From an optimization exercise on the open Yosys and OpenROAD flow, aimed at small area and a short achievable clock period; shortcuts taken in it are not production practice. RTL that was checked went through simulation tests only; none was proved equivalent to the original. The series may have gaps, and a smaller design here may also do less where the tests do not look. For runs 1 to 7 and 14 to 16, only the layout was checked, not whether the RTL still works. No activity file was given, so power comes from the tool's default toggle rates.

[flow/run.sh]
#!/bin/bash
# The standard layout (standard.sh), with these changes:
#  - port buffers are plain buffers: buf_2 on the outputs, and buf_1 on the
#    inputs (swapped in after global placement by flow/small_inbuf.tcl);
#  - clock tree: sink clusters of up to 27 sinks within 90 um, no dummy loads;
#  - the timing repair steps aim for 7.75 ns of setup slack.
# Each tool's output goes to the ORFS logs; make's own output to standard.log.
bash standard.sh \
  BUFFER_PORTS_ARGS="-buffer_cell sky130_fd_sc_hd__buf_2" \
  POST_GLOBAL_PLACE_TCL="$PWD/flow/small_inbuf.tcl" \
  CTS_ARGS="-sink_clustering_enable -repair_clock_nets -sink_clustering_size 27 -sink_clustering_max_diameter 90 -dont_use_dummy_load" \
  SETUP_SLACK_MARGIN=7.75 \
  finish > standard.log 2>&1
[flow/small_inbuf.tcl]
# Input port buffers only drive a register or two: use buf_1 for them.
set db [ord::get_db]
set block [ord::get_db_block]
set m [$db findMaster sky130_fd_sc_hd__buf_1]
set n 0
foreach bt [$block getBTerms] {
  if {[$bt getIoType] ne "INPUT" || [$bt getName] eq "clk"} { continue }
  set net [$bt getNet]
  foreach it [$net getITerms] {
    set inst [$it getInst]
    if {[[$inst getMaster] getName] eq "sky130_fd_sc_hd__buf_2"} {
      $inst swapMaster $m
      incr n
    }
  }
}
puts "small_inbuf: $n input buffers set to buf_1"
[standard.sh]
#!/bin/bash
# synth_recipe.tcl (not shown) runs the flow's synth.tcl, then flattens the netlist and writes it again
# the make line also repeats each setting of config.mk as NAME=value (left out here)
make -C /OpenROAD-flow-scripts/flow DESIGN_CONFIG=/design/flow/config.mk WORK_HOME=/design/flow/orfs CLKGATE_MAP_FILE= SYNTH_SCRIPT=/design/flow/synth_recipe.tcl "${@:-finish}"
[config.mk]
export PLATFORM = sky130hd
export DESIGN_NAME = conv_top
export DESIGN_NICKNAME = conv_top
export VERILOG_FILES = /design/flow/design.v
export SDC_FILE = /design/flow/constraint.sdc
export NUM_CORES = 4
export LEC_CHECK = 0
export CAP_MARGIN = 20
export CORE_MARGIN = 2
export CORE_UTILIZATION = 65
export CTS_CLUSTER_DIAMETER = 80
export CTS_CLUSTER_SIZE = 24
export PLACE_DENSITY = 0.72
export SLEW_MARGIN = 20
export SYNTH_HIERARCHICAL = 1
[constraint.sdc]
create_clock -name core_clock -period 11.0 [get_ports {clk}]
set_input_delay 2.2000 -clock core_clock [delete_from_list [all_inputs] [get_ports {clk}]]
set_output_delay 2.2000 -clock core_clock [all_outputs]
set_load 0.01 [all_outputs]
[design.v]
`timescale 1ns/1ps
module line_buffer (
    input  wire         clk,
    input  wire         rst,
    input  wire         pixel_valid,
    input  wire [7:0]   pixel_in,
    output wire         window_valid,
    output reg  [143:0] taps
);
    reg [2:0] col;        
    reg [1:0] row;        
    always @(posedge clk) begin
        if (pixel_valid)
            taps <= {taps[135:0], pixel_in};
    end
    always @(posedge clk or posedge rst) begin
        if (rst) begin
            col <= 3'd0;
            row <= 2'd0;
        end else if (pixel_valid) begin
            col <= col + 3'd1;
            if (col == 3'd7 && !row[1])
                row <= row + 2'd1;
        end
    end
    assign window_valid = pixel_valid & row[1] & (col[2] | col[1]);
endmodule
`timescale 1ns/1ps
module conv_core(
    input  wire        clk,
    input  wire        rst,
    input  wire        window_valid,
    input  wire [71:0] px,           
    input  wire [71:0] kernel,       
    output reg  [15:0] conv_out,
    output reg         conv_valid
);
    wire bx1;
    wire bx2;
    wire bx3;
    wire bx4;
    wire bx5;
    wire bx6;
    wire bx7;
    wire bx8;
    wire pp9;
    wire pp10;
    wire pp11;
    wire pp12;
    wire pp13;
    wire pp14;
    wire pp15;
    wire pp16;
    wire pp17;
    wire bx18;
    wire bx19;
    wire bx20;
    wire bx21;
    wire bx22;
    wire bx23;
    wire bx24;
    wire bx25;
    wire pp26;
    wire pp27;
    wire pp28;
    wire pp29;
    wire pp30;
    wire pp31;
    wire pp32;
    wire pp33;
    wire pp34;
    wire bx35;
    wire bx36;
    wire bx37;
    wire bx38;
    wire bx39;
    wire bx40;
    wire bx41;
    wire bx42;
    wire pp43;
    wire pp44;
    wire pp45;
    wire pp46;
    wire pp47;
    wire pp48;
    wire pp49;
    wire pp50;
    wire pp51;
    wire bx52;
    wire bx53;
    wire bx54;
    wire bx55;
    wire bx56;
    wire bx57;
    wire bx58;
    wire bx59;
    wire pp60;
    wire pp61;
    wire pp62;
    wire pp63;
    wire pp64;
    wire pp65;
    wire pp66;
    wire pp67;
    wire pp68;
    wire bx69;
    wire bx70;
    wire bx71;
    wire bx72;
    wire bx73;
    wire bx74;
    wire bx75;
    wire bx76;
    wire pp77;
    wire pp78;
    wire pp79;
    wire pp80;
    wire pp81;
    wire pp82;
    wire pp83;
    wire pp84;
    wire pp85;
    wire bx86;
    wire bx87;
    wire bx88;
    wire bx89;
    wire bx90;
    wire bx91;
    wire bx92;
    wire bx93;
    wire pp94;
    wire pp95;
    wire pp96;
    wire pp97;
    wire pp98;
    wire pp99;
    wire pp100;
    wire pp101;
    wire pp102;
    wire bx103;
    wire bx104;
    wire bx105;
    wire bx106;
    wire bx107;
    wire bx108;
    wire bx109;
    wire bx110;
    wire pp111;
    wire pp112;
    wire pp113;
    wire pp114;
    wire pp115;
    wire pp116;
    wire pp117;
    wire pp118;
    wire pp119;
    wire bx120;
    wire bx121;
    wire bx122;
    wire bx123;
    wire bx124;
    wire bx125;
    wire bx126;
    wire bx127;
    wire pp128;
    wire pp129;
    wire pp130;
    wire pp131;
    wire pp132;
    wire pp133;
    wire pp134;
    wire pp135;
    wire pp136;
    wire bx137;
    wire bx138;
    wire bx139;
    wire bx140;
    wire bx141;
    wire bx142;
    wire bx143;
    wire bx144;
    wire pp145;
    wire pp146;
    wire pp147;
    wire pp148;
    wire pp149;
    wire pp150;
    wire pp151;
    wire pp152;
    wire pp153;
    wire bx154;
    wire bx155;
    wire bx156;
    wire bx157;
    wire bx158;
    wire bx159;
    wire bx160;
    wire bx161;
    wire pp162;
    wire pp163;
    wire pp164;
    wire pp165;
    wire pp166;
    wire pp167;
    wire pp168;
    wire pp169;
    wire pp170;
    wire bx171;
    wire bx172;
    wire bx173;
    wire bx174;
    wire bx175;
    wire bx176;
    wire bx177;
    wire bx178;
    wire pp179;
    wire pp180;
    wire pp181;
    wire pp182;
    wire pp183;
    wire pp184;
    wire pp185;
    wire pp186;
    wire pp187;
    wire bx188;
    wire bx189;
    wire bx190;
    wire bx191;
    wire bx192;
    wire bx193;
    wire bx194;
    wire bx195;
    wire pp196;
    wire pp197;
    wire pp198;
    wire pp199;
    wire pp200;
    wire pp201;
    wire pp202;
    wire pp203;
    wire pp204;
    wire bx205;
    wire bx206;
    wire bx207;
    wire bx208;
    wire bx209;
    wire bx210;
    wire bx211;
    wire bx212;
    wire pp213;
    wire pp214;
    wire pp215;
    wire pp216;
    wire pp217;
    wire pp218;
    wire pp219;
    wire pp220;
    wire pp221;
    wire bx222;
    wire bx223;
    wire bx224;
    wire bx225;
    wire bx226;
    wire bx227;
    wire bx228;
    wire bx229;
    wire pp230;
    wire pp231;
    wire pp232;
    wire pp233;
    wire pp234;
    wire pp235;
    wire pp236;
    wire pp237;
    wire pp238;
    wire bx239;
    wire bx240;
    wire bx241;
    wire bx242;
    wire bx243;
    wire bx244;
    wire bx245;
    wire bx246;
    wire pp247;
    wire pp248;
    wire pp249;
    wire pp250;
    wire pp251;
    wire pp252;
    wire pp253;
    wire pp254;
    wire pp255;
    wire bx256;
    wire bx257;
    wire bx258;
    wire bx259;
    wire bx260;
    wire bx261;
    wire bx262;
    wire bx263;
    wire pp264;
    wire pp265;
    wire pp266;
    wire pp267;
    wire pp268;
    wire pp269;
    wire pp270;
    wire pp271;
    wire pp272;
    wire bx273;
    wire bx274;
    wire bx275;
    wire bx276;
    wire bx277;
    wire bx278;
    wire bx279;
    wire bx280;
    wire pp281;
    wire pp282;
    wire pp283;
    wire pp284;
    wire pp285;
    wire pp286;
    wire pp287;
    wire pp288;
    wire pp289;
    wire bx290;
    wire bx291;
    wire bx292;
    wire bx293;
    wire bx294;
    wire bx295;
    wire bx296;
    wire bx297;
    wire pp298;
    wire pp299;
    wire pp300;
    wire pp301;
    wire pp302;
    wire pp303;
    wire pp304;
    wire pp305;
    wire pp306;
    wire bx307;
    wire bx308;
    wire bx309;
    wire bx310;
    wire bx311;
    wire bx312;
    wire bx313;
    wire bx314;
    wire pp315;
    wire pp316;
    wire pp317;
    wire pp318;
    wire pp319;
    wire pp320;
    wire pp321;
    wire pp322;
    wire pp323;
    wire bx324;
    wire bx325;
    wire bx326;
    wire bx327;
    wire bx328;
    wire bx329;
    wire bx330;
    wire bx331;
    wire pp332;
    wire pp333;
    wire pp334;
    wire pp335;
    wire pp336;
    wire pp337;
    wire pp338;
    wire pp339;
    wire pp340;
    wire bx341;
    wire bx342;
    wire bx343;
    wire bx344;
    wire bx345;
    wire bx346;
    wire bx347;
    wire bx348;
    wire pp349;
    wire pp350;
    wire pp351;
    wire pp352;
    wire pp353;
    wire pp354;
    wire pp355;
    wire pp356;
    wire pp357;
    wire bx358;
    wire bx359;
    wire bx360;
    wire bx361;
    wire bx362;
    wire bx363;
    wire bx364;
    wire bx365;
    wire pp366;
    wire pp367;
    wire pp368;
    wire pp369;
    wire pp370;
    wire pp371;
    wire pp372;
    wire pp373;
    wire pp374;
    wire bx375;
    wire bx376;
    wire bx377;
    wire bx378;
    wire bx379;
    wire bx380;
    wire bx381;
    wire bx382;
    wire pp383;
    wire pp384;
    wire pp385;
    wire pp386;
    wire pp387;
    wire pp388;
    wire pp389;
    wire pp390;
    wire pp391;
    wire bx392;
    wire bx393;
    wire bx394;
    wire bx395;
    wire bx396;
    wire bx397;
    wire bx398;
    wire bx399;
    wire pp400;
    wire pp401;
    wire pp402;
    wire pp403;
    wire pp404;
    wire pp405;
    wire pp406;
    wire pp407;
    wire pp408;
    wire bx409;
    wire bx410;
    wire bx411;
    wire bx412;
    wire bx413;
    wire bx414;
    wire bx415;
    wire bx416;
    wire pp417;
    wire pp418;
    wire pp419;
    wire pp420;
    wire pp421;
    wire pp422;
    wire pp423;
    wire pp424;
    wire pp425;
    wire bx426;
    wire bx427;
    wire bx428;
    wire bx429;
    wire bx430;
    wire bx431;
    wire bx432;
    wire bx433;
    wire pp434;
    wire pp435;
    wire pp436;
    wire pp437;
    wire pp438;
    wire pp439;
    wire pp440;
    wire pp441;
    wire pp442;
    wire bx443;
    wire bx444;
    wire bx445;
    wire bx446;
    wire bx447;
    wire bx448;
    wire bx449;
    wire bx450;
    wire pp451;
    wire pp452;
    wire pp453;
    wire pp454;
    wire pp455;
    wire pp456;
    wire pp457;
    wire pp458;
    wire pp459;
    wire bx460;
    wire bx461;
    wire bx462;
    wire bx463;
    wire bx464;
    wire bx465;
    wire bx466;
    wire bx467;
    wire pp468;
    wire pp469;
    wire pp470;
    wire pp471;
    wire pp472;
    wire pp473;
    wire pp474;
    wire pp475;
    wire pp476;
    wire bx477;
    wire bx478;
    wire bx479;
    wire bx480;
    wire bx481;
    wire bx482;
    wire bx483;
    wire bx484;
    wire pp485;
    wire pp486;
    wire pp487;
    wire pp488;
    wire pp489;
    wire pp490;
    wire pp491;
    wire pp492;
    wire pp493;
    wire bx494;
    wire bx495;
    wire bx496;
    wire bx497;
    wire bx498;
    wire bx499;
    wire bx500;
    wire bx501;
    wire pp502;
    wire pp503;
    wire pp504;
    wire pp505;
    wire pp506;
    wire pp507;
    wire pp508;
    wire pp509;
    wire pp510;
    wire bx511;
    wire bx512;
    wire bx513;
    wire bx514;
    wire bx515;
    wire bx516;
    wire bx517;
    wire bx518;
    wire pp519;
    wire pp520;
    wire pp521;
    wire pp522;
    wire pp523;
    wire pp524;
    wire pp525;
    wire pp526;
    wire pp527;
    wire bx528;
    wire bx529;
    wire bx530;
    wire bx531;
    wire bx532;
    wire bx533;
    wire bx534;
    wire bx535;
    wire pp536;
    wire pp537;
    wire pp538;
    wire pp539;
    wire pp540;
    wire pp541;
    wire pp542;
    wire pp543;
    wire pp544;
    wire bx545;
    wire bx546;
    wire bx547;
    wire bx548;
    wire bx549;
    wire bx550;
    wire bx551;
    wire bx552;
    wire pp553;
    wire pp554;
    wire pp555;
    wire pp556;
    wire pp557;
    wire pp558;
    wire pp559;
    wire pp560;
    wire pp561;
    wire bx562;
    wire bx563;
    wire bx564;
    wire bx565;
    wire bx566;
    wire bx567;
    wire bx568;
    wire bx569;
    wire pp570;
    wire pp571;
    wire pp572;
    wire pp573;
    wire pp574;
    wire pp575;
    wire pp576;
    wire pp577;
    wire pp578;
    wire bx579;
    wire bx580;
    wire bx581;
    wire bx582;
    wire bx583;
    wire bx584;
    wire bx585;
    wire bx586;
    wire pp587;
    wire pp588;
    wire pp589;
    wire pp590;
    wire pp591;
    wire pp592;
    wire pp593;
    wire pp594;
    wire pp595;
    wire bx596;
    wire bx597;
    wire bx598;
    wire bx599;
    wire bx600;
    wire bx601;
    wire bx602;
    wire bx603;
    wire pp604;
    wire pp605;
    wire pp606;
    wire pp607;
    wire pp608;
    wire pp609;
    wire pp610;
    wire pp611;
    wire pp612;
    wire s613;
    wire c614;
    wire s615;
    wire c616;
    wire s617;
    wire c618;
    wire s619;
    wire c620;
    wire s621;
    wire c622;
    wire s623;
    wire c624;
    wire s625;
    wire c626;
    wire s627;
    wire c628;
    wire s629;
    wire c630;
    wire s631;
    wire c632;
    wire s633;
    wire c634;
    wire s635;
    wire c636;
    wire s637;
    wire c638;
    wire s639;
    wire c640;
    wire s641;
    wire c642;
    wire s643;
    wire c644;
    wire s645;
    wire c646;
    wire s647;
    wire c648;
    wire s649;
    wire c650;
    wire s651;
    wire c652;
    wire s653;
    wire c654;
    wire s655;
    wire c656;
    wire s657;
    wire c658;
    wire s659;
    wire c660;
    wire s661;
    wire c662;
    wire s663;
    wire c664;
    wire s665;
    wire c666;
    wire s667;
    wire c668;
    wire s669;
    wire c670;
    wire s671;
    wire c672;
    wire s673;
    wire c674;
    wire s675;
    wire c676;
    wire s677;
    wire c678;
    wire s679;
    wire c680;
    wire s681;
    wire c682;
    wire s683;
    wire c684;
    wire s685;
    wire c686;
    wire s687;
    wire c688;
    wire s689;
    wire c690;
    wire s691;
    wire c692;
    wire s693;
    wire c694;
    wire s695;
    wire c696;
    wire s697;
    wire c698;
    wire s699;
    wire c700;
    wire s701;
    wire c702;
    wire s703;
    wire c704;
    wire s705;
    wire c706;
    wire s707;
    wire c708;
    wire s709;
    wire c710;
    wire s711;
    wire c712;
    wire s713;
    wire c714;
    wire s715;
    wire c716;
    wire s717;
    wire c718;
    wire s719;
    wire c720;
    wire s721;
    wire c722;
    wire s723;
    wire c724;
    wire s725;
    wire c726;
    wire s727;
    wire c728;
    wire s729;
    wire c730;
    wire s731;
    wire c732;
    wire s733;
    wire c734;
    wire s735;
    wire c736;
    wire s737;
    wire c738;
    wire s739;
    wire c740;
    wire s741;
    wire c742;
    wire s743;
    wire c744;
    wire s745;
    wire c746;
    wire s747;
    wire c748;
    wire s749;
    wire c750;
    wire s751;
    wire c752;
    wire s753;
    wire c754;
    wire s755;
    wire c756;
    wire s757;
    wire c758;
    wire s759;
    wire c760;
    wire s761;
    wire c762;
    wire s763;
    wire c764;
    wire s765;
    wire c766;
    wire s767;
    wire c768;
    wire s769;
    wire c770;
    wire s771;
    wire c772;
    wire s773;
    wire c774;
    wire s775;
    wire c776;
    wire s777;
    wire c778;
    wire s779;
    wire c780;
    wire s781;
    wire c782;
    wire s783;
    wire c784;
    wire s785;
    wire c786;
    wire s787;
    wire c788;
    wire s789;
    wire c790;
    wire s791;
    wire c792;
    wire s793;
    wire c794;
    wire s795;
    wire c796;
    wire s797;
    wire c798;
    wire s799;
    wire c800;
    wire s801;
    wire c802;
    wire s803;
    wire c804;
    wire s805;
    wire c806;
    wire s807;
    wire c808;
    wire s809;
    wire c810;
    wire s811;
    wire c812;
    wire s813;
    wire c814;
    wire s815;
    wire c816;
    wire s817;
    wire c818;
    wire s819;
    wire c820;
    wire s821;
    wire c822;
    wire s823;
    wire c824;
    wire s825;
    wire c826;
    wire s827;
    wire c828;
    wire s829;
    wire c830;
    wire s831;
    wire c832;
    wire s833;
    wire c834;
    wire s835;
    wire c836;
    wire s837;
    wire c838;
    wire s839;
    wire c840;
    wire s841;
    wire c842;
    wire s843;
    wire c844;
    wire s845;
    wire c846;
    wire s847;
    wire c848;
    wire s849;
    wire c850;
    wire s851;
    wire c852;
    wire s853;
    wire c854;
    wire s855;
    wire c856;
    wire s857;
    wire c858;
    wire s859;
    wire c860;
    wire s861;
    wire c862;
    wire s863;
    wire c864;
    wire s865;
    wire c866;
    wire s867;
    wire c868;
    wire s869;
    wire c870;
    wire s871;
    wire c872;
    wire s873;
    wire c874;
    wire s875;
    wire c876;
    wire s877;
    wire c878;
    wire s879;
    wire c880;
    wire s881;
    wire c882;
    wire s883;
    wire c884;
    wire s885;
    wire c886;
    wire s887;
    wire c888;
    wire s889;
    wire c890;
    wire s891;
    wire c892;
    wire s893;
    wire c894;
    wire s895;
    wire c896;
    wire s897;
    wire c898;
    wire s899;
    wire c900;
    wire s901;
    wire c902;
    wire s903;
    wire c904;
    wire s905;
    wire c906;
    wire s907;
    wire c908;
    wire s909;
    wire c910;
    wire s911;
    wire c912;
    wire s913;
    wire c914;
    wire s915;
    wire c916;
    wire s917;
    wire c918;
    wire s919;
    wire c920;
    wire s921;
    wire c922;
    wire s923;
    wire c924;
    wire s925;
    wire c926;
    wire s927;
    wire c928;
    wire s929;
    wire c930;
    wire s931;
    wire c932;
    wire s933;
    wire c934;
    wire s935;
    wire c936;
    wire s937;
    wire c938;
    wire s939;
    wire c940;
    wire s941;
    wire c942;
    wire s943;
    wire c944;
    wire s945;
    wire c946;
    wire s947;
    wire c948;
    wire s949;
    wire c950;
    wire s951;
    wire c952;
    wire s953;
    wire c954;
    wire s955;
    wire c956;
    wire s957;
    wire c958;
    wire s959;
    wire c960;
    wire s961;
    wire c962;
    wire s963;
    wire c964;
    wire s965;
    wire c966;
    wire s967;
    wire c968;
    wire s969;
    wire c970;
    wire s971;
    wire c972;
    wire s973;
    wire c974;
    wire s975;
    wire c976;
    wire s977;
    wire c978;
    wire s979;
    wire c980;
    wire s981;
    wire c982;
    wire s983;
    wire c984;
    wire s985;
    wire c986;
    wire s987;
    wire c988;
    wire s989;
    wire c990;
    wire s991;
    wire c992;
    wire s993;
    wire c994;
    wire s995;
    wire c996;
    wire s997;
    wire c998;
    wire s999;
    wire c1000;
    wire s1001;
    wire c1002;
    wire s1003;
    wire c1004;
    wire s1005;
    wire c1006;
    wire s1007;
    wire c1008;
    wire s1009;
    wire c1010;
    wire s1011;
    wire c1012;
    wire s1013;
    wire c1014;
    wire s1015;
    wire c1016;
    wire s1017;
    wire c1018;
    wire s1019;
    wire c1020;
    wire s1021;
    wire c1022;
    wire s1023;
    wire c1024;
    wire s1025;
    wire c1026;
    wire s1027;
    wire c1028;
    wire s1029;
    wire c1030;
    wire s1031;
    wire c1032;
    wire s1033;
    wire c1034;
    wire s1035;
    wire c1036;
    wire s1037;
    wire c1038;
    wire s1039;
    wire c1040;
    wire s1041;
    wire c1042;
    wire s1043;
    wire c1044;
    wire s1045;
    wire c1046;
    wire s1047;
    wire c1048;
    wire s1049;
    wire c1050;
    wire s1051;
    wire c1052;
    wire s1053;
    wire c1054;
    wire s1055;
    wire c1056;
    wire s1057;
    wire c1058;
    wire s1059;
    wire c1060;
    wire s1061;
    wire c1062;
    wire s1063;
    wire c1064;
    wire s1065;
    wire c1066;
    wire s1067;
    wire c1068;
    wire s1069;
    wire c1070;
    wire s1071;
    wire c1072;
    wire s1073;
    wire c1074;
    wire s1075;
    wire c1076;
    wire s1077;
    wire c1078;
    wire s1079;
    wire c1080;
    wire s1081;
    wire c1082;
    wire s1083;
    wire c1084;
    wire s1085;
    wire c1086;
    wire s1087;
    wire c1088;
    wire s1089;
    wire c1090;
    wire s1091;
    wire c1092;
    wire s1093;
    wire c1094;
    wire s1095;
    wire c1096;
    wire s1097;
    wire c1098;
    wire s1099;
    wire c1100;
    wire s1101;
    wire c1102;
    wire s1103;
    wire c1104;
    wire s1105;
    wire c1106;
    wire s1107;
    wire c1108;
    wire s1109;
    wire c1110;
    wire s1111;
    wire c1112;
    wire s1113;
    wire c1114;
    wire s1115;
    wire c1116;
    wire s1117;
    wire c1118;
    wire s1119;
    wire c1120;
    wire s1121;
    wire c1122;
    wire s1123;
    wire c1124;
    wire s1125;
    wire c1126;
    wire s1127;
    wire c1128;
    wire s1129;
    wire c1130;
    wire s1131;
    wire c1132;
    wire s1133;
    wire c1134;
    wire s1135;
    wire c1136;
    wire s1137;
    wire c1138;
    wire x1139;
    wire x1140;
    wire x1141;
    wire x1142;
    wire x1143;
    wire s1237;
    wire c1238;
    wire s1239;
    wire c1240;
    wire s1241;
    wire c1242;
    wire s1243;
    wire c1244;
    wire s1245;
    wire c1246;
    wire s1247;
    wire c1248;
    wire s1249;
    wire c1250;
    wire s1251;
    wire c1252;
    wire s1253;
    wire c1254;
    wire s1255;
    wire c1256;
    wire s1257;
    wire c1258;
    wire s1259;
    wire c1260;
    wire s1261;
    wire c1262;
    wire s1263;
    wire c1264;
    wire s1265;
    wire c1266;
    wire s1267;
    wire c1268;
    wire s1269;
    wire c1270;
    wire s1271;
    wire c1272;
    wire s1273;
    wire c1274;
    wire s1275;
    wire c1276;
    wire s1277;
    wire c1278;
    wire s1279;
    wire c1280;
    wire s1281;
    wire c1282;
    wire s1283;
    wire c1284;
    wire s1285;
    wire c1286;
    wire s1287;
    wire c1288;
    wire s1289;
    wire c1290;
    wire s1291;
    wire c1292;
    wire s1293;
    wire c1294;
    wire s1295;
    wire c1296;
    wire s1297;
    wire c1298;
    wire s1299;
    wire c1300;
    wire s1301;
    wire c1302;
    wire s1303;
    wire c1304;
    wire s1305;
    wire c1306;
    wire s1307;
    wire c1308;
    wire s1309;
    wire c1310;
    wire s1311;
    wire c1312;
    wire s1313;
    wire c1314;
    wire s1315;
    wire c1316;
    wire s1317;
    wire c1318;
    wire s1319;
    wire c1320;
    wire s1321;
    wire c1322;
    wire s1323;
    wire c1324;
    wire s1325;
    wire c1326;
    wire s1327;
    wire c1328;
    wire s1329;
    wire c1330;
    wire s1331;
    wire c1332;
    wire s1333;
    wire c1334;
    wire s1335;
    wire c1336;
    wire s1337;
    wire c1338;
    wire s1339;
    wire c1340;
    wire s1341;
    wire c1342;
    wire s1343;
    wire c1344;
    wire s1345;
    wire c1346;
    wire s1347;
    wire c1348;
    wire s1349;
    wire c1350;
    wire s1351;
    wire c1352;
    wire s1353;
    wire c1354;
    wire s1355;
    wire c1356;
    wire s1357;
    wire c1358;
    wire s1359;
    wire c1360;
    wire s1361;
    wire c1362;
    wire s1363;
    wire c1364;
    wire x1365;
    wire x1366;
    wire x1367;
    wire x1368;
    wire s1394;
    wire c1395;
    wire s1396;
    wire c1397;
    wire s1398;
    wire c1399;
    reg r1144;
    reg r1145;
    reg r1146;
    reg r1147;
    reg r1148;
    reg r1149;
    reg r1150;
    reg r1151;
    reg r1152;
    reg r1153;
    reg r1154;
    reg r1155;
    reg r1156;
    reg r1157;
    reg r1158;
    reg r1159;
    reg r1160;
    reg r1161;
    reg r1162;
    reg r1163;
    reg r1164;
    reg r1165;
    reg r1166;
    reg r1167;
    reg r1168;
    reg r1169;
    reg r1170;
    reg r1171;
    reg r1172;
    reg r1173;
    reg r1174;
    reg r1175;
    reg r1176;
    reg r1177;
    reg r1178;
    reg r1179;
    reg r1180;
    reg r1181;
    reg r1182;
    reg r1183;
    reg r1184;
    reg r1185;
    reg r1186;
    reg r1187;
    reg r1188;
    reg r1189;
    reg r1190;
    reg r1191;
    reg r1192;
    reg r1193;
    reg r1194;
    reg r1195;
    reg r1196;
    reg r1197;
    reg r1198;
    reg r1199;
    reg r1200;
    reg r1201;
    reg r1202;
    reg r1203;
    reg r1204;
    reg r1205;
    reg r1206;
    reg r1207;
    reg r1208;
    reg r1209;
    reg r1210;
    reg r1211;
    reg r1212;
    reg r1213;
    reg r1214;
    reg r1215;
    reg r1216;
    reg r1217;
    reg r1218;
    reg r1219;
    reg r1220;
    reg r1221;
    reg r1222;
    reg r1223;
    reg r1224;
    reg r1225;
    reg r1226;
    reg r1227;
    reg r1228;
    reg r1229;
    reg r1230;
    reg r1231;
    reg r1232;
    reg r1233;
    reg r1234;
    reg r1235;
    reg r1236;
    reg r1369;
    reg r1370;
    reg r1371;
    reg r1372;
    reg r1373;
    reg r1374;
    reg r1375;
    reg r1376;
    reg r1377;
    reg r1378;
    reg r1379;
    reg r1380;
    reg r1381;
    reg r1382;
    reg r1383;
    reg r1384;
    reg r1385;
    reg r1386;
    reg r1387;
    reg r1388;
    reg r1389;
    reg r1390;
    reg r1391;
    reg r1392;
    reg r1393;
    wire [15:0] ra = {r1393, ~r1391, ~r1389, ~r1387, ~r1385, ~r1384, ~s1398, ~r1381, ~s1396, ~s1394, ~r1375, ~r1374, ~r1373, ~r1372, ~r1371, ~r1369};
    wire [15:0] rb = {1'b0, ~r1392, ~r1390, ~r1388, ~r1386, ~c1399, 1'b0, ~c1397, 1'b0, 1'b0, 1'b0, 1'b0, 1'b0, 1'b0, 1'b0, ~r1370};
    reg [107:0] ke;
    integer i, k;
    reg [8:0] wb;
    always @(posedge clk) begin
        for (i = 0; i < 9; i = i + 1) begin
            wb = {kernel[71-8*i -: 8], 1'b0};
            for (k = 0; k < 4; k = k + 1) begin
                ke[(4*i+k)*3]   <= ~wb[2*k+2] | (wb[2*k+1] & wb[2*k]);   
                ke[(4*i+k)*3+1] <= wb[2*k+1] ^ wb[2*k];
                ke[(4*i+k)*3+2] <= (wb[2*k+2] & ~wb[2*k+1] & ~wb[2*k]) | (~wb[2*k+2] & wb[2*k+1] & wb[2*k]);
            end
        end
    end
    assign pp9 = ~((ke[1] & bx1) | (ke[2] & ~ke[0]));
    assign pp10 = ~((ke[1] & bx2) | (ke[2] & bx1));
    assign pp11 = ~((ke[1] & bx3) | (ke[2] & bx2));
    assign pp12 = ~((ke[1] & bx4) | (ke[2] & bx3));
    assign pp13 = ~((ke[1] & bx5) | (ke[2] & bx4));
    assign pp14 = ~((ke[1] & bx6) | (ke[2] & bx5));
    assign pp15 = ~((ke[1] & bx7) | (ke[2] & bx6));
    assign pp16 = ~((ke[1] & bx8) | (ke[2] & bx7));
    assign pp17 = ((ke[1] & bx8) | (ke[2] & bx8));
    assign pp26 = ~((ke[4] & bx18) | (ke[5] & ~ke[3]));
    assign pp27 = ~((ke[4] & bx19) | (ke[5] & bx18));
    assign pp28 = ~((ke[4] & bx20) | (ke[5] & bx19));
    assign pp29 = ~((ke[4] & bx21) | (ke[5] & bx20));
    assign pp30 = ~((ke[4] & bx22) | (ke[5] & bx21));
    assign pp31 = ~((ke[4] & bx23) | (ke[5] & bx22));
    assign pp32 = ~((ke[4] & bx24) | (ke[5] & bx23));
    assign pp33 = ~((ke[4] & bx25) | (ke[5] & bx24));
    assign pp34 = ((ke[4] & bx25) | (ke[5] & bx25));
    assign pp43 = ~((ke[7] & bx35) | (ke[8] & ~ke[6]));
    assign pp44 = ~((ke[7] & bx36) | (ke[8] & bx35));
    assign pp45 = ~((ke[7] & bx37) | (ke[8] & bx36));
    assign pp46 = ~((ke[7] & bx38) | (ke[8] & bx37));
    assign pp47 = ~((ke[7] & bx39) | (ke[8] & bx38));
    assign pp48 = ~((ke[7] & bx40) | (ke[8] & bx39));
    assign pp49 = ~((ke[7] & bx41) | (ke[8] & bx40));
    assign pp50 = ~((ke[7] & bx42) | (ke[8] & bx41));
    assign pp51 = ((ke[7] & bx42) | (ke[8] & bx42));
    assign pp60 = ~((ke[10] & bx52) | (ke[11] & ~ke[9]));
    assign pp61 = ~((ke[10] & bx53) | (ke[11] & bx52));
    assign pp62 = ~((ke[10] & bx54) | (ke[11] & bx53));
    assign pp63 = ~((ke[10] & bx55) | (ke[11] & bx54));
    assign pp64 = ~((ke[10] & bx56) | (ke[11] & bx55));
    assign pp65 = ~((ke[10] & bx57) | (ke[11] & bx56));
    assign pp66 = ~((ke[10] & bx58) | (ke[11] & bx57));
    assign pp67 = ~((ke[10] & bx59) | (ke[11] & bx58));
    assign pp68 = ((ke[10] & bx59) | (ke[11] & bx59));
    assign pp77 = ~((ke[13] & bx69) | (ke[14] & ~ke[12]));
    assign pp78 = ~((ke[13] & bx70) | (ke[14] & bx69));
    assign pp79 = ~((ke[13] & bx71) | (ke[14] & bx70));
    assign pp80 = ~((ke[13] & bx72) | (ke[14] & bx71));
    assign pp81 = ~((ke[13] & bx73) | (ke[14] & bx72));
    assign pp82 = ~((ke[13] & bx74) | (ke[14] & bx73));
    assign pp83 = ~((ke[13] & bx75) | (ke[14] & bx74));
    assign pp84 = ~((ke[13] & bx76) | (ke[14] & bx75));
    assign pp85 = ((ke[13] & bx76) | (ke[14] & bx76));
    assign pp94 = ~((ke[16] & bx86) | (ke[17] & ~ke[15]));
    assign pp95 = ~((ke[16] & bx87) | (ke[17] & bx86));
    assign pp96 = ~((ke[16] & bx88) | (ke[17] & bx87));
    assign pp97 = ~((ke[16] & bx89) | (ke[17] & bx88));
    assign pp98 = ~((ke[16] & bx90) | (ke[17] & bx89));
    assign pp99 = ~((ke[16] & bx91) | (ke[17] & bx90));
    assign pp100 = ~((ke[16] & bx92) | (ke[17] & bx91));
    assign pp101 = ~((ke[16] & bx93) | (ke[17] & bx92));
    assign pp102 = ((ke[16] & bx93) | (ke[17] & bx93));
    assign pp111 = ~((ke[19] & bx103) | (ke[20] & ~ke[18]));
    assign pp112 = ~((ke[19] & bx104) | (ke[20] & bx103));
    assign pp113 = ~((ke[19] & bx105) | (ke[20] & bx104));
    assign pp114 = ~((ke[19] & bx106) | (ke[20] & bx105));
    assign pp115 = ~((ke[19] & bx107) | (ke[20] & bx106));
    assign pp116 = ~((ke[19] & bx108) | (ke[20] & bx107));
    assign pp117 = ~((ke[19] & bx109) | (ke[20] & bx108));
    assign pp118 = ~((ke[19] & bx110) | (ke[20] & bx109));
    assign pp119 = ((ke[19] & bx110) | (ke[20] & bx110));
    assign pp128 = ~((ke[22] & bx120) | (ke[23] & ~ke[21]));
    assign pp129 = ~((ke[22] & bx121) | (ke[23] & bx120));
    assign pp130 = ~((ke[22] & bx122) | (ke[23] & bx121));
    assign pp131 = ~((ke[22] & bx123) | (ke[23] & bx122));
    assign pp132 = ~((ke[22] & bx124) | (ke[23] & bx123));
    assign pp133 = ~((ke[22] & bx125) | (ke[23] & bx124));
    assign pp134 = ~((ke[22] & bx126) | (ke[23] & bx125));
    assign pp135 = ~((ke[22] & bx127) | (ke[23] & bx126));
    assign pp136 = ((ke[22] & bx127) | (ke[23] & bx127));
    assign pp145 = ~((ke[25] & bx137) | (ke[26] & ~ke[24]));
    assign pp146 = ~((ke[25] & bx138) | (ke[26] & bx137));
    assign pp147 = ~((ke[25] & bx139) | (ke[26] & bx138));
    assign pp148 = ~((ke[25] & bx140) | (ke[26] & bx139));
    assign pp149 = ~((ke[25] & bx141) | (ke[26] & bx140));
    assign pp150 = ~((ke[25] & bx142) | (ke[26] & bx141));
    assign pp151 = ~((ke[25] & bx143) | (ke[26] & bx142));
    assign pp152 = ~((ke[25] & bx144) | (ke[26] & bx143));
    assign pp153 = ((ke[25] & bx144) | (ke[26] & bx144));
    assign pp162 = ~((ke[28] & bx154) | (ke[29] & ~ke[27]));
    assign pp163 = ~((ke[28] & bx155) | (ke[29] & bx154));
    assign pp164 = ~((ke[28] & bx156) | (ke[29] & bx155));
    assign pp165 = ~((ke[28] & bx157) | (ke[29] & bx156));
    assign pp166 = ~((ke[28] & bx158) | (ke[29] & bx157));
    assign pp167 = ~((ke[28] & bx159) | (ke[29] & bx158));
    assign pp168 = ~((ke[28] & bx160) | (ke[29] & bx159));
    assign pp169 = ~((ke[28] & bx161) | (ke[29] & bx160));
    assign pp170 = ((ke[28] & bx161) | (ke[29] & bx161));
    assign pp179 = ~((ke[31] & bx171) | (ke[32] & ~ke[30]));
    assign pp180 = ~((ke[31] & bx172) | (ke[32] & bx171));
    assign pp181 = ~((ke[31] & bx173) | (ke[32] & bx172));
    assign pp182 = ~((ke[31] & bx174) | (ke[32] & bx173));
    assign pp183 = ~((ke[31] & bx175) | (ke[32] & bx174));
    assign pp184 = ~((ke[31] & bx176) | (ke[32] & bx175));
    assign pp185 = ~((ke[31] & bx177) | (ke[32] & bx176));
    assign pp186 = ~((ke[31] & bx178) | (ke[32] & bx177));
    assign pp187 = ((ke[31] & bx178) | (ke[32] & bx178));
    assign pp196 = ~((ke[34] & bx188) | (ke[35] & ~ke[33]));
    assign pp197 = ~((ke[34] & bx189) | (ke[35] & bx188));
    assign pp198 = ~((ke[34] & bx190) | (ke[35] & bx189));
    assign pp199 = ~((ke[34] & bx191) | (ke[35] & bx190));
    assign pp200 = ~((ke[34] & bx192) | (ke[35] & bx191));
    assign pp201 = ~((ke[34] & bx193) | (ke[35] & bx192));
    assign pp202 = ~((ke[34] & bx194) | (ke[35] & bx193));
    assign pp203 = ~((ke[34] & bx195) | (ke[35] & bx194));
    assign pp204 = ((ke[34] & bx195) | (ke[35] & bx195));
    assign pp213 = ~((ke[37] & bx205) | (ke[38] & ~ke[36]));
    assign pp214 = ~((ke[37] & bx206) | (ke[38] & bx205));
    assign pp215 = ~((ke[37] & bx207) | (ke[38] & bx206));
    assign pp216 = ~((ke[37] & bx208) | (ke[38] & bx207));
    assign pp217 = ~((ke[37] & bx209) | (ke[38] & bx208));
    assign pp218 = ~((ke[37] & bx210) | (ke[38] & bx209));
    assign pp219 = ~((ke[37] & bx211) | (ke[38] & bx210));
    assign pp220 = ~((ke[37] & bx212) | (ke[38] & bx211));
    assign pp221 = ((ke[37] & bx212) | (ke[38] & bx212));
    assign pp230 = ~((ke[40] & bx222) | (ke[41] & ~ke[39]));
    assign pp231 = ~((ke[40] & bx223) | (ke[41] & bx222));
    assign pp232 = ~((ke[40] & bx224) | (ke[41] & bx223));
    assign pp233 = ~((ke[40] & bx225) | (ke[41] & bx224));
    assign pp234 = ~((ke[40] & bx226) | (ke[41] & bx225));
    assign pp235 = ~((ke[40] & bx227) | (ke[41] & bx226));
    assign pp236 = ~((ke[40] & bx228) | (ke[41] & bx227));
    assign pp237 = ~((ke[40] & bx229) | (ke[41] & bx228));
    assign pp238 = ((ke[40] & bx229) | (ke[41] & bx229));
    assign pp247 = ~((ke[43] & bx239) | (ke[44] & ~ke[42]));
    assign pp248 = ~((ke[43] & bx240) | (ke[44] & bx239));
    assign pp249 = ~((ke[43] & bx241) | (ke[44] & bx240));
    assign pp250 = ~((ke[43] & bx242) | (ke[44] & bx241));
    assign pp251 = ~((ke[43] & bx243) | (ke[44] & bx242));
    assign pp252 = ~((ke[43] & bx244) | (ke[44] & bx243));
    assign pp253 = ~((ke[43] & bx245) | (ke[44] & bx244));
    assign pp254 = ~((ke[43] & bx246) | (ke[44] & bx245));
    assign pp255 = ((ke[43] & bx246) | (ke[44] & bx246));
    assign pp264 = ~((ke[46] & bx256) | (ke[47] & ~ke[45]));
    assign pp265 = ~((ke[46] & bx257) | (ke[47] & bx256));
    assign pp266 = ~((ke[46] & bx258) | (ke[47] & bx257));
    assign pp267 = ~((ke[46] & bx259) | (ke[47] & bx258));
    assign pp268 = ~((ke[46] & bx260) | (ke[47] & bx259));
    assign pp269 = ~((ke[46] & bx261) | (ke[47] & bx260));
    assign pp270 = ~((ke[46] & bx262) | (ke[47] & bx261));
    assign pp271 = ~((ke[46] & bx263) | (ke[47] & bx262));
    assign pp272 = ((ke[46] & bx263) | (ke[47] & bx263));
    assign pp281 = ~((ke[49] & bx273) | (ke[50] & ~ke[48]));
    assign pp282 = ~((ke[49] & bx274) | (ke[50] & bx273));
    assign pp283 = ~((ke[49] & bx275) | (ke[50] & bx274));
    assign pp284 = ~((ke[49] & bx276) | (ke[50] & bx275));
    assign pp285 = ~((ke[49] & bx277) | (ke[50] & bx276));
    assign pp286 = ~((ke[49] & bx278) | (ke[50] & bx277));
    assign pp287 = ~((ke[49] & bx279) | (ke[50] & bx278));
    assign pp288 = ~((ke[49] & bx280) | (ke[50] & bx279));
    assign pp289 = ((ke[49] & bx280) | (ke[50] & bx280));
    assign pp298 = ~((ke[52] & bx290) | (ke[53] & ~ke[51]));
    assign pp299 = ~((ke[52] & bx291) | (ke[53] & bx290));
    assign pp300 = ~((ke[52] & bx292) | (ke[53] & bx291));
    assign pp301 = ~((ke[52] & bx293) | (ke[53] & bx292));
    assign pp302 = ~((ke[52] & bx294) | (ke[53] & bx293));
    assign pp303 = ~((ke[52] & bx295) | (ke[53] & bx294));
    assign pp304 = ~((ke[52] & bx296) | (ke[53] & bx295));
    assign pp305 = ~((ke[52] & bx297) | (ke[53] & bx296));
    assign pp306 = ((ke[52] & bx297) | (ke[53] & bx297));
    assign pp315 = ~((ke[55] & bx307) | (ke[56] & ~ke[54]));
    assign pp316 = ~((ke[55] & bx308) | (ke[56] & bx307));
    assign pp317 = ~((ke[55] & bx309) | (ke[56] & bx308));
    assign pp318 = ~((ke[55] & bx310) | (ke[56] & bx309));
    assign pp319 = ~((ke[55] & bx311) | (ke[56] & bx310));
    assign pp320 = ~((ke[55] & bx312) | (ke[56] & bx311));
    assign pp321 = ~((ke[55] & bx313) | (ke[56] & bx312));
    assign pp322 = ~((ke[55] & bx314) | (ke[56] & bx313));
    assign pp323 = ((ke[55] & bx314) | (ke[56] & bx314));
    assign pp332 = ~((ke[58] & bx324) | (ke[59] & ~ke[57]));
    assign pp333 = ~((ke[58] & bx325) | (ke[59] & bx324));
    assign pp334 = ~((ke[58] & bx326) | (ke[59] & bx325));
    assign pp335 = ~((ke[58] & bx327) | (ke[59] & bx326));
    assign pp336 = ~((ke[58] & bx328) | (ke[59] & bx327));
    assign pp337 = ~((ke[58] & bx329) | (ke[59] & bx328));
    assign pp338 = ~((ke[58] & bx330) | (ke[59] & bx329));
    assign pp339 = ~((ke[58] & bx331) | (ke[59] & bx330));
    assign pp340 = ((ke[58] & bx331) | (ke[59] & bx331));
    assign pp349 = ~((ke[61] & bx341) | (ke[62] & ~ke[60]));
    assign pp350 = ~((ke[61] & bx342) | (ke[62] & bx341));
    assign pp351 = ~((ke[61] & bx343) | (ke[62] & bx342));
    assign pp352 = ~((ke[61] & bx344) | (ke[62] & bx343));
    assign pp353 = ~((ke[61] & bx345) | (ke[62] & bx344));
    assign pp354 = ~((ke[61] & bx346) | (ke[62] & bx345));
    assign pp355 = ~((ke[61] & bx347) | (ke[62] & bx346));
    assign pp356 = ~((ke[61] & bx348) | (ke[62] & bx347));
    assign pp357 = ((ke[61] & bx348) | (ke[62] & bx348));
    assign pp366 = ~((ke[64] & bx358) | (ke[65] & ~ke[63]));
    assign pp367 = ~((ke[64] & bx359) | (ke[65] & bx358));
    assign pp368 = ~((ke[64] & bx360) | (ke[65] & bx359));
    assign pp369 = ~((ke[64] & bx361) | (ke[65] & bx360));
    assign pp370 = ~((ke[64] & bx362) | (ke[65] & bx361));
    assign pp371 = ~((ke[64] & bx363) | (ke[65] & bx362));
    assign pp372 = ~((ke[64] & bx364) | (ke[65] & bx363));
    assign pp373 = ~((ke[64] & bx365) | (ke[65] & bx364));
    assign pp374 = ((ke[64] & bx365) | (ke[65] & bx365));
    assign pp383 = ~((ke[67] & bx375) | (ke[68] & ~ke[66]));
    assign pp384 = ~((ke[67] & bx376) | (ke[68] & bx375));
    assign pp385 = ~((ke[67] & bx377) | (ke[68] & bx376));
    assign pp386 = ~((ke[67] & bx378) | (ke[68] & bx377));
    assign pp387 = ~((ke[67] & bx379) | (ke[68] & bx378));
    assign pp388 = ~((ke[67] & bx380) | (ke[68] & bx379));
    assign pp389 = ~((ke[67] & bx381) | (ke[68] & bx380));
    assign pp390 = ~((ke[67] & bx382) | (ke[68] & bx381));
    assign pp391 = ((ke[67] & bx382) | (ke[68] & bx382));
    assign pp400 = ~((ke[70] & bx392) | (ke[71] & ~ke[69]));
    assign pp401 = ~((ke[70] & bx393) | (ke[71] & bx392));
    assign pp402 = ~((ke[70] & bx394) | (ke[71] & bx393));
    assign pp403 = ~((ke[70] & bx395) | (ke[71] & bx394));
    assign pp404 = ~((ke[70] & bx396) | (ke[71] & bx395));
    assign pp405 = ~((ke[70] & bx397) | (ke[71] & bx396));
    assign pp406 = ~((ke[70] & bx398) | (ke[71] & bx397));
    assign pp407 = ~((ke[70] & bx399) | (ke[71] & bx398));
    assign pp408 = ((ke[70] & bx399) | (ke[71] & bx399));
    assign pp417 = ~((ke[73] & bx409) | (ke[74] & ~ke[72]));
    assign pp418 = ~((ke[73] & bx410) | (ke[74] & bx409));
    assign pp419 = ~((ke[73] & bx411) | (ke[74] & bx410));
    assign pp420 = ~((ke[73] & bx412) | (ke[74] & bx411));
    assign pp421 = ~((ke[73] & bx413) | (ke[74] & bx412));
    assign pp422 = ~((ke[73] & bx414) | (ke[74] & bx413));
    assign pp423 = ~((ke[73] & bx415) | (ke[74] & bx414));
    assign pp424 = ~((ke[73] & bx416) | (ke[74] & bx415));
    assign pp425 = ((ke[73] & bx416) | (ke[74] & bx416));
    assign pp434 = ~((ke[76] & bx426) | (ke[77] & ~ke[75]));
    assign pp435 = ~((ke[76] & bx427) | (ke[77] & bx426));
    assign pp436 = ~((ke[76] & bx428) | (ke[77] & bx427));
    assign pp437 = ~((ke[76] & bx429) | (ke[77] & bx428));
    assign pp438 = ~((ke[76] & bx430) | (ke[77] & bx429));
    assign pp439 = ~((ke[76] & bx431) | (ke[77] & bx430));
    assign pp440 = ~((ke[76] & bx432) | (ke[77] & bx431));
    assign pp441 = ~((ke[76] & bx433) | (ke[77] & bx432));
    assign pp442 = ((ke[76] & bx433) | (ke[77] & bx433));
    assign pp451 = ~((ke[79] & bx443) | (ke[80] & ~ke[78]));
    assign pp452 = ~((ke[79] & bx444) | (ke[80] & bx443));
    assign pp453 = ~((ke[79] & bx445) | (ke[80] & bx444));
    assign pp454 = ~((ke[79] & bx446) | (ke[80] & bx445));
    assign pp455 = ~((ke[79] & bx447) | (ke[80] & bx446));
    assign pp456 = ~((ke[79] & bx448) | (ke[80] & bx447));
    assign pp457 = ~((ke[79] & bx449) | (ke[80] & bx448));
    assign pp458 = ~((ke[79] & bx450) | (ke[80] & bx449));
    assign pp459 = ((ke[79] & bx450) | (ke[80] & bx450));
    assign pp468 = ~((ke[82] & bx460) | (ke[83] & ~ke[81]));
    assign pp469 = ~((ke[82] & bx461) | (ke[83] & bx460));
    assign pp470 = ~((ke[82] & bx462) | (ke[83] & bx461));
    assign pp471 = ~((ke[82] & bx463) | (ke[83] & bx462));
    assign pp472 = ~((ke[82] & bx464) | (ke[83] & bx463));
    assign pp473 = ~((ke[82] & bx465) | (ke[83] & bx464));
    assign pp474 = ~((ke[82] & bx466) | (ke[83] & bx465));
    assign pp475 = ~((ke[82] & bx467) | (ke[83] & bx466));
    assign pp476 = ((ke[82] & bx467) | (ke[83] & bx467));
    assign pp485 = ~((ke[85] & bx477) | (ke[86] & ~ke[84]));
    assign pp486 = ~((ke[85] & bx478) | (ke[86] & bx477));
    assign pp487 = ~((ke[85] & bx479) | (ke[86] & bx478));
    assign pp488 = ~((ke[85] & bx480) | (ke[86] & bx479));
    assign pp489 = ~((ke[85] & bx481) | (ke[86] & bx480));
    assign pp490 = ~((ke[85] & bx482) | (ke[86] & bx481));
    assign pp491 = ~((ke[85] & bx483) | (ke[86] & bx482));
    assign pp492 = ~((ke[85] & bx484) | (ke[86] & bx483));
    assign pp493 = ((ke[85] & bx484) | (ke[86] & bx484));
    assign pp502 = ~((ke[88] & bx494) | (ke[89] & ~ke[87]));
    assign pp503 = ~((ke[88] & bx495) | (ke[89] & bx494));
    assign pp504 = ~((ke[88] & bx496) | (ke[89] & bx495));
    assign pp505 = ~((ke[88] & bx497) | (ke[89] & bx496));
    assign pp506 = ~((ke[88] & bx498) | (ke[89] & bx497));
    assign pp507 = ~((ke[88] & bx499) | (ke[89] & bx498));
    assign pp508 = ~((ke[88] & bx500) | (ke[89] & bx499));
    assign pp509 = ~((ke[88] & bx501) | (ke[89] & bx500));
    assign pp510 = ((ke[88] & bx501) | (ke[89] & bx501));
    assign pp519 = ~((ke[91] & bx511) | (ke[92] & ~ke[90]));
    assign pp520 = ~((ke[91] & bx512) | (ke[92] & bx511));
    assign pp521 = ~((ke[91] & bx513) | (ke[92] & bx512));
    assign pp522 = ~((ke[91] & bx514) | (ke[92] & bx513));
    assign pp523 = ~((ke[91] & bx515) | (ke[92] & bx514));
    assign pp524 = ~((ke[91] & bx516) | (ke[92] & bx515));
    assign pp525 = ~((ke[91] & bx517) | (ke[92] & bx516));
    assign pp526 = ~((ke[91] & bx518) | (ke[92] & bx517));
    assign pp527 = ((ke[91] & bx518) | (ke[92] & bx518));
    assign pp536 = ~((ke[94] & bx528) | (ke[95] & ~ke[93]));
    assign pp537 = ~((ke[94] & bx529) | (ke[95] & bx528));
    assign pp538 = ~((ke[94] & bx530) | (ke[95] & bx529));
    assign pp539 = ~((ke[94] & bx531) | (ke[95] & bx530));
    assign pp540 = ~((ke[94] & bx532) | (ke[95] & bx531));
    assign pp541 = ~((ke[94] & bx533) | (ke[95] & bx532));
    assign pp542 = ~((ke[94] & bx534) | (ke[95] & bx533));
    assign pp543 = ~((ke[94] & bx535) | (ke[95] & bx534));
    assign pp544 = ((ke[94] & bx535) | (ke[95] & bx535));
    assign pp553 = ~((ke[97] & bx545) | (ke[98] & ~ke[96]));
    assign pp554 = ~((ke[97] & bx546) | (ke[98] & bx545));
    assign pp555 = ~((ke[97] & bx547) | (ke[98] & bx546));
    assign pp556 = ~((ke[97] & bx548) | (ke[98] & bx547));
    assign pp557 = ~((ke[97] & bx549) | (ke[98] & bx548));
    assign pp558 = ~((ke[97] & bx550) | (ke[98] & bx549));
    assign pp559 = ~((ke[97] & bx551) | (ke[98] & bx550));
    assign pp560 = ~((ke[97] & bx552) | (ke[98] & bx551));
    assign pp561 = ((ke[97] & bx552) | (ke[98] & bx552));
    assign pp570 = ~((ke[100] & bx562) | (ke[101] & ~ke[99]));
    assign pp571 = ~((ke[100] & bx563) | (ke[101] & bx562));
    assign pp572 = ~((ke[100] & bx564) | (ke[101] & bx563));
    assign pp573 = ~((ke[100] & bx565) | (ke[101] & bx564));
    assign pp574 = ~((ke[100] & bx566) | (ke[101] & bx565));
    assign pp575 = ~((ke[100] & bx567) | (ke[101] & bx566));
    assign pp576 = ~((ke[100] & bx568) | (ke[101] & bx567));
    assign pp577 = ~((ke[100] & bx569) | (ke[101] & bx568));
    assign pp578 = ((ke[100] & bx569) | (ke[101] & bx569));
    assign pp587 = ~((ke[103] & bx579) | (ke[104] & ~ke[102]));
    assign pp588 = ~((ke[103] & bx580) | (ke[104] & bx579));
    assign pp589 = ~((ke[103] & bx581) | (ke[104] & bx580));
    assign pp590 = ~((ke[103] & bx582) | (ke[104] & bx581));
    assign pp591 = ~((ke[103] & bx583) | (ke[104] & bx582));
    assign pp592 = ~((ke[103] & bx584) | (ke[104] & bx583));
    assign pp593 = ~((ke[103] & bx585) | (ke[104] & bx584));
    assign pp594 = ~((ke[103] & bx586) | (ke[104] & bx585));
    assign pp595 = ((ke[103] & bx586) | (ke[104] & bx586));
    assign pp604 = ~((ke[106] & bx596) | (ke[107] & ~ke[105]));
    assign pp605 = ~((ke[106] & bx597) | (ke[107] & bx596));
    assign pp606 = ~((ke[106] & bx598) | (ke[107] & bx597));
    assign pp607 = ~((ke[106] & bx599) | (ke[107] & bx598));
    assign pp608 = ~((ke[106] & bx600) | (ke[107] & bx599));
    assign pp609 = ~((ke[106] & bx601) | (ke[107] & bx600));
    assign pp610 = ~((ke[106] & bx602) | (ke[107] & bx601));
    assign pp611 = ~((ke[106] & bx603) | (ke[107] & bx602));
    assign pp612 = ((ke[106] & bx603) | (ke[107] & bx603));
    bx_xnor u_bx1 (.a(px[64]), .b(ke[0]), .y(bx1));
    bx_xnor u_bx2 (.a(px[65]), .b(ke[0]), .y(bx2));
    bx_xnor u_bx3 (.a(px[66]), .b(ke[0]), .y(bx3));
    bx_xnor u_bx4 (.a(px[67]), .b(ke[0]), .y(bx4));
    bx_xnor u_bx5 (.a(px[68]), .b(ke[0]), .y(bx5));
    bx_xnor u_bx6 (.a(px[69]), .b(ke[0]), .y(bx6));
    bx_xnor u_bx7 (.a(px[70]), .b(ke[0]), .y(bx7));
    bx_xnor u_bx8 (.a(px[71]), .b(ke[0]), .y(bx8));
    bx_xnor u_bx18 (.a(px[64]), .b(ke[3]), .y(bx18));
    bx_xnor u_bx19 (.a(px[65]), .b(ke[3]), .y(bx19));
    bx_xnor u_bx20 (.a(px[66]), .b(ke[3]), .y(bx20));
    bx_xnor u_bx21 (.a(px[67]), .b(ke[3]), .y(bx21));
    bx_xnor u_bx22 (.a(px[68]), .b(ke[3]), .y(bx22));
    bx_xnor u_bx23 (.a(px[69]), .b(ke[3]), .y(bx23));
    bx_xnor u_bx24 (.a(px[70]), .b(ke[3]), .y(bx24));
    bx_xnor u_bx25 (.a(px[71]), .b(ke[3]), .y(bx25));
    bx_xnor u_bx35 (.a(px[64]), .b(ke[6]), .y(bx35));
    bx_xnor u_bx36 (.a(px[65]), .b(ke[6]), .y(bx36));
    bx_xnor u_bx37 (.a(px[66]), .b(ke[6]), .y(bx37));
    bx_xnor u_bx38 (.a(px[67]), .b(ke[6]), .y(bx38));
    bx_xnor u_bx39 (.a(px[68]), .b(ke[6]), .y(bx39));
    bx_xnor u_bx40 (.a(px[69]), .b(ke[6]), .y(bx40));
    bx_xnor u_bx41 (.a(px[70]), .b(ke[6]), .y(bx41));
    bx_xnor u_bx42 (.a(px[71]), .b(ke[6]), .y(bx42));
    bx_xnor u_bx52 (.a(px[64]), .b(ke[9]), .y(bx52));
    bx_xnor u_bx53 (.a(px[65]), .b(ke[9]), .y(bx53));
    bx_xnor u_bx54 (.a(px[66]), .b(ke[9]), .y(bx54));
    bx_xnor u_bx55 (.a(px[67]), .b(ke[9]), .y(bx55));
    bx_xnor u_bx56 (.a(px[68]), .b(ke[9]), .y(bx56));
    bx_xnor u_bx57 (.a(px[69]), .b(ke[9]), .y(bx57));
    bx_xnor u_bx58 (.a(px[70]), .b(ke[9]), .y(bx58));
    bx_xnor u_bx59 (.a(px[71]), .b(ke[9]), .y(bx59));
    bx_xnor u_bx69 (.a(px[56]), .b(ke[12]), .y(bx69));
    bx_xnor u_bx70 (.a(px[57]), .b(ke[12]), .y(bx70));
    bx_xnor u_bx71 (.a(px[58]), .b(ke[12]), .y(bx71));
    bx_xnor u_bx72 (.a(px[59]), .b(ke[12]), .y(bx72));
    bx_xnor u_bx73 (.a(px[60]), .b(ke[12]), .y(bx73));
    bx_xnor u_bx74 (.a(px[61]), .b(ke[12]), .y(bx74));
    bx_xnor u_bx75 (.a(px[62]), .b(ke[12]), .y(bx75));
    bx_xnor u_bx76 (.a(px[63]), .b(ke[12]), .y(bx76));
    bx_xnor u_bx86 (.a(px[56]), .b(ke[15]), .y(bx86));
    bx_xnor u_bx87 (.a(px[57]), .b(ke[15]), .y(bx87));
    bx_xnor u_bx88 (.a(px[58]), .b(ke[15]), .y(bx88));
    bx_xnor u_bx89 (.a(px[59]), .b(ke[15]), .y(bx89));
    bx_xnor u_bx90 (.a(px[60]), .b(ke[15]), .y(bx90));
    bx_xnor u_bx91 (.a(px[61]), .b(ke[15]), .y(bx91));
    bx_xnor u_bx92 (.a(px[62]), .b(ke[15]), .y(bx92));
    bx_xnor u_bx93 (.a(px[63]), .b(ke[15]), .y(bx93));
    bx_xnor u_bx103 (.a(px[56]), .b(ke[18]), .y(bx103));
    bx_xnor u_bx104 (.a(px[57]), .b(ke[18]), .y(bx104));
    bx_xnor u_bx105 (.a(px[58]), .b(ke[18]), .y(bx105));
    bx_xnor u_bx106 (.a(px[59]), .b(ke[18]), .y(bx106));
    bx_xnor u_bx107 (.a(px[60]), .b(ke[18]), .y(bx107));
    bx_xnor u_bx108 (.a(px[61]), .b(ke[18]), .y(bx108));
    bx_xnor u_bx109 (.a(px[62]), .b(ke[18]), .y(bx109));
    bx_xnor u_bx110 (.a(px[63]), .b(ke[18]), .y(bx110));
    bx_xnor u_bx120 (.a(px[56]), .b(ke[21]), .y(bx120));
    bx_xnor u_bx121 (.a(px[57]), .b(ke[21]), .y(bx121));
    bx_xnor u_bx122 (.a(px[58]), .b(ke[21]), .y(bx122));
    bx_xnor u_bx123 (.a(px[59]), .b(ke[21]), .y(bx123));
    bx_xnor u_bx124 (.a(px[60]), .b(ke[21]), .y(bx124));
    bx_xnor u_bx125 (.a(px[61]), .b(ke[21]), .y(bx125));
    bx_xnor u_bx126 (.a(px[62]), .b(ke[21]), .y(bx126));
    bx_xnor u_bx127 (.a(px[63]), .b(ke[21]), .y(bx127));
    bx_xnor u_bx137 (.a(px[48]), .b(ke[24]), .y(bx137));
    bx_xnor u_bx138 (.a(px[49]), .b(ke[24]), .y(bx138));
    bx_xnor u_bx139 (.a(px[50]), .b(ke[24]), .y(bx139));
    bx_xnor u_bx140 (.a(px[51]), .b(ke[24]), .y(bx140));
    bx_xnor u_bx141 (.a(px[52]), .b(ke[24]), .y(bx141));
    bx_xnor u_bx142 (.a(px[53]), .b(ke[24]), .y(bx142));
    bx_xnor u_bx143 (.a(px[54]), .b(ke[24]), .y(bx143));
    bx_xnor u_bx144 (.a(px[55]), .b(ke[24]), .y(bx144));
    bx_xnor u_bx154 (.a(px[48]), .b(ke[27]), .y(bx154));
    bx_xnor u_bx155 (.a(px[49]), .b(ke[27]), .y(bx155));
    bx_xnor u_bx156 (.a(px[50]), .b(ke[27]), .y(bx156));
    bx_xnor u_bx157 (.a(px[51]), .b(ke[27]), .y(bx157));
    bx_xnor u_bx158 (.a(px[52]), .b(ke[27]), .y(bx158));
    bx_xnor u_bx159 (.a(px[53]), .b(ke[27]), .y(bx159));
    bx_xnor u_bx160 (.a(px[54]), .b(ke[27]), .y(bx160));
    bx_xnor u_bx161 (.a(px[55]), .b(ke[27]), .y(bx161));
    bx_xnor u_bx171 (.a(px[48]), .b(ke[30]), .y(bx171));
    bx_xnor u_bx172 (.a(px[49]), .b(ke[30]), .y(bx172));
    bx_xnor u_bx173 (.a(px[50]), .b(ke[30]), .y(bx173));
    bx_xnor u_bx174 (.a(px[51]), .b(ke[30]), .y(bx174));
    bx_xnor u_bx175 (.a(px[52]), .b(ke[30]), .y(bx175));
    bx_xnor u_bx176 (.a(px[53]), .b(ke[30]), .y(bx176));
    bx_xnor u_bx177 (.a(px[54]), .b(ke[30]), .y(bx177));
    bx_xnor u_bx178 (.a(px[55]), .b(ke[30]), .y(bx178));
    bx_xnor u_bx188 (.a(px[48]), .b(ke[33]), .y(bx188));
    bx_xnor u_bx189 (.a(px[49]), .b(ke[33]), .y(bx189));
    bx_xnor u_bx190 (.a(px[50]), .b(ke[33]), .y(bx190));
    bx_xnor u_bx191 (.a(px[51]), .b(ke[33]), .y(bx191));
    bx_xnor u_bx192 (.a(px[52]), .b(ke[33]), .y(bx192));
    bx_xnor u_bx193 (.a(px[53]), .b(ke[33]), .y(bx193));
    bx_xnor u_bx194 (.a(px[54]), .b(ke[33]), .y(bx194));
    bx_xnor u_bx195 (.a(px[55]), .b(ke[33]), .y(bx195));
    bx_xnor u_bx205 (.a(px[40]), .b(ke[36]), .y(bx205));
    bx_xnor u_bx206 (.a(px[41]), .b(ke[36]), .y(bx206));
    bx_xnor u_bx207 (.a(px[42]), .b(ke[36]), .y(bx207));
    bx_xnor u_bx208 (.a(px[43]), .b(ke[36]), .y(bx208));
    bx_xnor u_bx209 (.a(px[44]), .b(ke[36]), .y(bx209));
    bx_xnor u_bx210 (.a(px[45]), .b(ke[36]), .y(bx210));
    bx_xnor u_bx211 (.a(px[46]), .b(ke[36]), .y(bx211));
    bx_xnor u_bx212 (.a(px[47]), .b(ke[36]), .y(bx212));
    bx_xnor u_bx222 (.a(px[40]), .b(ke[39]), .y(bx222));
    bx_xnor u_bx223 (.a(px[41]), .b(ke[39]), .y(bx223));
    bx_xnor u_bx224 (.a(px[42]), .b(ke[39]), .y(bx224));
    bx_xnor u_bx225 (.a(px[43]), .b(ke[39]), .y(bx225));
    bx_xnor u_bx226 (.a(px[44]), .b(ke[39]), .y(bx226));
    bx_xnor u_bx227 (.a(px[45]), .b(ke[39]), .y(bx227));
    bx_xnor u_bx228 (.a(px[46]), .b(ke[39]), .y(bx228));
    bx_xnor u_bx229 (.a(px[47]), .b(ke[39]), .y(bx229));
    bx_xnor u_bx239 (.a(px[40]), .b(ke[42]), .y(bx239));
    bx_xnor u_bx240 (.a(px[41]), .b(ke[42]), .y(bx240));
    bx_xnor u_bx241 (.a(px[42]), .b(ke[42]), .y(bx241));
    bx_xnor u_bx242 (.a(px[43]), .b(ke[42]), .y(bx242));
    bx_xnor u_bx243 (.a(px[44]), .b(ke[42]), .y(bx243));
    bx_xnor u_bx244 (.a(px[45]), .b(ke[42]), .y(bx244));
    bx_xnor u_bx245 (.a(px[46]), .b(ke[42]), .y(bx245));
    bx_xnor u_bx246 (.a(px[47]), .b(ke[42]), .y(bx246));
    bx_xnor u_bx256 (.a(px[40]), .b(ke[45]), .y(bx256));
    bx_xnor u_bx257 (.a(px[41]), .b(ke[45]), .y(bx257));
    bx_xnor u_bx258 (.a(px[42]), .b(ke[45]), .y(bx258));
    bx_xnor u_bx259 (.a(px[43]), .b(ke[45]), .y(bx259));
    bx_xnor u_bx260 (.a(px[44]), .b(ke[45]), .y(bx260));
    bx_xnor u_bx261 (.a(px[45]), .b(ke[45]), .y(bx261));
    bx_xnor u_bx262 (.a(px[46]), .b(ke[45]), .y(bx262));
    bx_xnor u_bx263 (.a(px[47]), .b(ke[45]), .y(bx263));
    bx_xnor u_bx273 (.a(px[32]), .b(ke[48]), .y(bx273));
    bx_xnor u_bx274 (.a(px[33]), .b(ke[48]), .y(bx274));
    bx_xnor u_bx275 (.a(px[34]), .b(ke[48]), .y(bx275));
    bx_xnor u_bx276 (.a(px[35]), .b(ke[48]), .y(bx276));
    bx_xnor u_bx277 (.a(px[36]), .b(ke[48]), .y(bx277));
    bx_xnor u_bx278 (.a(px[37]), .b(ke[48]), .y(bx278));
    bx_xnor u_bx279 (.a(px[38]), .b(ke[48]), .y(bx279));
    bx_xnor u_bx280 (.a(px[39]), .b(ke[48]), .y(bx280));
    bx_xnor u_bx290 (.a(px[32]), .b(ke[51]), .y(bx290));
    bx_xnor u_bx291 (.a(px[33]), .b(ke[51]), .y(bx291));
    bx_xnor u_bx292 (.a(px[34]), .b(ke[51]), .y(bx292));
    bx_xnor u_bx293 (.a(px[35]), .b(ke[51]), .y(bx293));
    bx_xnor u_bx294 (.a(px[36]), .b(ke[51]), .y(bx294));
    bx_xnor u_bx295 (.a(px[37]), .b(ke[51]), .y(bx295));
    bx_xnor u_bx296 (.a(px[38]), .b(ke[51]), .y(bx296));
    bx_xnor u_bx297 (.a(px[39]), .b(ke[51]), .y(bx297));
    bx_xnor u_bx307 (.a(px[32]), .b(ke[54]), .y(bx307));
    bx_xnor u_bx308 (.a(px[33]), .b(ke[54]), .y(bx308));
    bx_xnor u_bx309 (.a(px[34]), .b(ke[54]), .y(bx309));
    bx_xnor u_bx310 (.a(px[35]), .b(ke[54]), .y(bx310));
    bx_xnor u_bx311 (.a(px[36]), .b(ke[54]), .y(bx311));
    bx_xnor u_bx312 (.a(px[37]), .b(ke[54]), .y(bx312));
    bx_xnor u_bx313 (.a(px[38]), .b(ke[54]), .y(bx313));
    bx_xnor u_bx314 (.a(px[39]), .b(ke[54]), .y(bx314));
    bx_xnor u_bx324 (.a(px[32]), .b(ke[57]), .y(bx324));
    bx_xnor u_bx325 (.a(px[33]), .b(ke[57]), .y(bx325));
    bx_xnor u_bx326 (.a(px[34]), .b(ke[57]), .y(bx326));
    bx_xnor u_bx327 (.a(px[35]), .b(ke[57]), .y(bx327));
    bx_xnor u_bx328 (.a(px[36]), .b(ke[57]), .y(bx328));
    bx_xnor u_bx329 (.a(px[37]), .b(ke[57]), .y(bx329));
    bx_xnor u_bx330 (.a(px[38]), .b(ke[57]), .y(bx330));
    bx_xnor u_bx331 (.a(px[39]), .b(ke[57]), .y(bx331));
    bx_xnor u_bx341 (.a(px[24]), .b(ke[60]), .y(bx341));
    bx_xnor u_bx342 (.a(px[25]), .b(ke[60]), .y(bx342));
    bx_xnor u_bx343 (.a(px[26]), .b(ke[60]), .y(bx343));
    bx_xnor u_bx344 (.a(px[27]), .b(ke[60]), .y(bx344));
    bx_xnor u_bx345 (.a(px[28]), .b(ke[60]), .y(bx345));
    bx_xnor u_bx346 (.a(px[29]), .b(ke[60]), .y(bx346));
    bx_xnor u_bx347 (.a(px[30]), .b(ke[60]), .y(bx347));
    bx_xnor u_bx348 (.a(px[31]), .b(ke[60]), .y(bx348));
    bx_xnor u_bx358 (.a(px[24]), .b(ke[63]), .y(bx358));
    bx_xnor u_bx359 (.a(px[25]), .b(ke[63]), .y(bx359));
    bx_xnor u_bx360 (.a(px[26]), .b(ke[63]), .y(bx360));
    bx_xnor u_bx361 (.a(px[27]), .b(ke[63]), .y(bx361));
    bx_xnor u_bx362 (.a(px[28]), .b(ke[63]), .y(bx362));
    bx_xnor u_bx363 (.a(px[29]), .b(ke[63]), .y(bx363));
    bx_xnor u_bx364 (.a(px[30]), .b(ke[63]), .y(bx364));
    bx_xnor u_bx365 (.a(px[31]), .b(ke[63]), .y(bx365));
    bx_xnor u_bx375 (.a(px[24]), .b(ke[66]), .y(bx375));
    bx_xnor u_bx376 (.a(px[25]), .b(ke[66]), .y(bx376));
    bx_xnor u_bx377 (.a(px[26]), .b(ke[66]), .y(bx377));
    bx_xnor u_bx378 (.a(px[27]), .b(ke[66]), .y(bx378));
    bx_xnor u_bx379 (.a(px[28]), .b(ke[66]), .y(bx379));
    bx_xnor u_bx380 (.a(px[29]), .b(ke[66]), .y(bx380));
    bx_xnor u_bx381 (.a(px[30]), .b(ke[66]), .y(bx381));
    bx_xnor u_bx382 (.a(px[31]), .b(ke[66]), .y(bx382));
    bx_xnor u_bx392 (.a(px[24]), .b(ke[69]), .y(bx392));
    bx_xnor u_bx393 (.a(px[25]), .b(ke[69]), .y(bx393));
    bx_xnor u_bx394 (.a(px[26]), .b(ke[69]), .y(bx394));
    bx_xnor u_bx395 (.a(px[27]), .b(ke[69]), .y(bx395));
    bx_xnor u_bx396 (.a(px[28]), .b(ke[69]), .y(bx396));
    bx_xnor u_bx397 (.a(px[29]), .b(ke[69]), .y(bx397));
    bx_xnor u_bx398 (.a(px[30]), .b(ke[69]), .y(bx398));
    bx_xnor u_bx399 (.a(px[31]), .b(ke[69]), .y(bx399));
    bx_xnor u_bx409 (.a(px[16]), .b(ke[72]), .y(bx409));
    bx_xnor u_bx410 (.a(px[17]), .b(ke[72]), .y(bx410));
    bx_xnor u_bx411 (.a(px[18]), .b(ke[72]), .y(bx411));
    bx_xnor u_bx412 (.a(px[19]), .b(ke[72]), .y(bx412));
    bx_xnor u_bx413 (.a(px[20]), .b(ke[72]), .y(bx413));
    bx_xnor u_bx414 (.a(px[21]), .b(ke[72]), .y(bx414));
    bx_xnor u_bx415 (.a(px[22]), .b(ke[72]), .y(bx415));
    bx_xnor u_bx416 (.a(px[23]), .b(ke[72]), .y(bx416));
    bx_xnor u_bx426 (.a(px[16]), .b(ke[75]), .y(bx426));
    bx_xnor u_bx427 (.a(px[17]), .b(ke[75]), .y(bx427));
    bx_xnor u_bx428 (.a(px[18]), .b(ke[75]), .y(bx428));
    bx_xnor u_bx429 (.a(px[19]), .b(ke[75]), .y(bx429));
    bx_xnor u_bx430 (.a(px[20]), .b(ke[75]), .y(bx430));
    bx_xnor u_bx431 (.a(px[21]), .b(ke[75]), .y(bx431));
    bx_xnor u_bx432 (.a(px[22]), .b(ke[75]), .y(bx432));
    bx_xnor u_bx433 (.a(px[23]), .b(ke[75]), .y(bx433));
    bx_xnor u_bx443 (.a(px[16]), .b(ke[78]), .y(bx443));
    bx_xnor u_bx444 (.a(px[17]), .b(ke[78]), .y(bx444));
    bx_xnor u_bx445 (.a(px[18]), .b(ke[78]), .y(bx445));
    bx_xnor u_bx446 (.a(px[19]), .b(ke[78]), .y(bx446));
    bx_xnor u_bx447 (.a(px[20]), .b(ke[78]), .y(bx447));
    bx_xnor u_bx448 (.a(px[21]), .b(ke[78]), .y(bx448));
    bx_xnor u_bx449 (.a(px[22]), .b(ke[78]), .y(bx449));
    bx_xnor u_bx450 (.a(px[23]), .b(ke[78]), .y(bx450));
    bx_xnor u_bx460 (.a(px[16]), .b(ke[81]), .y(bx460));
    bx_xnor u_bx461 (.a(px[17]), .b(ke[81]), .y(bx461));
    bx_xnor u_bx462 (.a(px[18]), .b(ke[81]), .y(bx462));
    bx_xnor u_bx463 (.a(px[19]), .b(ke[81]), .y(bx463));
    bx_xnor u_bx464 (.a(px[20]), .b(ke[81]), .y(bx464));
    bx_xnor u_bx465 (.a(px[21]), .b(ke[81]), .y(bx465));
    bx_xnor u_bx466 (.a(px[22]), .b(ke[81]), .y(bx466));
    bx_xnor u_bx467 (.a(px[23]), .b(ke[81]), .y(bx467));
    bx_xnor u_bx477 (.a(px[8]), .b(ke[84]), .y(bx477));
    bx_xnor u_bx478 (.a(px[9]), .b(ke[84]), .y(bx478));
    bx_xnor u_bx479 (.a(px[10]), .b(ke[84]), .y(bx479));
    bx_xnor u_bx480 (.a(px[11]), .b(ke[84]), .y(bx480));
    bx_xnor u_bx481 (.a(px[12]), .b(ke[84]), .y(bx481));
    bx_xnor u_bx482 (.a(px[13]), .b(ke[84]), .y(bx482));
    bx_xnor u_bx483 (.a(px[14]), .b(ke[84]), .y(bx483));
    bx_xnor u_bx484 (.a(px[15]), .b(ke[84]), .y(bx484));
    bx_xnor u_bx494 (.a(px[8]), .b(ke[87]), .y(bx494));
    bx_xnor u_bx495 (.a(px[9]), .b(ke[87]), .y(bx495));
    bx_xnor u_bx496 (.a(px[10]), .b(ke[87]), .y(bx496));
    bx_xnor u_bx497 (.a(px[11]), .b(ke[87]), .y(bx497));
    bx_xnor u_bx498 (.a(px[12]), .b(ke[87]), .y(bx498));
    bx_xnor u_bx499 (.a(px[13]), .b(ke[87]), .y(bx499));
    bx_xnor u_bx500 (.a(px[14]), .b(ke[87]), .y(bx500));
    bx_xnor u_bx501 (.a(px[15]), .b(ke[87]), .y(bx501));
    bx_xnor u_bx511 (.a(px[8]), .b(ke[90]), .y(bx511));
    bx_xnor u_bx512 (.a(px[9]), .b(ke[90]), .y(bx512));
    bx_xnor u_bx513 (.a(px[10]), .b(ke[90]), .y(bx513));
    bx_xnor u_bx514 (.a(px[11]), .b(ke[90]), .y(bx514));
    bx_xnor u_bx515 (.a(px[12]), .b(ke[90]), .y(bx515));
    bx_xnor u_bx516 (.a(px[13]), .b(ke[90]), .y(bx516));
    bx_xnor u_bx517 (.a(px[14]), .b(ke[90]), .y(bx517));
    bx_xnor u_bx518 (.a(px[15]), .b(ke[90]), .y(bx518));
    bx_xnor u_bx528 (.a(px[8]), .b(ke[93]), .y(bx528));
    bx_xnor u_bx529 (.a(px[9]), .b(ke[93]), .y(bx529));
    bx_xnor u_bx530 (.a(px[10]), .b(ke[93]), .y(bx530));
    bx_xnor u_bx531 (.a(px[11]), .b(ke[93]), .y(bx531));
    bx_xnor u_bx532 (.a(px[12]), .b(ke[93]), .y(bx532));
    bx_xnor u_bx533 (.a(px[13]), .b(ke[93]), .y(bx533));
    bx_xnor u_bx534 (.a(px[14]), .b(ke[93]), .y(bx534));
    bx_xnor u_bx535 (.a(px[15]), .b(ke[93]), .y(bx535));
    bx_xnor u_bx545 (.a(px[0]), .b(ke[96]), .y(bx545));
    bx_xnor u_bx546 (.a(px[1]), .b(ke[96]), .y(bx546));
    bx_xnor u_bx547 (.a(px[2]), .b(ke[96]), .y(bx547));
    bx_xnor u_bx548 (.a(px[3]), .b(ke[96]), .y(bx548));
    bx_xnor u_bx549 (.a(px[4]), .b(ke[96]), .y(bx549));
    bx_xnor u_bx550 (.a(px[5]), .b(ke[96]), .y(bx550));
    bx_xnor u_bx551 (.a(px[6]), .b(ke[96]), .y(bx551));
    bx_xnor u_bx552 (.a(px[7]), .b(ke[96]), .y(bx552));
    bx_xnor u_bx562 (.a(px[0]), .b(ke[99]), .y(bx562));
    bx_xnor u_bx563 (.a(px[1]), .b(ke[99]), .y(bx563));
    bx_xnor u_bx564 (.a(px[2]), .b(ke[99]), .y(bx564));
    bx_xnor u_bx565 (.a(px[3]), .b(ke[99]), .y(bx565));
    bx_xnor u_bx566 (.a(px[4]), .b(ke[99]), .y(bx566));
    bx_xnor u_bx567 (.a(px[5]), .b(ke[99]), .y(bx567));
    bx_xnor u_bx568 (.a(px[6]), .b(ke[99]), .y(bx568));
    bx_xnor u_bx569 (.a(px[7]), .b(ke[99]), .y(bx569));
    bx_xnor u_bx579 (.a(px[0]), .b(ke[102]), .y(bx579));
    bx_xnor u_bx580 (.a(px[1]), .b(ke[102]), .y(bx580));
    bx_xnor u_bx581 (.a(px[2]), .b(ke[102]), .y(bx581));
    bx_xnor u_bx582 (.a(px[3]), .b(ke[102]), .y(bx582));
    bx_xnor u_bx583 (.a(px[4]), .b(ke[102]), .y(bx583));
    bx_xnor u_bx584 (.a(px[5]), .b(ke[102]), .y(bx584));
    bx_xnor u_bx585 (.a(px[6]), .b(ke[102]), .y(bx585));
    bx_xnor u_bx586 (.a(px[7]), .b(ke[102]), .y(bx586));
    bx_xnor u_bx596 (.a(px[0]), .b(ke[105]), .y(bx596));
    bx_xnor u_bx597 (.a(px[1]), .b(ke[105]), .y(bx597));
    bx_xnor u_bx598 (.a(px[2]), .b(ke[105]), .y(bx598));
    bx_xnor u_bx599 (.a(px[3]), .b(ke[105]), .y(bx599));
    bx_xnor u_bx600 (.a(px[4]), .b(ke[105]), .y(bx600));
    bx_xnor u_bx601 (.a(px[5]), .b(ke[105]), .y(bx601));
    bx_xnor u_bx602 (.a(px[6]), .b(ke[105]), .y(bx602));
    bx_xnor u_bx603 (.a(px[7]), .b(ke[105]), .y(bx603));
    csa_fa u_s613 (.a(ke[0]), .b(ke[12]), .c(ke[24]), .s(s613), .co(c614));
    csa_fa u_s615 (.a(ke[36]), .b(ke[48]), .c(ke[60]), .s(s615), .co(c616));
    csa_fa u_s617 (.a(ke[72]), .b(ke[84]), .c(ke[96]), .s(s617), .co(c618));
    csa_fa u_s619 (.a(s613), .b(s615), .c(s617), .s(s619), .co(c620));
    csa_fa u_s621 (.a(pp9), .b(pp77), .c(pp145), .s(s621), .co(c622));
    csa_fa u_s623 (.a(pp213), .b(pp281), .c(pp349), .s(s623), .co(c624));
    csa_fa u_s625 (.a(pp417), .b(pp485), .c(pp553), .s(s625), .co(c626));
    csa_fa u_s627 (.a(s619), .b(s621), .c(s623), .s(s627), .co(c628));
    csa_fa u_s629 (.a(c614), .b(c616), .c(c618), .s(s629), .co(c630));
    csa_fa u_s631 (.a(pp10), .b(pp78), .c(pp146), .s(s631), .co(c632));
    csa_fa u_s633 (.a(pp214), .b(pp282), .c(pp350), .s(s633), .co(c634));
    csa_fa u_s635 (.a(pp418), .b(pp486), .c(pp554), .s(s635), .co(c636));
    csa_fa u_s637 (.a(c620), .b(s629), .c(c622), .s(s637), .co(c638));
    csa_fa u_s639 (.a(c624), .b(c626), .c(s631), .s(s639), .co(c640));
    csa_fa u_s641 (.a(s633), .b(s635), .c(c628), .s(s641), .co(c642));
    csa_fa u_s643 (.a(ke[3]), .b(ke[15]), .c(ke[27]), .s(s643), .co(c644));
    csa_fa u_s645 (.a(ke[39]), .b(ke[51]), .c(ke[63]), .s(s645), .co(c646));
    csa_fa u_s647 (.a(ke[75]), .b(ke[87]), .c(ke[99]), .s(s647), .co(c648));
    csa_fa u_s649 (.a(s643), .b(s645), .c(s647), .s(s649), .co(c650));
    csa_fa u_s651 (.a(pp11), .b(pp26), .c(pp79), .s(s651), .co(c652));
    csa_fa u_s653 (.a(pp94), .b(pp147), .c(pp162), .s(s653), .co(c654));
    csa_fa u_s655 (.a(pp215), .b(pp230), .c(pp283), .s(s655), .co(c656));
    csa_fa u_s657 (.a(pp298), .b(pp351), .c(pp366), .s(s657), .co(c658));
    csa_fa u_s659 (.a(pp419), .b(pp434), .c(pp487), .s(s659), .co(c660));
    csa_fa u_s661 (.a(pp502), .b(pp555), .c(pp570), .s(s661), .co(c662));
    csa_fa u_s663 (.a(c630), .b(s649), .c(c632), .s(s663), .co(c664));
    csa_fa u_s665 (.a(c634), .b(c636), .c(s651), .s(s665), .co(c666));
    csa_fa u_s667 (.a(s653), .b(s655), .c(s657), .s(s667), .co(c668));
    csa_fa u_s669 (.a(s659), .b(s661), .c(c638), .s(s669), .co(c670));
    csa_fa u_s671 (.a(c640), .b(s663), .c(s665), .s(s671), .co(c672));
    csa_fa u_s673 (.a(s667), .b(c642), .c(s669), .s(s673), .co(c674));
    csa_fa u_s675 (.a(c644), .b(c646), .c(c648), .s(s675), .co(c676));
    csa_fa u_s677 (.a(pp12), .b(pp27), .c(pp80), .s(s677), .co(c678));
    csa_fa u_s679 (.a(pp95), .b(pp148), .c(pp163), .s(s679), .co(c680));
    csa_fa u_s681 (.a(pp216), .b(pp231), .c(pp284), .s(s681), .co(c682));
    csa_fa u_s683 (.a(pp299), .b(pp352), .c(pp367), .s(s683), .co(c684));
    csa_fa u_s685 (.a(pp420), .b(pp435), .c(pp488), .s(s685), .co(c686));
    csa_fa u_s687 (.a(pp503), .b(pp556), .c(pp571), .s(s687), .co(c688));
    csa_fa u_s689 (.a(c650), .b(s675), .c(c652), .s(s689), .co(c690));
    csa_fa u_s691 (.a(c654), .b(c656), .c(c658), .s(s691), .co(c692));
    csa_fa u_s693 (.a(c660), .b(c662), .c(s677), .s(s693), .co(c694));
    csa_fa u_s695 (.a(s679), .b(s681), .c(s683), .s(s695), .co(c696));
    csa_fa u_s697 (.a(s685), .b(s687), .c(c664), .s(s697), .co(c698));
    csa_fa u_s699 (.a(c666), .b(c668), .c(s689), .s(s699), .co(c700));
    csa_fa u_s701 (.a(s691), .b(s693), .c(s695), .s(s701), .co(c702));
    csa_fa u_s703 (.a(ke[6]), .b(ke[18]), .c(ke[30]), .s(s703), .co(c704));
    csa_fa u_s705 (.a(ke[42]), .b(ke[54]), .c(ke[66]), .s(s705), .co(c706));
    csa_fa u_s707 (.a(ke[78]), .b(ke[90]), .c(ke[102]), .s(s707), .co(c708));
    csa_fa u_s709 (.a(s703), .b(s705), .c(s707), .s(s709), .co(c710));
    csa_fa u_s711 (.a(pp13), .b(pp28), .c(pp43), .s(s711), .co(c712));
    csa_fa u_s713 (.a(pp81), .b(pp96), .c(pp111), .s(s713), .co(c714));
    csa_fa u_s715 (.a(pp149), .b(pp164), .c(pp179), .s(s715), .co(c716));
    csa_fa u_s717 (.a(pp217), .b(pp232), .c(pp247), .s(s717), .co(c718));
    csa_fa u_s719 (.a(pp285), .b(pp300), .c(pp315), .s(s719), .co(c720));
    csa_fa u_s721 (.a(pp353), .b(pp368), .c(pp383), .s(s721), .co(c722));
    csa_fa u_s723 (.a(pp421), .b(pp436), .c(pp451), .s(s723), .co(c724));
    csa_fa u_s725 (.a(pp489), .b(pp504), .c(pp519), .s(s725), .co(c726));
    csa_fa u_s727 (.a(pp557), .b(pp572), .c(pp587), .s(s727), .co(c728));
    csa_fa u_s729 (.a(c676), .b(s709), .c(c678), .s(s729), .co(c730));
    csa_fa u_s731 (.a(c680), .b(c682), .c(c684), .s(s731), .co(c732));
    csa_fa u_s733 (.a(c686), .b(c688), .c(s711), .s(s733), .co(c734));
    csa_fa u_s735 (.a(s713), .b(s715), .c(s717), .s(s735), .co(c736));
    csa_fa u_s737 (.a(s719), .b(s721), .c(s723), .s(s737), .co(c738));
    csa_fa u_s739 (.a(s725), .b(s727), .c(c690), .s(s739), .co(c740));
    csa_fa u_s741 (.a(c692), .b(c694), .c(c696), .s(s741), .co(c742));
    csa_fa u_s743 (.a(s729), .b(s731), .c(s733), .s(s743), .co(c744));
    csa_fa u_s745 (.a(s735), .b(s737), .c(c698), .s(s745), .co(c746));
    csa_fa u_s747 (.a(c704), .b(c706), .c(c708), .s(s747), .co(c748));
    csa_fa u_s749 (.a(pp14), .b(pp29), .c(pp44), .s(s749), .co(c750));
    csa_fa u_s751 (.a(pp82), .b(pp97), .c(pp112), .s(s751), .co(c752));
    csa_fa u_s753 (.a(pp150), .b(pp165), .c(pp180), .s(s753), .co(c754));
    csa_fa u_s755 (.a(pp218), .b(pp233), .c(pp248), .s(s755), .co(c756));
    csa_fa u_s757 (.a(pp286), .b(pp301), .c(pp316), .s(s757), .co(c758));
    csa_fa u_s759 (.a(pp354), .b(pp369), .c(pp384), .s(s759), .co(c760));
    csa_fa u_s761 (.a(pp422), .b(pp437), .c(pp452), .s(s761), .co(c762));
    csa_fa u_s763 (.a(pp490), .b(pp505), .c(pp520), .s(s763), .co(c764));
    csa_fa u_s765 (.a(pp558), .b(pp573), .c(pp588), .s(s765), .co(c766));
    csa_fa u_s767 (.a(c710), .b(s747), .c(c712), .s(s767), .co(c768));
    csa_fa u_s769 (.a(c714), .b(c716), .c(c718), .s(s769), .co(c770));
    csa_fa u_s771 (.a(c720), .b(c722), .c(c724), .s(s771), .co(c772));
    csa_fa u_s773 (.a(c726), .b(c728), .c(s749), .s(s773), .co(c774));
    csa_fa u_s775 (.a(s751), .b(s753), .c(s755), .s(s775), .co(c776));
    csa_fa u_s777 (.a(s757), .b(s759), .c(s761), .s(s777), .co(c778));
    csa_fa u_s779 (.a(s763), .b(s765), .c(c730), .s(s779), .co(c780));
    csa_fa u_s781 (.a(c732), .b(c734), .c(c736), .s(s781), .co(c782));
    csa_fa u_s783 (.a(c738), .b(s767), .c(s769), .s(s783), .co(c784));
    csa_fa u_s785 (.a(s771), .b(s773), .c(s775), .s(s785), .co(c786));
    csa_fa u_s787 (.a(s777), .b(c740), .c(c742), .s(s787), .co(c788));
    csa_fa u_s789 (.a(ke[9]), .b(ke[21]), .c(ke[33]), .s(s789), .co(c790));
    csa_fa u_s791 (.a(ke[45]), .b(ke[57]), .c(ke[69]), .s(s791), .co(c792));
    csa_fa u_s793 (.a(ke[81]), .b(ke[93]), .c(ke[105]), .s(s793), .co(c794));
    csa_fa u_s795 (.a(s789), .b(s791), .c(s793), .s(s795), .co(c796));
    csa_fa u_s797 (.a(pp15), .b(pp30), .c(pp45), .s(s797), .co(c798));
    csa_fa u_s799 (.a(pp60), .b(pp83), .c(pp98), .s(s799), .co(c800));
    csa_fa u_s801 (.a(pp113), .b(pp128), .c(pp151), .s(s801), .co(c802));
    csa_fa u_s803 (.a(pp166), .b(pp181), .c(pp196), .s(s803), .co(c804));
    csa_fa u_s805 (.a(pp219), .b(pp234), .c(pp249), .s(s805), .co(c806));
    csa_fa u_s807 (.a(pp264), .b(pp287), .c(pp302), .s(s807), .co(c808));
    csa_fa u_s809 (.a(pp317), .b(pp332), .c(pp355), .s(s809), .co(c810));
    csa_fa u_s811 (.a(pp370), .b(pp385), .c(pp400), .s(s811), .co(c812));
    csa_fa u_s813 (.a(pp423), .b(pp438), .c(pp453), .s(s813), .co(c814));
    csa_fa u_s815 (.a(pp468), .b(pp491), .c(pp506), .s(s815), .co(c816));
    csa_fa u_s817 (.a(pp521), .b(pp536), .c(pp559), .s(s817), .co(c818));
    csa_fa u_s819 (.a(pp574), .b(pp589), .c(pp604), .s(s819), .co(c820));
    csa_fa u_s821 (.a(c748), .b(s795), .c(c750), .s(s821), .co(c822));
    csa_fa u_s823 (.a(c752), .b(c754), .c(c756), .s(s823), .co(c824));
    csa_fa u_s825 (.a(c758), .b(c760), .c(c762), .s(s825), .co(c826));
    csa_fa u_s827 (.a(c764), .b(c766), .c(s797), .s(s827), .co(c828));
    csa_fa u_s829 (.a(s799), .b(s801), .c(s803), .s(s829), .co(c830));
    csa_fa u_s831 (.a(s805), .b(s807), .c(s809), .s(s831), .co(c832));
    csa_fa u_s833 (.a(s811), .b(s813), .c(s815), .s(s833), .co(c834));
    csa_fa u_s835 (.a(s817), .b(s819), .c(c768), .s(s835), .co(c836));
    csa_fa u_s837 (.a(c770), .b(c772), .c(c774), .s(s837), .co(c838));
    csa_fa u_s839 (.a(c776), .b(c778), .c(s821), .s(s839), .co(c840));
    csa_fa u_s841 (.a(s823), .b(s825), .c(s827), .s(s841), .co(c842));
    csa_fa u_s843 (.a(s829), .b(s831), .c(s833), .s(s843), .co(c844));
    csa_fa u_s845 (.a(c780), .b(c782), .c(c784), .s(s845), .co(c846));
    csa_fa u_s847 (.a(c790), .b(c792), .c(c794), .s(s847), .co(c848));
    csa_fa u_s849 (.a(pp16), .b(pp31), .c(pp46), .s(s849), .co(c850));
    csa_fa u_s851 (.a(pp61), .b(pp84), .c(pp99), .s(s851), .co(c852));
    csa_fa u_s853 (.a(pp114), .b(pp129), .c(pp152), .s(s853), .co(c854));
    csa_fa u_s855 (.a(pp167), .b(pp182), .c(pp197), .s(s855), .co(c856));
    csa_fa u_s857 (.a(pp220), .b(pp235), .c(pp250), .s(s857), .co(c858));
    csa_fa u_s859 (.a(pp265), .b(pp288), .c(pp303), .s(s859), .co(c860));
    csa_fa u_s861 (.a(pp318), .b(pp333), .c(pp356), .s(s861), .co(c862));
    csa_fa u_s863 (.a(pp371), .b(pp386), .c(pp401), .s(s863), .co(c864));
    csa_fa u_s865 (.a(pp424), .b(pp439), .c(pp454), .s(s865), .co(c866));
    csa_fa u_s867 (.a(pp469), .b(pp492), .c(pp507), .s(s867), .co(c868));
    csa_fa u_s869 (.a(pp522), .b(pp537), .c(pp560), .s(s869), .co(c870));
    csa_fa u_s871 (.a(pp575), .b(pp590), .c(pp605), .s(s871), .co(c872));
    csa_fa u_s873 (.a(c796), .b(s847), .c(c798), .s(s873), .co(c874));
    csa_fa u_s875 (.a(c800), .b(c802), .c(c804), .s(s875), .co(c876));
    csa_fa u_s877 (.a(c806), .b(c808), .c(c810), .s(s877), .co(c878));
    csa_fa u_s879 (.a(c812), .b(c814), .c(c816), .s(s879), .co(c880));
    csa_fa u_s881 (.a(c818), .b(c820), .c(s849), .s(s881), .co(c882));
    csa_fa u_s883 (.a(s851), .b(s853), .c(s855), .s(s883), .co(c884));
    csa_fa u_s885 (.a(s857), .b(s859), .c(s861), .s(s885), .co(c886));
    csa_fa u_s887 (.a(s863), .b(s865), .c(s867), .s(s887), .co(c888));
    csa_fa u_s889 (.a(s869), .b(s871), .c(c822), .s(s889), .co(c890));
    csa_fa u_s891 (.a(c824), .b(c826), .c(c828), .s(s891), .co(c892));
    csa_fa u_s893 (.a(c830), .b(c832), .c(c834), .s(s893), .co(c894));
    csa_fa u_s895 (.a(s873), .b(s875), .c(s877), .s(s895), .co(c896));
    csa_fa u_s897 (.a(s879), .b(s881), .c(s883), .s(s897), .co(c898));
    csa_fa u_s899 (.a(s885), .b(s887), .c(c836), .s(s899), .co(c900));
    csa_fa u_s901 (.a(c838), .b(c840), .c(s889), .s(s901), .co(c902));
    csa_fa u_s903 (.a(pp17), .b(pp32), .c(pp47), .s(s903), .co(c904));
    csa_fa u_s905 (.a(pp62), .b(pp85), .c(pp100), .s(s905), .co(c906));
    csa_fa u_s907 (.a(pp115), .b(pp130), .c(pp153), .s(s907), .co(c908));
    csa_fa u_s909 (.a(pp168), .b(pp183), .c(pp198), .s(s909), .co(c910));
    csa_fa u_s911 (.a(pp221), .b(pp236), .c(pp251), .s(s911), .co(c912));
    csa_fa u_s913 (.a(pp266), .b(pp289), .c(pp304), .s(s913), .co(c914));
    csa_fa u_s915 (.a(pp319), .b(pp334), .c(pp357), .s(s915), .co(c916));
    csa_fa u_s917 (.a(pp372), .b(pp387), .c(pp402), .s(s917), .co(c918));
    csa_fa u_s919 (.a(pp425), .b(pp440), .c(pp455), .s(s919), .co(c920));
    csa_fa u_s921 (.a(pp470), .b(pp493), .c(pp508), .s(s921), .co(c922));
    csa_fa u_s923 (.a(pp523), .b(pp538), .c(pp561), .s(s923), .co(c924));
    csa_fa u_s925 (.a(pp576), .b(pp591), .c(pp606), .s(s925), .co(c926));
    csa_fa u_s927 (.a(c848), .b(c850), .c(c852), .s(s927), .co(c928));
    csa_fa u_s929 (.a(c854), .b(c856), .c(c858), .s(s929), .co(c930));
    csa_fa u_s931 (.a(c860), .b(c862), .c(c864), .s(s931), .co(c932));
    csa_fa u_s933 (.a(c866), .b(c868), .c(c870), .s(s933), .co(c934));
    csa_fa u_s935 (.a(c872), .b(s903), .c(s905), .s(s935), .co(c936));
    csa_fa u_s937 (.a(s907), .b(s909), .c(s911), .s(s937), .co(c938));
    csa_fa u_s939 (.a(s913), .b(s915), .c(s917), .s(s939), .co(c940));
    csa_fa u_s941 (.a(s919), .b(s921), .c(s923), .s(s941), .co(c942));
    csa_fa u_s943 (.a(s925), .b(c874), .c(c876), .s(s943), .co(c944));
    csa_fa u_s945 (.a(c878), .b(c880), .c(c882), .s(s945), .co(c946));
    csa_fa u_s947 (.a(c884), .b(c886), .c(c888), .s(s947), .co(c948));
    csa_fa u_s949 (.a(s927), .b(s929), .c(s931), .s(s949), .co(c950));
    csa_fa u_s951 (.a(s933), .b(s935), .c(s937), .s(s951), .co(c952));
    assign s953 = s939 ^ s941;
    assign c954 = s939 & s941;
    csa_fa u_s955 (.a(s953), .b(c890), .c(c892), .s(s955), .co(c956));
    csa_fa u_s957 (.a(c894), .b(c896), .c(s943), .s(s957), .co(c958));
    csa_fa u_s959 (.a(pp33), .b(pp48), .c(pp63), .s(s959), .co(c960));
    csa_fa u_s961 (.a(pp101), .b(pp116), .c(pp131), .s(s961), .co(c962));
    csa_fa u_s963 (.a(pp169), .b(pp184), .c(pp199), .s(s963), .co(c964));
    csa_fa u_s965 (.a(pp237), .b(pp252), .c(pp267), .s(s965), .co(c966));
    csa_fa u_s967 (.a(pp305), .b(pp320), .c(pp335), .s(s967), .co(c968));
    csa_fa u_s969 (.a(pp373), .b(pp388), .c(pp403), .s(s969), .co(c970));
    csa_fa u_s971 (.a(pp441), .b(pp456), .c(pp471), .s(s971), .co(c972));
    csa_fa u_s973 (.a(pp509), .b(pp524), .c(pp539), .s(s973), .co(c974));
    csa_fa u_s975 (.a(pp577), .b(pp592), .c(pp607), .s(s975), .co(c976));
    csa_fa u_s977 (.a(c904), .b(c906), .c(c908), .s(s977), .co(c978));
    csa_fa u_s979 (.a(c910), .b(c912), .c(c914), .s(s979), .co(c980));
    csa_fa u_s981 (.a(c916), .b(c918), .c(c920), .s(s981), .co(c982));
    csa_fa u_s983 (.a(c922), .b(c924), .c(c926), .s(s983), .co(c984));
    csa_fa u_s985 (.a(s959), .b(s961), .c(s963), .s(s985), .co(c986));
    csa_fa u_s987 (.a(s965), .b(s967), .c(s969), .s(s987), .co(c988));
    csa_fa u_s989 (.a(s971), .b(s973), .c(s975), .s(s989), .co(c990));
    csa_fa u_s991 (.a(c928), .b(c930), .c(c932), .s(s991), .co(c992));
    csa_fa u_s993 (.a(c934), .b(c936), .c(c938), .s(s993), .co(c994));
    csa_fa u_s995 (.a(c940), .b(c942), .c(s977), .s(s995), .co(c996));
    csa_fa u_s997 (.a(s979), .b(s981), .c(s983), .s(s997), .co(c998));
    csa_fa u_s999 (.a(s985), .b(s987), .c(s989), .s(s999), .co(c1000));
    csa_fa u_s1001 (.a(c954), .b(c944), .c(c946), .s(s1001), .co(c1002));
    csa_fa u_s1003 (.a(c948), .b(c950), .c(s991), .s(s1003), .co(c1004));
    csa_fa u_s1005 (.a(pp34), .b(pp49), .c(pp64), .s(s1005), .co(c1006));
    csa_fa u_s1007 (.a(pp102), .b(pp117), .c(pp132), .s(s1007), .co(c1008));
    csa_fa u_s1009 (.a(pp170), .b(pp185), .c(pp200), .s(s1009), .co(c1010));
    csa_fa u_s1011 (.a(pp238), .b(pp253), .c(pp268), .s(s1011), .co(c1012));
    csa_fa u_s1013 (.a(pp306), .b(pp321), .c(pp336), .s(s1013), .co(c1014));
    csa_fa u_s1015 (.a(pp374), .b(pp389), .c(pp404), .s(s1015), .co(c1016));
    csa_fa u_s1017 (.a(pp442), .b(pp457), .c(pp472), .s(s1017), .co(c1018));
    csa_fa u_s1019 (.a(pp510), .b(pp525), .c(pp540), .s(s1019), .co(c1020));
    csa_fa u_s1021 (.a(pp578), .b(pp593), .c(pp608), .s(s1021), .co(c1022));
    csa_fa u_s1023 (.a(c960), .b(c962), .c(c964), .s(s1023), .co(c1024));
    csa_fa u_s1025 (.a(c966), .b(c968), .c(c970), .s(s1025), .co(c1026));
    csa_fa u_s1027 (.a(c972), .b(c974), .c(c976), .s(s1027), .co(c1028));
    csa_fa u_s1029 (.a(s1005), .b(s1007), .c(s1009), .s(s1029), .co(c1030));
    csa_fa u_s1031 (.a(s1011), .b(s1013), .c(s1015), .s(s1031), .co(c1032));
    csa_fa u_s1033 (.a(s1017), .b(s1019), .c(s1021), .s(s1033), .co(c1034));
    csa_fa u_s1035 (.a(c978), .b(c980), .c(c982), .s(s1035), .co(c1036));
    csa_fa u_s1037 (.a(c984), .b(c986), .c(c988), .s(s1037), .co(c1038));
    csa_fa u_s1039 (.a(c990), .b(s1023), .c(s1025), .s(s1039), .co(c1040));
    csa_fa u_s1041 (.a(s1027), .b(s1029), .c(s1031), .s(s1041), .co(c1042));
    csa_fa u_s1043 (.a(s1033), .b(c992), .c(c994), .s(s1043), .co(c1044));
    csa_fa u_s1045 (.a(c996), .b(c998), .c(s1035), .s(s1045), .co(c1046));
    csa_fa u_s1047 (.a(pp50), .b(pp65), .c(pp118), .s(s1047), .co(c1048));
    csa_fa u_s1049 (.a(pp133), .b(pp186), .c(pp201), .s(s1049), .co(c1050));
    csa_fa u_s1051 (.a(pp254), .b(pp269), .c(pp322), .s(s1051), .co(c1052));
    csa_fa u_s1053 (.a(pp337), .b(pp390), .c(pp405), .s(s1053), .co(c1054));
    csa_fa u_s1055 (.a(pp458), .b(pp473), .c(pp526), .s(s1055), .co(c1056));
    csa_fa u_s1057 (.a(pp541), .b(pp594), .c(pp609), .s(s1057), .co(c1058));
    csa_fa u_s1059 (.a(c1006), .b(c1008), .c(c1010), .s(s1059), .co(c1060));
    csa_fa u_s1061 (.a(c1012), .b(c1014), .c(c1016), .s(s1061), .co(c1062));
    csa_fa u_s1063 (.a(c1018), .b(c1020), .c(c1022), .s(s1063), .co(c1064));
    csa_fa u_s1065 (.a(s1047), .b(s1049), .c(s1051), .s(s1065), .co(c1066));
    csa_fa u_s1067 (.a(s1053), .b(s1055), .c(s1057), .s(s1067), .co(c1068));
    csa_fa u_s1069 (.a(c1024), .b(c1026), .c(c1028), .s(s1069), .co(c1070));
    csa_fa u_s1071 (.a(c1030), .b(c1032), .c(c1034), .s(s1071), .co(c1072));
    csa_fa u_s1073 (.a(s1059), .b(s1061), .c(s1063), .s(s1073), .co(c1074));
    csa_fa u_s1075 (.a(s1065), .b(s1067), .c(c1036), .s(s1075), .co(c1076));
    csa_fa u_s1077 (.a(c1038), .b(c1040), .c(s1069), .s(s1077), .co(c1078));
    csa_fa u_s1079 (.a(pp51), .b(pp66), .c(pp119), .s(s1079), .co(c1080));
    csa_fa u_s1081 (.a(pp134), .b(pp187), .c(pp202), .s(s1081), .co(c1082));
    csa_fa u_s1083 (.a(pp255), .b(pp270), .c(pp323), .s(s1083), .co(c1084));
    csa_fa u_s1085 (.a(pp338), .b(pp391), .c(pp406), .s(s1085), .co(c1086));
    csa_fa u_s1087 (.a(pp459), .b(pp474), .c(pp527), .s(s1087), .co(c1088));
    csa_fa u_s1089 (.a(pp542), .b(pp595), .c(pp610), .s(s1089), .co(c1090));
    csa_fa u_s1091 (.a(c1048), .b(c1050), .c(c1052), .s(s1091), .co(c1092));
    csa_fa u_s1093 (.a(c1054), .b(c1056), .c(c1058), .s(s1093), .co(c1094));
    csa_fa u_s1095 (.a(s1079), .b(s1081), .c(s1083), .s(s1095), .co(c1096));
    csa_fa u_s1097 (.a(s1085), .b(s1087), .c(s1089), .s(s1097), .co(c1098));
    csa_fa u_s1099 (.a(c1060), .b(c1062), .c(c1064), .s(s1099), .co(c1100));
    csa_fa u_s1101 (.a(c1066), .b(c1068), .c(s1091), .s(s1101), .co(c1102));
    csa_fa u_s1103 (.a(s1093), .b(s1095), .c(s1097), .s(s1103), .co(c1104));
    csa_fa u_s1105 (.a(c1070), .b(c1072), .c(c1074), .s(s1105), .co(c1106));
    csa_fa u_s1107 (.a(pp67), .b(pp135), .c(pp203), .s(s1107), .co(c1108));
    csa_fa u_s1109 (.a(pp271), .b(pp339), .c(pp407), .s(s1109), .co(c1110));
    csa_fa u_s1111 (.a(pp475), .b(pp543), .c(pp611), .s(s1111), .co(c1112));
    csa_fa u_s1113 (.a(c1080), .b(c1082), .c(c1084), .s(s1113), .co(c1114));
    csa_fa u_s1115 (.a(c1086), .b(c1088), .c(c1090), .s(s1115), .co(c1116));
    csa_fa u_s1117 (.a(s1107), .b(s1109), .c(s1111), .s(s1117), .co(c1118));
    csa_fa u_s1119 (.a(c1092), .b(c1094), .c(c1096), .s(s1119), .co(c1120));
    csa_fa u_s1121 (.a(c1098), .b(s1113), .c(s1115), .s(s1121), .co(c1122));
    csa_fa u_s1123 (.a(s1117), .b(c1100), .c(c1102), .s(s1123), .co(c1124));
    csa_fa u_s1125 (.a(pp68), .b(pp136), .c(pp204), .s(s1125), .co(c1126));
    csa_fa u_s1127 (.a(pp272), .b(pp340), .c(pp408), .s(s1127), .co(c1128));
    csa_fa u_s1129 (.a(pp476), .b(pp544), .c(pp612), .s(s1129), .co(c1130));
    csa_fa u_s1131 (.a(c1108), .b(c1110), .c(c1112), .s(s1131), .co(c1132));
    csa_fa u_s1133 (.a(s1125), .b(s1127), .c(s1129), .s(s1133), .co(c1134));
    csa_fa u_s1135 (.a(c1114), .b(c1116), .c(c1118), .s(s1135), .co(c1136));
    csa_fa u_s1137 (.a(s1131), .b(s1133), .c(c1120), .s(s1137), .co(c1138));
    assign x1139 = c1126 ^ c1128;
    assign x1140 = c1130 ^ x1139;
    assign x1141 = x1140 ^ c1132;
    assign x1142 = c1134 ^ x1141;
    assign x1143 = x1142 ^ c1136;
    csa_fa u_s1237 (.a(r1146), .b(r1147), .c(r1148), .s(s1237), .co(c1238));
    csa_fa u_s1239 (.a(r1149), .b(r1150), .c(c1238), .s(s1239), .co(c1240));
    csa_fa u_s1241 (.a(r1151), .b(r1152), .c(r1153), .s(s1241), .co(c1242));
    csa_fa u_s1243 (.a(r1154), .b(r1155), .c(r1156), .s(s1243), .co(c1244));
    csa_fa u_s1245 (.a(s1241), .b(s1243), .c(c1240), .s(s1245), .co(c1246));
    csa_fa u_s1247 (.a(r1157), .b(r1158), .c(r1159), .s(s1247), .co(c1248));
    csa_fa u_s1249 (.a(r1160), .b(r1161), .c(r1162), .s(s1249), .co(c1250));
    csa_fa u_s1251 (.a(c1242), .b(c1244), .c(s1247), .s(s1251), .co(c1252));
    csa_fa u_s1253 (.a(s1249), .b(s1251), .c(c1246), .s(s1253), .co(c1254));
    csa_fa u_s1255 (.a(r1163), .b(r1164), .c(r1165), .s(s1255), .co(c1256));
    csa_fa u_s1257 (.a(r1166), .b(r1167), .c(r1168), .s(s1257), .co(c1258));
    csa_fa u_s1259 (.a(r1169), .b(c1248), .c(c1250), .s(s1259), .co(c1260));
    csa_fa u_s1261 (.a(s1255), .b(s1257), .c(c1252), .s(s1261), .co(c1262));
    csa_fa u_s1263 (.a(s1259), .b(s1261), .c(c1254), .s(s1263), .co(c1264));
    csa_fa u_s1265 (.a(r1170), .b(r1171), .c(r1172), .s(s1265), .co(c1266));
    csa_fa u_s1267 (.a(r1173), .b(r1174), .c(r1175), .s(s1267), .co(c1268));
    csa_fa u_s1269 (.a(r1176), .b(r1177), .c(c1256), .s(s1269), .co(c1270));
    csa_fa u_s1271 (.a(c1258), .b(s1265), .c(s1267), .s(s1271), .co(c1272));
    csa_fa u_s1273 (.a(c1260), .b(s1269), .c(s1271), .s(s1273), .co(c1274));
    csa_fa u_s1275 (.a(r1178), .b(r1179), .c(r1180), .s(s1275), .co(c1276));
    csa_fa u_s1277 (.a(r1181), .b(r1182), .c(r1183), .s(s1277), .co(c1278));
    csa_fa u_s1279 (.a(r1184), .b(r1185), .c(r1186), .s(s1279), .co(c1280));
    csa_fa u_s1281 (.a(c1266), .b(c1268), .c(s1275), .s(s1281), .co(c1282));
    csa_fa u_s1283 (.a(s1277), .b(s1279), .c(c1270), .s(s1283), .co(c1284));
    csa_fa u_s1285 (.a(c1272), .b(s1281), .c(s1283), .s(s1285), .co(c1286));
    csa_fa u_s1287 (.a(r1187), .b(r1188), .c(r1189), .s(s1287), .co(c1288));
    csa_fa u_s1289 (.a(r1190), .b(r1191), .c(r1192), .s(s1289), .co(c1290));
    csa_fa u_s1291 (.a(r1193), .b(r1194), .c(r1195), .s(s1291), .co(c1292));
    csa_fa u_s1293 (.a(c1276), .b(c1278), .c(c1280), .s(s1293), .co(c1294));
    csa_fa u_s1295 (.a(s1287), .b(s1289), .c(s1291), .s(s1295), .co(c1296));
    csa_fa u_s1297 (.a(c1282), .b(s1293), .c(s1295), .s(s1297), .co(c1298));
    csa_fa u_s1299 (.a(c1284), .b(s1297), .c(c1286), .s(s1299), .co(c1300));
    csa_fa u_s1301 (.a(r1196), .b(r1197), .c(r1198), .s(s1301), .co(c1302));
    csa_fa u_s1303 (.a(r1199), .b(r1200), .c(r1201), .s(s1303), .co(c1304));
    csa_fa u_s1305 (.a(r1202), .b(r1203), .c(r1204), .s(s1305), .co(c1306));
    csa_fa u_s1307 (.a(c1288), .b(c1290), .c(c1292), .s(s1307), .co(c1308));
    csa_fa u_s1309 (.a(s1301), .b(s1303), .c(s1305), .s(s1309), .co(c1310));
    csa_fa u_s1311 (.a(c1294), .b(c1296), .c(s1307), .s(s1311), .co(c1312));
    csa_fa u_s1313 (.a(s1309), .b(c1298), .c(s1311), .s(s1313), .co(c1314));
    csa_fa u_s1315 (.a(r1205), .b(r1206), .c(r1207), .s(s1315), .co(c1316));
    csa_fa u_s1317 (.a(r1208), .b(r1209), .c(r1210), .s(s1317), .co(c1318));
    csa_fa u_s1319 (.a(r1211), .b(r1212), .c(c1302), .s(s1319), .co(c1320));
    csa_fa u_s1321 (.a(c1304), .b(c1306), .c(s1315), .s(s1321), .co(c1322));
    csa_fa u_s1323 (.a(s1317), .b(c1308), .c(c1310), .s(s1323), .co(c1324));
    csa_fa u_s1325 (.a(s1319), .b(s1321), .c(c1312), .s(s1325), .co(c1326));
    csa_fa u_s1327 (.a(s1323), .b(c1314), .c(s1325), .s(s1327), .co(c1328));
    csa_fa u_s1329 (.a(r1213), .b(r1214), .c(r1215), .s(s1329), .co(c1330));
    csa_fa u_s1331 (.a(r1216), .b(r1217), .c(r1218), .s(s1331), .co(c1332));
    csa_fa u_s1333 (.a(r1219), .b(c1316), .c(c1318), .s(s1333), .co(c1334));
    csa_fa u_s1335 (.a(s1329), .b(s1331), .c(c1320), .s(s1335), .co(c1336));
    csa_fa u_s1337 (.a(c1322), .b(s1333), .c(c1324), .s(s1337), .co(c1338));
    csa_fa u_s1339 (.a(s1335), .b(c1326), .c(s1337), .s(s1339), .co(c1340));
    csa_fa u_s1341 (.a(r1220), .b(r1221), .c(r1222), .s(s1341), .co(c1342));
    csa_fa u_s1343 (.a(r1223), .b(r1224), .c(r1225), .s(s1343), .co(c1344));
    csa_fa u_s1345 (.a(c1330), .b(c1332), .c(s1341), .s(s1345), .co(c1346));
    csa_fa u_s1347 (.a(s1343), .b(c1334), .c(s1345), .s(s1347), .co(c1348));
    csa_fa u_s1349 (.a(c1336), .b(s1347), .c(c1338), .s(s1349), .co(c1350));
    csa_fa u_s1351 (.a(r1226), .b(r1227), .c(r1228), .s(s1351), .co(c1352));
    csa_fa u_s1353 (.a(r1229), .b(r1230), .c(c1342), .s(s1353), .co(c1354));
    csa_fa u_s1355 (.a(c1344), .b(s1351), .c(c1346), .s(s1355), .co(c1356));
    csa_fa u_s1357 (.a(s1353), .b(c1348), .c(s1355), .s(s1357), .co(c1358));
    csa_fa u_s1359 (.a(r1231), .b(r1232), .c(r1233), .s(s1359), .co(c1360));
    csa_fa u_s1361 (.a(r1234), .b(c1352), .c(s1359), .s(s1361), .co(c1362));
    csa_fa u_s1363 (.a(c1354), .b(s1361), .c(c1356), .s(s1363), .co(c1364));
    assign x1365 = r1235 ^ r1236;
    assign x1366 = x1365 ^ c1360;
    assign x1367 = x1366 ^ c1362;
    assign x1368 = x1367 ^ c1364;
    csa_fa u_s1394 (.a(r1376), .b(r1377), .c(r1378), .s(s1394), .co(c1395));
    csa_fa u_s1396 (.a(r1379), .b(r1380), .c(c1395), .s(s1396), .co(c1397));
    assign s1398 = r1382 ^ r1383;
    assign c1399 = r1382 & r1383;
    reg [1:0] vpipe;
    always @(posedge clk) begin
        r1144 <= s625;
        r1145 <= s627;
        r1146 <= s637;
        r1147 <= s639;
        r1148 <= s641;
        r1149 <= s671;
        r1150 <= s673;
        r1151 <= c670;
        r1152 <= s697;
        r1153 <= c672;
        r1154 <= s699;
        r1155 <= s701;
        r1156 <= c674;
        r1157 <= c700;
        r1158 <= s739;
        r1159 <= c702;
        r1160 <= s741;
        r1161 <= s743;
        r1162 <= s745;
        r1163 <= s779;
        r1164 <= c744;
        r1165 <= s781;
        r1166 <= s783;
        r1167 <= s785;
        r1168 <= c746;
        r1169 <= s787;
        r1170 <= s835;
        r1171 <= c786;
        r1172 <= s837;
        r1173 <= s839;
        r1174 <= s841;
        r1175 <= s843;
        r1176 <= c788;
        r1177 <= s845;
        r1178 <= c842;
        r1179 <= c844;
        r1180 <= s891;
        r1181 <= s893;
        r1182 <= s895;
        r1183 <= s897;
        r1184 <= c846;
        r1185 <= s899;
        r1186 <= s901;
        r1187 <= c898;
        r1188 <= s945;
        r1189 <= s947;
        r1190 <= s949;
        r1191 <= s951;
        r1192 <= c900;
        r1193 <= c902;
        r1194 <= s955;
        r1195 <= s957;
        r1196 <= c952;
        r1197 <= s993;
        r1198 <= s995;
        r1199 <= s997;
        r1200 <= s999;
        r1201 <= c956;
        r1202 <= c958;
        r1203 <= s1001;
        r1204 <= s1003;
        r1205 <= c1000;
        r1206 <= s1037;
        r1207 <= s1039;
        r1208 <= s1041;
        r1209 <= c1002;
        r1210 <= c1004;
        r1211 <= s1043;
        r1212 <= s1045;
        r1213 <= c1042;
        r1214 <= s1071;
        r1215 <= s1073;
        r1216 <= c1044;
        r1217 <= c1046;
        r1218 <= s1075;
        r1219 <= s1077;
        r1220 <= s1099;
        r1221 <= s1101;
        r1222 <= s1103;
        r1223 <= c1076;
        r1224 <= c1078;
        r1225 <= s1105;
        r1226 <= c1104;
        r1227 <= s1119;
        r1228 <= s1121;
        r1229 <= c1106;
        r1230 <= s1123;
        r1231 <= c1122;
        r1232 <= s1135;
        r1233 <= c1124;
        r1234 <= s1137;
        r1235 <= x1143;
        r1236 <= c1138;
        r1369 <= r1144;
        r1370 <= r1145;
        r1371 <= s1237;
        r1372 <= s1239;
        r1373 <= s1245;
        r1374 <= s1253;
        r1375 <= s1263;
        r1376 <= c1262;
        r1377 <= s1273;
        r1378 <= c1264;
        r1379 <= c1274;
        r1380 <= s1285;
        r1381 <= s1299;
        r1382 <= s1313;
        r1383 <= c1300;
        r1384 <= s1327;
        r1385 <= c1328;
        r1386 <= s1339;
        r1387 <= c1340;
        r1388 <= s1349;
        r1389 <= s1357;
        r1390 <= c1350;
        r1391 <= c1358;
        r1392 <= s1363;
        r1393 <= x1368;
        conv_out <= ra + rb;
        conv_valid <= vpipe[1];
    end
    always @(posedge clk or posedge rst) begin
        if (rst) begin
            vpipe <= 2'd0;
        end else begin
            vpipe <= {vpipe[0:0], window_valid};
        end
    end
endmodule
module csa_fa(input wire a, input wire b, input wire c, output wire s, output wire co);
    assign s  = a ^ b ^ c;
    assign co = (a & b) | (a & c) | (b & c);
endmodule
module bx_xnor(input wire a, input wire b, output wire y);
    assign y = ~(a ^ b);
endmodule
`timescale 1ns/1ps
module conv_top (
    input  wire        clk,
    input  wire        rst,
    input  wire        pixel_valid,
    input  wire [7:0]  pixel_in,
    input  wire [71:0] kernel_in,
    output wire signed [15:0] conv_out,
    output wire        conv_valid
);
    reg        pv_q;
    reg [7:0]  pin_q;
    always @(posedge clk) begin
        pv_q  <= pixel_valid;
        pin_q <= pixel_in;
    end
    wire [143:0] taps;
    wire         window_valid;
    line_buffer u_line_buffer (
        .clk(clk),
        .rst(rst),
        .pixel_valid(pv_q),
        .pixel_in(pin_q),
        .window_valid(window_valid),
        .taps(taps)
    );
    wire [71:0] window = {taps[143:136], taps[135:128], taps[127:120],
                          taps[79:72],   taps[71:64],   taps[63:56],
                          taps[15:8],    taps[7:0],     pin_q};
    conv_core u_core (
        .clk(clk),
        .rst(rst),
        .window_valid(window_valid),
        .px(window),
        .kernel(kernel_in),
        .conv_out(conv_out),
        .conv_valid(conv_valid)
    );
endmodule
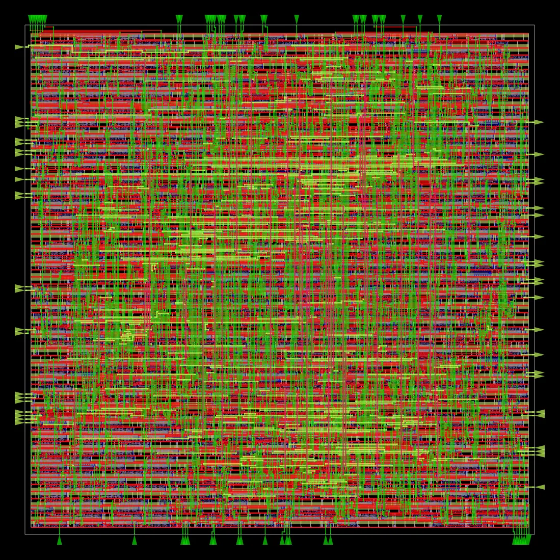
**Above:** run 1 (signal routing as the flow saved it).
Total GRT Usage: 0.313
met3 wire length: 4660 µm
Max Used Layer: met4
WL met2: 26900 µm
Post-Route WL: 57900 µm

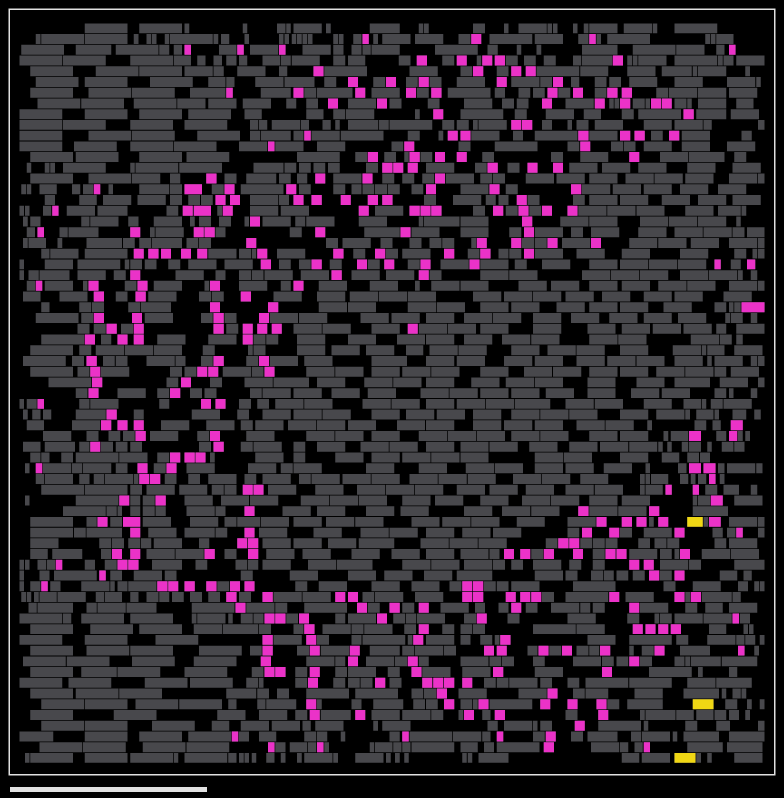
**Above:** run 1 (logic cells by family).
The bar under the picture is 50 µm long.
legend:
  inverting AOI/OAI gates:
    color: magenta
    cells: 328
    where: spread over the die
  multiplexers:
    color: yellow
    cells: 3
Finished Layout Cells: 2245
most common cell after layout, fill and taps aside: fa_1
multi-input gate share of total cell area: 0.536

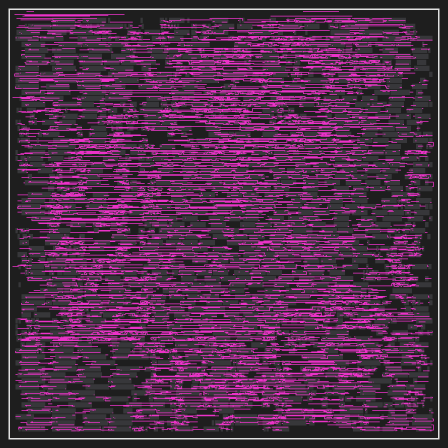
**Above:** run 1 (the metal 1 layer).
wire length on this layer: 24.0 mm
nets with wire on the layer: 2044
Via Count: 13864
met1 Track Usage GR: 0.441

==> results.tsv, run 1 <==
stage	metric	value	unit
outcome	outcome	complete, no violations	
layout	area grow syn2layout	6.29	%
yosys	syn avg cell area	13.6	µm²
yosys	top cell type's share of synthesized area	0.281	
pwr	Power Density	273	nW/µm²
clock_network	H-tree depth	1	
yosys	Synth Warn #	9	
global_route	first-pass GRT wire length	86000	µm
yosys	Seq/Total Area, Yosys	0.408	
job	max_cap viols	0	
worst_hold_path	Hold WC Path Type	reg -> reg	
routing	first drt pass iteration count	6	
worst_setup_path	R2R Setup Slk	7.82	ns
layout	Reg area	9590	µm²
timing	Max Clk Rate	312	MHz
yosys	largest area contributor in the netlist	fa_1	
timing	TNS Setup	0	ns
timing	Max Clock Skew	0.0606	ns
clock_network	hold_buf cts	0	
timing	max-slew violations	0	
floorplan	FP Rows	69	
routing	vias per std cell	6.18	
routing	Residual DRC	0	
timing	post-layout min period	3.21	ns
yosys	post-synthesis cell area	23400	µm²
floorplan	Horiz. Die Dim	194	µm
timing	final period utilization	0.292	
layout	Multi-input gate area	13300	µm²
floorplan	I/O Pins	100	
clock_network	Clock Sinks	403	
pwr	maximum VDD drop	0.282	mV
floorplan	Die Area	37500	µm²
worst_setup_path	CP required	8.80	ns
worst_setup_path	CP Capture Type	output pin	
yosys	Area contributors post-synth	fa_1, dfxtp_1, edfxtp_1, xnor2_1, a22oi_1	
floorplan	die height	194	µm
timing	slew margin rel.	0.315	
yosys	Seq cells post-synth	403	
timing	Final setup viols	0	
global_route	largest net degree at the start of global routing	81	
global_route	initial antenna violation count	1	
worst_setup_path	worst path cell trace	buf_2	
worst_setup_path	Slowest-stage cell, CP	dfxtp_1	
placement	port bufs	99	
layout	final core occ	0.701	
worst_setup_path	crit path kind	reg -> out	
routing	drt initial violations	1160	
pwr	PnR Total Power	6770	µW
timing	worst slew pin tran	1.03	ns
pwr	leakage power of the design	0.00882	µW
yosys	syn_nets	2164	
worst_setup_path	startpoint types	flip-flop	
layout	ANT cells	0	
yosys	Post-Synthesis Cells	1714	
clock_network	Max Buffers Root-to-Sink	3	
placement	DP Cell Count	2200	
worst_setup_path	WP buf/inv	1	
clock_network	clock slew at reported path FFs	0.10	ns
floorplan	CORE AREA	35500	µm²
-- run 1: per-layer routing --
metal | vias to the layer above | global-route usage | part of all wire | routed length (µm)
li1 | 6095 | - | - | -
met1 | 7092 | 0.441 | 0.41 | 24000
met2 | 580 | 0.488 | 0.46 | 26900
met3 | 97 | 0.0611 | 0.081 | 4660
met4 | 0 | 0.121 | 0.042 | 2450
met5 | - | 0 | 0 | 0
-- run 1: per-module statistics from Yosys, one instance, submodules excluded --
| module | times used | cells inside | flip-flops and latches | cell area, µm² |
|---|---|---|---|---|
| bx_xnor | 288 | 1 | 0 | 8.76 |
| conv_core | 1 | 929 | 245 | 9560 |
| csa_fa | 328 | 1 | 0 | 20.0 |
| line_buffer | 1 | 160 | 149 | 4560 |
| conv_top | 1 | 9 | 9 | 180 |
-- run 1: stage by stage --
stage	instance area, µm²	hold WS, ns	setup WS, ns
3_5_place_dp	24100	0.317	7.67
3_3_place_gp	24200	0.312	7.75
2_1_floorplan	23400	0.310	7.93
6_report	24900	0.337	7.79
4_1_cts	24700	0.340	7.76
5_1_grt	24900	0.351	7.75
-- run 1: cells in the mapped netlist, drive strengths merged --
library cell	n
a2111oi	2
o21a	36
a41o	1
nor2	15
o21ai	28
and3	1
nor3	3
and4	1
nor3b	4
nand3b	28
nand2b	56
dfxtp	252
mux2	3
a211o	1
a21o	2
buf	3
o211a	1
nor2b	2
a31oi	2
dfrtp	7
a22oi	288
a31o	2
edfxtp	144
xor2	8
or2b	1
inv	64
a21oi	4
ha	39
nor4b	1
a41oi	1
o311ai	2
fa	328
nor4bb	1
a311oi	1
xnor2	301
nand4b	1
clkbuf	72
nand3	2
nand2	6
-- run 1: final timing paths --
kind,start,endpoint,cells past startpoint
worst max-delay path,u_core.conv_valid,conv_valid,1
worst min-delay path,u_core.r1144,u_core.r1369,0
worst max register to register,u_line_buffer.taps[64],u_core.r1177,6
worst min register to register,u_core.r1144,u_core.r1369,0
max in group asynchronous,rst,u_line_buffer.col[2],2
min in group asynchronous,rst,u_core.vpipe[0],2
-- run 1: logic make-up after synthesis --
family,synth area share
and+or+nand+nor,0.0329
adders and majority gates,0.302
buffers and inverters,0.0231
muxes,0.00177
xor gates and xnor gates,0.116
DFF,0.408
AOI/OAI and AO/OA,0.117
-- run 1: area by class of cell --
cell class / instances / share of cell area
inverter: 64 / 0.00966
tap: 461 / 0.0232
sequential: 403 / 0.386
timing repair buffer: 124 / 0.0239
clock buffer: 21 / 0.0211
multi-input combinational: 1172 / 0.536
-- run 1: power by group --
group	leakage [µW]	internal [µW]	switching (µW)
registers	0.00361	2000	286
logic	0.00495	1710	1980
clock network	0.000259	341	451
-- run 1: cells in the final DEF (no fill, tap or decap), types with 2 or more instances in the layout --
cell and count:
o21ai_0 27, a22oi_1 285, a31oi_1 2, nor2b_1 2
dfxtp_2 34, nor3b_1 4, inv_1 64, nand2_1 6
xor2_1 8, o21a_1 36, xnor2_1 299, xnor2_2 2
nor3_1 2, fa_1 328, nand3_1 2, buf_4 24
a2111oi_0 2, edfxtp_1 144, nor2_1 15, dfrtp_1 7
mux2_4 2, buf_1 82, nand2b_1 56, nand3b_1 28
ha_1 39, dfxtp_1 217, a21oi_1 3, a22oi_2 3
buf_2 17, clkbuf_16 21
-- run 1: flip-flops by register name, summed over array words and instances (netlist names), 2 cells and up --
| name | flops |
|---|---|
| u_core.conv_out | 16 |
| pin_q | 8 |
| u_core.ke | 108 |
| u_line_buffer.row | 2 |
| u_core.vpipe | 2 |
| u_line_buffer.taps | 144 |
| u_line_buffer.col | 3 |
-- run 1: repair_timing --
item | CTS | global route
resized for setup | 18 | 21
setup endpoints to repair | 12 | 24
pin swaps | 0 | 1
gates cloned | 0 | 0
setup buffers | 5 | 19
--- run 2: outline of the changes from run 1 ---
design.v: 2581 -> 3112 lines; modules unchanged: 1
  line_buffer: edited, 26 -> 30 lines
  conv_core: edited, 2507 -> 3038 lines
  conv_top: edited, 38 -> 37 lines
  removed: bx_xnor
==> module line_buffer as of run 2 <==
module line_buffer (
    input  wire        clk,
    input  wire        rst,
    input  wire        pixel_valid,
    input  wire [7:0]  pixel_in,
    output wire        window_valid,
    output wire [71:0] window_out    
);
    reg [143:0] sr;         
    reg [2:0]   col;        
    reg [1:0]   row;        
    always @(posedge clk) begin
        if (pixel_valid)
            sr <= {sr[135:0], pixel_in};
    end
    always @(posedge clk or posedge rst) begin
        if (rst) begin
            col <= 3'd0;
            row <= 2'd0;
        end else if (pixel_valid) begin
            col <= col + 3'd1;
            if (col == 3'd7 && !row[1])
                row <= row + 2'd1;
        end
    end
    assign window_valid = pixel_valid & row[1] & (col[2] | col[1]);
    assign window_out = {sr[143:136], sr[135:128], sr[127:120],
                         sr[79:72],   sr[71:64],   sr[63:56],
                         sr[15:8],    sr[7:0],     pixel_in};
endmodule
==> module conv_top as of run 2 <==
module conv_top (
    input  wire        clk,
    input  wire        rst,
    input  wire        pixel_valid,
    input  wire [7:0]  pixel_in,
    input  wire [71:0] kernel_in,
    output wire signed [15:0] conv_out,
    output wire        conv_valid
);
    reg        pv_q;
    reg [7:0]  pin_q;
    reg [71:0] kq;
    always @(posedge clk) begin
        pv_q  <= pixel_valid;
        pin_q <= pixel_in;
        kq    <= kernel_in;
    end
    wire [71:0] window;
    wire        window_valid;
    line_buffer u_line_buffer (
        .clk(clk),
        .rst(rst),
        .pixel_valid(pv_q),
        .pixel_in(pin_q),
        .window_out(window),
        .window_valid(window_valid)
    );
    conv_core u_core (
        .clk(clk),
        .rst(rst),
        .window_valid(window_valid),
        .px(window),
        .wt(kq),
        .conv_out(conv_out),
        .conv_valid(conv_valid)
    );
endmodule
==> flow/run.sh (replaced) <==
#!/bin/bash
bash standard.sh BUFFER_PORTS_ARGS="-buffer_cell sky130_fd_sc_hd__buf_2" finish > standard.log 2>&1
--- a/config.mk
+++ b/config.mk
@@ -6,10 +6,8 @@
 export NUM_CORES = 4
 export LEC_CHECK = 0
+export ABC_CLOCK_PERIOD_IN_PS = 3000
 export CAP_MARGIN = 20
 export CORE_MARGIN = 2
-export CORE_UTILIZATION = 65
-export CTS_CLUSTER_DIAMETER = 80
-export CTS_CLUSTER_SIZE = 24
-export PLACE_DENSITY = 0.72
+export CORE_UTILIZATION = 40
 export SLEW_MARGIN = 20
 export SYNTH_HIERARCHICAL = 1
removed: flow/small_inbuf.tcl
==> run 2 against run 1 <==
  * Critical endpoint is now u_core.conv_out[15]
  * Non-clock buffer count decreased by 23
  * Largest cell class unchanged
  * Utilization is 26 points lower
  * Highest routed layer unchanged
  * Hold slack better by 0.012 ns
  * Critical path depth rose by 10
==> results.tsv, run 2 <==
stage	metric	value	unit	change
global_route	largest net degree at the start of global routing	75		-7.4%
pwr	clock share of power	0.148		+0.031
worst_hold_path	Hold WC Path Type	reg -> reg		
pwr	leakage power of the design	0.00882	µW	about the same
layout	Largest register FFs	144		unchanged
global_route	initial antenna violation count	0		-1
yosys	Post-Synthesis Cells	1782		+4.0%
floorplan	Horiz. Die Dim	243	µm	+26%
placement	port bufs	99		unchanged
worst_setup_path	crit path kind	reg -> reg		
yosys	post-synthesis cell area	22900	µm²	-2.1%
clock_network	Max Buffers Root-to-Sink	3		unchanged
floorplan	I/O Pins	100		unchanged
pwr	maximum VDD drop	0.677	mV	+140%
yosys	Post-synth top cells	nand2_1, fa_1, dfxtp_1, edfxtp_1, clkbuf_1		
yosys	Synth Flop Type	dfxtp_1		
timing	TNS Setup	0	ns	unchanged
worst_setup_path	Slowest-stage cell, CP	nor4_1		
pwr	Pint	5080	µW	+25%
worst_setup_path	R2R Path End	u_core.conv_out[15]		
worst_setup_path	Critical Path Stages	11		+10
worst_setup_path	R2R Setup Slk	6.77	ns	-1.05 ns
timing	Max Clock Skew	0.0392	ns	-0.0214 ns
global_route	first-pass GRT wire length	95900	µm	+11%
floorplan	die height	243	µm	+26%
yosys	syn avg cell area	12.9	µm²	-5.8%
worst_setup_path	startpoint types	flip-flop		
clock_network	CTS resizes	0		-18
worst_setup_path	worst path cell trace	fa_1, fa_1, fa_1, fa_1, inv_1, ha_1, or2b_2, nor4_1, o21ai_0, a21oi_1, xnor2_1		
outcome	outcome	complete, no violations		
pwr	PnR Total Power	9020	µW	+33%
floorplan	CORE AREA	56500	µm²	+59%
clock_network	hold_buf cts	0		unchanged
clock_network	clock slew at reported path FFs	0.06	ns	-0.04 ns
yosys	Seq/Total Area, Yosys	0.352		-0.0561
layout	ANT cells	0		unchanged
worst_setup_path	critical path endpoint	u_core.conv_out[15]		
worst_setup_path	CP Capture Type	flip-flop		
clock_network	Post-CTS Setup Bufs	0		-5
routing	Residual DRC	0		unchanged
worst_setup_path	worst r2r path cells	11		+5
timing	worst slew pin tran	1.07	ns	+0.0428 ns
worst_setup_path	crit path from	u_core.r1586		
yosys	Synth Warn #	9		unchanged
yosys	largest area contributor in the netlist	fa_1		
pwr	Seq pwr share	0.208		-0.130
layout	area grow syn2layout	7.53	%	
pwr	Sw Share	0.437		+0.0347
floorplan	FP Rows	87		+26%
clock_network	H-tree depth	2		+1
layout	Regs by FF count	u_line_buffer.sr x144, kq x72, u_core.conv_out x16		
layout	Biggest register	u_line_buffer.sr		
timing	Max Clk Rate	236	MHz	-24%
timing	post-layout min period	4.23	ns	+1.02 ns
worst_setup_path	reg2reg start	u_core.r1586		
run 2: changes by cell type after synthesis, moves of 55 or more:
| cell | delta |
|---|---|
| a22oi_1 | -288 |
| clkbuf_1 | +65 |
| dfxtp_1 | -74 |
| fa_1 | +209 |
| xnor2_1 | -280 |
| nand2b_1 | -55 |
| nand2_1 | +568 |
| buf_4 | +71 |
run 2: cell type report:
cell class / count / area [µm²]
Inverter: 50 / 188
Sequential cell: 329 / 8070
Clock inverter: 20 / 163
Multi-Input combinational cell: 1190 / 13600
Timing Repair Buffer: 101 / 510
Clock buffer: 52 / 1180
Fill cell: 5167 / 31900
Tap cell: 756 / 946
run 2: worst min-delay path by stage:
| stage | end | depth (start not counted) | slack (ns) |
|---|---|---|---|
| 2_1_floorplan | u_core.conv_valid | 0 | 0.33 |
| 3_3_place_gp | u_core.conv_valid | 0 | 0.33 |
| 3_5_place_dp | u_core.conv_valid | 0 | 0.34 |
| 4_1_cts | u_core.conv_valid | 0 | 0.36 |
| 5_1_grt | u_core.conv_valid | 0 | 0.37 |
| 6_report | u_core.conv_valid | 0 | 0.35 |
run 2: worst register-to-register path: cells and delay by family (launching register included):
| family | cells | cell delay, ns |
|---|---|---|
| buffers and inverters | 1 | 0.04 |
| and+or+nand+nor | 2 | 1.06 |
| AOI/OAI and AO/OA | 2 | 0.51 |
| adders and majority gates | 5 | 2.11 |
| DFF | 1 | 0.32 |
| xor gates and xnor gates | 1 | 0.14 |
run 2: power by group through the flow:
stage | sequential [µW] | combinational [µW] | clock (µW)
final | 1880 | 5810 | 1330
after global routing | 1910 | 6560 | 1420
after CTS | 1880 | 5920 | 1370
after detailed placement | 1900 | 5880 | 0
after global placement | 1900 | 5810 | 0
after floorplan | 1810 | 4210 | 0
run 2: layer usage:
metal	vias up	global-route usage	part of all wire
li1	5178	-	-
met1	6901	0.296	0.39
met2	620	0.370	0.49
met3	143	0.0304	0.066
met4	0	0.113	0.056
met5	-	0	0
run 2: cells by family after synthesis:
| kind of cell | share of synthesized area |
|---|---|
| simple gates | 0.0992 |
| xor+xnor | 0.0115 |
| compound gates | 0.00437 |
| buf+inv | 0.0552 |
| mux | 0.00131 |
| fa+ha+maj | 0.476 |
| flops | 0.352 |
run 2: per-module statistics from Yosys, one instance, submodules excluded:
| module | flip-flops and latches | cell area (µm²) |
|---|---|---|
| line_buffer | 149 | 5100 |
| csa_fa | 0 | 20.0 |
| conv_core | 99 | 5430 |
| conv_top | 81 | 1620 |
run 2: through the flow:
stage | cells | cell area [µm²] | utilization | worst slack [ns] | hold WS (ns)
floorplan | 1782 | 22900 | - | 6.77 | 0.331
CTS | 2498 | 24600 | 0.436 | 6.62 | 0.356
detailed placement | 2426 | 23300 | 0.412 | 6.63 | 0.342
finish | 2498 | 24600 | 0.436 | 6.77 | 0.349
global route | 2498 | 24600 | 0.436 | 6.47 | 0.373
global placement | 2426 | 23300 | 0.412 | 6.64 | 0.334
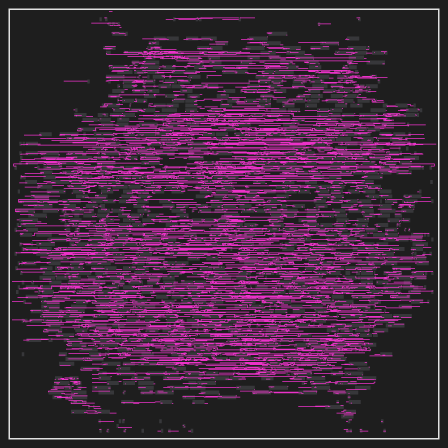
**Above:** run 2 (the metal 1 layer).
main direction: horizontal
longest straight run: 100 µm
Post-Route WL: 63800 µm
Via Count: 12842
met1 Track Usage GR: 0.296

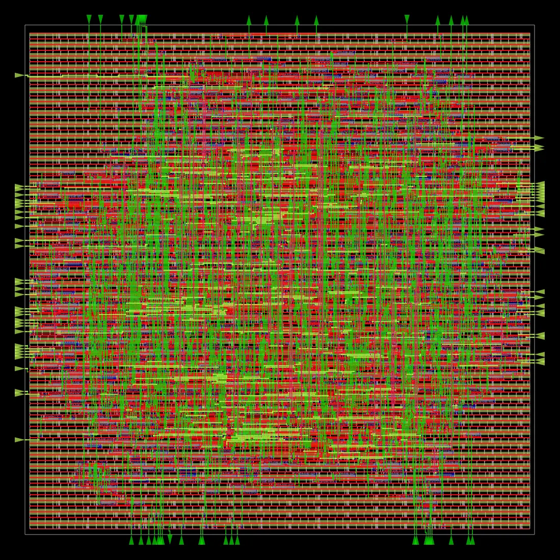
**Above:** run 2 (signal routing as the flow saved it).
Routed met1 length: 25000 µm
Avg WL per Cell: 25.5 µm
met3 wire length: 4230 µm
WL met2: 31000 µm
Total GRT Usage: 0.226

==> run 3, diff against run 2 <==
==> run.sh (new file) <==
#!/bin/bash
# synth_recipe.tcl (not shown) runs the flow's synth.tcl, then flattens the netlist and writes it again
# the make line also repeats each setting of config.mk as NAME=value (left out here)
make -C /OpenROAD-flow-scripts/flow DESIGN_CONFIG=/design/flow/config.mk WORK_HOME=/design/flow/orfs CLKGATE_MAP_FILE= SYNTH_SCRIPT=/design/flow/synth_recipe.tcl finish
removed: flow/run.sh
removed: standard.sh
==> run 3 against run 2 <==
  * Sequential power is essentially flat
  * Wire length grew 0.58%
  * Synthesized cell count is the same
  * Sequential share of layout area shrank 0.74 points
  * Count of clock-buffer cells in the layout shrank 4
  * Cell count is essentially flat
  * Highest routed layer is now met5
  * Clock power grew 5%
  * Die area is the same
  * Global-route usage grew 0.29 points
  * Via count grew 1.5%
  * Still clean on timing, DRC and antenna
  * Critical endpoint unchanged
==> results.tsv, run 3 <==
stage	metric	value	unit	change
clock_network	Max Buffers Root-to-Sink	3		unchanged
pwr	maximum VDD drop	0.495	mV	-27%
layout	ANT cells	0		unchanged
outcome	outcome	complete, no violations		
clock_network	H-tree depth	2		unchanged
yosys	largest area contributor in the netlist	fa_1		
clock_network	CTS resizes	0		unchanged
worst_setup_path	R2R Path End	u_core.conv_out[15]		
worst_setup_path	crit path kind	reg -> reg		
clock_network	clock slew at reported path FFs	0.06	ns	about the same
placement	dpl ws	6.67	ns	+0.0410 ns
pwr	leakage power of the design	0.00884	µW	+0.15%
timing	setup ws final	6.67	ns	-0.0981 ns
global_route	first-pass GRT wire length	97200	µm	+1.3%
timing	TNS Setup	0	ns	unchanged
yosys	Post-synth top cells	nand2_1, fa_1, dfxtp_1, edfxtp_1, clkbuf_1		
worst_hold_path	Hold WC Path Type	reg -> reg		
layout	area grow syn2layout	10.0	%	
pwr	Seq pwr share	0.206		-0.002
worst_setup_path	Slowest-stage cell, CP	nor4_1		
floorplan	FP Rows	87		unchanged
layout	Biggest register	u_line_buffer.sr		
timing	Max Clk Rate	231	MHz	-2.3%
pwr	Pint	5190	µW	+2.2%
clock_network	hold_buf cts	0		unchanged
routing	Residual DRC	0		unchanged
worst_setup_path	R2R Setup Slk	6.67	ns	-0.10 ns
global_route	largest net degree at the start of global routing	72		-4.0%
yosys	syn avg cell area	12.9	µm²	unchanged
placement	Area after DPL	23800	µm²	+2.1%
timing	worst slew pin tran	1.01	ns	-0.0647 ns
layout	design area	25200	µm²	+2.3%
floorplan	I/O Pins	100		unchanged
run 3: cell counts after synthesis:
No cell type changed its count.
run 3: routing by layer:
metal / track usage / up-vias / routed length (µm)
li1: - / 5181 / -
met1: 0.295 / 7063 / 24400
met2: 0.380 / 644 / 31700
met3: 0.0283 / 145 / 4260
met4: 0.121 / 2 / 3860
met5: 0 / - / 13
run 3: worst max-delay path, delay by kind of cell, from the launching register on:
family | cells | cell delay, ns
xor gates and xnor gates | 1 | 0.15
DFF | 1 | 0.32
AOI/OAI and AO/OA | 2 | 0.53
buffers and inverters | 1 | 0.04
and+or+nand+nor | 2 | 1.11
adders and majority gates | 5 | 2.12
run 3: final cells by class:
class                      count  area, µm²
timing repair buffer         101       1010
tap                          756        946
clock inverter                25        279
inverter                      50        188
clock buffer                  48       1140
sequential                   329       8070
fill                        5117      31300
multi-input combinational   1190      13600
run 3: kinds of logic after synthesis:
| logic type | count (synthesis) | synth area share |
|---|---|---|
| AND/OR/NAND/NOR | 593 | 0.0992 |
| XOR/XNOR | 30 | 0.0115 |
| multiplexers | 2 | 0.00131 |
| flip-flops | 329 | 0.352 |
| adder cells (fa/ha/maj) | 550 | 0.476 |
| AO/OA/AOI/OAI | 15 | 0.00437 |
| buffers and inverters | 263 | 0.0552 |
run 3: per-stage QoR:
stage | total power, µW | std cells
floorplan | 6020 | 1782
global placement | 7730 | 2426
detailed placement | 7850 | 2426
CTS | 9310 | 2499
global route | 10000 | 2499
finish | 9150 | 2499
run 3: per-module statistics from Yosys, one instance, submodules excluded:
module | cell area (µm²) | copies in the design
conv_core | 5430 | 1
line_buffer | 5100 | 1
conv_top | 1620 | 1
csa_fa | 20.0 | 537
run 3: power by group through the flow:
stage,sequential (µW),combinational (µW),clock (µW)
2_1_floorplan,1810,4210,0
4_1_cts,1890,5980,1440
3_3_place_gp,1900,5830,0
3_5_place_dp,1910,5940,0
6_report,1890,5860,1400
5_1_grt,1920,6640,1490
run 3: worst max-delay path by stage:
stage,start,endpoint,slack [ns],cells after the start
2_1_floorplan,pv_q,u_line_buffer.col[1],6.77,2
3_3_place_gp,u_core.r1580,u_core.conv_out[15],6.71,11
3_5_place_dp,u_core.r1586,u_core.conv_out[15],6.67,11
4_1_cts,u_core.r1586,u_core.conv_out[15],6.66,11
5_1_grt,u_core.r1586,u_core.conv_out[15],6.38,11
6_report,u_core.r1586,u_core.conv_out[15],6.67,11
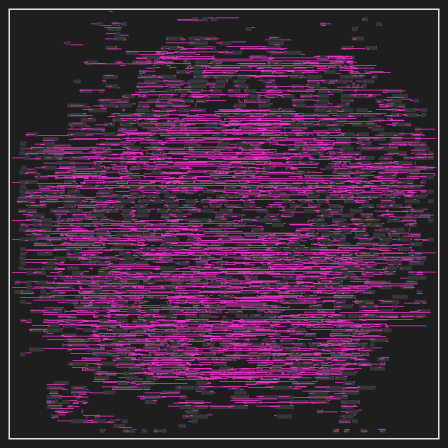
**Above:** run 3 (the metal 1 layer).
share of all routed wire: 38%
wire length on this layer: 24.4 mm
longest straight run: 85.6 µm
Via Count: 13035
met1 Track Usage GR: 0.295

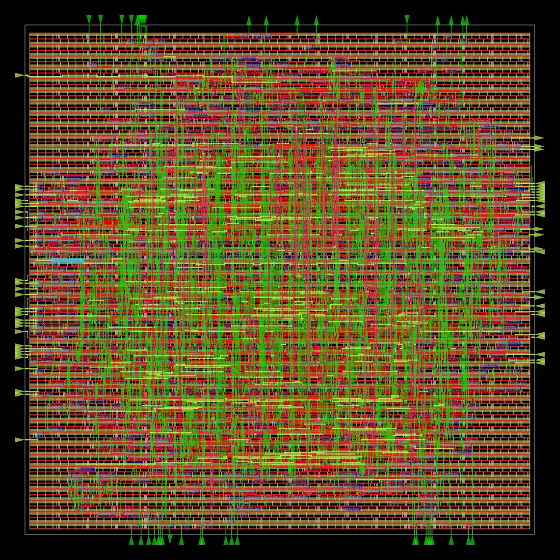
**Above:** run 3 (signal routing as the flow saved it).
Post-Route WL: 64200 µm
met3 wire length: 4260 µm
Routed met1 length: 24400 µm
Total GRT Usage: 0.229
Avg WL per Cell: 25.7 µm

==> run 4, diff against run 3 <==
==> flow/run.sh (new file) <==
#!/bin/bash
bash standard.sh BUFFER_PORTS_ARGS="-buffer_cell sky130_fd_sc_hd__buf_2" SETUP_SLACK_MARGIN=8.0 finish > standard.log 2>&1
==> standard.sh (new file) <==
#!/bin/bash
# synth_recipe.tcl (not shown) runs the flow's synth.tcl, then flattens the netlist and writes it again
# the make line also repeats each setting of config.mk as NAME=value (left out here)
make -C /OpenROAD-flow-scripts/flow DESIGN_CONFIG=/design/flow/config.mk WORK_HOME=/design/flow/orfs CLKGATE_MAP_FILE= SYNTH_SCRIPT=/design/flow/synth_recipe.tcl "${@:-finish}"
--- a/config.mk
+++ b/config.mk
@@ -5,7 +5,6 @@
 export SDC_FILE = /design/flow/constraint.sdc
 export NUM_CORES = 4
 export LEC_CHECK = 0
-export ABC_CLOCK_PERIOD_IN_PS = 3000
 export CAP_MARGIN = 20
 export CORE_MARGIN = 2
 export CORE_UTILIZATION = 40
removed: run.sh
==> run 4 against run 3 <==
  * Worst setup slack gained 0.72 ns
  * Register-to-register slack gained 0.72 ns
  * Synthesized cell count is the same
  * Power grew 20%
  * Still clean
  * Critical path type unchanged
==> results.tsv, run 4 <==
stage	metric	value	unit	change
outcome	outcome	complete, no violations		
yosys	largest area contributor in the netlist	fa_1		
worst_setup_path	CP required	11.48	ns	
timing	worst slew pin tran	0.828	ns	-0.178 ns
yosys	Post-synth top cells	nand2_1, fa_1, dfxtp_1, edfxtp_1, clkbuf_1		
layout	post-layout net count	2523		
global_route	largest net degree at the start of global routing	75		+4.2%
worst_setup_path	crit path kind	reg -> reg		
worst_hold_path	Min-Delay Endpoint	u_core.conv_valid		
routing	Post-Route WL	66700	µm	+4.0%
pwr	leakage power of the design	0.00995	µW	+13%
yosys	syn avg cell area	12.9	µm²	unchanged
worst_setup_path	worst path cell trace	fa_2, fa_2, fa_2, fa_1, inv_2, ha_4, nand2_4, or4_4, a21oi_2, xor2_1		
floorplan	FP Rows	87		unchanged
timing	post-layout min period	3.61	ns	
worst_hold_path	Hold WC Path Type	reg -> reg		
yosys	Seq cells post-synth	329		
timing	final hold viol count	0		
timing	final period utilization	0.328		
yosys	Post-Synthesis Cells	1782		
global_route	Total GRT Usage	0.232		+0.00300
worst_setup_path	R2R Setup Slk	7.39	ns	+0.72 ns
yosys	Synth Warn #	9		
floorplan	Die Area	59200	µm²	
routing	Residual DRC	0		unchanged
clock_network	Max Buffers Root-to-Sink	3		unchanged
global_route	first-pass GRT wire length	98400	µm	+1.3%
floorplan	die height	243	µm	
clock_network	clock slew at reported path FFs	0.06	ns	about the same
routing	Avg WL per Cell	24.9	µm	-2.9%
timing	TNS Setup	0	ns	unchanged
worst_setup_path	Slowest-stage cell, CP	or4_4		
global_route	number of global-route vias before repair	15428		
clock_network	Clock Sinks	329		
placement	Placer Congestion	0.980		
clock_network	H-tree depth	2		unchanged
timing	Max Clk Rate	277	MHz	+20%
floorplan	Initial Util	0.405		
layout	ANT cells	0		unchanged
worst_setup_path	CP Capture Type	flip-flop		
timing	slew margin rel.	0.446		
placement	port bufs	99		
worst_hold_path	hold path depth	0		
global_route	initial antenna violation count	0		
layout	fill count	4816		-5.9%
worst_hold_path	HP Start	u_core.vpipe		
routing	Via Count	13646		+4.7%
worst_setup_path	slowest cell delay on critical path	0.55	ns	
yosys	Post-synth EDFFs	144		
clock_network	CTS Buf Count	39		
worst_setup_path	worst path arrival time	4.09	ns	
layout	Biggest register	u_line_buffer.sr		
pwr	maximum VDD drop	0.655	mV	+32%
floorplan	I/O Pins	100		unchanged
clock_network	CTS Root Cell	clkbuf_16		
worst_setup_path	startpoint types	flip-flop		
worst_setup_path	R2R Path End	u_core.conv_out[12]		
routing	vias per std cell	5.10		
placement	DP HPWL	53200	µm	
[run 4: cell type report]
class                           instances  area (µm²)  share of cell area
Clock inverter                         12        78.8             0.00281
Clock buffer                           58        1130              0.0402
Tap cell                              756         946              0.0337
Multi-Input combinational cell       1190       15000               0.536
Inverter                               50         188             0.00669
Sequential cell                       329        8270               0.295
Timing Repair Buffer                  280        2420              0.0862
[run 4: kinds of logic after synthesis]
kind of cell | share of synthesized area
compound gates | 0.00437
simple gates | 0.0992
flops | 0.352
buf+inv | 0.0552
fa+ha+maj | 0.476
mux | 0.00131
xor+xnor | 0.0115
[run 4: where the power goes]
group          total, µW  leakage [µW]  internal, µW  switching, µW
sequential          1860       0.00301          1680            186
clock               1240      0.000597           713            526
combinational       7920       0.00634          3890           4020
[run 4: critical path, delay by kind of cell (launching register included)]
kind	cells	cell delay [ns]
simple gates	2	0.61
compound gates	1	0.16
fa+ha+maj	5	2.23
flops	1	0.32
xor+xnor	1	0.15
buf+inv	1	0.05
[run 4: worst max path at each step]
| stage | from | end | slack (ns) | cells past startpoint |
|---|---|---|---|---|
| floorplan | u_core.r1608 | u_core.conv_out[14] | 7.54 | 11 |
| global placement | u_core.r1590 | u_core.conv_out[15] | 7.09 | 11 |
| detailed placement | u_core.r1590 | u_core.conv_out[15] | 7.06 | 11 |
| CTS | u_core.r1608 | u_core.conv_out[12] | 7.38 | 10 |
| global route | u_core.r1586 | u_core.conv_out[12] | 7.29 | 10 |
| finish | u_core.r1608 | u_core.conv_out[12] | 7.39 | 10 |
[run 4: per-layer routing]
layer / GRT usage / wire length [µm] / vias up
met5: 0 / 0 / -
met4: 0.115 / 3540 / 0
met3: 0.0333 / 4630 / 141
met2: 0.386 / 33200 / 674
met1: 0.297 / 25300 / 7285
li1: - / - / 5546
[run 4: Yosys stat by module (local to each module, per instance)]
module,times used,cells inside,flops+latches
conv_core,1,932,99
csa_fa,537,1,0
conv_top,1,81,81
line_buffer,1,232,149
[run 4: what timing repair did]
item / 4_1_cts / 5_1_grt
setup buffers: 148 / 31
pin swaps: 157 / 122
gates resized for setup: 293 / 105
hold buffers: 0 / 0
endpoints found under the setup margin: 94 / 92
[run 4: stage by stage]
step	power (µW)	instance area [µm²]	std cells	worst slack (ns)	hold WS [ns]
6_report	11000	28100	2675	7.39	0.351
5_1_grt	11900	28100	2675	7.29	0.359
4_1_cts	10700	27500	2644	7.38	0.354
3_5_place_dp	8310	24100	2426	7.06	0.341
3_3_place_gp	8170	24100	2426	7.09	0.336
2_1_floorplan	6460	24500	1782	7.54	0.331
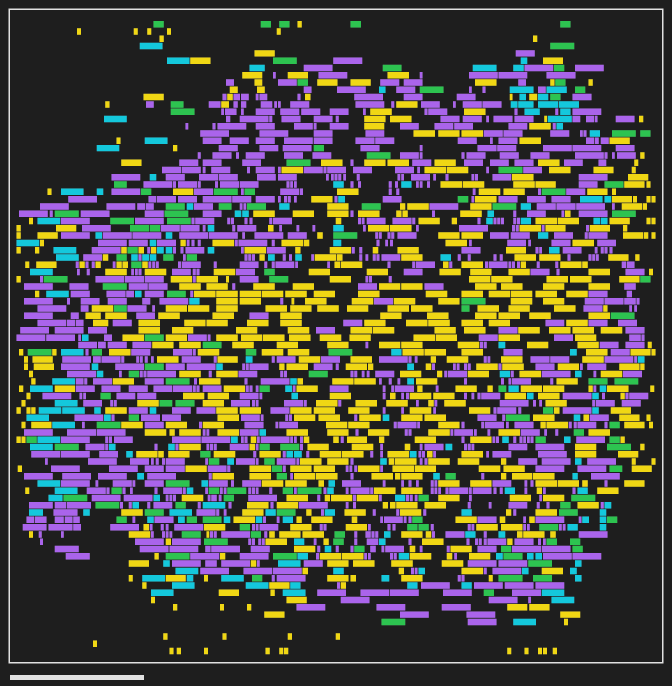
**Above:** run 4 (cell sizes after repair).
The bar under the picture is 50 µm long.
legend:
  drive 2:
    color: yellow
    cells: 594
  drive 1 or less:
    color: purple
    cells: 1004
  drive 6 and up:
    color: green
    cells: 138
  drive 3 to 4:
    color: cyan
    cells: 183
setup ws final: 7.39 ns
design area: 28100 µm²
Non-CTS buffers: 280
area grow syn2layout: 22.5%

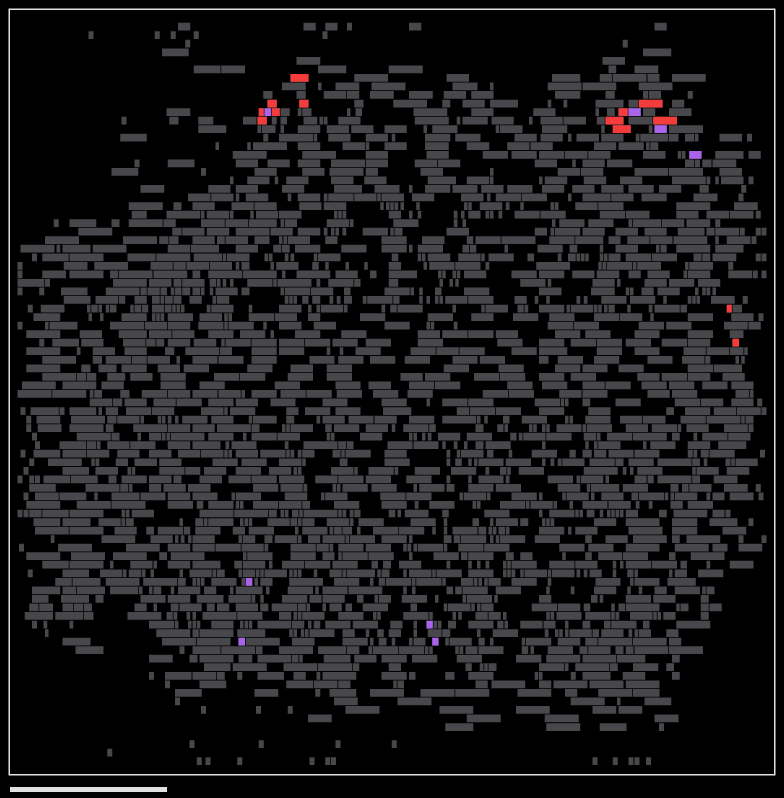
**Above:** run 4 (logic cells by family).
The bar under the picture is 50 µm long.
legend:
  AND and OR gates:
    color: purple
    cells: 8
  inverting AOI/OAI gates:
    color: red
    cells: 13
Finished Layout Cells: 2675
multi-input gate share of total cell area: 0.536
most common cell after layout, fill and taps aside: nand2_1

==> run 5, diff against run 4 <==
==> flow/run.sh (replaced) <==
#!/bin/bash
bash standard.sh BUFFER_PORTS_ARGS="-buffer_cell sky130_fd_sc_hd__buf_2" SETUP_SLACK_MARGIN=7.5 finish > standard.log 2>&1
==> run 5 against run 4 <==
  * Final area shrank 3.6%
  * Critical path type unchanged
  * Sequential share of layout area rose by 0.92 points
  * Die area did not move
  * Wire length decreased by 0.53%
  * Largest power group unchanged
  * Still clean
==> results.tsv, run 5 <==
stage	metric	value	unit	change
timing	slew margin rel.	0.381		-0.0648
worst_setup_path	CP required	11.49	ns	about the same
clock_network	CTS Buf Count	40		+2.6%
pwr	clock share of power	0.138		+0.026
outcome	outcome	complete, no violations		
yosys	largest area contributor in the netlist	fa_1		
pwr	switching pwr	4470	µW	-5.6%
timing	post-layout min period	3.63	ns	+0.0228 ns
pwr	maximum VDD drop	0.971	mV	+48%
routing	Via Count	13726		+0.59%
yosys	Post-synth EDFFs	144		unchanged
yosys	Seq cells post-synth	329		unchanged
layout	post-layout net count	2536		+0.52%
routing	vias per std cell	5.10		about the same
pwr	Seq pwr share	0.179		+0.010
global_route	largest net degree at the start of global routing	64		-15%
yosys	Synth Area in Adders	0.476		unchanged
layout	Biggest register	u_line_buffer.sr		
worst_setup_path	crit path kind	reg -> reg		
global_route	number of global-route vias before repair	15679		+1.6%
pwr	Comb power frac	0.683		-0.035
placement	Placer Congestion	1.01		+3.3%
worst_setup_path	CP Capture Type	flip-flop		
clock_network	H-tree depth	2		unchanged
yosys	Synth Warn #	9		unchanged
clock_network	Max Buffers Root-to-Sink	3		unchanged
yosys	Post-synth top cells	nand2_1, fa_1, dfxtp_1, edfxtp_1, clkbuf_1		
worst_setup_path	R2R Setup Slk	7.37	ns	-0.02 ns
pwr	leakage power of the design	0.00982	µW	-1.2%
floorplan	Die Area	59200	µm²	unchanged
pwr	Sw Share	0.432		+0.00222
worst_hold_path	Hold WC Path Type	reg -> reg		
yosys	combinational family with the most area after synthesis	adder cells		
yosys	Synth Area in Simple Gates	0.0992		unchanged
floorplan	die height	243	µm	unchanged
timing	final period utilization	0.330		+0.00207
[run 5: cell type report]
cell class                 instances  area, µm²
fill                            4932      29400
clock inverter                    25        294
tap                              756        946
inverter                          50        188
sequential                       329       8230
multi-input combinational       1190      14100
clock buffer                      49       1130
timing repair buffer             292       2160
[run 5: stage by stage]
stage	instances	worst slack (ns)	instance area (µm²)	total power, µW
after CTS	2667	7.35	26500	9940
after floorplan	1782	7.50	23000	6100
after detailed placement	2426	6.73	23300	7920
final	2691	7.37	27100	10400
after global routing	2691	7.27	27100	11300
after global placement	2426	6.71	23300	7800
[run 5: power by group through the flow]
stage	Sequential, µW	Combinational [µW]	Clock, µW
final	1850	7070	1430
after global routing	1880	7900	1510
after CTS	1850	6630	1460
after detailed placement	1910	6010	0
after global placement	1900	5900	0
after floorplan	1810	4280	0
[run 5: per-module statistics from Yosys, one instance, submodules excluded]
module / cells inside / flip-flops and latches / times used
conv_top: 81 / 81 / 1
line_buffer: 232 / 149 / 1
conv_core: 932 / 99 / 1
csa_fa: 1 / 0 / 537
[run 5: per-layer routing]
layer  vias up  GRT usage  wire length, µm  part of all wire
li1       5562          -                -                 -
met1      7302      0.299            25500              0.38
met2       693      0.374            31400              0.47
met3       169     0.0353             4580             0.069
met4         0      0.141             4870             0.073
met5         -          0                0                 0
[run 5: timing repair]
action	in CTS	in global routing
gates resized for setup	185	128
pin swaps	42	88
setup buffers	167	24
endpoints found under the setup margin	23	30
[run 5: path summary, 6_finish.rpt]
| check | from | endpoint | cells after the start |
|---|---|---|---|
| setup / recovery | u_core.r1608 | u_core.conv_out[14] | 10 |
| hold / removal | u_core.vpipe | u_core.conv_valid | 0 |
| setup reg to reg | u_core.r1608 | u_core.conv_out[14] | 10 |
| hold reg to reg | u_core.vpipe | u_core.conv_valid | 0 |
| max in group asynchronous | rst | u_line_buffer.row[0] | 2 |
| min in group asynchronous | rst | u_core.vpipe | 2 |
[run 5: logic make-up after synthesis]
logic type	Yosys count
multiplexers	2
AO/OA/AOI/OAI	15
AND/OR/NAND/NOR	593
adder cells (fa/ha/maj)	550
flip-flops	329
XOR/XNOR	30
buffers and inverters	263
[run 5: critical path, stage by stage, from the launching register on]
cell,delay [ns]
dfxtp_2,0.33
fa_2,0.46
fa_2,0.54
fa_2,0.44
fa_1,0.51
inv_2,0.05
ha_4,0.28
nand2_4,0.06
or4_4,0.55
a21oi_2,0.17
xor2_1,0.16
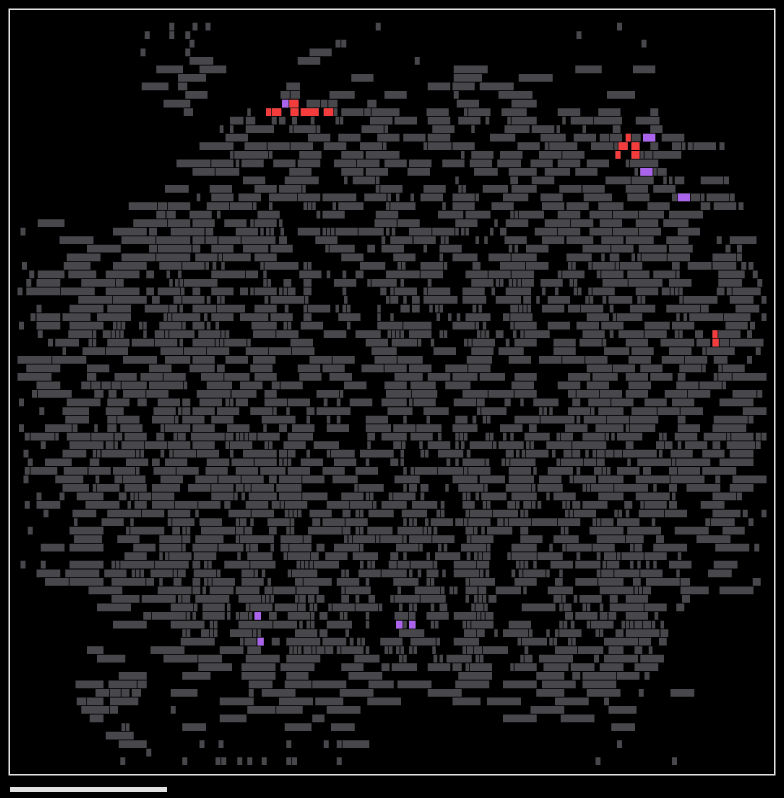
**Above:** run 5 (logic cells by family).
The bar under the picture is 50 µm long.
legend:
  inverting AOI/OAI gates:
    color: red
    cells: 13
  AND and OR gates:
    color: purple
    cells: 8
multi-input gate share of total cell area: 0.521
Finished Layout Cells: 2691

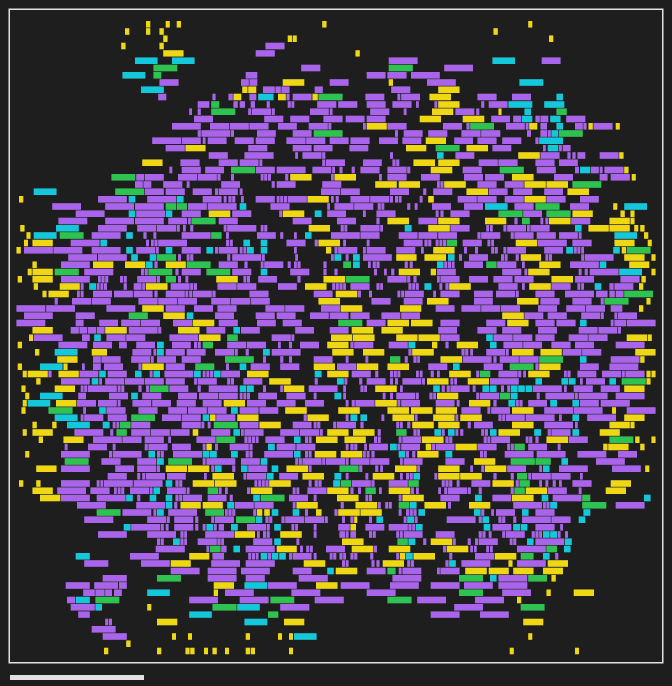
**Above:** run 5 (cell sizes after repair).
The bar under the picture is 50 µm long.
legend:
  drive 1 or less:
    color: purple
    cells: 1300
  drive 6 and up:
    color: green
    cells: 94
  drive 3 to 4:
    color: cyan
    cells: 197
  drive 2:
    color: yellow
    cells: 344
area grow syn2layout: 18.1%
setup ws final: 7.37 ns

--- run 6: outline of the changes from run 5 ---
design.v: 3112 -> 3166 lines; modules unchanged: 3
  conv_core: edited, 3038 -> 3092 lines
==> flow/run.sh (replaced) <==
#!/bin/bash
bash standard.sh BUFFER_PORTS_ARGS="-buffer_cell sky130_fd_sc_hd__buf_2" finish > standard.log 2>&1
==> run 6 against run 5 <==
  * Final area fell by 5.7%
  * Critical path depth fell by 4
  * Via count fell by 2.6%
  * Critical path type unchanged
  * Combinational power fell by 48%
  * Still clean
  * Non-clock buffer count fell by 191
  * Wire length fell by 1.7%
==> results.tsv, run 6 <==
stage	metric	value	unit	change
outcome	outcome	complete, no violations		
yosys	Seq cells post-synth	358		+8.8%
timing	setup ws final	7.28	ns	-0.0814 ns
clock_network	CTS resizes	0		-100%
worst_hold_path	Min-Delay Endpoint	u_core.r1783		
timing	slew margin rel.	0.324		-0.0562
clock_network	H-tree depth	2		unchanged
worst_hold_path	HP Start	u_core.r1567		
layout	post-layout net count	2398		-5.4%
layout	Biggest register	u_line_buffer.sr		
clock_network	Post-CTS Setup Bufs	0		-100%
layout	fill count	5420		+9.9%
placement	Area after DPL	24000	µm²	+3.1%
layout	area grow syn2layout	7.80	%	
pwr	clock share of power	0.206		+0.068
worst_setup_path	crit path from	pin_q[1]		
floorplan	die height	247	µm	+1.6%
worst_setup_path	R2R Path End	u_core.r1599		
worst_setup_path	crit path kind	reg -> reg		
clock_network	Max Buffers Root-to-Sink	3		unchanged
global_route	largest net degree at the start of global routing	70		+9.4%
placement	Placer Congestion	1.01		-0.39%
layout	Finished Layout Cells	2571		-4.5%
pwr	leakage power of the design	0.00919	µW	-6.5%
pwr	maximum VDD drop	0.246	mV	-75%
pwr	Sw Share	0.397		-0.0347
yosys	Synth Warn #	9		unchanged
worst_hold_path	Hold WC Path Type	reg -> reg		
routing	Max Used Layer	met4		
pwr	Seq pwr share	0.285		+0.106
routing	vias per std cell	5.20		+2.0%
timing	post-layout min period	3.72	ns	+0.0814 ns
layout	design area	25500	µm²	-5.7%
worst_hold_path	hold path depth	0		unchanged
==> run 6: changes by cell type after synthesis, moves of 3 or more <==
cell      before  now
inv_1         50   45
a21o_1         0    3
nor2_1         4    9
nand3_1        0    3
o31ai_1        3    0
nand2_1      574  582
dfxtp_1      178  206
clkbuf_1     137  140
nor3_1         3    0
xor2_1         9    5
==> run 6: per-layer routing <==
| layer | GRT usage | vias up |
|---|---|---|
| met5 | 0 | - |
| met4 | 0.0986 | 0 |
| met3 | 0.0338 | 145 |
| met2 | 0.372 | 680 |
| met1 | 0.304 | 7178 |
| li1 | - | 5372 |
==> run 6: kinds of logic (layout without fill, tap and decap cells) <==
logic type,Yosys count,count (layout),synth area share
simple gates,615,615,0.101
fa+ha+maj,550,550,0.461
flops,358,358,0.366
buf+inv,261,223,0.0533
xor+xnor,26,26,0.00963
compound gates,22,22,0.00698
mux,4,4,0.00212
==> run 6: per-stage QoR <==
step / utilization / hold slack [ns] / power [µW]
global placement: 0.409 / 0.314 / 5730
detailed placement: 0.409 / 0.314 / 5810
CTS: 0.434 / 0.329 / 7320
finish: 0.434 / 0.326 / 7190
global route: 0.434 / 0.342 / 7810
floorplan: - / 0.310 / 4250
==> run 6: worst max-delay path by stage <==
stage | endpoint | slack (ns) | cells past startpoint
floorplan | u_line_buffer.col[1] | 6.77 | 2
global placement | u_core.r1599 | 7.33 | 6
detailed placement | u_core.r1599 | 7.28 | 6
CTS | u_core.r1599 | 7.27 | 6
global route | u_core.r1599 | 7.20 | 6
finish | u_core.r1599 | 7.28 | 6
==> run 6: layout make-up <==
type / instances / area [µm²] / area share
timing repair buffer: 101 / 510 / 0.0200
clock inverter: 20 / 265 / 0.0104
clock buffer: 57 / 1190 / 0.0467
sequential: 358 / 8650 / 0.339
tap: 773 / 967 / 0.0379
multi-input combinational: 1217 / 13800 / 0.539
inverter: 45 / 169 / 0.00662
==> run 6: per-module statistics from Yosys, one instance, submodules excluded <==
module,cells,times used
conv_core,986,1
line_buffer,232,1
conv_top,81,1
csa_fa,1,537
==> run 6: power groups by stage <==
stage	logic [µW]	clock network, µW	registers, µW
floorplan	2290	0	1960
global placement	3670	0	2070
detailed placement	3740	0	2080
CTS	3740	1520	2050
global route	4150	1570	2080
finish	3660	1480	2050
==> run 6: critical path, cell delays in order (launching register included) <==
cell	delay, ns
dfxtp_1	0.73
nand2_1	0.17
fa_1	0.48
fa_1	0.60
fa_1	0.66
fa_1	0.46
fa_1	0.46
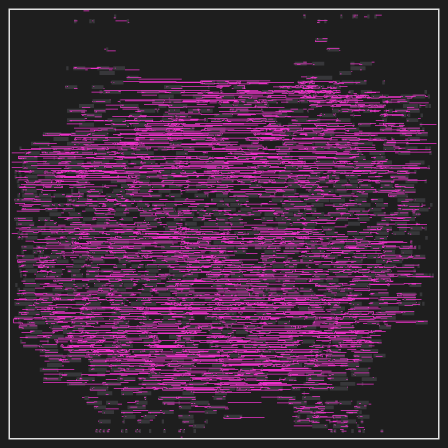
**Above:** run 6 (the metal 1 layer).
share of all routed wire: 39%
main direction: horizontal
Via Count: 13375
Post-Route WL: 65200 µm
met1 Track Usage GR: 0.304

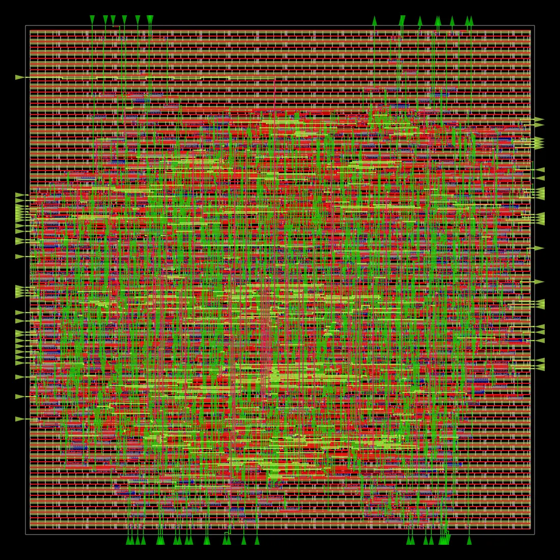
**Above:** run 6 (signal routing as the flow saved it).
met3 wire length: 4890 µm
Routed met1 length: 25500 µm
WL met2: 31600 µm
Total GRT Usage: 0.228
Avg WL per Cell: 25.4 µm

==> run 7, diff against run 6 <==
==> flow/run.sh (replaced) <==
#!/bin/bash
bash standard.sh BUFFER_PORTS_ARGS="-buffer_cell sky130_fd_sc_hd__buf_2" SETUP_SLACK_MARGIN=7.6 finish > standard.log 2>&1
==> run 7 against run 6 <==
  * Critical path depth unchanged
  * Combinational power grew 5%
  * Die area unchanged
  * Sequential cell count unchanged
  * Global-route usage is 0.58 points higher
  * Clock power fell by 7%
  * Highest routed layer unchanged
  * Register-to-register slack improved by 0.37 ns
  * Worst setup slack better by 0.37 ns
  * Largest power group unchanged
  * Critical endpoint is now u_core.r1568
  * Synthesized area unchanged
  * Non-clock buffer count rose by 130
==> results.tsv, run 7 <==
stage	metric	value	unit	change
timing	post-layout min period	3.35	ns	-0.367 ns
worst_hold_path	Hold WC Path Type	reg -> reg		
worst_setup_path	worst-path maximum fanout	8		
floorplan	die height	247	µm	unchanged
clock_network	CTS tree	yes		
layout	area grow syn2layout	13.1	%	
pwr	maximum VDD drop	0.268	mV	+8.8%
yosys	Post-synth top cells	nand2_1, fa_1, dfxtp_1, edfxtp_1, clkbuf_1		
yosys	Seq cells post-synth	358		unchanged
worst_setup_path	worst path cell trace	nand2_1, fa_1, fa_1, fa_1, fa_1, fa_1		
pwr	leakage power of the design	0.00984	µW	+7.1%
placement	Placer Congestion	0.944		-6.4%
clock_network	Max Buffers Root-to-Sink	3		unchanged
worst_setup_path	slowest cell delay on critical path	0.57	ns	-0.16 ns
layout	ANT cells	0		
worst_setup_path	Most Frequent Cell on Critical Path	fa_1		
worst_hold_path	HP Start	u_core.r1564		
pwr	Sw Share	0.403		+0.00596
layout	Regs by FF count	u_line_buffer.sr x144, kq x72, u_core.conv_out x16		
global_route	largest net degree at the start of global routing	68		-2.9%
worst_hold_path	hold path depth	0		unchanged
timing	max-slew violations	0		
routing	vias per std cell	5.18		-0.42%
pwr	Seq pwr share	0.278		-0.007
layout	Biggest register	u_line_buffer.sr		
timing	Hold WS	0.318	ns	-0.00816 ns
layout	post-layout net count	2529		+5.5%
timing	slew margin rel.	0.364		+0.0391
yosys	Synth Warn #	9		unchanged
outcome	outcome	complete, no violations		
routing	Avg WL per Cell	25.4	µm	about the same
worst_setup_path	Slowest-stage cell, CP	edfxtp_1		
pwr	clock share of power	0.191		-0.015
[run 7: routing by layer]
metal / track usage / wire length (µm) / share of wire
met5: 0 / 0 / 0
met4: 0.105 / 3590 / 0.052
met3: 0.0358 / 4880 / 0.071
met2: 0.388 / 33000 / 0.48
met1: 0.304 / 27100 / 0.39
[run 7: per-stage QoR]
| stage | setup slack [ns] | total power, µW | area, µm² | utilization |
|---|---|---|---|---|
| global placement | 7.36 | 5810 | 24000 | 0.409 |
| detailed placement | 7.31 | 5910 | 24000 | 0.409 |
| floorplan | 7.69 | 4250 | 23700 | - |
| CTS | 7.59 | 7340 | 26300 | 0.447 |
| global route | 7.58 | 7840 | 26800 | 0.455 |
| finish | 7.65 | 7230 | 26800 | 0.455 |
[run 7: area by class of cell]
cell class | count | area, µm²
Timing Repair Buffer | 231 | 1700
Inverter | 45 | 169
Tap cell | 773 | 967
Clock buffer | 55 | 1160
Fill cell | 5319 | 32000
Sequential cell | 358 | 8760
Multi-Input combinational cell | 1217 | 13800
Clock inverter | 23 | 195
[run 7: per-module statistics from Yosys, one instance, submodules excluded]
| module | cell area [µm²] | times used | flip-flops and latches |
|---|---|---|---|
| conv_core | 6180 | 1 | 128 |
| conv_top | 1620 | 1 | 81 |
| line_buffer | 5100 | 1 | 149 |
| csa_fa | 20.0 | 537 | 0 |
[run 7: worst paths after layout]
check                                             to  slack (ns)
worst min register to register          u_core.r1780        0.32
max in group asynchronous       u_line_buffer.col[2]        9.30
min in group asynchronous            u_core.vpipe[1]        1.50
worst max-delay path                    u_core.r1568        7.65
worst min-delay path                    u_core.r1780        0.32
worst max register to register          u_core.r1568        7.65
[run 7: timing repair]
item	CTS	global route
endpoints found under the setup margin	43	43
buffers inserted	78	52
resized for setup	47	61
pin swaps	0	11
[run 7: critical path, delay by kind of cell, from the launching register on]
kind | cells | cell delay [ns]
simple gates | 1 | 0.16
flops | 1 | 0.57
fa+ha+maj | 5 | 2.49
[run 7: cells by family (layout without fill, tap and decap cells)]
group | Yosys count | after routing | share of synthesized area
multiplexers | 4 | 4 | 0.00212
buffers and inverters | 261 | 354 | 0.0533
AO/OA/AOI/OAI | 22 | 22 | 0.00698
flip-flops | 358 | 358 | 0.366
AND/OR/NAND/NOR | 615 | 615 | 0.101
XOR/XNOR | 26 | 26 | 0.00963
adder cells (fa/ha/maj) | 550 | 550 | 0.461
[run 7: power groups by stage]
stage          logic [µW]  registers, µW  clock network [µW]
2_1_floorplan        2290           1960                   0
3_3_place_gp         3750           2060                   0
3_5_place_dp         3840           2070                   0
4_1_cts              3900           2020                1420
5_1_grt              4320           2040                1480
6_report             3840           2010                1380
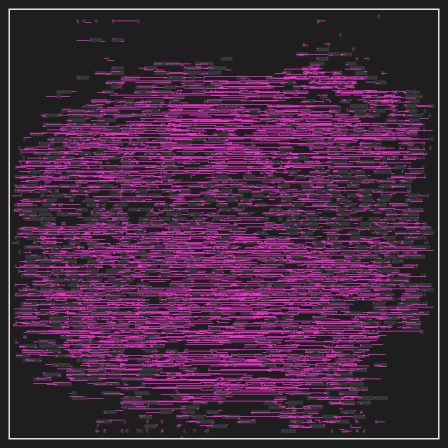
**Above:** run 7 (the metal 1 layer).
wire length on this layer: 27.1 mm
nets with wire on the layer: 2227
longest straight run: 73.6 µm
Post-Route WL: 68500 µm
met1 Track Usage GR: 0.304
Via Count: 13997

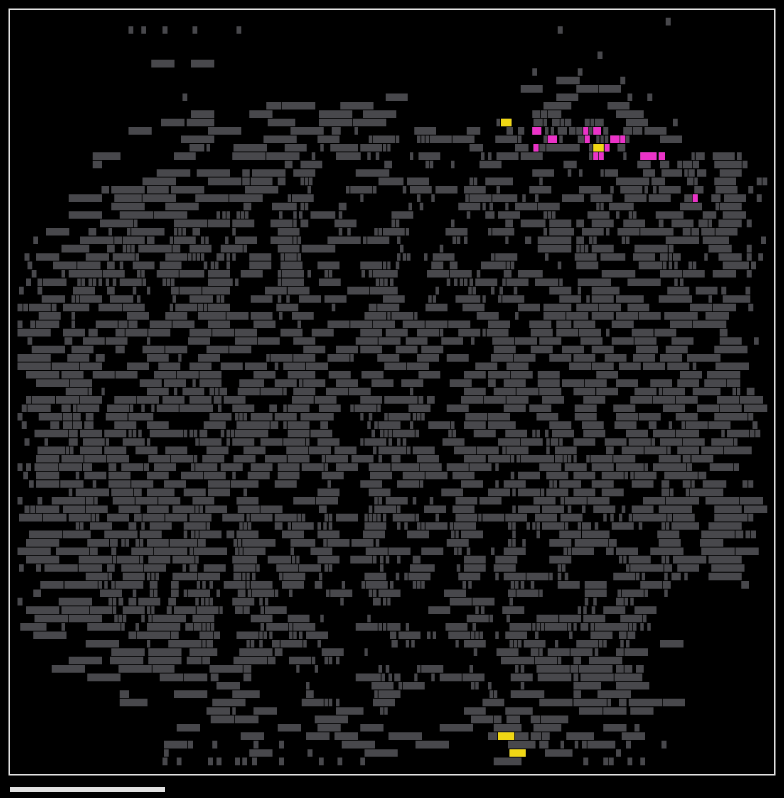
**Above:** run 7 (logic cells by family).
The bar under the picture is 50 µm long.
legend:
  multiplexers:
    color: yellow
    cells: 4
  inverting AOI/OAI gates:
    color: magenta
    cells: 14
    where: top right
multi-input gate share of total cell area: 0.516
Finished Layout Cells: 2702

--- run 8: outline of the changes from run 7 ---
design.v: 3166 -> 3246 lines; modules unchanged: 3
  conv_core: edited, 3092 -> 3172 lines
==> flow/run.sh (replaced) <==
#!/bin/bash
bash standard.sh BUFFER_PORTS_ARGS="-buffer_cell sky130_fd_sc_hd__buf_2" finish > standard.log 2>&1
==> run 8 against run 7 <==
  * Still clean on timing, DRC and antenna
  * Power is 9.1% higher
  * Clock power is 13% higher
  * Register-to-register slack better by 0.04 ns
  * Non-clock buffer count is 130 lower
  * Worst setup slack better by 0.039 ns
  * Fmax is 1.2% higher
  * Critical path type unchanged
==> results.tsv, run 8 <==
stage	metric	value	unit	change
timing	slew margin rel.	0.295		-0.0687
pwr	clock share of power	0.198		+0.007
routing	vias per std cell	5.18		about the same
global_route	largest net degree at the start of global routing	72		+5.9%
routing	Avg WL per Cell	26.7	µm	+5.3%
worst_setup_path	critical path endpoint	u_core.r1611		
worst_setup_path	worst-path maximum fanout	9		+1
layout	Reg area	9430	µm²	+7.7%
yosys	Seq cells post-synth	397		+11%
worst_setup_path	R2R Setup Slk	7.69	ns	+0.04 ns
global_route	GRT busiest layer	met2		
layout	Finished Layout Cells	2616		-3.2%
clock_network	Post-CTS Setup Bufs	0		-100%
pwr	maximum VDD drop	0.278	mV	+3.7%
clock_network	CTS resizes	0		-100%
worst_setup_path	slowest cell delay on critical path	0.65	ns	+0.08 ns
yosys	Synth Warn #	9		unchanged
timing	max-slew violations	0		unchanged
outcome	outcome	complete, no violations		
layout	ANT cells	0		unchanged
layout	Multi-input gate area	13700	µm²	-0.71%
layout	fill count	5475		+2.9%
pwr	Seq pwr share	0.291		+0.013
placement	Placer Congestion	0.913		-3.3%
floorplan	die height	251	µm	+1.5%
==> run 8: critical path: cells and delay by family (launching register included) <==
kind / cells / cell delay (ns)
flops: 1 / 0.65
simple gates: 1 / 0.15
xor+xnor: 4 / 0.65
fa+ha+maj: 4 / 1.78
==> run 8: Yosys stat by module, one instance, submodules excluded <==
module,copies in the design,flip-flops and latches,cell area [µm²],cells inside
line_buffer,1,149,5100,232
csa_fa,537,0,20.0,1
conv_top,1,81,1620,81
conv_core,1,167,6920,1010
==> run 8: metal layers <==
metal	routed length (µm)	vias up	part of all wire
li1	-	5477	-
met1	27600	7312	0.39
met2	34000	610	0.49
met3	4020	155	0.058
met4	4290	0	0.061
met5	0	-	0
==> run 8: through the flow <==
step                      hold WS [ns]  instance area [µm²]  worst slack, ns  utilization
final                            0.326                26400             7.69        0.437
after global routing             0.340                26400             7.56        0.437
after CTS                        0.329                26400             7.66        0.437
after detailed placement         0.316                24800             7.72        0.411
after global placement           0.315                24800             7.78        0.411
after floorplan                  0.310                24400             6.77            -
==> run 8: layout make-up <==
type | instances | area share
multi-input cells | 1204 | 0.520
flip-flops and latches | 397 | 0.358
clock buffers | 67 | 0.0518
well taps | 782 | 0.0371
repair buffers | 101 | 0.0194
clock inverters | 19 | 0.00707
inverters | 46 | 0.00655
==> run 8: cell families after synthesis <==
family | Yosys count | share of synthesized area
AOI/OAI and AO/OA | 21 | 0.00713
and+or+nand+nor | 603 | 0.0965
muxes | 2 | 0.00123
adders and majority gates | 550 | 0.447
buffers and inverters | 259 | 0.0512
xor gates and xnor gates | 28 | 0.0101
DFF | 397 | 0.387
==> run 8: worst min-delay path by stage <==
stage                      start      endpoint  cells after the start
global route        u_core.r1494  u_core.r1807                      0
global placement    u_core.r1492  u_core.r1805                      0
finish              u_core.r1492  u_core.r1805                      0
detailed placement  u_core.r1494  u_core.r1807                      0
CTS                 u_core.r1494  u_core.r1807                      0
floorplan           u_core.r1492  u_core.r1805                      0
==> run 8: power groups by stage <==
stage / clock network [µW] / registers [µW] / logic [µW]
floorplan: 0 / 2200 / 2540
global placement: 0 / 2310 / 3940
detailed placement: 0 / 2320 / 4050
CTS: 1600 / 2290 / 4070
global route: 1650 / 2330 / 4550
finish: 1560 / 2290 / 4030
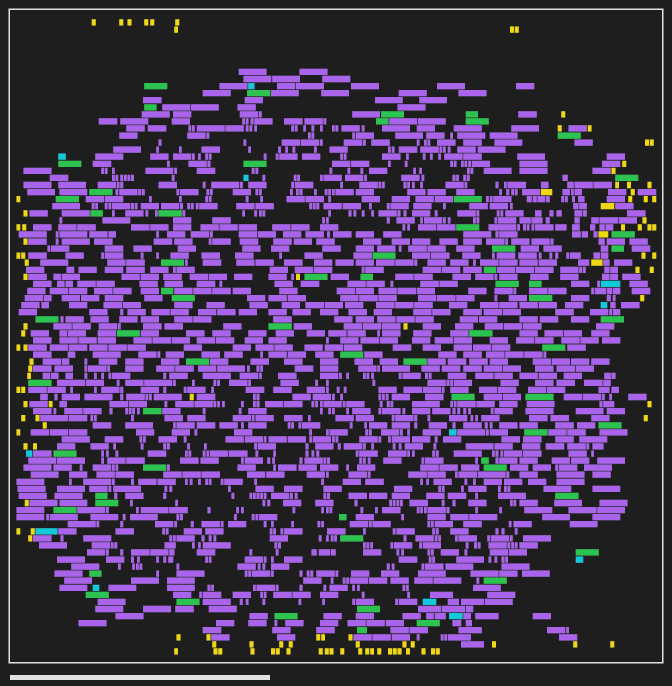
**Above:** run 8 (cell sizes after repair).
The bar under the picture is 100 µm long.
legend:
  drive 3 to 4:
    color: cyan
    cells: 12
  drive 6 and up:
    color: green
    cells: 64
  drive 1 or less:
    color: purple
    cells: 1649
  drive 2:
    color: yellow
    cells: 109
area grow syn2layout: 8.06%
setup ws final: 7.69 ns
design area: 26400 µm²

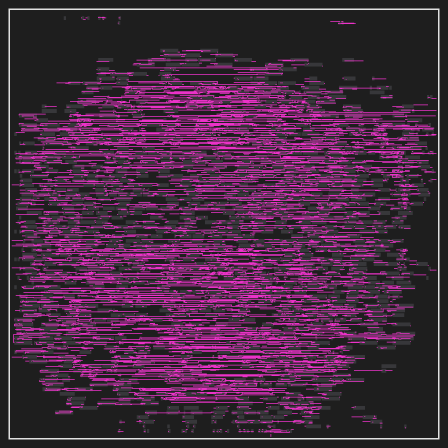
**Above:** run 8 (the metal 1 layer).
share of all routed wire: 39%
main direction: horizontal
wire length on this layer: 27.6 mm
nets with wire on the layer: 2141
Via Count: 13554
Post-Route WL: 69900 µm
met1 Track Usage GR: 0.300

==> run 9, diff against run 8 <==
==> flow/run.sh (replaced) <==
#!/bin/bash
bash standard.sh BUFFER_PORTS_ARGS="-buffer_cell sky130_fd_sc_hd__buf_2" SETUP_SLACK_MARGIN=7.75 finish > standard.log 2>&1
--- a/config.mk
+++ b/config.mk
@@ -7,6 +7,7 @@
 export LEC_CHECK = 0
 export CAP_MARGIN = 20
 export CORE_MARGIN = 2
-export CORE_UTILIZATION = 40
+export CORE_UTILIZATION = 65
+export PLACE_DENSITY = 0.72
 export SLEW_MARGIN = 20
 export SYNTH_HIERARCHICAL = 1
==> run 9 against run 8 <==
  * Utilization rose by 27 points
  * Still clean on timing, DRC and antenna
  * Synthesized cell count did not move
  * Largest cell class unchanged
  * Synthesized area did not move
  * Hold slack improved by 0.0023 ns
  * Clock power fell by about 10%
==> results.tsv, run 9 <==
stage	metric	value	unit	change
routing	Avg WL per Cell	28.0	µm	+4.9%
pwr	maximum VDD drop	0.203	mV	-27%
worst_hold_path	hold path depth	0		unchanged
routing	vias per std cell	5.94		+15%
outcome	outcome	complete, no violations		
layout	area grow syn2layout	6.75	%	
worst_setup_path	Critical Path Stages	1		-8
yosys	combinational family with the most area after synthesis	adder cells		
placement	Area after DPL	24400	µm²	-1.6%
timing	TNS Setup	0	ns	
timing	slew margin rel.	0.402		+0.107
yosys	Synth Area in Adders	0.447		unchanged
worst_setup_path	WP buf/inv	1		+1
yosys	mux contribution to synthesized area	0.00123		unchanged
timing	max-slew violations	0		unchanged
floorplan	die height	198	µm	-21%
layout	ANT cells	0		unchanged
worst_setup_path	slowest cell delay on critical path	0.36	ns	-0.29 ns
worst_setup_path	worst-path maximum fanout	1		-8
layout	most common cell after layout, fill and taps aside	nand2_1		
layout	design area	26000	µm²	-1.2%
pwr	Seq pwr share	0.304		+0.013
yosys	Seq cells post-synth	397		unchanged
yosys	Synth Warn #	9		unchanged
pwr	clock share of power	0.186		-0.012
yosys	Synth Area in Simple Gates	0.0965		unchanged
timing	final period utilization	0.296		
yosys	compound-gate portion of the synthesized area	0.00713		unchanged
yosys	xor/xnor share of the synthesized area	0.0101		unchanged
-- run 9: cell counts after synthesis --
No cell type changed its count.
-- run 9: logic make-up after synthesis --
logic type,after synthesis
AOI/OAI and AO/OA,21
xor gates and xnor gates,28
adders and majority gates,550
buffers and inverters,259
DFF,397
muxes,2
and+or+nand+nor,603
-- run 9: final cells by class --
| class | count | area, µm² |
|---|---|---|
| Clock inverter | 13 | 76.3 |
| Sequential cell | 397 | 9460 |
| Clock buffer | 65 | 1280 |
| Multi-Input combinational cell | 1204 | 13700 |
| Inverter | 46 | 173 |
| Tap cell | 468 | 586 |
| Fill cell | 2539 | 10700 |
| Timing Repair Buffer | 133 | 751 |
-- run 9: power groups by stage --
stage	clock network [µW]	registers [µW]	logic, µW
after detailed placement	0	2320	3860
after floorplan	0	2200	2540
after CTS	1420	2290	3880
after global placement	0	2310	3700
after global routing	1480	2320	4390
final	1400	2290	3840
-- run 9: layer usage --
metal	share of wire	track usage	routed length, µm	up-vias
li1	-	-	-	5521
met1	0.35	0.463	23000	7238
met2	0.48	0.575	31100	854
met3	0.081	0.0484	5270	213
met4	0.089	0.271	5800	0
met5	0	0	0	-
-- run 9: Yosys stat by module, one instance, submodules excluded --
| module | flip-flops and latches | cells inside |
|---|---|---|
| conv_top | 81 | 81 |
| line_buffer | 149 | 232 |
| conv_core | 167 | 1010 |
| csa_fa | 0 | 1 |
-- run 9: final timing paths --
path                                       from              endpoint  slack, ns
setup / recovery              u_core.conv_valid            conv_valid       7.74
hold / removal                     u_core.r1493          u_core.r1806       0.33
setup reg to reg           u_line_buffer.sr[14]          u_core.r1611       7.80
hold reg to reg                    u_core.r1493          u_core.r1806       0.33
max in group asynchronous                   rst  u_line_buffer.col[2]       9.30
min in group asynchronous                   rst     u_core.conv_valid       1.50
-- run 9: what timing repair did --
| action | 4_1_cts | 5_1_grt |
|---|---|---|
| resized for setup | 1 | 17 |
| endpoints found under the setup margin | 2 | 3 |
| hold buffers | 0 | 0 |
| setup buffers | 0 | 32 |
-- run 9: metrics by stage --
stage / utilization / std cells / setup WS [ns]
floorplan: - / 1860 / 7.91
finish: 0.708 / 2326 / 7.74
global route: 0.708 / 2326 / 7.71
global placement: 0.664 / 2216 / 7.78
detailed placement: 0.664 / 2216 / 7.72
CTS: 0.701 / 2294 / 7.71
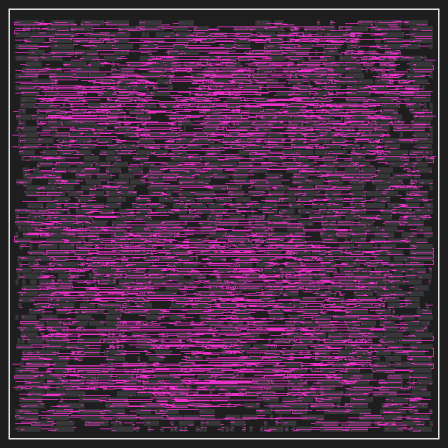
**Above:** run 9 (the metal 1 layer).
main direction: horizontal
nets with wire on the layer: 2141
share of all routed wire: 35%
wire length on this layer: 23.0 mm
longest straight run: 67.6 µm
Via Count: 13826
met1 Track Usage GR: 0.463
Post-Route WL: 65200 µm

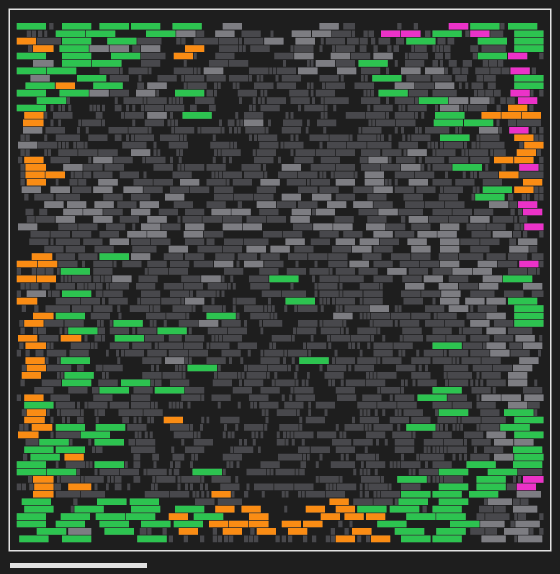
**Above:** run 9 (sequential cells grouped by signal name).
The bar under the picture is 50 µm long.
legend:
  `u_core.conv_out`:
    color: magenta
    placed_flops: 16
  `u_line_buffer.sr`:
    color: green
    placed_flops: 144
    where: spread over the die
  `kq`:
    color: orange
    placed_flops: 72
    where: spread over the die
Reg area: 9460 µm²
final core occ: 0.708
seq pwr: 2290 µW

==> run 10, diff against run 9 <==
--- a/config.mk
+++ b/config.mk
@@ -8,6 +8,8 @@
 export CAP_MARGIN = 20
 export CORE_MARGIN = 2
 export CORE_UTILIZATION = 65
+export CTS_CLUSTER_DIAMETER = 80
+export CTS_CLUSTER_SIZE = 24
 export PLACE_DENSITY = 0.72
 export SLEW_MARGIN = 20
 export SYNTH_HIERARCHICAL = 1
==> run 10 against run 9 <==
  * Still clean
  * First-iteration DRC count decreased by 6.8%
  * Fmax decreased by 0.59%
  * Global-route usage decreased by 0.77 points
  * Worst setup slack got worse by 0.019 ns
  * Synthesized cell count unchanged
  * Sequential power about the same
  * Sequential cell count unchanged
  * Cell count decreased by 1.5%
  * Wire length decreased by 1.7%
  * Register-to-register slack got worse by 0.03 ns
  * Critical path type unchanged
  * Critical endpoint unchanged
  * Highest routed layer unchanged
==> results.tsv, run 10 <==
stage	metric	value	unit	change
worst_setup_path	slowest cell delay on critical path	0.37	ns	about the same
timing	Max Clk Rate	305	MHz	
timing	Final setup viols	0		
yosys	Synth Area in Adders	0.447		unchanged
timing	TNS Setup	0	ns	unchanged
clock_network	clock slew at reported path FFs	0.09	ns	
clock_network	Clock Sinks	397		
yosys	Synth Area in Simple Gates	0.0965		unchanged
pwr	clock share of power	0.138		-0.048
yosys	post-synthesis async set-or-reset flop share	0.0202		
routing	Avg WL per Cell	28.0	µm	-0.15%
worst_setup_path	CP top delay family	flip-flops		
timing	final period utilization	0.298		+0.00175
worst_setup_path	worst-path maximum fanout	1		unchanged
floorplan	die height	198	µm	unchanged
pwr	maximum VDD drop	0.221	mV	+8.8%
timing	slew margin rel.	0.385		-0.0166
layout	area grow syn2layout	4.49	%	
yosys	post-synthesis cell area	24400	µm²	
layout	ANT cells	0		unchanged
layout	fill count	2631		+3.6%
job	max_cap viols	0		
yosys	combinational family with the most area after synthesis	adder cells		
yosys	xor/xnor share of the synthesized area	0.0101		unchanged
yosys	compound-gate portion of the synthesized area	0.00713		unchanged
routing	vias per std cell	5.94		about the same
yosys	syn_nets	2493		
pwr	Seq pwr share	0.321		+0.017
global_route	largest net degree at the start of global routing	60		
pwr	Comb power frac	0.540		
yosys	count leader, synth	nand2_1		
outcome	outcome	complete, no violations		
routing	Residual DRC	0		
worst_hold_path	Hold WC Path Type	reg -> reg		
yosys	Synth Flop Type	dfxtp_1		
timing	setup ws final	7.72	ns	-0.0192 ns
placement	dpl ws	7.72	ns	unchanged
clock_network	hold_buf cts	0		unchanged
yosys	largest area contributor in the netlist	fa_1		
yosys	Synth Warn #	9		unchanged
worst_setup_path	worst path cell trace	buf_2		
worst_setup_path	WP buf/inv	1		unchanged
yosys	mux contribution to synthesized area	0.00123		unchanged
yosys	Seq cells post-synth	397		unchanged
layout	most common cell after layout, fill and taps aside	nand2_1		
timing	max-slew violations	0		unchanged
run 10: final timing paths:
check / startpoint / endpoint / slack (ns) / cells past startpoint
worst min register to register: u_core.r1493 / u_core.r1806 / 0.34 / 0
min in group asynchronous: rst / u_core.vpipe[1] / 1.48 / 2
worst max register to register: kq[13] / u_core.r1611 / 7.77 / 9
worst min-delay path: u_core.r1493 / u_core.r1806 / 0.34 / 0
worst max-delay path: u_core.conv_valid / conv_valid / 7.72 / 1
max in group asynchronous: rst / u_line_buffer.col[1] / 9.31 / 2
run 10: through the flow:
stage	utilization	hold WS, ns	area, µm²	total power [µW]	cells
2_1_floorplan	-	0.310	24400	4740	1860
3_3_place_gp	0.664	0.312	24400	6010	2216
3_5_place_dp	0.664	0.313	24400	6180	2216
4_1_cts	0.686	0.336	25200	7160	2261
5_1_grt	0.693	0.349	25500	7760	2290
6_report	0.693	0.336	25500	7120	2290
run 10: per-module statistics from Yosys (local to each module, per instance):
module,flip-flops and latches,cell area [µm²],times used,cells
conv_core,167,6920,1,1010
line_buffer,149,5100,1,232
conv_top,81,1620,1,81
csa_fa,0,20.0,537,1
run 10: layer usage:
layer,track usage,routed length [µm],vias to the layer above
met2,0.569,30700,821
met1,0.462,22900,7130
met5,0,0,-
met3,0.0319,4910,184
met4,0.256,5510,0
li1,-,-,5466
run 10: kinds of logic after synthesis:
logic type,Yosys count
compound gates,21
xor+xnor,28
fa+ha+maj,550
buf+inv,259
flops,397
mux,2
simple gates,603
run 10: final cells by class:
class,instances,area [µm²],share of cell area
Timing Repair Buffer,131,767,0.0301
Inverter,46,173,0.00677
Clock buffer,35,663,0.0260
Tap cell,468,586,0.0230
Sequential cell,397,9450,0.371
Clock inverter,9,133,0.00520
Multi-Input combinational cell,1204,13700,0.538
run 10: repair_timing:
action,in CTS,in global routing
resized for setup,6,16
buffers inserted,1,29
setup endpoints to repair,4,10
run 10: power groups by stage:
stage	Combinational (µW)	Clock, µW	Sequential, µW
finish	3850	984	2290
global route	4380	1060	2320
CTS	3870	1010	2290
detailed placement	3860	0	2320
global placement	3700	0	2310
floorplan	2540	0	2200
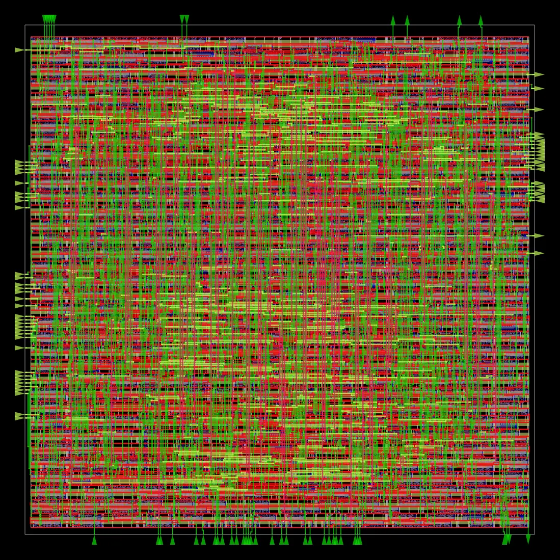
**Above:** run 10 (signal routing as the flow saved it).
WL met2: 30700 µm
Via Count: 13601
met3 wire length: 4910 µm
Total GRT Usage: 0.354
Post-Route WL: 64100 µm

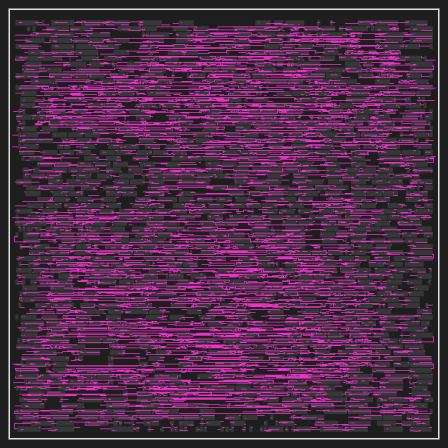
**Above:** run 10 (the metal 1 layer).
main direction: horizontal
share of all routed wire: 36%
longest straight run: 86.9 µm
met1 Track Usage GR: 0.462

==> run 11, diff against run 10 <==
--- a/config.mk
+++ b/config.mk
@@ -8,8 +8,9 @@
 export CAP_MARGIN = 20
 export CORE_MARGIN = 2
 export CORE_UTILIZATION = 65
-export CTS_CLUSTER_DIAMETER = 80
-export CTS_CLUSTER_SIZE = 24
+export CTS_BUF_LIST = sky130_fd_sc_hd__clkbuf_8
+export CTS_CLUSTER_DIAMETER = 60
+export CTS_CLUSTER_SIZE = 20
 export PLACE_DENSITY = 0.72
 export SLEW_MARGIN = 20
 export SYNTH_HIERARCHICAL = 1
==> run 11 against run 10 <==
  * Sequential cell count did not move
  * Power fell by 1.3%
  * Wire length fell by 0.25%
  * Cell count rose by 0.57%
  * Critical endpoint unchanged
  * Sequential share of layout area rose by 0.18 points
  * Synthesized area did not move
  * Worst setup slack got worse by 0.10 ns
  * Hold slack improved by 0.0049 ns
==> results.tsv, run 11 <==
stage	metric	value	unit	change
routing	vias per std cell	5.94		about the same
yosys	Synth Warn #	9		unchanged
layout	final core occ	0.691		-0.00163
pwr	maximum VDD drop	0.212	mV	-4.3%
layout	most common cell after layout, fill and taps aside	nand2_1		
worst_setup_path	reg2reg start	u_line_buffer.sr[6]		
worst_hold_path	HP Start	u_core.r1493		
yosys	post-synthesis async set-or-reset flop share	0.0202		unchanged
routing	WL met2	30900	µm	+0.65%
yosys	post-synthesis cell area	24400	µm²	unchanged
routing	Residual DRC	0		unchanged
timing	Final setup viols	0		unchanged
routing	Routed met1 length	22400	µm	-2.6%
layout	design area	25400	µm²	-0.24%
timing	slew margin rel.	0.390		+0.00466
timing	setup ws final	7.62	ns	-0.101 ns
worst_setup_path	worst-path maximum fanout	1		unchanged
outcome	outcome	complete, no violations		
worst_setup_path	worst path cell trace	buf_2		
placement	dpl ws	7.72	ns	unchanged
yosys	Synth Flop Type	dfxtp_1		
routing	Avg WL per Cell	27.7	µm	-0.82%
yosys	Seq cells post-synth	397		unchanged
worst_setup_path	R2R Path End	u_core.r1611		
clock_network	hold_buf cts	0		unchanged
layout	area grow syn2layout	4.25	%	
job	max_cap viols	0		unchanged
-- run 11: cell counts after synthesis --
No cell type changed its count.
-- run 11: cells by family after synthesis --
group	synth area share
AOI/OAI and AO/OA	0.00713
xor gates and xnor gates	0.0101
adders and majority gates	0.447
buffers and inverters	0.0512
DFF	0.387
muxes	0.00123
and+or+nand+nor	0.0965
-- run 11: what timing repair did --
action                                  in CTS  in global routing
setup buffers                                4                 26
endpoints found under the setup margin      18                 18
gates resized for setup                      9                 26
pin swaps                                    0                  0
-- run 11: stage by stage --
step / hold WS (ns) / std cells
after floorplan: 0.310 / 1860
after global placement: 0.312 / 2216
after detailed placement: 0.313 / 2216
after CTS: 0.342 / 2277
after global routing: 0.352 / 2303
final: 0.341 / 2303
-- run 11: layout make-up --
cell class,count,area (µm²)
well taps,468,586
inverters,46,173
clock buffers,32,440
clock inverters,25,273
flip-flops and latches,397,9480
multi-input cells,1204,13700
repair buffers,131,767
fillers,2630,11400
-- run 11: routing by layer --
layer	GRT usage	vias to the layer above
met5	0	-
met4	0.228	0
met3	0.0399	207
met2	0.575	841
met1	0.461	7142
li1	-	5484
-- run 11: worst max path at each step --
| stage | startpoint | endpoint | slack (ns) | cells past startpoint |
|---|---|---|---|---|
| floorplan | u_line_buffer.sr[141] | u_core.r1611 | 7.91 | 11 |
| global placement | kq[70] | u_core.r1611 | 7.78 | 9 |
| detailed placement | kq[62] | u_core.r1611 | 7.72 | 9 |
| CTS | u_core.conv_valid | conv_valid | 7.57 | 1 |
| global route | u_core.conv_valid | conv_valid | 7.57 | 1 |
| finish | u_core.conv_valid | conv_valid | 7.62 | 1 |
-- run 11: where the power goes --
group / internal, µW / switching (µW)
registers: 2000 / 278
logic: 1760 / 2090
clock network: 352 / 544
-- run 11: Yosys stat by module, one instance, submodules excluded --
module / flops+latches / cells inside / area, µm² / copies in the design
line_buffer: 149 / 232 / 5100 / 1
csa_fa: 0 / 1 / 20.0 / 537
conv_core: 167 / 1010 / 6920 / 1
conv_top: 81 / 81 / 1620 / 1
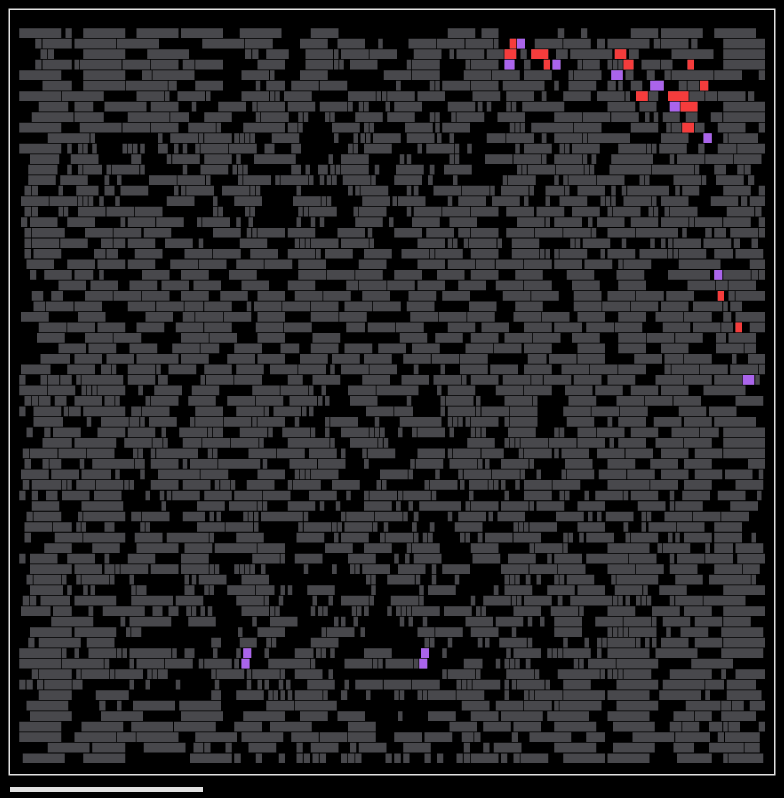
**Above:** run 11 (logic cells by family).
The bar under the picture is 50 µm long.
legend:
  inverting AOI/OAI gates:
    color: red
    cells: 14
    where: top right
  AND and OR gates:
    color: purple
    cells: 13
multi-input gate share of total cell area: 0.539
Finished Layout Cells: 2303

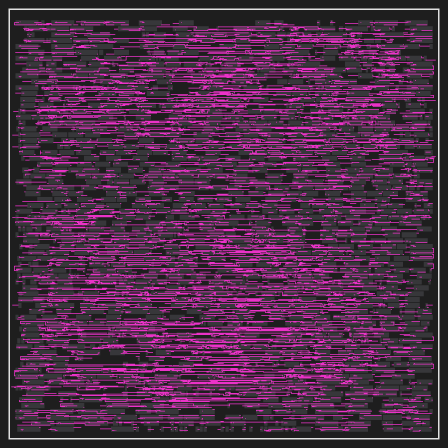
**Above:** run 11 (the metal 1 layer).
share of all routed wire: 35%
nets with wire on the layer: 2121
wire length on this layer: 22.4 mm
Via Count: 13674
met1 Track Usage GR: 0.461

==> run 12, diff against run 11 <==
==> config.mk (replaced) <==
export PLATFORM = sky130hd
export DESIGN_NAME = conv_top
export DESIGN_NICKNAME = conv_top
export VERILOG_FILES = /design/flow/design.v
export SDC_FILE = /design/flow/constraint.sdc
export NUM_CORES = 4
export LEC_CHECK = 0
export CAP_MARGIN = 20
export CORE_MARGIN = 2
export CORE_UTILIZATION = 40
export SLEW_MARGIN = 20
export SYNTH_HIERARCHICAL = 1
==> run 12 against run 11 <==
  * Combinational power up 4%
  * Utilization down 25 points
  * Global-route usage down 12 points
  * Largest power group unchanged
  * Still clean on timing, DRC and antenna
==> results.tsv, run 12 <==
stage	metric	value	unit	change
routing	vias per std cell	5.12		-14%
global_route	number of global-route vias before repair	15203		
yosys	Post-synth EDFFs	144		
placement	dpl ws	7.74	ns	+0.0168 ns
pwr	leakage power of the design	0.00969	µW	
worst_setup_path	worst-path maximum fanout	1		unchanged
worst_setup_path	CP top delay family	flip-flops		
yosys	Synth Flop Type	dfxtp_1		
routing	Via Count	13550		-0.91%
placement	DP Cell Count	2530		+14%
clock_network	hold_buf cts	0		unchanged
timing	slew margin rel.	0.289		-0.101
layout	Largest register FFs	144		
clock_network	H-tree depth	2		
clock_network	clock slew at reported path FFs	0.06	ns	
layout	Biggest register	u_line_buffer.sr		
yosys	Seq cells post-synth	397		unchanged
timing	Final setup viols	0		unchanged
floorplan	Horiz. Die Dim	251	µm	
layout	final core occ	0.441		-0.250
timing	worst slew pin tran	1.07	ns	
worst_setup_path	CP Capture Type	output pin		
outcome	outcome	complete, no violations		
routing	drt initial violations	1058		
layout	Regs by FF count	u_line_buffer.sr x144, kq x72, u_core.conv_out x16		
pwr	maximum VDD drop	0.288	mV	+36%
worst_setup_path	worst path cell trace	buf_2		
timing	final hold viol count	0		
floorplan	I/O Pins	100		
worst_setup_path	Slowest-stage cell, CP	dfrtp_1		
timing	max-slew violations	0		
yosys	Post-Synthesis Cells	1860		
timing	final period utilization	0.296		
yosys	Netlist cell types	46		
placement	DP HPWL	57500	µm	
yosys	Post-synth top cells	nand2_1, fa_1, dfxtp_1, edfxtp_1, clkbuf_1		
global_route	initial antenna violation count	0		
routing	Residual DRC	0		unchanged
yosys	post-synthesis cell area	24400	µm²	unchanged
worst_hold_path	Hold WC Path Type	reg -> reg		
worst_setup_path	startpoint types	flip-flop		
layout	most common cell after layout, fill and taps aside	nand2_1		
layout	most frequent cells in the layout	nand2_1, fa_1, dfxtp_1		
worst_setup_path	slowest cell delay on critical path	0.36	ns	
layout	fill count	5457		+110%
timing	post-layout min period	3.26	ns	
yosys	post-synthesis async set-or-reset flop share	0.0202		unchanged
yosys	Seq/Total Area, Yosys	0.387		
job	max_cap viols	0		unchanged
floorplan	die height	251	µm	
clock_network	CTS tree	yes		
floorplan	Die Area	63000	µm²	
worst_setup_path	CP required	8.80	ns	
yosys	Area contributors post-synth	fa_1, dfxtp_1, edfxtp_1, nand2_1, buf_4		
clock_network	Max Buffers Root-to-Sink	3		
global_route	total global routing overflow	0		
layout	Finished Layout Cells	2646		+15%
layout	proportion of layout cells with a drive suffix above 1	0.128		
yosys	Synth Warn #	9		unchanged
placement	Placer Congestion	0.907		
## run 12: cell counts after synthesis
Identical to the previous run, type by type.
## run 12: logic make-up after synthesis
group	Yosys count	share of synthesized area
muxes	2	0.00123
and+or+nand+nor	603	0.0965
xor gates and xnor gates	28	0.0101
AOI/OAI and AO/OA	21	0.00713
DFF	397	0.387
buffers and inverters	259	0.0512
adders and majority gates	550	0.447
## run 12: per-layer routing
layer | global-route usage | wire, µm
met1 | 0.302 | 28000
met2 | 0.381 | 33900
met3 | 0.0315 | 4110
met4 | 0.124 | 4200
met5 | 0 | 0
## run 12: area by class of cell
class / count / area, µm² / share of cell area
well taps: 782 / 978 / 0.0367
multi-input cells: 1204 / 13700 / 0.515
flip-flops and latches: 397 / 9460 / 0.355
inverters: 46 / 173 / 0.00648
clock inverters: 15 / 98.8 / 0.00371
clock buffers: 69 / 1410 / 0.0531
repair buffers: 133 / 793 / 0.0298
## run 12: power breakdown
part / switching, µW / internal (µW)
logic: 2190 / 1800
registers: 280 / 2010
clock network: 626 / 893
total: 3090 / 4700
## run 12: modules after synthesis (local to each module, per instance)
module | area [µm²] | cells inside | times used
conv_core | 6920 | 1010 | 1
csa_fa | 20.0 | 1 | 537
line_buffer | 5100 | 232 | 1
conv_top | 1620 | 81 | 1
## run 12: what timing repair did
action / CTS / global route
setup endpoints to repair: 8 / 7
resized for setup: 9 / 24
buffers inserted: 1 / 31
endpoints found under the hold margin: 0 / 0
## run 12: worst paths after layout
| check | startpoint | to | slack [ns] | cells after the start |
|---|---|---|---|---|
| setup / recovery | u_core.conv_valid | conv_valid | 7.74 | 1 |
| hold / removal | u_core.r1492 | u_core.r1805 | 0.32 | 0 |
| setup reg to reg | kq[5] | u_core.r1611 | 7.87 | 9 |
| hold reg to reg | u_core.r1492 | u_core.r1805 | 0.32 | 0 |
| max in group asynchronous | rst | u_line_buffer.row[0] | 9.28 | 2 |
| min in group asynchronous | rst | u_core.vpipe[1] | 1.49 | 2 |
## run 12: per-stage QoR
step / power (µW) / hold slack, ns
detailed placement: 6270 / 0.313
CTS: 7830 / 0.328
global placement: 6180 / 0.315
floorplan: 4740 / 0.310
finish: 7790 / 0.325
global route: 8450 / 0.331
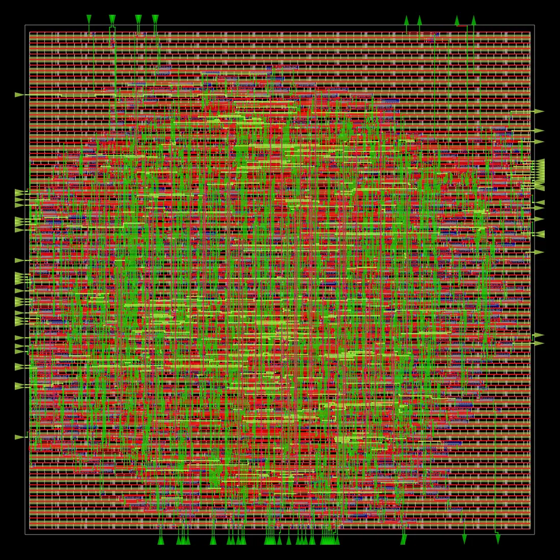
**Above:** run 12 (signal routing as the flow saved it).
Avg WL per Cell: 26.5 µm
Routed met1 length: 28000 µm
Total GRT Usage: 0.232
WL met2: 33900 µm

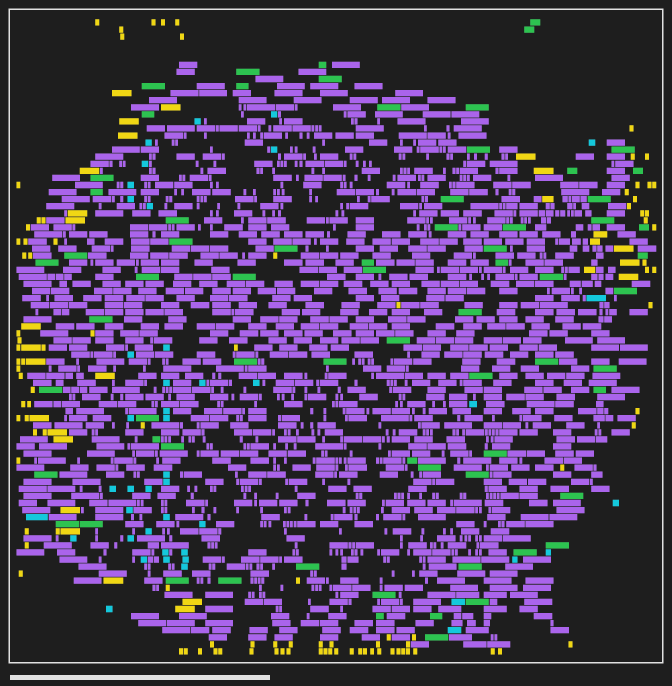
**Above:** run 12 (cell sizes after repair).
The bar under the picture is 100 µm long.
legend:
  drive 1 or less:
    color: purple
    cells: 1626
  drive 6 and up:
    color: green
    cells: 68
  drive 3 to 4:
    color: cyan
    cells: 43
  drive 2:
    color: yellow
    cells: 127
Non-CTS buffers: 133
setup ws final: 7.74 ns
design area: 26600 µm²
area grow syn2layout: 9.19%

==> run 13, diff against run 12 <==
==> flow/run.sh (replaced) <==
#!/bin/bash
bash standard.sh BUFFER_PORTS_ARGS="-buffer_cell sky130_fd_sc_hd__buf_2" SETUP_SLACK_MARGIN=7.85 finish > standard.log 2>&1
--- a/config.mk
+++ b/config.mk
@@ -7,6 +7,9 @@
 export LEC_CHECK = 0
 export CAP_MARGIN = 20
 export CORE_MARGIN = 2
-export CORE_UTILIZATION = 40
+export CORE_UTILIZATION = 65
+export CTS_CLUSTER_DIAMETER = 80
+export CTS_CLUSTER_SIZE = 24
+export PLACE_DENSITY = 0.72
 export SLEW_MARGIN = 20
 export SYNTH_HIERARCHICAL = 1
==> run 13 against run 12 <==
  * Cell count down 13%
  * Power is 8.7% lower
  * Via count increased by 0.15%
  * Clock skew increased by 0.0057 ns
  * Count of clock-buffer cells in the layout down 34
  * Sequential cell count stayed put
  * Worst setup slack worse by 0.020 ns
  * Largest cell class unchanged
  * Largest power group unchanged
==> results.tsv, run 13 <==
stage	metric	value	unit	change
pwr	maximum VDD drop	0.219	mV	-24%
timing	worst slew pin tran	0.909	ns	-0.158 ns
pwr	switching pwr	2900	µW	-6.1%
yosys	combinational family with the most area after synthesis	adder cells		
layout	Biggest register	u_line_buffer.sr		
job	max_cap viols	0		unchanged
clock_network	clock slew at reported path FFs	0.09	ns	+0.03 ns
yosys	Seq cells post-synth	397		unchanged
global_route	Total GRT Usage	0.356		+0.124
worst_setup_path	CP required	8.80	ns	about the same
routing	vias per std cell	5.92		+16%
yosys	Synth Flop Type	dfxtp_1		
yosys	Synth Warn #	9		unchanged
yosys	post-synthesis async set-or-reset flop share	0.0202		unchanged
routing	drt initial violations	1205		+14%
yosys	Area contributors post-synth	fa_1, dfxtp_1, edfxtp_1, nand2_1, buf_4		
outcome	outcome	complete, no violations		
worst_setup_path	crit path from	u_core.conv_valid		
placement	Placer Congestion	1.01		+11%
yosys	compound-gate portion of the synthesized area	0.00713		unchanged
layout	most common cell after layout, fill and taps aside	nand2_1		
placement	DP HPWL	52900	µm	-8.0%
yosys	Seq/Total Area, Yosys	0.387		unchanged
floorplan	Die Area	39100	µm²	-38%
floorplan	Horiz. Die Dim	198	µm	-21%
timing	max-slew violations	0		unchanged
yosys	Post-synth EDFFs	144		unchanged
timing	Final setup viols	0		unchanged
pwr	Sw Share	0.408		+0.0111
worst_setup_path	startpoint types	flip-flop		
routing	Avg WL per Cell	28.0	µm	+5.6%
pwr	clock share of power	0.138		-0.057
global_route	number of global-route vias before repair	15230		+0.18%
pwr	leakage power of the design	0.00932	µW	-3.9%
worst_setup_path	worst-path maximum fanout	1		unchanged
yosys	mux contribution to synthesized area	0.00123		unchanged
yosys	Synth Area in Simple Gates	0.0965		unchanged
routing	Residual DRC	0		unchanged
layout	fill count	2617		-52%
worst_setup_path	reg2reg start	kq[66]		
clock_network	CTS tree	yes		
yosys	Post-Synthesis Cells	1860		unchanged
timing	final period utilization	0.298		+0.00181
worst_hold_path	HP Start	u_core.r1493		
clock_network	Max Buffers Root-to-Sink	3		unchanged
yosys	xor/xnor share of the synthesized area	0.0101		unchanged
layout	final core occ	0.695		+0.253
floorplan	I/O Pins	100		unchanged
pwr	Comb power frac	0.542		+0.031
layout	Regs by FF count	u_line_buffer.sr x144, kq x72, u_core.conv_out x16		
clock_network	H-tree depth	1		-1
routing	Via Count	13570		+0.15%
floorplan	die height	198	µm	-21%
global_route	initial antenna violation count	0		unchanged
-- run 13: cell counts after synthesis --
No cell type changed its count.
-- run 13: layout make-up --
| class | count | area [µm²] | area share |
|---|---|---|---|
| clock inverters | 9 | 133 | 0.00519 |
| inverters | 46 | 173 | 0.00676 |
| well taps | 468 | 586 | 0.0229 |
| repair buffers | 132 | 774 | 0.0303 |
| multi-input cells | 1204 | 13700 | 0.537 |
| clock buffers | 35 | 663 | 0.0260 |
| flip-flops and latches | 397 | 9490 | 0.371 |
-- run 13: what timing repair did --
action | in CTS | in global routing
pin swaps | 0 | 1
setup buffers | 24 | 7
resized for setup | 20 | 26
setup endpoints to repair | 18 | 20
-- run 13: per-layer routing --
layer  track usage  share of wire
met5             0              0
met4         0.265          0.091
met2         0.568           0.48
met3        0.0353          0.076
met1         0.462           0.36
-- run 13: logic make-up (layout without fill, tap and decap cells) --
logic type | after synthesis | count (layout)
AO/OA/AOI/OAI | 21 | 21
AND/OR/NAND/NOR | 603 | 603
buffers and inverters | 259 | 222
flip-flops | 397 | 397
adder cells (fa/ha/maj) | 550 | 550
multiplexers | 2 | 2
XOR/XNOR | 28 | 28
-- run 13: power by group through the flow --
stage | Clock [µW] | Combinational (µW) | Sequential [µW]
finish | 982 | 3850 | 2280
global route | 1060 | 4390 | 2320
CTS | 1010 | 3890 | 2280
detailed placement | 0 | 3860 | 2320
global placement | 0 | 3700 | 2310
floorplan | 0 | 2540 | 2200
-- run 13: final timing paths --
| path | endpoint | slack, ns | cells after the start |
|---|---|---|---|
| hold reg to reg | u_core.r1806 | 0.34 | 0 |
| setup reg to reg | u_core.r1534 | 7.90 | 5 |
| max in group asynchronous | u_line_buffer.row[1] | 9.31 | 2 |
| min in group asynchronous | u_core.conv_valid | 1.48 | 2 |
| setup / recovery | conv_valid | 7.72 | 1 |
| hold / removal | u_core.r1806 | 0.34 | 0 |
-- run 13: modules after synthesis (local to each module, per instance) --
module / cell area, µm² / times used
conv_core: 6920 / 1
conv_top: 1620 / 1
csa_fa: 20.0 / 537
line_buffer: 5100 / 1
-- run 13: per-stage QoR --
step	hold slack [ns]	area, µm²	setup slack, ns	total power, µW	instances
3_5_place_dp	0.313	24400	7.72	6180	2216
2_1_floorplan	0.310	24400	7.91	4740	1860
5_1_grt	0.349	25600	7.69	7770	2291
6_report	0.336	25600	7.72	7120	2291
3_3_place_gp	0.312	24400	7.78	6010	2216
4_1_cts	0.336	25400	7.69	7180	2284
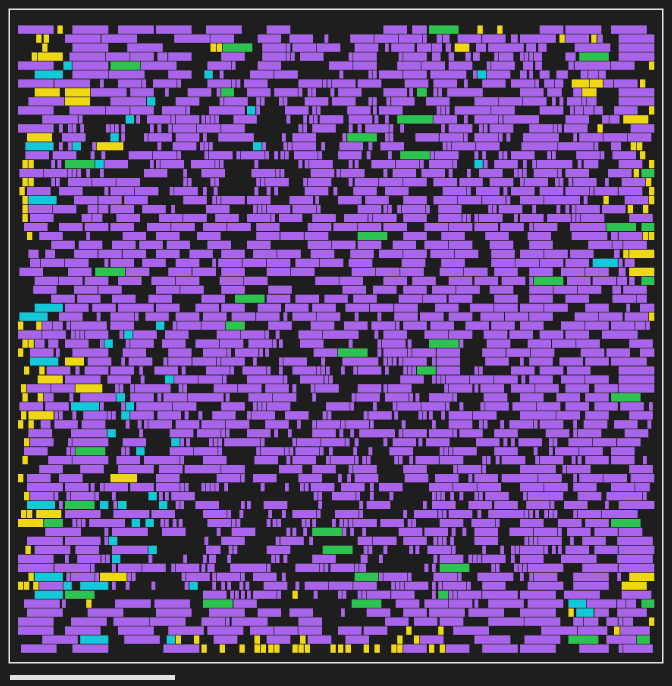
**Above:** run 13 (cell sizes after repair).
The bar under the picture is 50 µm long.
legend:
  drive 2:
    color: yellow
    cells: 118
  drive 3 to 4:
    color: cyan
    cells: 48
  drive 6 and up:
    color: green
    cells: 38
  drive 1 or less:
    color: purple
    cells: 1619
area grow syn2layout: 4.75%
Non-CTS buffers: 132

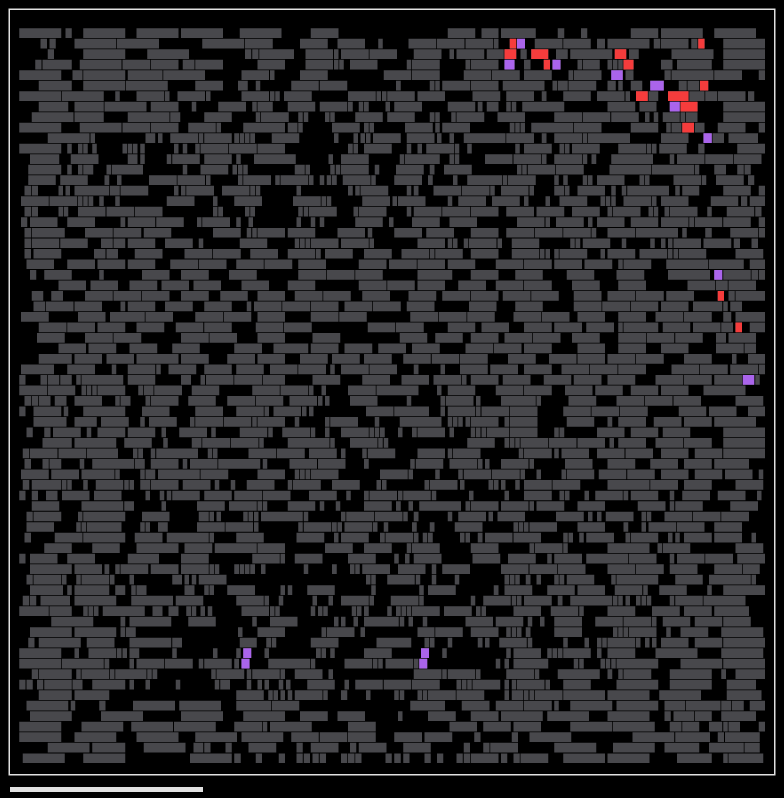
**Above:** run 13 (logic cells by family).
The bar under the picture is 50 µm long.
legend:
  AND and OR gates:
    color: purple
    cells: 13
  inverting AOI/OAI gates:
    color: red
    cells: 14
    where: top right
multi-input gate share of total cell area: 0.537
Finished Layout Cells: 2291

==> run 14, diff against run 13 <==
--- a/design.v
+++ b/design.v
@@ -1,18 +1,17 @@
 `timescale 1ns/1ps
 module line_buffer (
-    input  wire        clk,
-    input  wire        rst,
-    input  wire        pixel_valid,
-    input  wire [7:0]  pixel_in,
-    output wire        window_valid,
-    output wire [71:0] window_out    
+    input  wire         clk,
+    input  wire         rst,
+    input  wire         pixel_valid,
+    input  wire [7:0]   pixel_in,
+    output wire         window_valid,
+    output reg  [143:0] taps
 );
-    reg [143:0] sr;         
-    reg [2:0]   col;        
-    reg [1:0]   row;        
+    reg [2:0] col;        
+    reg [1:0] row;        
     always @(posedge clk) begin
         if (pixel_valid)
-            sr <= {sr[135:0], pixel_in};
+            taps <= {taps[135:0], pixel_in};
     end
     always @(posedge clk or posedge rst) begin
         if (rst) begin
@@ -25,9 +24,6 @@
         end
     end
     assign window_valid = pixel_valid & row[1] & (col[2] | col[1]);
-    assign window_out = {sr[143:136], sr[135:128], sr[127:120],
-                         sr[79:72],   sr[71:64],   sr[63:56],
-                         sr[15:8],    sr[7:0],     pixel_in};
 endmodule
 `timescale 1ns/1ps
 module conv_core(
@@ -3224,16 +3220,19 @@
         pin_q <= pixel_in;
         kq    <= kernel_in;
     end
-    wire [71:0] window;
-    wire        window_valid;
+    wire [143:0] taps;
+    wire         window_valid;
     line_buffer u_line_buffer (
         .clk(clk),
         .rst(rst),
         .pixel_valid(pv_q),
         .pixel_in(pin_q),
-        .window_out(window),
-        .window_valid(window_valid)
+        .window_valid(window_valid),
+        .taps(taps)
     );
+    wire [71:0] window = {taps[143:136], taps[135:128], taps[127:120],
+                          taps[79:72],   taps[71:64],   taps[63:56],
+                          taps[15:8],    taps[7:0],     pin_q};
     conv_core u_core (
         .clk(clk),
         .rst(rst),
==> flow/run.sh (replaced) <==
#!/bin/bash
bash standard.sh BUFFER_PORTS_ARGS="-buffer_cell sky130_fd_sc_hd__buf_2" SETUP_SLACK_MARGIN=7.75 finish > standard.log 2>&1
==> run 14 against run 13 <==
  * Fmax decreased by 0.51%
  * Synthesized cell count decreased by 3.9%
  * Utilization is 0.79 points higher
  * Cell count is 0.17% higher
  * Sequential cell count stayed put
  * Final area is essentially flat
  * Synthesized area down 2.2%
  * Die area down 2.2%
  * Worst setup slack lost 0.017 ns
  * Sequential share of layout area decreased by 0.11 points
  * Still clean
==> results.tsv, run 14 <==
stage	metric	value	unit	change
floorplan	die height	196	µm	-1.1%
timing	RSZ-0062 raised after global routing	yes		
floorplan	CORE AREA	36300	µm²	
pwr	maximum VDD drop	0.304	mV	+39%
worst_setup_path	worst-path maximum fanout	1		unchanged
worst_setup_path	startpoint types	flip-flop		
outcome	outcome	complete, no violations		
placement	DP HPWL	52800	µm	-0.17%
layout	most common cell after layout, fill and taps aside	nand2_1		
routing	drt initial violations	1324		+9.9%
yosys	Seq cells post-synth	397		unchanged
placement	Placer Congestion	0.945		-6.2%
layout	area grow syn2layout	7.05	%	
yosys	Seq/Total Area, Yosys	0.395		+0.00876
yosys	compound-gate portion of the synthesized area	0.00729		+0.000162
global_route	grt met2 use	0.605		+0.0370
timing	TNS Setup	0	ns	
layout	Biggest register	u_line_buffer.taps		
yosys	Post-synth EDFFs	144		unchanged
yosys	Post-Synthesis Cells	1788		-3.9%
timing	worst slew pin tran	0.930	ns	+0.0215 ns
global_route	number of global-route vias before repair	15232		+0.013%
floorplan	Horiz. Die Dim	196	µm	-1.1%
routing	Avg WL per Cell	28.3	µm	+0.85%
worst_setup_path	crit path from	u_core.conv_valid		
clock_network	hold_buf cts	0		
timing	final period utilization	0.300		+0.00153
floorplan	Die Area	38200	µm²	-2.2%
yosys	Synth Area in Simple Gates	0.0987		+0.00219
yosys	mux contribution to synthesized area	0.00126		+0.0000279
floorplan	I/O Pins	100		unchanged
placement	Area after DPL	24400	µm²	unchanged
worst_hold_path	HP Start	u_core.r1493		
job	max_cap viols	0		unchanged
yosys	xor/xnor share of the synthesized area	0.0103		+0.000228
routing	Residual DRC	0		unchanged
layout	design area	25500	µm²	about the same
clock_network	H-tree depth	1		unchanged
yosys	Area contributors post-synth	fa_1, dfxtp_1, edfxtp_1, nand2_1, clkbuf_1		
yosys	largest area contributor in the netlist	fa_1		
global_route	Total GRT Usage	0.361		+0.00526
yosys	Synth Warn #	9		unchanged
timing	Final setup viols	0		unchanged
worst_setup_path	CP required	8.80	ns	about the same
clock_network	CTS tree	yes		
routing	vias per std cell	5.99		+1.1%
worst_setup_path	reg2reg start	pin_q[5]		
clock_network	Max Buffers Root-to-Sink	3		unchanged
worst_setup_path	CP top delay family	flip-flops		
global_route	initial antenna violation count	0		unchanged
yosys	Synth Flop Type	dfxtp_1		
clock_network	clock slew at reported path FFs	0.09	ns	about the same
layout	Regs by FF count	u_line_buffer.taps x144, kq x72, u_core.conv_out x16		
timing	max-slew violations	0		unchanged
global_route	GRT busiest layer	met2		
global_route	met3 Use GR	0.0470		+0.0117
yosys	post-synthesis async set-or-reset flop share	0.0202		unchanged
yosys	combinational family with the most area after synthesis	adder cells		
pwr	leakage power of the design	0.00933	µW	+0.15%
## run 14: cell types whose count changed after synthesis, sizes merged
| cell | previous run | this run |
|---|---|---|
| buf | 75 | 3 |
## run 14: cells by family after synthesis
| group | Yosys count |
|---|---|
| simple gates | 603 |
| fa+ha+maj | 550 |
| flops | 397 |
| buf+inv | 187 |
| xor+xnor | 28 |
| compound gates | 21 |
| mux | 2 |
## run 14: area by class of cell
type                    instances  area [µm²]
multi-input cells            1204       13700
fillers                      2525       10800
well taps                     468         586
repair buffers                136         798
inverters                      46         173
clock buffers                  30         623
flip-flops and latches        397        9460
clock inverters                14         185
## run 14: worst paths after layout
| path | to | slack, ns | cells past startpoint |
|---|---|---|---|
| max reg2reg | u_core.r1611 | 7.82 | 9 |
| min | u_core.r1806 | 0.34 | 0 |
| min reg2reg | u_core.r1806 | 0.34 | 0 |
| min in group asynchronous | u_core.conv_valid | 1.47 | 2 |
| max | conv_valid | 7.70 | 1 |
| max in group asynchronous | u_line_buffer.row[0] | 9.33 | 2 |
## run 14: what timing repair did
item                                    in CTS  in global routing
gates resized for setup                      2                 21
setup buffers                                1                 34
endpoints found under the setup margin       8                 15
## run 14: per-layer routing
layer / part of all wire / wire (µm)
met1: 0.36 / 23500
met2: 0.50 / 32200
met3: 0.074 / 4780
met4: 0.067 / 4340
met5: 0 / 0
## run 14: stage by stage
step	std cells	worst slack [ns]	utilization	hold slack (ns)	power, µW
after detailed placement	2216	7.75	0.672	0.312	6210
after floorplan	1788	7.99	-	0.310	4720
after CTS	2261	7.69	0.694	0.334	7220
final	2295	7.70	0.703	0.335	7220
after global placement	2216	7.79	0.672	0.313	6070
after global routing	2295	7.68	0.703	0.354	7770
## run 14: Yosys stat by module, one instance, submodules excluded
module,copies in the design,cells
conv_core,1,1010
conv_top,1,81
csa_fa,537,1
line_buffer,1,160
## run 14: power by group
group	leakage [µW]	switching [µW]	internal, µW
Clock	0.000388	541	452
Sequential	0.00357	285	2010
Combinational	0.00537	2120	1810
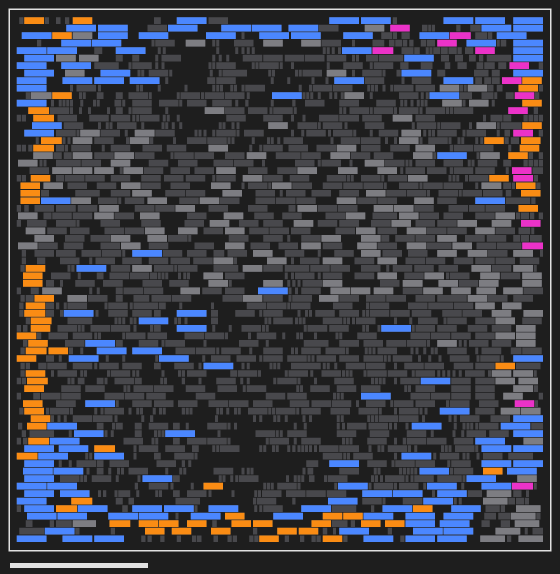
**Above:** run 14 (sequential cells grouped by signal name).
The bar under the picture is 50 µm long.
legend:
  `kq`:
    color: orange
    placed_flops: 72
    where: spread over the die
  `u_line_buffer.taps`:
    color: blue
    placed_flops: 144
    where: spread over the die
  `u_core.conv_out`:
    color: magenta
    placed_flops: 16
not colored: 165
sequential portion of the cell area: 0.370
final core occ: 0.703

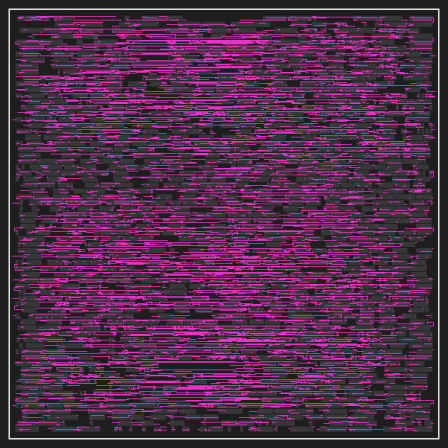
**Above:** run 14 (the metal 1 layer).
wire length on this layer: 23.5 mm
main direction: horizontal
share of all routed wire: 36%
Post-Route WL: 64900 µm
Via Count: 13742
met1 Track Usage GR: 0.471

## Run 15: large edit since run 14, in outline
design.v: 3245 -> 2081 lines; modules unchanged: 2
  conv_core: edited, 3172 -> 2006 lines
  booth_enc: new, 4 lines
  conv_top: edited, 40 -> 38 lines
==> module conv_top as of run 15 <==
module conv_top (
    input  wire        clk,
    input  wire        rst,
    input  wire        pixel_valid,
    input  wire [7:0]  pixel_in,
    input  wire [71:0] kernel_in,
    output wire signed [15:0] conv_out,
    output wire        conv_valid
);
    reg        pv_q;
    reg [7:0]  pin_q;
    always @(posedge clk) begin
        pv_q  <= pixel_valid;
        pin_q <= pixel_in;
    end
    wire [143:0] taps;
    wire         window_valid;
    line_buffer u_line_buffer (
        .clk(clk),
        .rst(rst),
        .pixel_valid(pv_q),
        .pixel_in(pin_q),
        .window_valid(window_valid),
        .taps(taps)
    );
    wire [71:0] window = {taps[143:136], taps[135:128], taps[127:120],
                          taps[79:72],   taps[71:64],   taps[63:56],
                          taps[15:8],    taps[7:0],     pin_q};
    conv_core u_core (
        .clk(clk),
        .rst(rst),
        .window_valid(window_valid),
        .px(window),
        .kernel(kernel_in),
        .conv_out(conv_out),
        .conv_valid(conv_valid)
    );
endmodule
==> module booth_enc as of run 15 <==
module booth_enc(input wire b2, input wire b1, input wire b0, output wire one, output wire two);
    assign one = b1 ^ b0;
    assign two = (b2 ^ b1) & ~(b1 ^ b0);
endmodule
==> run 15 against run 14 <==
  * Global-route usage shrank 3.1 points
  * Synthesized area is 3.9% lower
  * Combinational power grew 6.6%
  * Synthesized cell count grew 2.5%
  * Utilization is 6.2 points higher
  * Worst setup slack improved by 0.052 ns
  * Highest routed layer is now met5
==> results.tsv, run 15 <==
stage	metric	value	unit	change
global_route	initial antenna violation count	2		+2
yosys	largest area contributor in the netlist	fa_1		
routing	vias per std cell	6.21		+3.6%
yosys	Post-Synthesis Cells	1832		+2.5%
clock_network	Max Buffers Root-to-Sink	3		unchanged
routing	Avg WL per Cell	25.2	µm	-11%
yosys	Area contributors post-synth	fa_1, dfxtp_1, edfxtp_1, xnor2_1, a22oi_1		
layout	Finished Layout Cells	2382		+3.8%
yosys	Synth Flop Type	dfxtp_1		
worst_setup_path	worst-path maximum fanout	8		+7
timing	RSZ-0062 raised after global routing	yes		
worst_setup_path	reg2reg start	u_core.kq[13]		
global_route	Total GRT Usage	0.330		-0.0314
worst_setup_path	startpoint types	flip-flop		
worst_setup_path	crit path from	u_core.kq[13]		
layout	most common cell after layout, fill and taps aside	fa_1		
routing	Residual DRC	0		unchanged
clock_network	clock slew at reported path FFs	0.09	ns	about the same
worst_hold_path	HP Start	u_core.r856		
yosys	post-synthesis async set-or-reset flop share	0.0190		-0.00118
job	max_cap viols	0		unchanged
pwr	PnR Total Power	7280	µW	+0.82%
yosys	Seq cells post-synth	369		-7.1%
floorplan	CORE AREA	34600	µm²	-4.7%
yosys	Seq/Total Area, Yosys	0.387		-0.00847
layout	Regs by FF count	u_line_buffer.taps x144, u_core.kq x72, u_core.conv_out x16		
global_route	number of global-route vias before repair	14343		-5.8%
timing	final period utilization	0.295		-0.00472
placement	Placer Congestion	1.04		+10%
pwr	maximum VDD drop	0.260	mV	-15%
timing	TNS Setup	0	ns	unchanged
timing	Final setup viols	0		unchanged
timing	max-slew violations	0		unchanged
routing	Post-Route WL	60000	µm	-7.5%
floorplan	Die Area	36800	µm²	-3.9%
routing	Via Count	14782		+7.6%
yosys	syn avg cell area	12.5	µm²	
layout	Biggest register	u_line_buffer.taps		
floorplan	Horiz. Die Dim	192	µm	-2.0%
layout	post-layout net count	2335		
placement	DP Cell Count	2213		-0.14%
clock_network	CTS tree	yes		
routing	drt initial violations	1488		+12%
worst_setup_path	CP required	11.42	ns	+2.62 ns
floorplan	I/O Pins	100		unchanged
timing	worst slew pin tran	0.990	ns	+0.0602 ns
yosys	Post-synth EDFFs	144		unchanged
floorplan	die height	192	µm	-2.0%
yosys	Synth Warn #	9		unchanged
pwr	leakage power of the design	0.00970	µW	+4.0%
outcome	outcome	complete, no violations		
run 15: cell count changes in the layout (fill, tap and decap cells not counted), moves of 42 or more:
cell | previous run | this run
a22oi_1 | 0 | 168
buf_4 | 37 | 112
dfxtp_1 | 225 | 152
fa_1 | 537 | 250
fa_2 | 0 | 78
inv_1 | 47 | 5
nand2_1 | 573 | 103
nand2b_1 | 1 | 85
nand3_1 | 1 | 67
o21ai_0 | 2 | 86
xnor2_1 | 19 | 226
run 15: modules after synthesis (local to each module, per instance):
| module | flops+latches | copies in the design | cells inside |
|---|---|---|---|
| conv_top | 9 | 1 | 9 |
| line_buffer | 149 | 1 | 160 |
| csa_fa | 0 | 328 | 1 |
| booth_enc | 0 | 27 | 4 |
| conv_core | 211 | 1 | 1227 |
run 15: worst paths after layout:
path                                        end  slack (ns)  cells past startpoint
setup reg to reg                    u_core.r938        7.76                      8
max in group asynchronous  u_line_buffer.row[0]        9.30                      2
hold reg to reg                    u_core.r1082        0.34                      0
min in group asynchronous       u_core.vpipe[1]        1.46                      2
hold / removal                     u_core.r1082        0.34                      0
setup / recovery                    u_core.r938        7.76                      8
run 15: timing repair:
item	CTS	global route
setup buffers	54	74
cloned	0	1
hold endpoints to repair	0	0
gates resized for setup	168	142
pin swaps	35	149
hold buffers	0	0
setup endpoints to repair	83	32
run 15: cell families after synthesis:
| family | count (synthesis) | synth area share |
|---|---|---|
| and+or+nand+nor | 306 | 0.0702 |
| xor gates and xnor gates | 302 | 0.115 |
| buffers and inverters | 180 | 0.0305 |
| DFF | 369 | 0.387 |
| muxes | 13 | 0.00661 |
| AOI/OAI and AO/OA | 322 | 0.0974 |
| adders and majority gates | 340 | 0.293 |
run 15: report_power, final:
group          internal, µW  switching (µW)  leakage [µW]
logic                  1910            2290       0.00598
clock network           440             499      0.000373
registers              1880             261       0.00335
total                  4230            3050       0.00970
run 15: layout make-up:
class                   count  area [µm²]  share of cell area
flip-flops and latches    369        9040               0.341
multi-input cells        1284       14500               0.548
repair buffers            228        1590              0.0599
inverters                   6        22.5            0.000850
clock inverters            10         156             0.00590
clock buffers              30         612              0.0231
well taps                 455         569              0.0215
run 15: per-stage QoR:
step | hold WS, ns | worst slack [ns]
detailed placement | 0.316 | 7.02
finish | 0.338 | 7.76
floorplan | 0.310 | 7.87
global route | 0.344 | 7.69
CTS | 0.338 | 7.73
global placement | 0.316 | 7.02
run 15: layer usage:
layer | vias to the layer above | GRT usage | share of wire
met5 | - | 0 | 0.00022
met2 | 772 | 0.524 | 0.47
met1 | 7556 | 0.467 | 0.39
met4 | 2 | 0.109 | 0.043
li1 | 6316 | - | -
met3 | 136 | 0.0561 | 0.090
run 15: critical path, stage by stage (launching register included):
cell      delay (ns)
dfxtp_4         0.40
nand2b_1        0.19
o21ai_4         0.27
a22oi_1         0.17
xnor2_1         0.25
fa_1            0.48
fa_2            0.44
fa_2            0.41
fa_1            0.46
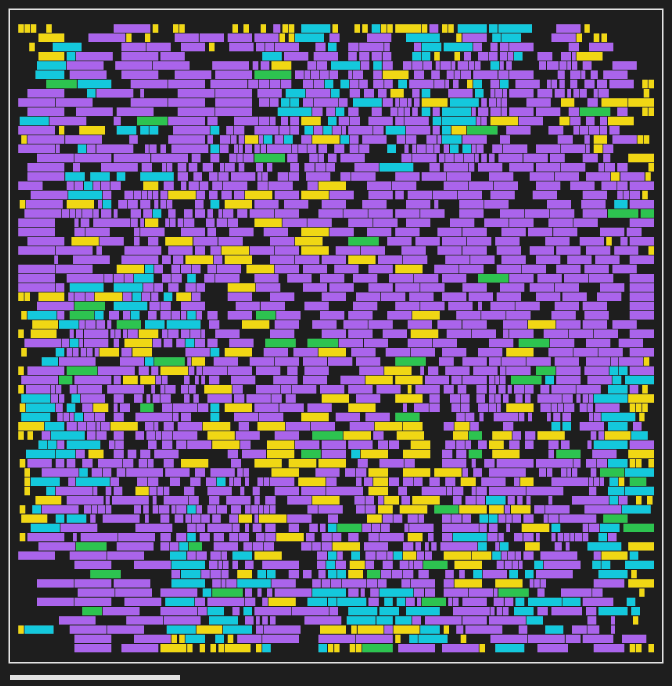
**Above:** run 15 (cell sizes after repair).
The bar under the picture is 50 µm long.
legend:
  drive 1 or less:
    color: purple
    cells: 1410
  drive 2:
    color: yellow
    cells: 255
  drive 6 and up:
    color: green
    cells: 46
  drive 3 to 4:
    color: cyan
    cells: 216
setup ws final: 7.76 ns
Non-CTS buffers: 228
design area: 26500 µm²
area grow syn2layout: 15.6%

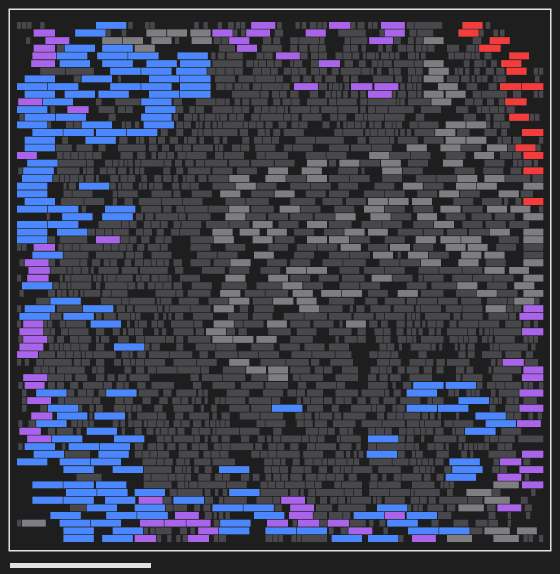
**Above:** run 15 (sequential cells grouped by signal name).
The bar under the picture is 50 µm long.
legend:
  `u_line_buffer.taps`:
    color: blue
    placed_flops: 144
    where: spread over the die
  `u_core.kq`:
    color: purple
    placed_flops: 72
    where: spread over the die
  `u_core.conv_out`:
    color: red
    placed_flops: 16
    where: top right
not colored: 137
sequential portion of the cell area: 0.341
seq pwr: 2140 µW
Reg area: 9040 µm²
final core occ: 0.765

==> run 16, diff against run 15 <==
==> flow/run.sh (replaced) <==
#!/bin/bash
# The standard layout (standard.sh), with these changes:
#  - port buffers are plain buffers: buf_2 on the outputs, and buf_1 on the
#    inputs (swapped in after global placement by flow/small_inbuf.tcl);
#  - the timing repair steps aim for 7.75 ns of setup slack.
# Each tool's output goes to the ORFS logs; make's own output to standard.log.
bash standard.sh \
  BUFFER_PORTS_ARGS="-buffer_cell sky130_fd_sc_hd__buf_2" \
  POST_GLOBAL_PLACE_TCL="$PWD/flow/small_inbuf.tcl" \
  SETUP_SLACK_MARGIN=7.75 \
  finish > standard.log 2>&1
==> flow/small_inbuf.tcl (new file) <==
# Input port buffers only drive a register or two: use buf_1 for them.
set db [ord::get_db]
set block [ord::get_db_block]
set m [$db findMaster sky130_fd_sc_hd__buf_1]
set n 0
foreach bt [$block getBTerms] {
  if {[$bt getIoType] ne "INPUT" || [$bt getName] eq "clk"} { continue }
  set net [$bt getNet]
  foreach it [$net getITerms] {
    set inst [$it getInst]
    if {[[$inst getMaster] getName] eq "sky130_fd_sc_hd__buf_2"} {
      $inst swapMaster $m
      incr n
    }
  }
}
puts "small_inbuf: $n input buffers set to buf_1"
==> run 16 against run 15 <==
  * Still clean on timing, DRC and antenna
  * Wire length grew 0.16%
  * First-iteration DRC count grew 8.3%
  * Hold slack lost 0.0014 ns
  * Count of clock-buffer cells in the layout is the same
  * Combinational power is essentially flat
  * Cell count grew 0.25%
  * Clock skew shrank 0.017 ns
  * Die area is the same
  * Utilization shrank 0.35 points
  * Sequential share of layout area grew 0.15 points
  * Largest cell class unchanged
==> results.tsv, run 16 <==
stage	metric	value	unit	change
outcome	outcome	complete, no violations		
yosys	post-synthesis async set-or-reset flop share	0.0190		unchanged
floorplan	I/O Pins	100		unchanged
layout	most common cell after layout, fill and taps aside	fa_1		
floorplan	Die Area	36800	µm²	unchanged
yosys	Seq cells post-synth	369		unchanged
global_route	Total GRT Usage	0.329		-0.000747
timing	setup ws final	7.74	ns	-0.0161 ns
timing	RSZ-0062 raised after global routing	yes		
yosys	syn avg cell area	12.5	µm²	unchanged
worst_setup_path	startpoint types	flip-flop		
timing	worst slew pin tran	0.993	ns	+0.00301 ns
pwr	leakage power of the design	0.00946	µW	-2.5%
yosys	Post-Synthesis Cells	1832		unchanged
clock_network	CTS tree	yes		
yosys	Area contributors post-synth	fa_1, dfxtp_1, edfxtp_1, xnor2_1, a22oi_1		
clock_network	Max Buffers Root-to-Sink	3		unchanged
global_route	initial antenna violation count	1		-1
layout	final core occ	0.761		-0.00354
worst_setup_path	R2R Setup Slk	7.74	ns	-0.02 ns
layout	Regs by FF count	u_line_buffer.taps x144, u_core.kq x72, u_core.conv_out x16		
pwr	maximum VDD drop	0.295	mV	+13%
routing	vias per std cell	6.19		-0.22%
worst_setup_path	R2R Path End	u_core.r943		
floorplan	die height	192	µm	unchanged
routing	WL met2	28000	µm	-1.2%
timing	Hold WS	0.336	ns	-0.00137 ns
worst_setup_path	reg2reg start	u_core.kq[3]		
routing	Routed met1 length	23800	µm	+0.54%
yosys	largest area contributor in the netlist	fa_1		
timing	final period utilization	0.296		+0.00146
routing	Max Used Layer	met5		
floorplan	CORE AREA	34600	µm²	unchanged
placement	DP Cell Count	2213		unchanged
yosys	Synth Warn #	9		unchanged
[run 16: cell count changes in the layout (fill, tap and decap cells not counted), sizes merged]
cell    previous run  this run
buf              225       229
bufinv             1         2
clkinv             5         3
diode              0         1
inv               10        12
[run 16: cell type report]
| type | count | area [µm²] |
|---|---|---|
| Antenna cell | 1 | 2.50 |
| Multi-Input combinational cell | 1284 | 14500 |
| Clock inverter | 11 | 184 |
| Sequential cell | 369 | 9040 |
| Clock buffer | 30 | 602 |
| Fill cell | 2191 | 8260 |
| Tap cell | 455 | 569 |
| Timing Repair Buffer | 232 | 1450 |
| Inverter | 6 | 22.5 |
[run 16: logic make-up after synthesis]
family | synth area share
compound gates | 0.0974
buf+inv | 0.0305
xor+xnor | 0.115
mux | 0.00661
flops | 0.387
simple gates | 0.0702
fa+ha+maj | 0.293
[run 16: modules after synthesis (local to each module, per instance)]
module       flip-flops and latches  cells  cell area, µm²  times used
booth_enc                         0      4            31.3          27
conv_core                       211   1227           10800           1
conv_top                          9      9             180           1
csa_fa                            0      1            20.0         328
line_buffer                     149    160            4560           1
[run 16: layer usage]
metal	vias up	GRT usage
li1	6329	-
met3	148	0.0650
met1	7572	0.463
met4	2	0.123
met5	-	0
met2	736	0.513
[run 16: repair_timing]
action                                  4_1_cts  5_1_grt
hold buffers                                  0        0
gates resized for setup                     172      130
gates cloned                                  0        1
pin swaps                                    34      145
endpoints found under the hold margin         0        0
endpoints found under the setup margin       82       31
buffers inserted                             50       82
[run 16: report_power, final]
part           switching (µW)  leakage [µW]  internal, µW
Clock                     490      0.000377           458
Sequential                257       0.00335          1870
Combinational            2280       0.00574          1910
Total                    3030       0.00946          4240
[run 16: worst max-delay path by stage]
| stage | slack (ns) | start | depth (start not counted) | end |
|---|---|---|---|---|
| floorplan | 7.87 | u_core.kq[67] | 9 | u_core.r938 |
| global placement | 7.02 | u_core.kq[69] | 7 | u_core.r925 |
| detailed placement | 7.00 | u_core.kq[69] | 7 | u_core.r932 |
| CTS | 7.74 | u_core.kq[49] | 8 | u_core.r938 |
| global route | 7.62 | u_core.kq[3] | 8 | u_core.r943 |
| finish | 7.74 | u_core.kq[3] | 8 | u_core.r943 |
[run 16: through the flow]
step | area (µm²) | total power, µW
2_1_floorplan | 22900 | 4480
3_3_place_gp | 23300 | 5960
3_5_place_dp | 23200 | 6110
4_1_cts | 25100 | 7150
5_1_grt | 26400 | 7750
6_report | 26400 | 7270
[run 16: worst max-delay path, stage by stage, from the launching register on]
cell and delay [ns]:
dfxtp_4 0.40, nand2b_1 0.19, o21ai_4 0.26, a22oi_1 0.15, xnor2_1 0.32, fa_1 0.55, fa_2 0.41, fa_1 0.41
fa_1 0.44
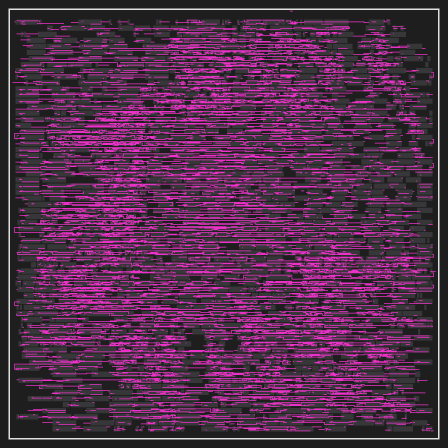
**Above:** run 16 (the metal 1 layer).
nets with wire on the layer: 2090
wire length on this layer: 23.8 mm
main direction: horizontal
share of all routed wire: 40%
longest straight run: 72.7 µm
met1 Track Usage GR: 0.463
Post-Route WL: 60100 µm
Via Count: 14787

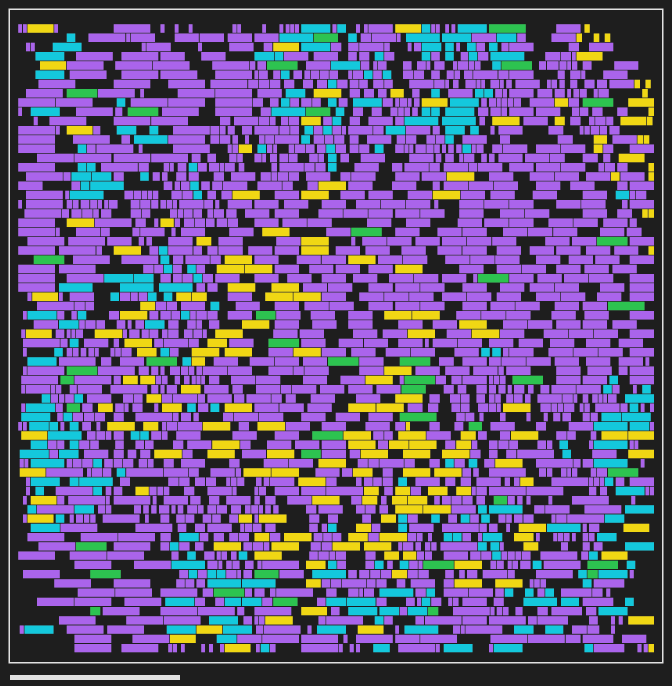
**Above:** run 16 (cell sizes after repair).
The bar under the picture is 50 µm long.
legend:
  drive 3 to 4:
    color: cyan
    cells: 223
  drive 2:
    color: yellow
    cells: 172
  drive 1 or less:
    color: purple
    cells: 1497
  drive 6 and up:
    color: green
    cells: 40
area grow syn2layout: 15.1%
Non-CTS buffers: 232

==> run 17, diff against run 16 <==
--- a/design.v
+++ b/design.v
@@ -1150,90 +1150,19 @@
     reg r1107;
     wire [15:0] ra = {r1107, r1105, r1103, r1101, r1099, r1098, s1112, r1094, s1110, s1108, r1088, r1087, r1086, r1085, r1084, r1082};
     wire [15:0] rb = {1'b0, r1106, r1104, r1102, r1100, c1113, 1'b0, c1111, 1'b0, 1'b0, 1'b0, 1'b0, 1'b0, 1'b0, 1'b0, r1083};
-    reg [71:0] kq;
-    always @(posedge clk) kq <= kernel;
-    wire [107:0] ke;
-    assign ke[0] = kq[65];
-    assign ke[1] = kq[64];
-    assign ke[2] = kq[65] & ~kq[64];
-    assign ke[3] = kq[67];
-    booth_enc u_enc0_1 (.b2(kq[67]), .b1(kq[66]), .b0(kq[65]), .one(ke[4]), .two(ke[5]));
-    assign ke[6] = kq[69];
-    booth_enc u_enc0_2 (.b2(kq[69]), .b1(kq[68]), .b0(kq[67]), .one(ke[7]), .two(ke[8]));
-    assign ke[9] = kq[71];
-    booth_enc u_enc0_3 (.b2(kq[71]), .b1(kq[70]), .b0(kq[69]), .one(ke[10]), .two(ke[11]));
-    assign ke[12] = kq[57];
-    assign ke[13] = kq[56];
-    assign ke[14] = kq[57] & ~kq[56];
-    assign ke[15] = kq[59];
-    booth_enc u_enc1_1 (.b2(kq[59]), .b1(kq[58]), .b0(kq[57]), .one(ke[16]), .two(ke[17]));
-    assign ke[18] = kq[61];
-    booth_enc u_enc1_2 (.b2(kq[61]), .b1(kq[60]), .b0(kq[59]), .one(ke[19]), .two(ke[20]));
-    assign ke[21] = kq[63];
-    booth_enc u_enc1_3 (.b2(kq[63]), .b1(kq[62]), .b0(kq[61]), .one(ke[22]), .two(ke[23]));
-    assign ke[24] = kq[49];
-    assign ke[25] = kq[48];
-    assign ke[26] = kq[49] & ~kq[48];
-    assign ke[27] = kq[51];
-    booth_enc u_enc2_1 (.b2(kq[51]), .b1(kq[50]), .b0(kq[49]), .one(ke[28]), .two(ke[29]));
-    assign ke[30] = kq[53];
-    booth_enc u_enc2_2 (.b2(kq[53]), .b1(kq[52]), .b0(kq[51]), .one(ke[31]), .two(ke[32]));
-    assign ke[33] = kq[55];
-    booth_enc u_enc2_3 (.b2(kq[55]), .b1(kq[54]), .b0(kq[53]), .one(ke[34]), .two(ke[35]));
-    assign ke[36] = kq[41];
-    assign ke[37] = kq[40];
-    assign ke[38] = kq[41] & ~kq[40];
-    assign ke[39] = kq[43];
-    booth_enc u_enc3_1 (.b2(kq[43]), .b1(kq[42]), .b0(kq[41]), .one(ke[40]), .two(ke[41]));
-    assign ke[42] = kq[45];
-    booth_enc u_enc3_2 (.b2(kq[45]), .b1(kq[44]), .b0(kq[43]), .one(ke[43]), .two(ke[44]));
-    assign ke[45] = kq[47];
-    booth_enc u_enc3_3 (.b2(kq[47]), .b1(kq[46]), .b0(kq[45]), .one(ke[46]), .two(ke[47]));
-    assign ke[48] = kq[33];
-    assign ke[49] = kq[32];
-    assign ke[50] = kq[33] & ~kq[32];
-    assign ke[51] = kq[35];
-    booth_enc u_enc4_1 (.b2(kq[35]), .b1(kq[34]), .b0(kq[33]), .one(ke[52]), .two(ke[53]));
-    assign ke[54] = kq[37];
-    booth_enc u_enc4_2 (.b2(kq[37]), .b1(kq[36]), .b0(kq[35]), .one(ke[55]), .two(ke[56]));
-    assign ke[57] = kq[39];
-    booth_enc u_enc4_3 (.b2(kq[39]), .b1(kq[38]), .b0(kq[37]), .one(ke[58]), .two(ke[59]));
-    assign ke[60] = kq[25];
-    assign ke[61] = kq[24];
-    assign ke[62] = kq[25] & ~kq[24];
-    assign ke[63] = kq[27];
-    booth_enc u_enc5_1 (.b2(kq[27]), .b1(kq[26]), .b0(kq[25]), .one(ke[64]), .two(ke[65]));
-    assign ke[66] = kq[29];
-    booth_enc u_enc5_2 (.b2(kq[29]), .b1(kq[28]), .b0(kq[27]), .one(ke[67]), .two(ke[68]));
-    assign ke[69] = kq[31];
-    booth_enc u_enc5_3 (.b2(kq[31]), .b1(kq[30]), .b0(kq[29]), .one(ke[70]), .two(ke[71]));
-    assign ke[72] = kq[17];
-    assign ke[73] = kq[16];
-    assign ke[74] = kq[17] & ~kq[16];
-    assign ke[75] = kq[19];
-    booth_enc u_enc6_1 (.b2(kq[19]), .b1(kq[18]), .b0(kq[17]), .one(ke[76]), .two(ke[77]));
-    assign ke[78] = kq[21];
-    booth_enc u_enc6_2 (.b2(kq[21]), .b1(kq[20]), .b0(kq[19]), .one(ke[79]), .two(ke[80]));
-    assign ke[81] = kq[23];
-    booth_enc u_enc6_3 (.b2(kq[23]), .b1(kq[22]), .b0(kq[21]), .one(ke[82]), .two(ke[83]));
-    assign ke[84] = kq[9];
-    assign ke[85] = kq[8];
-    assign ke[86] = kq[9] & ~kq[8];
-    assign ke[87] = kq[11];
-    booth_enc u_enc7_1 (.b2(kq[11]), .b1(kq[10]), .b0(kq[9]), .one(ke[88]), .two(ke[89]));
-    assign ke[90] = kq[13];
-    booth_enc u_enc7_2 (.b2(kq[13]), .b1(kq[12]), .b0(kq[11]), .one(ke[91]), .two(ke[92]));
-    assign ke[93] = kq[15];
-    booth_enc u_enc7_3 (.b2(kq[15]), .b1(kq[14]), .b0(kq[13]), .one(ke[94]), .two(ke[95]));
-    assign ke[96] = kq[1];
-    assign ke[97] = kq[0];
-    assign ke[98] = kq[1] & ~kq[0];
-    assign ke[99] = kq[3];
-    booth_enc u_enc8_1 (.b2(kq[3]), .b1(kq[2]), .b0(kq[1]), .one(ke[100]), .two(ke[101]));
-    assign ke[102] = kq[5];
-    booth_enc u_enc8_2 (.b2(kq[5]), .b1(kq[4]), .b0(kq[3]), .one(ke[103]), .two(ke[104]));
-    assign ke[105] = kq[7];
-    booth_enc u_enc8_3 (.b2(kq[7]), .b1(kq[6]), .b0(kq[5]), .one(ke[106]), .two(ke[107]));
+    reg [107:0] ke;
+    integer i, k;
+    reg [8:0] wb;
+    always @(posedge clk) begin
+        for (i = 0; i < 9; i = i + 1) begin
+            wb = {kernel[71-8*i -: 8], 1'b0};
+            for (k = 0; k < 4; k = k + 1) begin
+                ke[(4*i+k)*3]   <= wb[2*k+2];
+                ke[(4*i+k)*3+1] <= wb[2*k+1] ^ wb[2*k];
+                ke[(4*i+k)*3+2] <= (wb[2*k+2] & ~wb[2*k+1] & ~wb[2*k]) | (~wb[2*k+2] & wb[2*k+1] & wb[2*k]);
+            end
+        end
+    end
     assign pp1 = ((ke[1] & px[64]) ^ ke[0]);
     assign pp2 = (((ke[1] & px[65]) | (ke[2] & px[64])) ^ ke[0]);
     assign pp3 = (((ke[1] & px[66]) | (ke[2] & px[65])) ^ ke[0]);
@@ -2036,10 +1965,6 @@
     assign s  = a ^ b ^ c;
     assign co = (a & b) | (a & c) | (b & c);
 endmodule
-module booth_enc(input wire b2, input wire b1, input wire b0, output wire one, output wire two);
-    assign one = b1 ^ b0;
-    assign two = (b2 ^ b1) & ~(b1 ^ b0);
-endmodule
 `timescale 1ns/1ps
 module conv_top (
     input  wire        clk,
==> flow/run.sh (replaced) <==
#!/bin/bash
# The standard layout (standard.sh), with these changes:
#  - port buffers are plain buffers: buf_2 on the outputs, and buf_1 on the
#    inputs (swapped in after global placement by flow/small_inbuf.tcl);
#  - clock tree: sink clusters of up to 27 sinks within 90 um, no dummy loads;
#  - the timing repair steps aim for 7.82 ns of setup slack.
# Each tool's output goes to the ORFS logs; make's own output to standard.log.
bash standard.sh \
  BUFFER_PORTS_ARGS="-buffer_cell sky130_fd_sc_hd__buf_2" \
  POST_GLOBAL_PLACE_TCL="$PWD/flow/small_inbuf.tcl" \
  CTS_ARGS="-sink_clustering_enable -repair_clock_nets -sink_clustering_size 27 -sink_clustering_max_diameter 90 -dont_use_dummy_load" \
  SETUP_SLACK_MARGIN=7.82 \
  finish > standard.log 2>&1
==> run 17 against run 16 <==
  * Final area down 6.5%
  * Clock skew up 0.037 ns
  * Global-route usage down 1.7 points
  * Still clean on timing, DRC and antenna
  * Combinational power about the same
  * Count of clock-buffer cells in the layout down 10
  * Wire length down 3.3%
  * Hold slack better by 0.0033 ns
  * Critical path type is now reg -> out
  * Worst setup slack better by 0.067 ns
  * Die area up 1.9%
==> results.tsv, run 17 <==
stage	metric	value	unit	change
outcome	outcome	complete, no violations		
placement	Area after DPL	23700	µm²	+2.1%
worst_setup_path	WP buf/inv	1		+1
clock_network	Max Buffers Root-to-Sink	3		unchanged
timing	RSZ-0062 raised after global routing	yes		
layout	design area	24700	µm²	-6.5%
yosys	Seq cells post-synth	405		+9.8%
layout	fill count	2534		+16%
layout	Regs by FF count	u_line_buffer.taps x144, u_core.ke x108, u_core.conv_out x16		
clock_network	hold_buf cts	0		unchanged
floorplan	die height	194	µm	+0.97%
timing	Hold WS	0.340	ns	+0.00333 ns
pwr	maximum VDD drop	0.415	mV	+41%
yosys	post-synthesis async set-or-reset flop share	0.0173		-0.00169
pwr	Comb power frac	0.574		-0.002
worst_setup_path	Slowest-stage cell, CP	dfxtp_2		
yosys	syn avg cell area	13.3	µm²	+6.2%
yosys	Synth Warn #	9		unchanged
layout	area grow syn2layout	5.54	%	
pwr	clock share of power	0.107		-0.023
worst_setup_path	worst path cell trace	buf_6		
clock_network	CTS tree	yes		
global_route	Total GRT Usage	0.312		-0.0167
worst_setup_path	slowest cell delay on critical path	0.33	ns	-0.22 ns
pwr	switching pwr	3040	µW	+0.59%
pwr	Sw Share	0.419		+0.00228
pwr	leakage power of the design	0.00882	µW	-6.8%
floorplan	CORE AREA	35500	µm²	+2.5%
## run 17: cell types whose count changed in the layout (fill, tap and decap cells not counted), moves of 59 or more
cell / before / now
a22oi_1: 166 / 251
buf_4: 123 / 46
xnor2_1: 225 / 301
fa_1: 249 / 324
fa_2: 79 / 4
nand3_1: 67 / 3
nand2_1: 103 / 41
nand2b_1: 90 / 29
dfxtp_1: 154 / 213
## run 17: path summary, 6_finish.rpt
path                                             end  slack, ns  cells past startpoint
worst max-delay path                     conv_out[0]       7.81                      1
max in group asynchronous       u_line_buffer.col[0]       9.30                      2
worst min-delay path                    u_core.r1083       0.34                      0
min in group asynchronous            u_core.vpipe[1]       1.47                      2
worst max register to register           u_core.r917       7.87                      6
worst min register to register          u_core.r1083       0.34                      0
## run 17: power by group through the flow
| stage | Clock, µW | Sequential (µW) | Combinational, µW |
|---|---|---|---|
| finish | 775 | 2320 | 4170 |
| global route | 841 | 2360 | 4570 |
| CTS | 793 | 2330 | 4120 |
| detailed placement | 0 | 2360 | 4110 |
| global placement | 0 | 2350 | 3960 |
| floorplan | 0 | 2220 | 2480 |
## run 17: kinds of logic (layout without fill, tap and decap cells)
logic type,after synthesis,count (layout),share of synthesized area
XOR/XNOR,375,375,0.141
AO/OA/AOI/OAI,331,331,0.100
adder cells (fa/ha/maj),340,340,0.287
buffers and inverters,178,177,0.0289
multiplexers,4,4,0.00214
flip-flops,405,405,0.410
AND/OR/NAND/NOR,126,126,0.0308
## run 17: per-stage QoR
| step | util | std cells | setup WS (ns) |
|---|---|---|---|
| finish | 0.695 | 2219 | 7.81 |
| global route | 0.695 | 2219 | 7.76 |
| CTS | 0.683 | 2168 | 7.78 |
| detailed placement | 0.668 | 2148 | 7.68 |
| global placement | 0.671 | 2148 | 7.74 |
| floorplan | - | 1759 | 8.07 |
## run 17: final cells by class
type,instances,share of cell area
repair buffers,151,0.0320
flip-flops and latches,405,0.391
inverters,6,0.000913
well taps,461,0.0234
clock buffers,20,0.0203
multi-input cells,1176,0.533
## run 17: timing repair
action,CTS,global route
pin swaps,0,1
hold endpoints to repair,0,0
gates resized for setup,35,14
setup endpoints to repair,33,34
cloned,0,0
buffers inserted,0,51
## run 17: per-layer routing
layer / vias up / share of wire / GRT usage
met3: 102 / 0.073 / 0.0484
met4: 4 / 0.037 / 0.102
met5: - / 0.00041 / 0
li1: 5924 / - / -
met2: 589 / 0.46 / 0.490
met1: 7046 / 0.43 / 0.454
## run 17: per-module statistics from Yosys (local to each module, per instance)
module / cells inside / area [µm²] / copies in the design / flip-flops and latches
line_buffer: 160 / 4560 / 1 / 149
conv_top: 9 / 180 / 1 / 9
csa_fa: 1 / 20.0 / 328 / 0
conv_core: 1262 / 12100 / 1 / 247
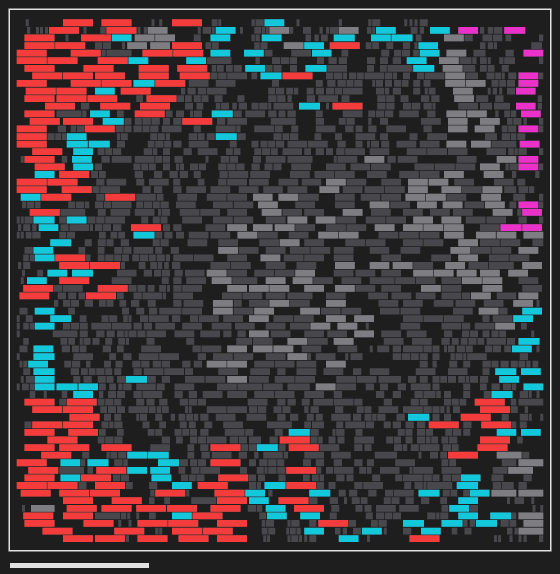
**Above:** run 17 (sequential cells grouped by signal name).
The bar under the picture is 50 µm long.
legend:
  `u_core.conv_out`:
    color: magenta
    placed_flops: 16
    where: top right
  `u_core.ke`:
    color: cyan
    placed_flops: 108
    where: spread over the die
  `u_line_buffer.taps`:
    color: red
    placed_flops: 144
sequential portion of the cell area: 0.391
final core occ: 0.695
Reg area: 9640 µm²
seq pwr: 2320 µW

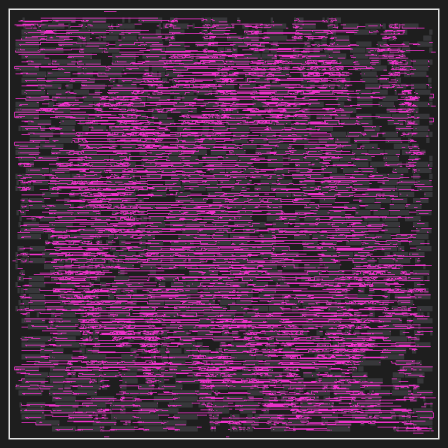
**Above:** run 17 (the metal 1 layer).
nets with wire on the layer: 1967
longest straight run: 90.6 µm
Via Count: 13665
Post-Route WL: 58100 µm
met1 Track Usage GR: 0.454


==> gallery <==
Cell sizes after repair.
The bar under the picture is 50 µm long.
panel A
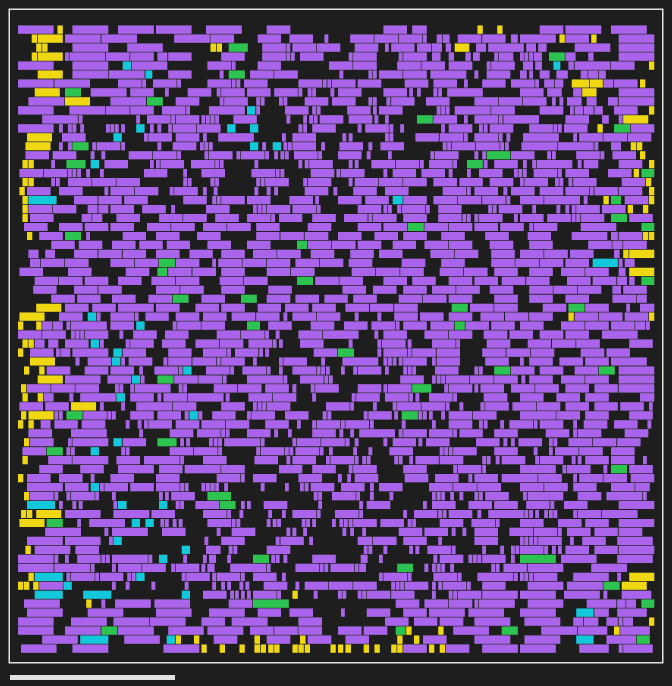
panel B
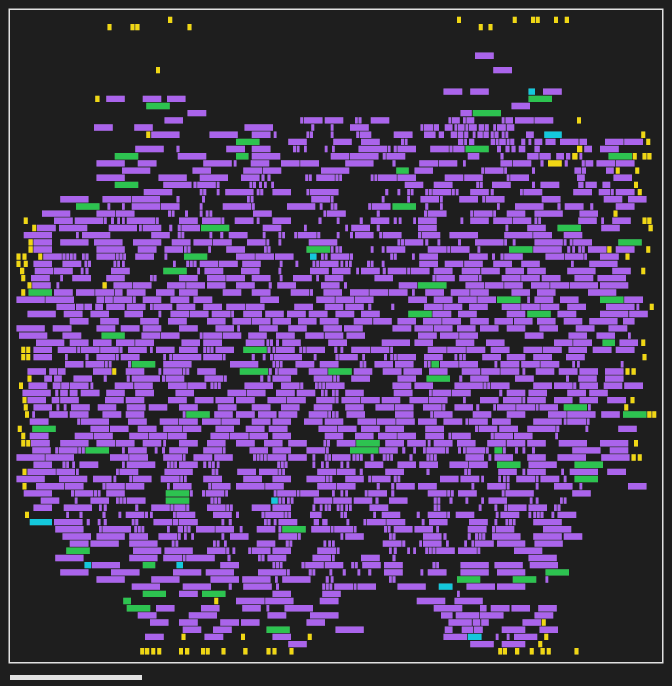
panel C
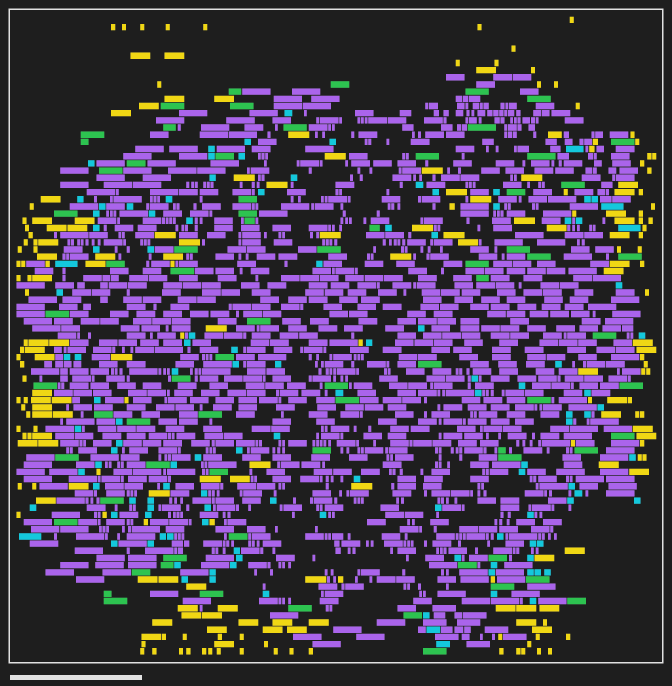
- smallest die: panel A
- panel B = run 6
- panel A = run 11
- panel C = run 7

afterwards: timing with drivers on the ports:
The flow's constraints put no driver on any port. The routed layouts listed below were extracted and timed again, unchanged, in two steps. Step 1: set_driving_cell puts a clkbuf_16 on clk and a buf_2 on each other input, an assumption about the parent block. Step 2, shift: input delay + t, output delay - t, t = (earliest + latest rising clock arrival at the registers) / 2. This alone moves slack from input paths to output paths. Three values: ideal ports, drivers, drivers and shift; two values: the first two.
| run | t (ns) | setup slack, ns | hold WS [ns] | pins driven straight from the clock port |
|---|---|---|---|---|
| run 1 | 0.587 | 7.791 / 7.738 / 7.817 | 0.337 / 0.337 / 0.337 | 1 |
| run 2 | 0.615 | 6.770 / 6.770 / 6.770 | 0.349 / 0.349 / 0.349 | 1 |
| run 3 | 0.612 | 6.672 / 6.672 / 6.672 | 0.341 / 0.341 / 0.341 | 1 |
| run 4 | 0.614 | 7.388 / 7.388 / 7.388 | 0.351 / 0.351 / 0.351 | 1 |
| run 5 | 0.621 | 7.365 / 7.365 / 7.365 | 0.349 / 0.349 / 0.349 | 1 |
| run 6 | 0.628 | 7.284 / 7.284 / 7.284 | 0.326 / 0.326 / 0.326 | 1 |
| run 7 | 0.623 | 7.651 / 7.651 / 7.651 | 0.318 / 0.318 / 0.318 | 1 |
| run 8 | 0.643 | 7.690 / 7.670 / 7.690 | 0.326 / 0.326 / 0.326 | 1 |
| run 9 | 0.625 | 7.739 / 7.679 / 7.796 | 0.329 / 0.329 / 0.329 | 1 |
| run 10 | 0.633 | 7.720 / 7.662 / 7.770 | 0.336 / 0.336 / 0.336 | 1 |
| run 11 | 0.708 | 7.619 / 7.565 / 7.852 | 0.341 / 0.341 / 0.341 | 1 |
| run 12 | 0.629 | 7.742 / 7.683 / 7.869 | 0.325 / 0.325 / 0.325 | 1 |
| run 13 | 0.633 | 7.722 / 7.663 / 7.896 | 0.336 / 0.336 / 0.336 | 1 |
| run 14 | 0.635 | 7.705 / 7.650 / 7.816 | 0.335 / 0.335 / 0.335 | 1 |
| run 15 | 0.615 | 7.757 / 7.736 / 7.757 | 0.338 / 0.338 / 0.338 | 1 |
| run 16 | 0.607 | 7.741 / 7.741 / 7.741 | 0.336 / 0.336 / 0.336 | 1 |
| run 17 | 0.593 | 7.807 / 7.749 / 7.865 | 0.340 / 0.340 / 0.340 | 1 |
After both steps setup and hold are still met in every run listed.
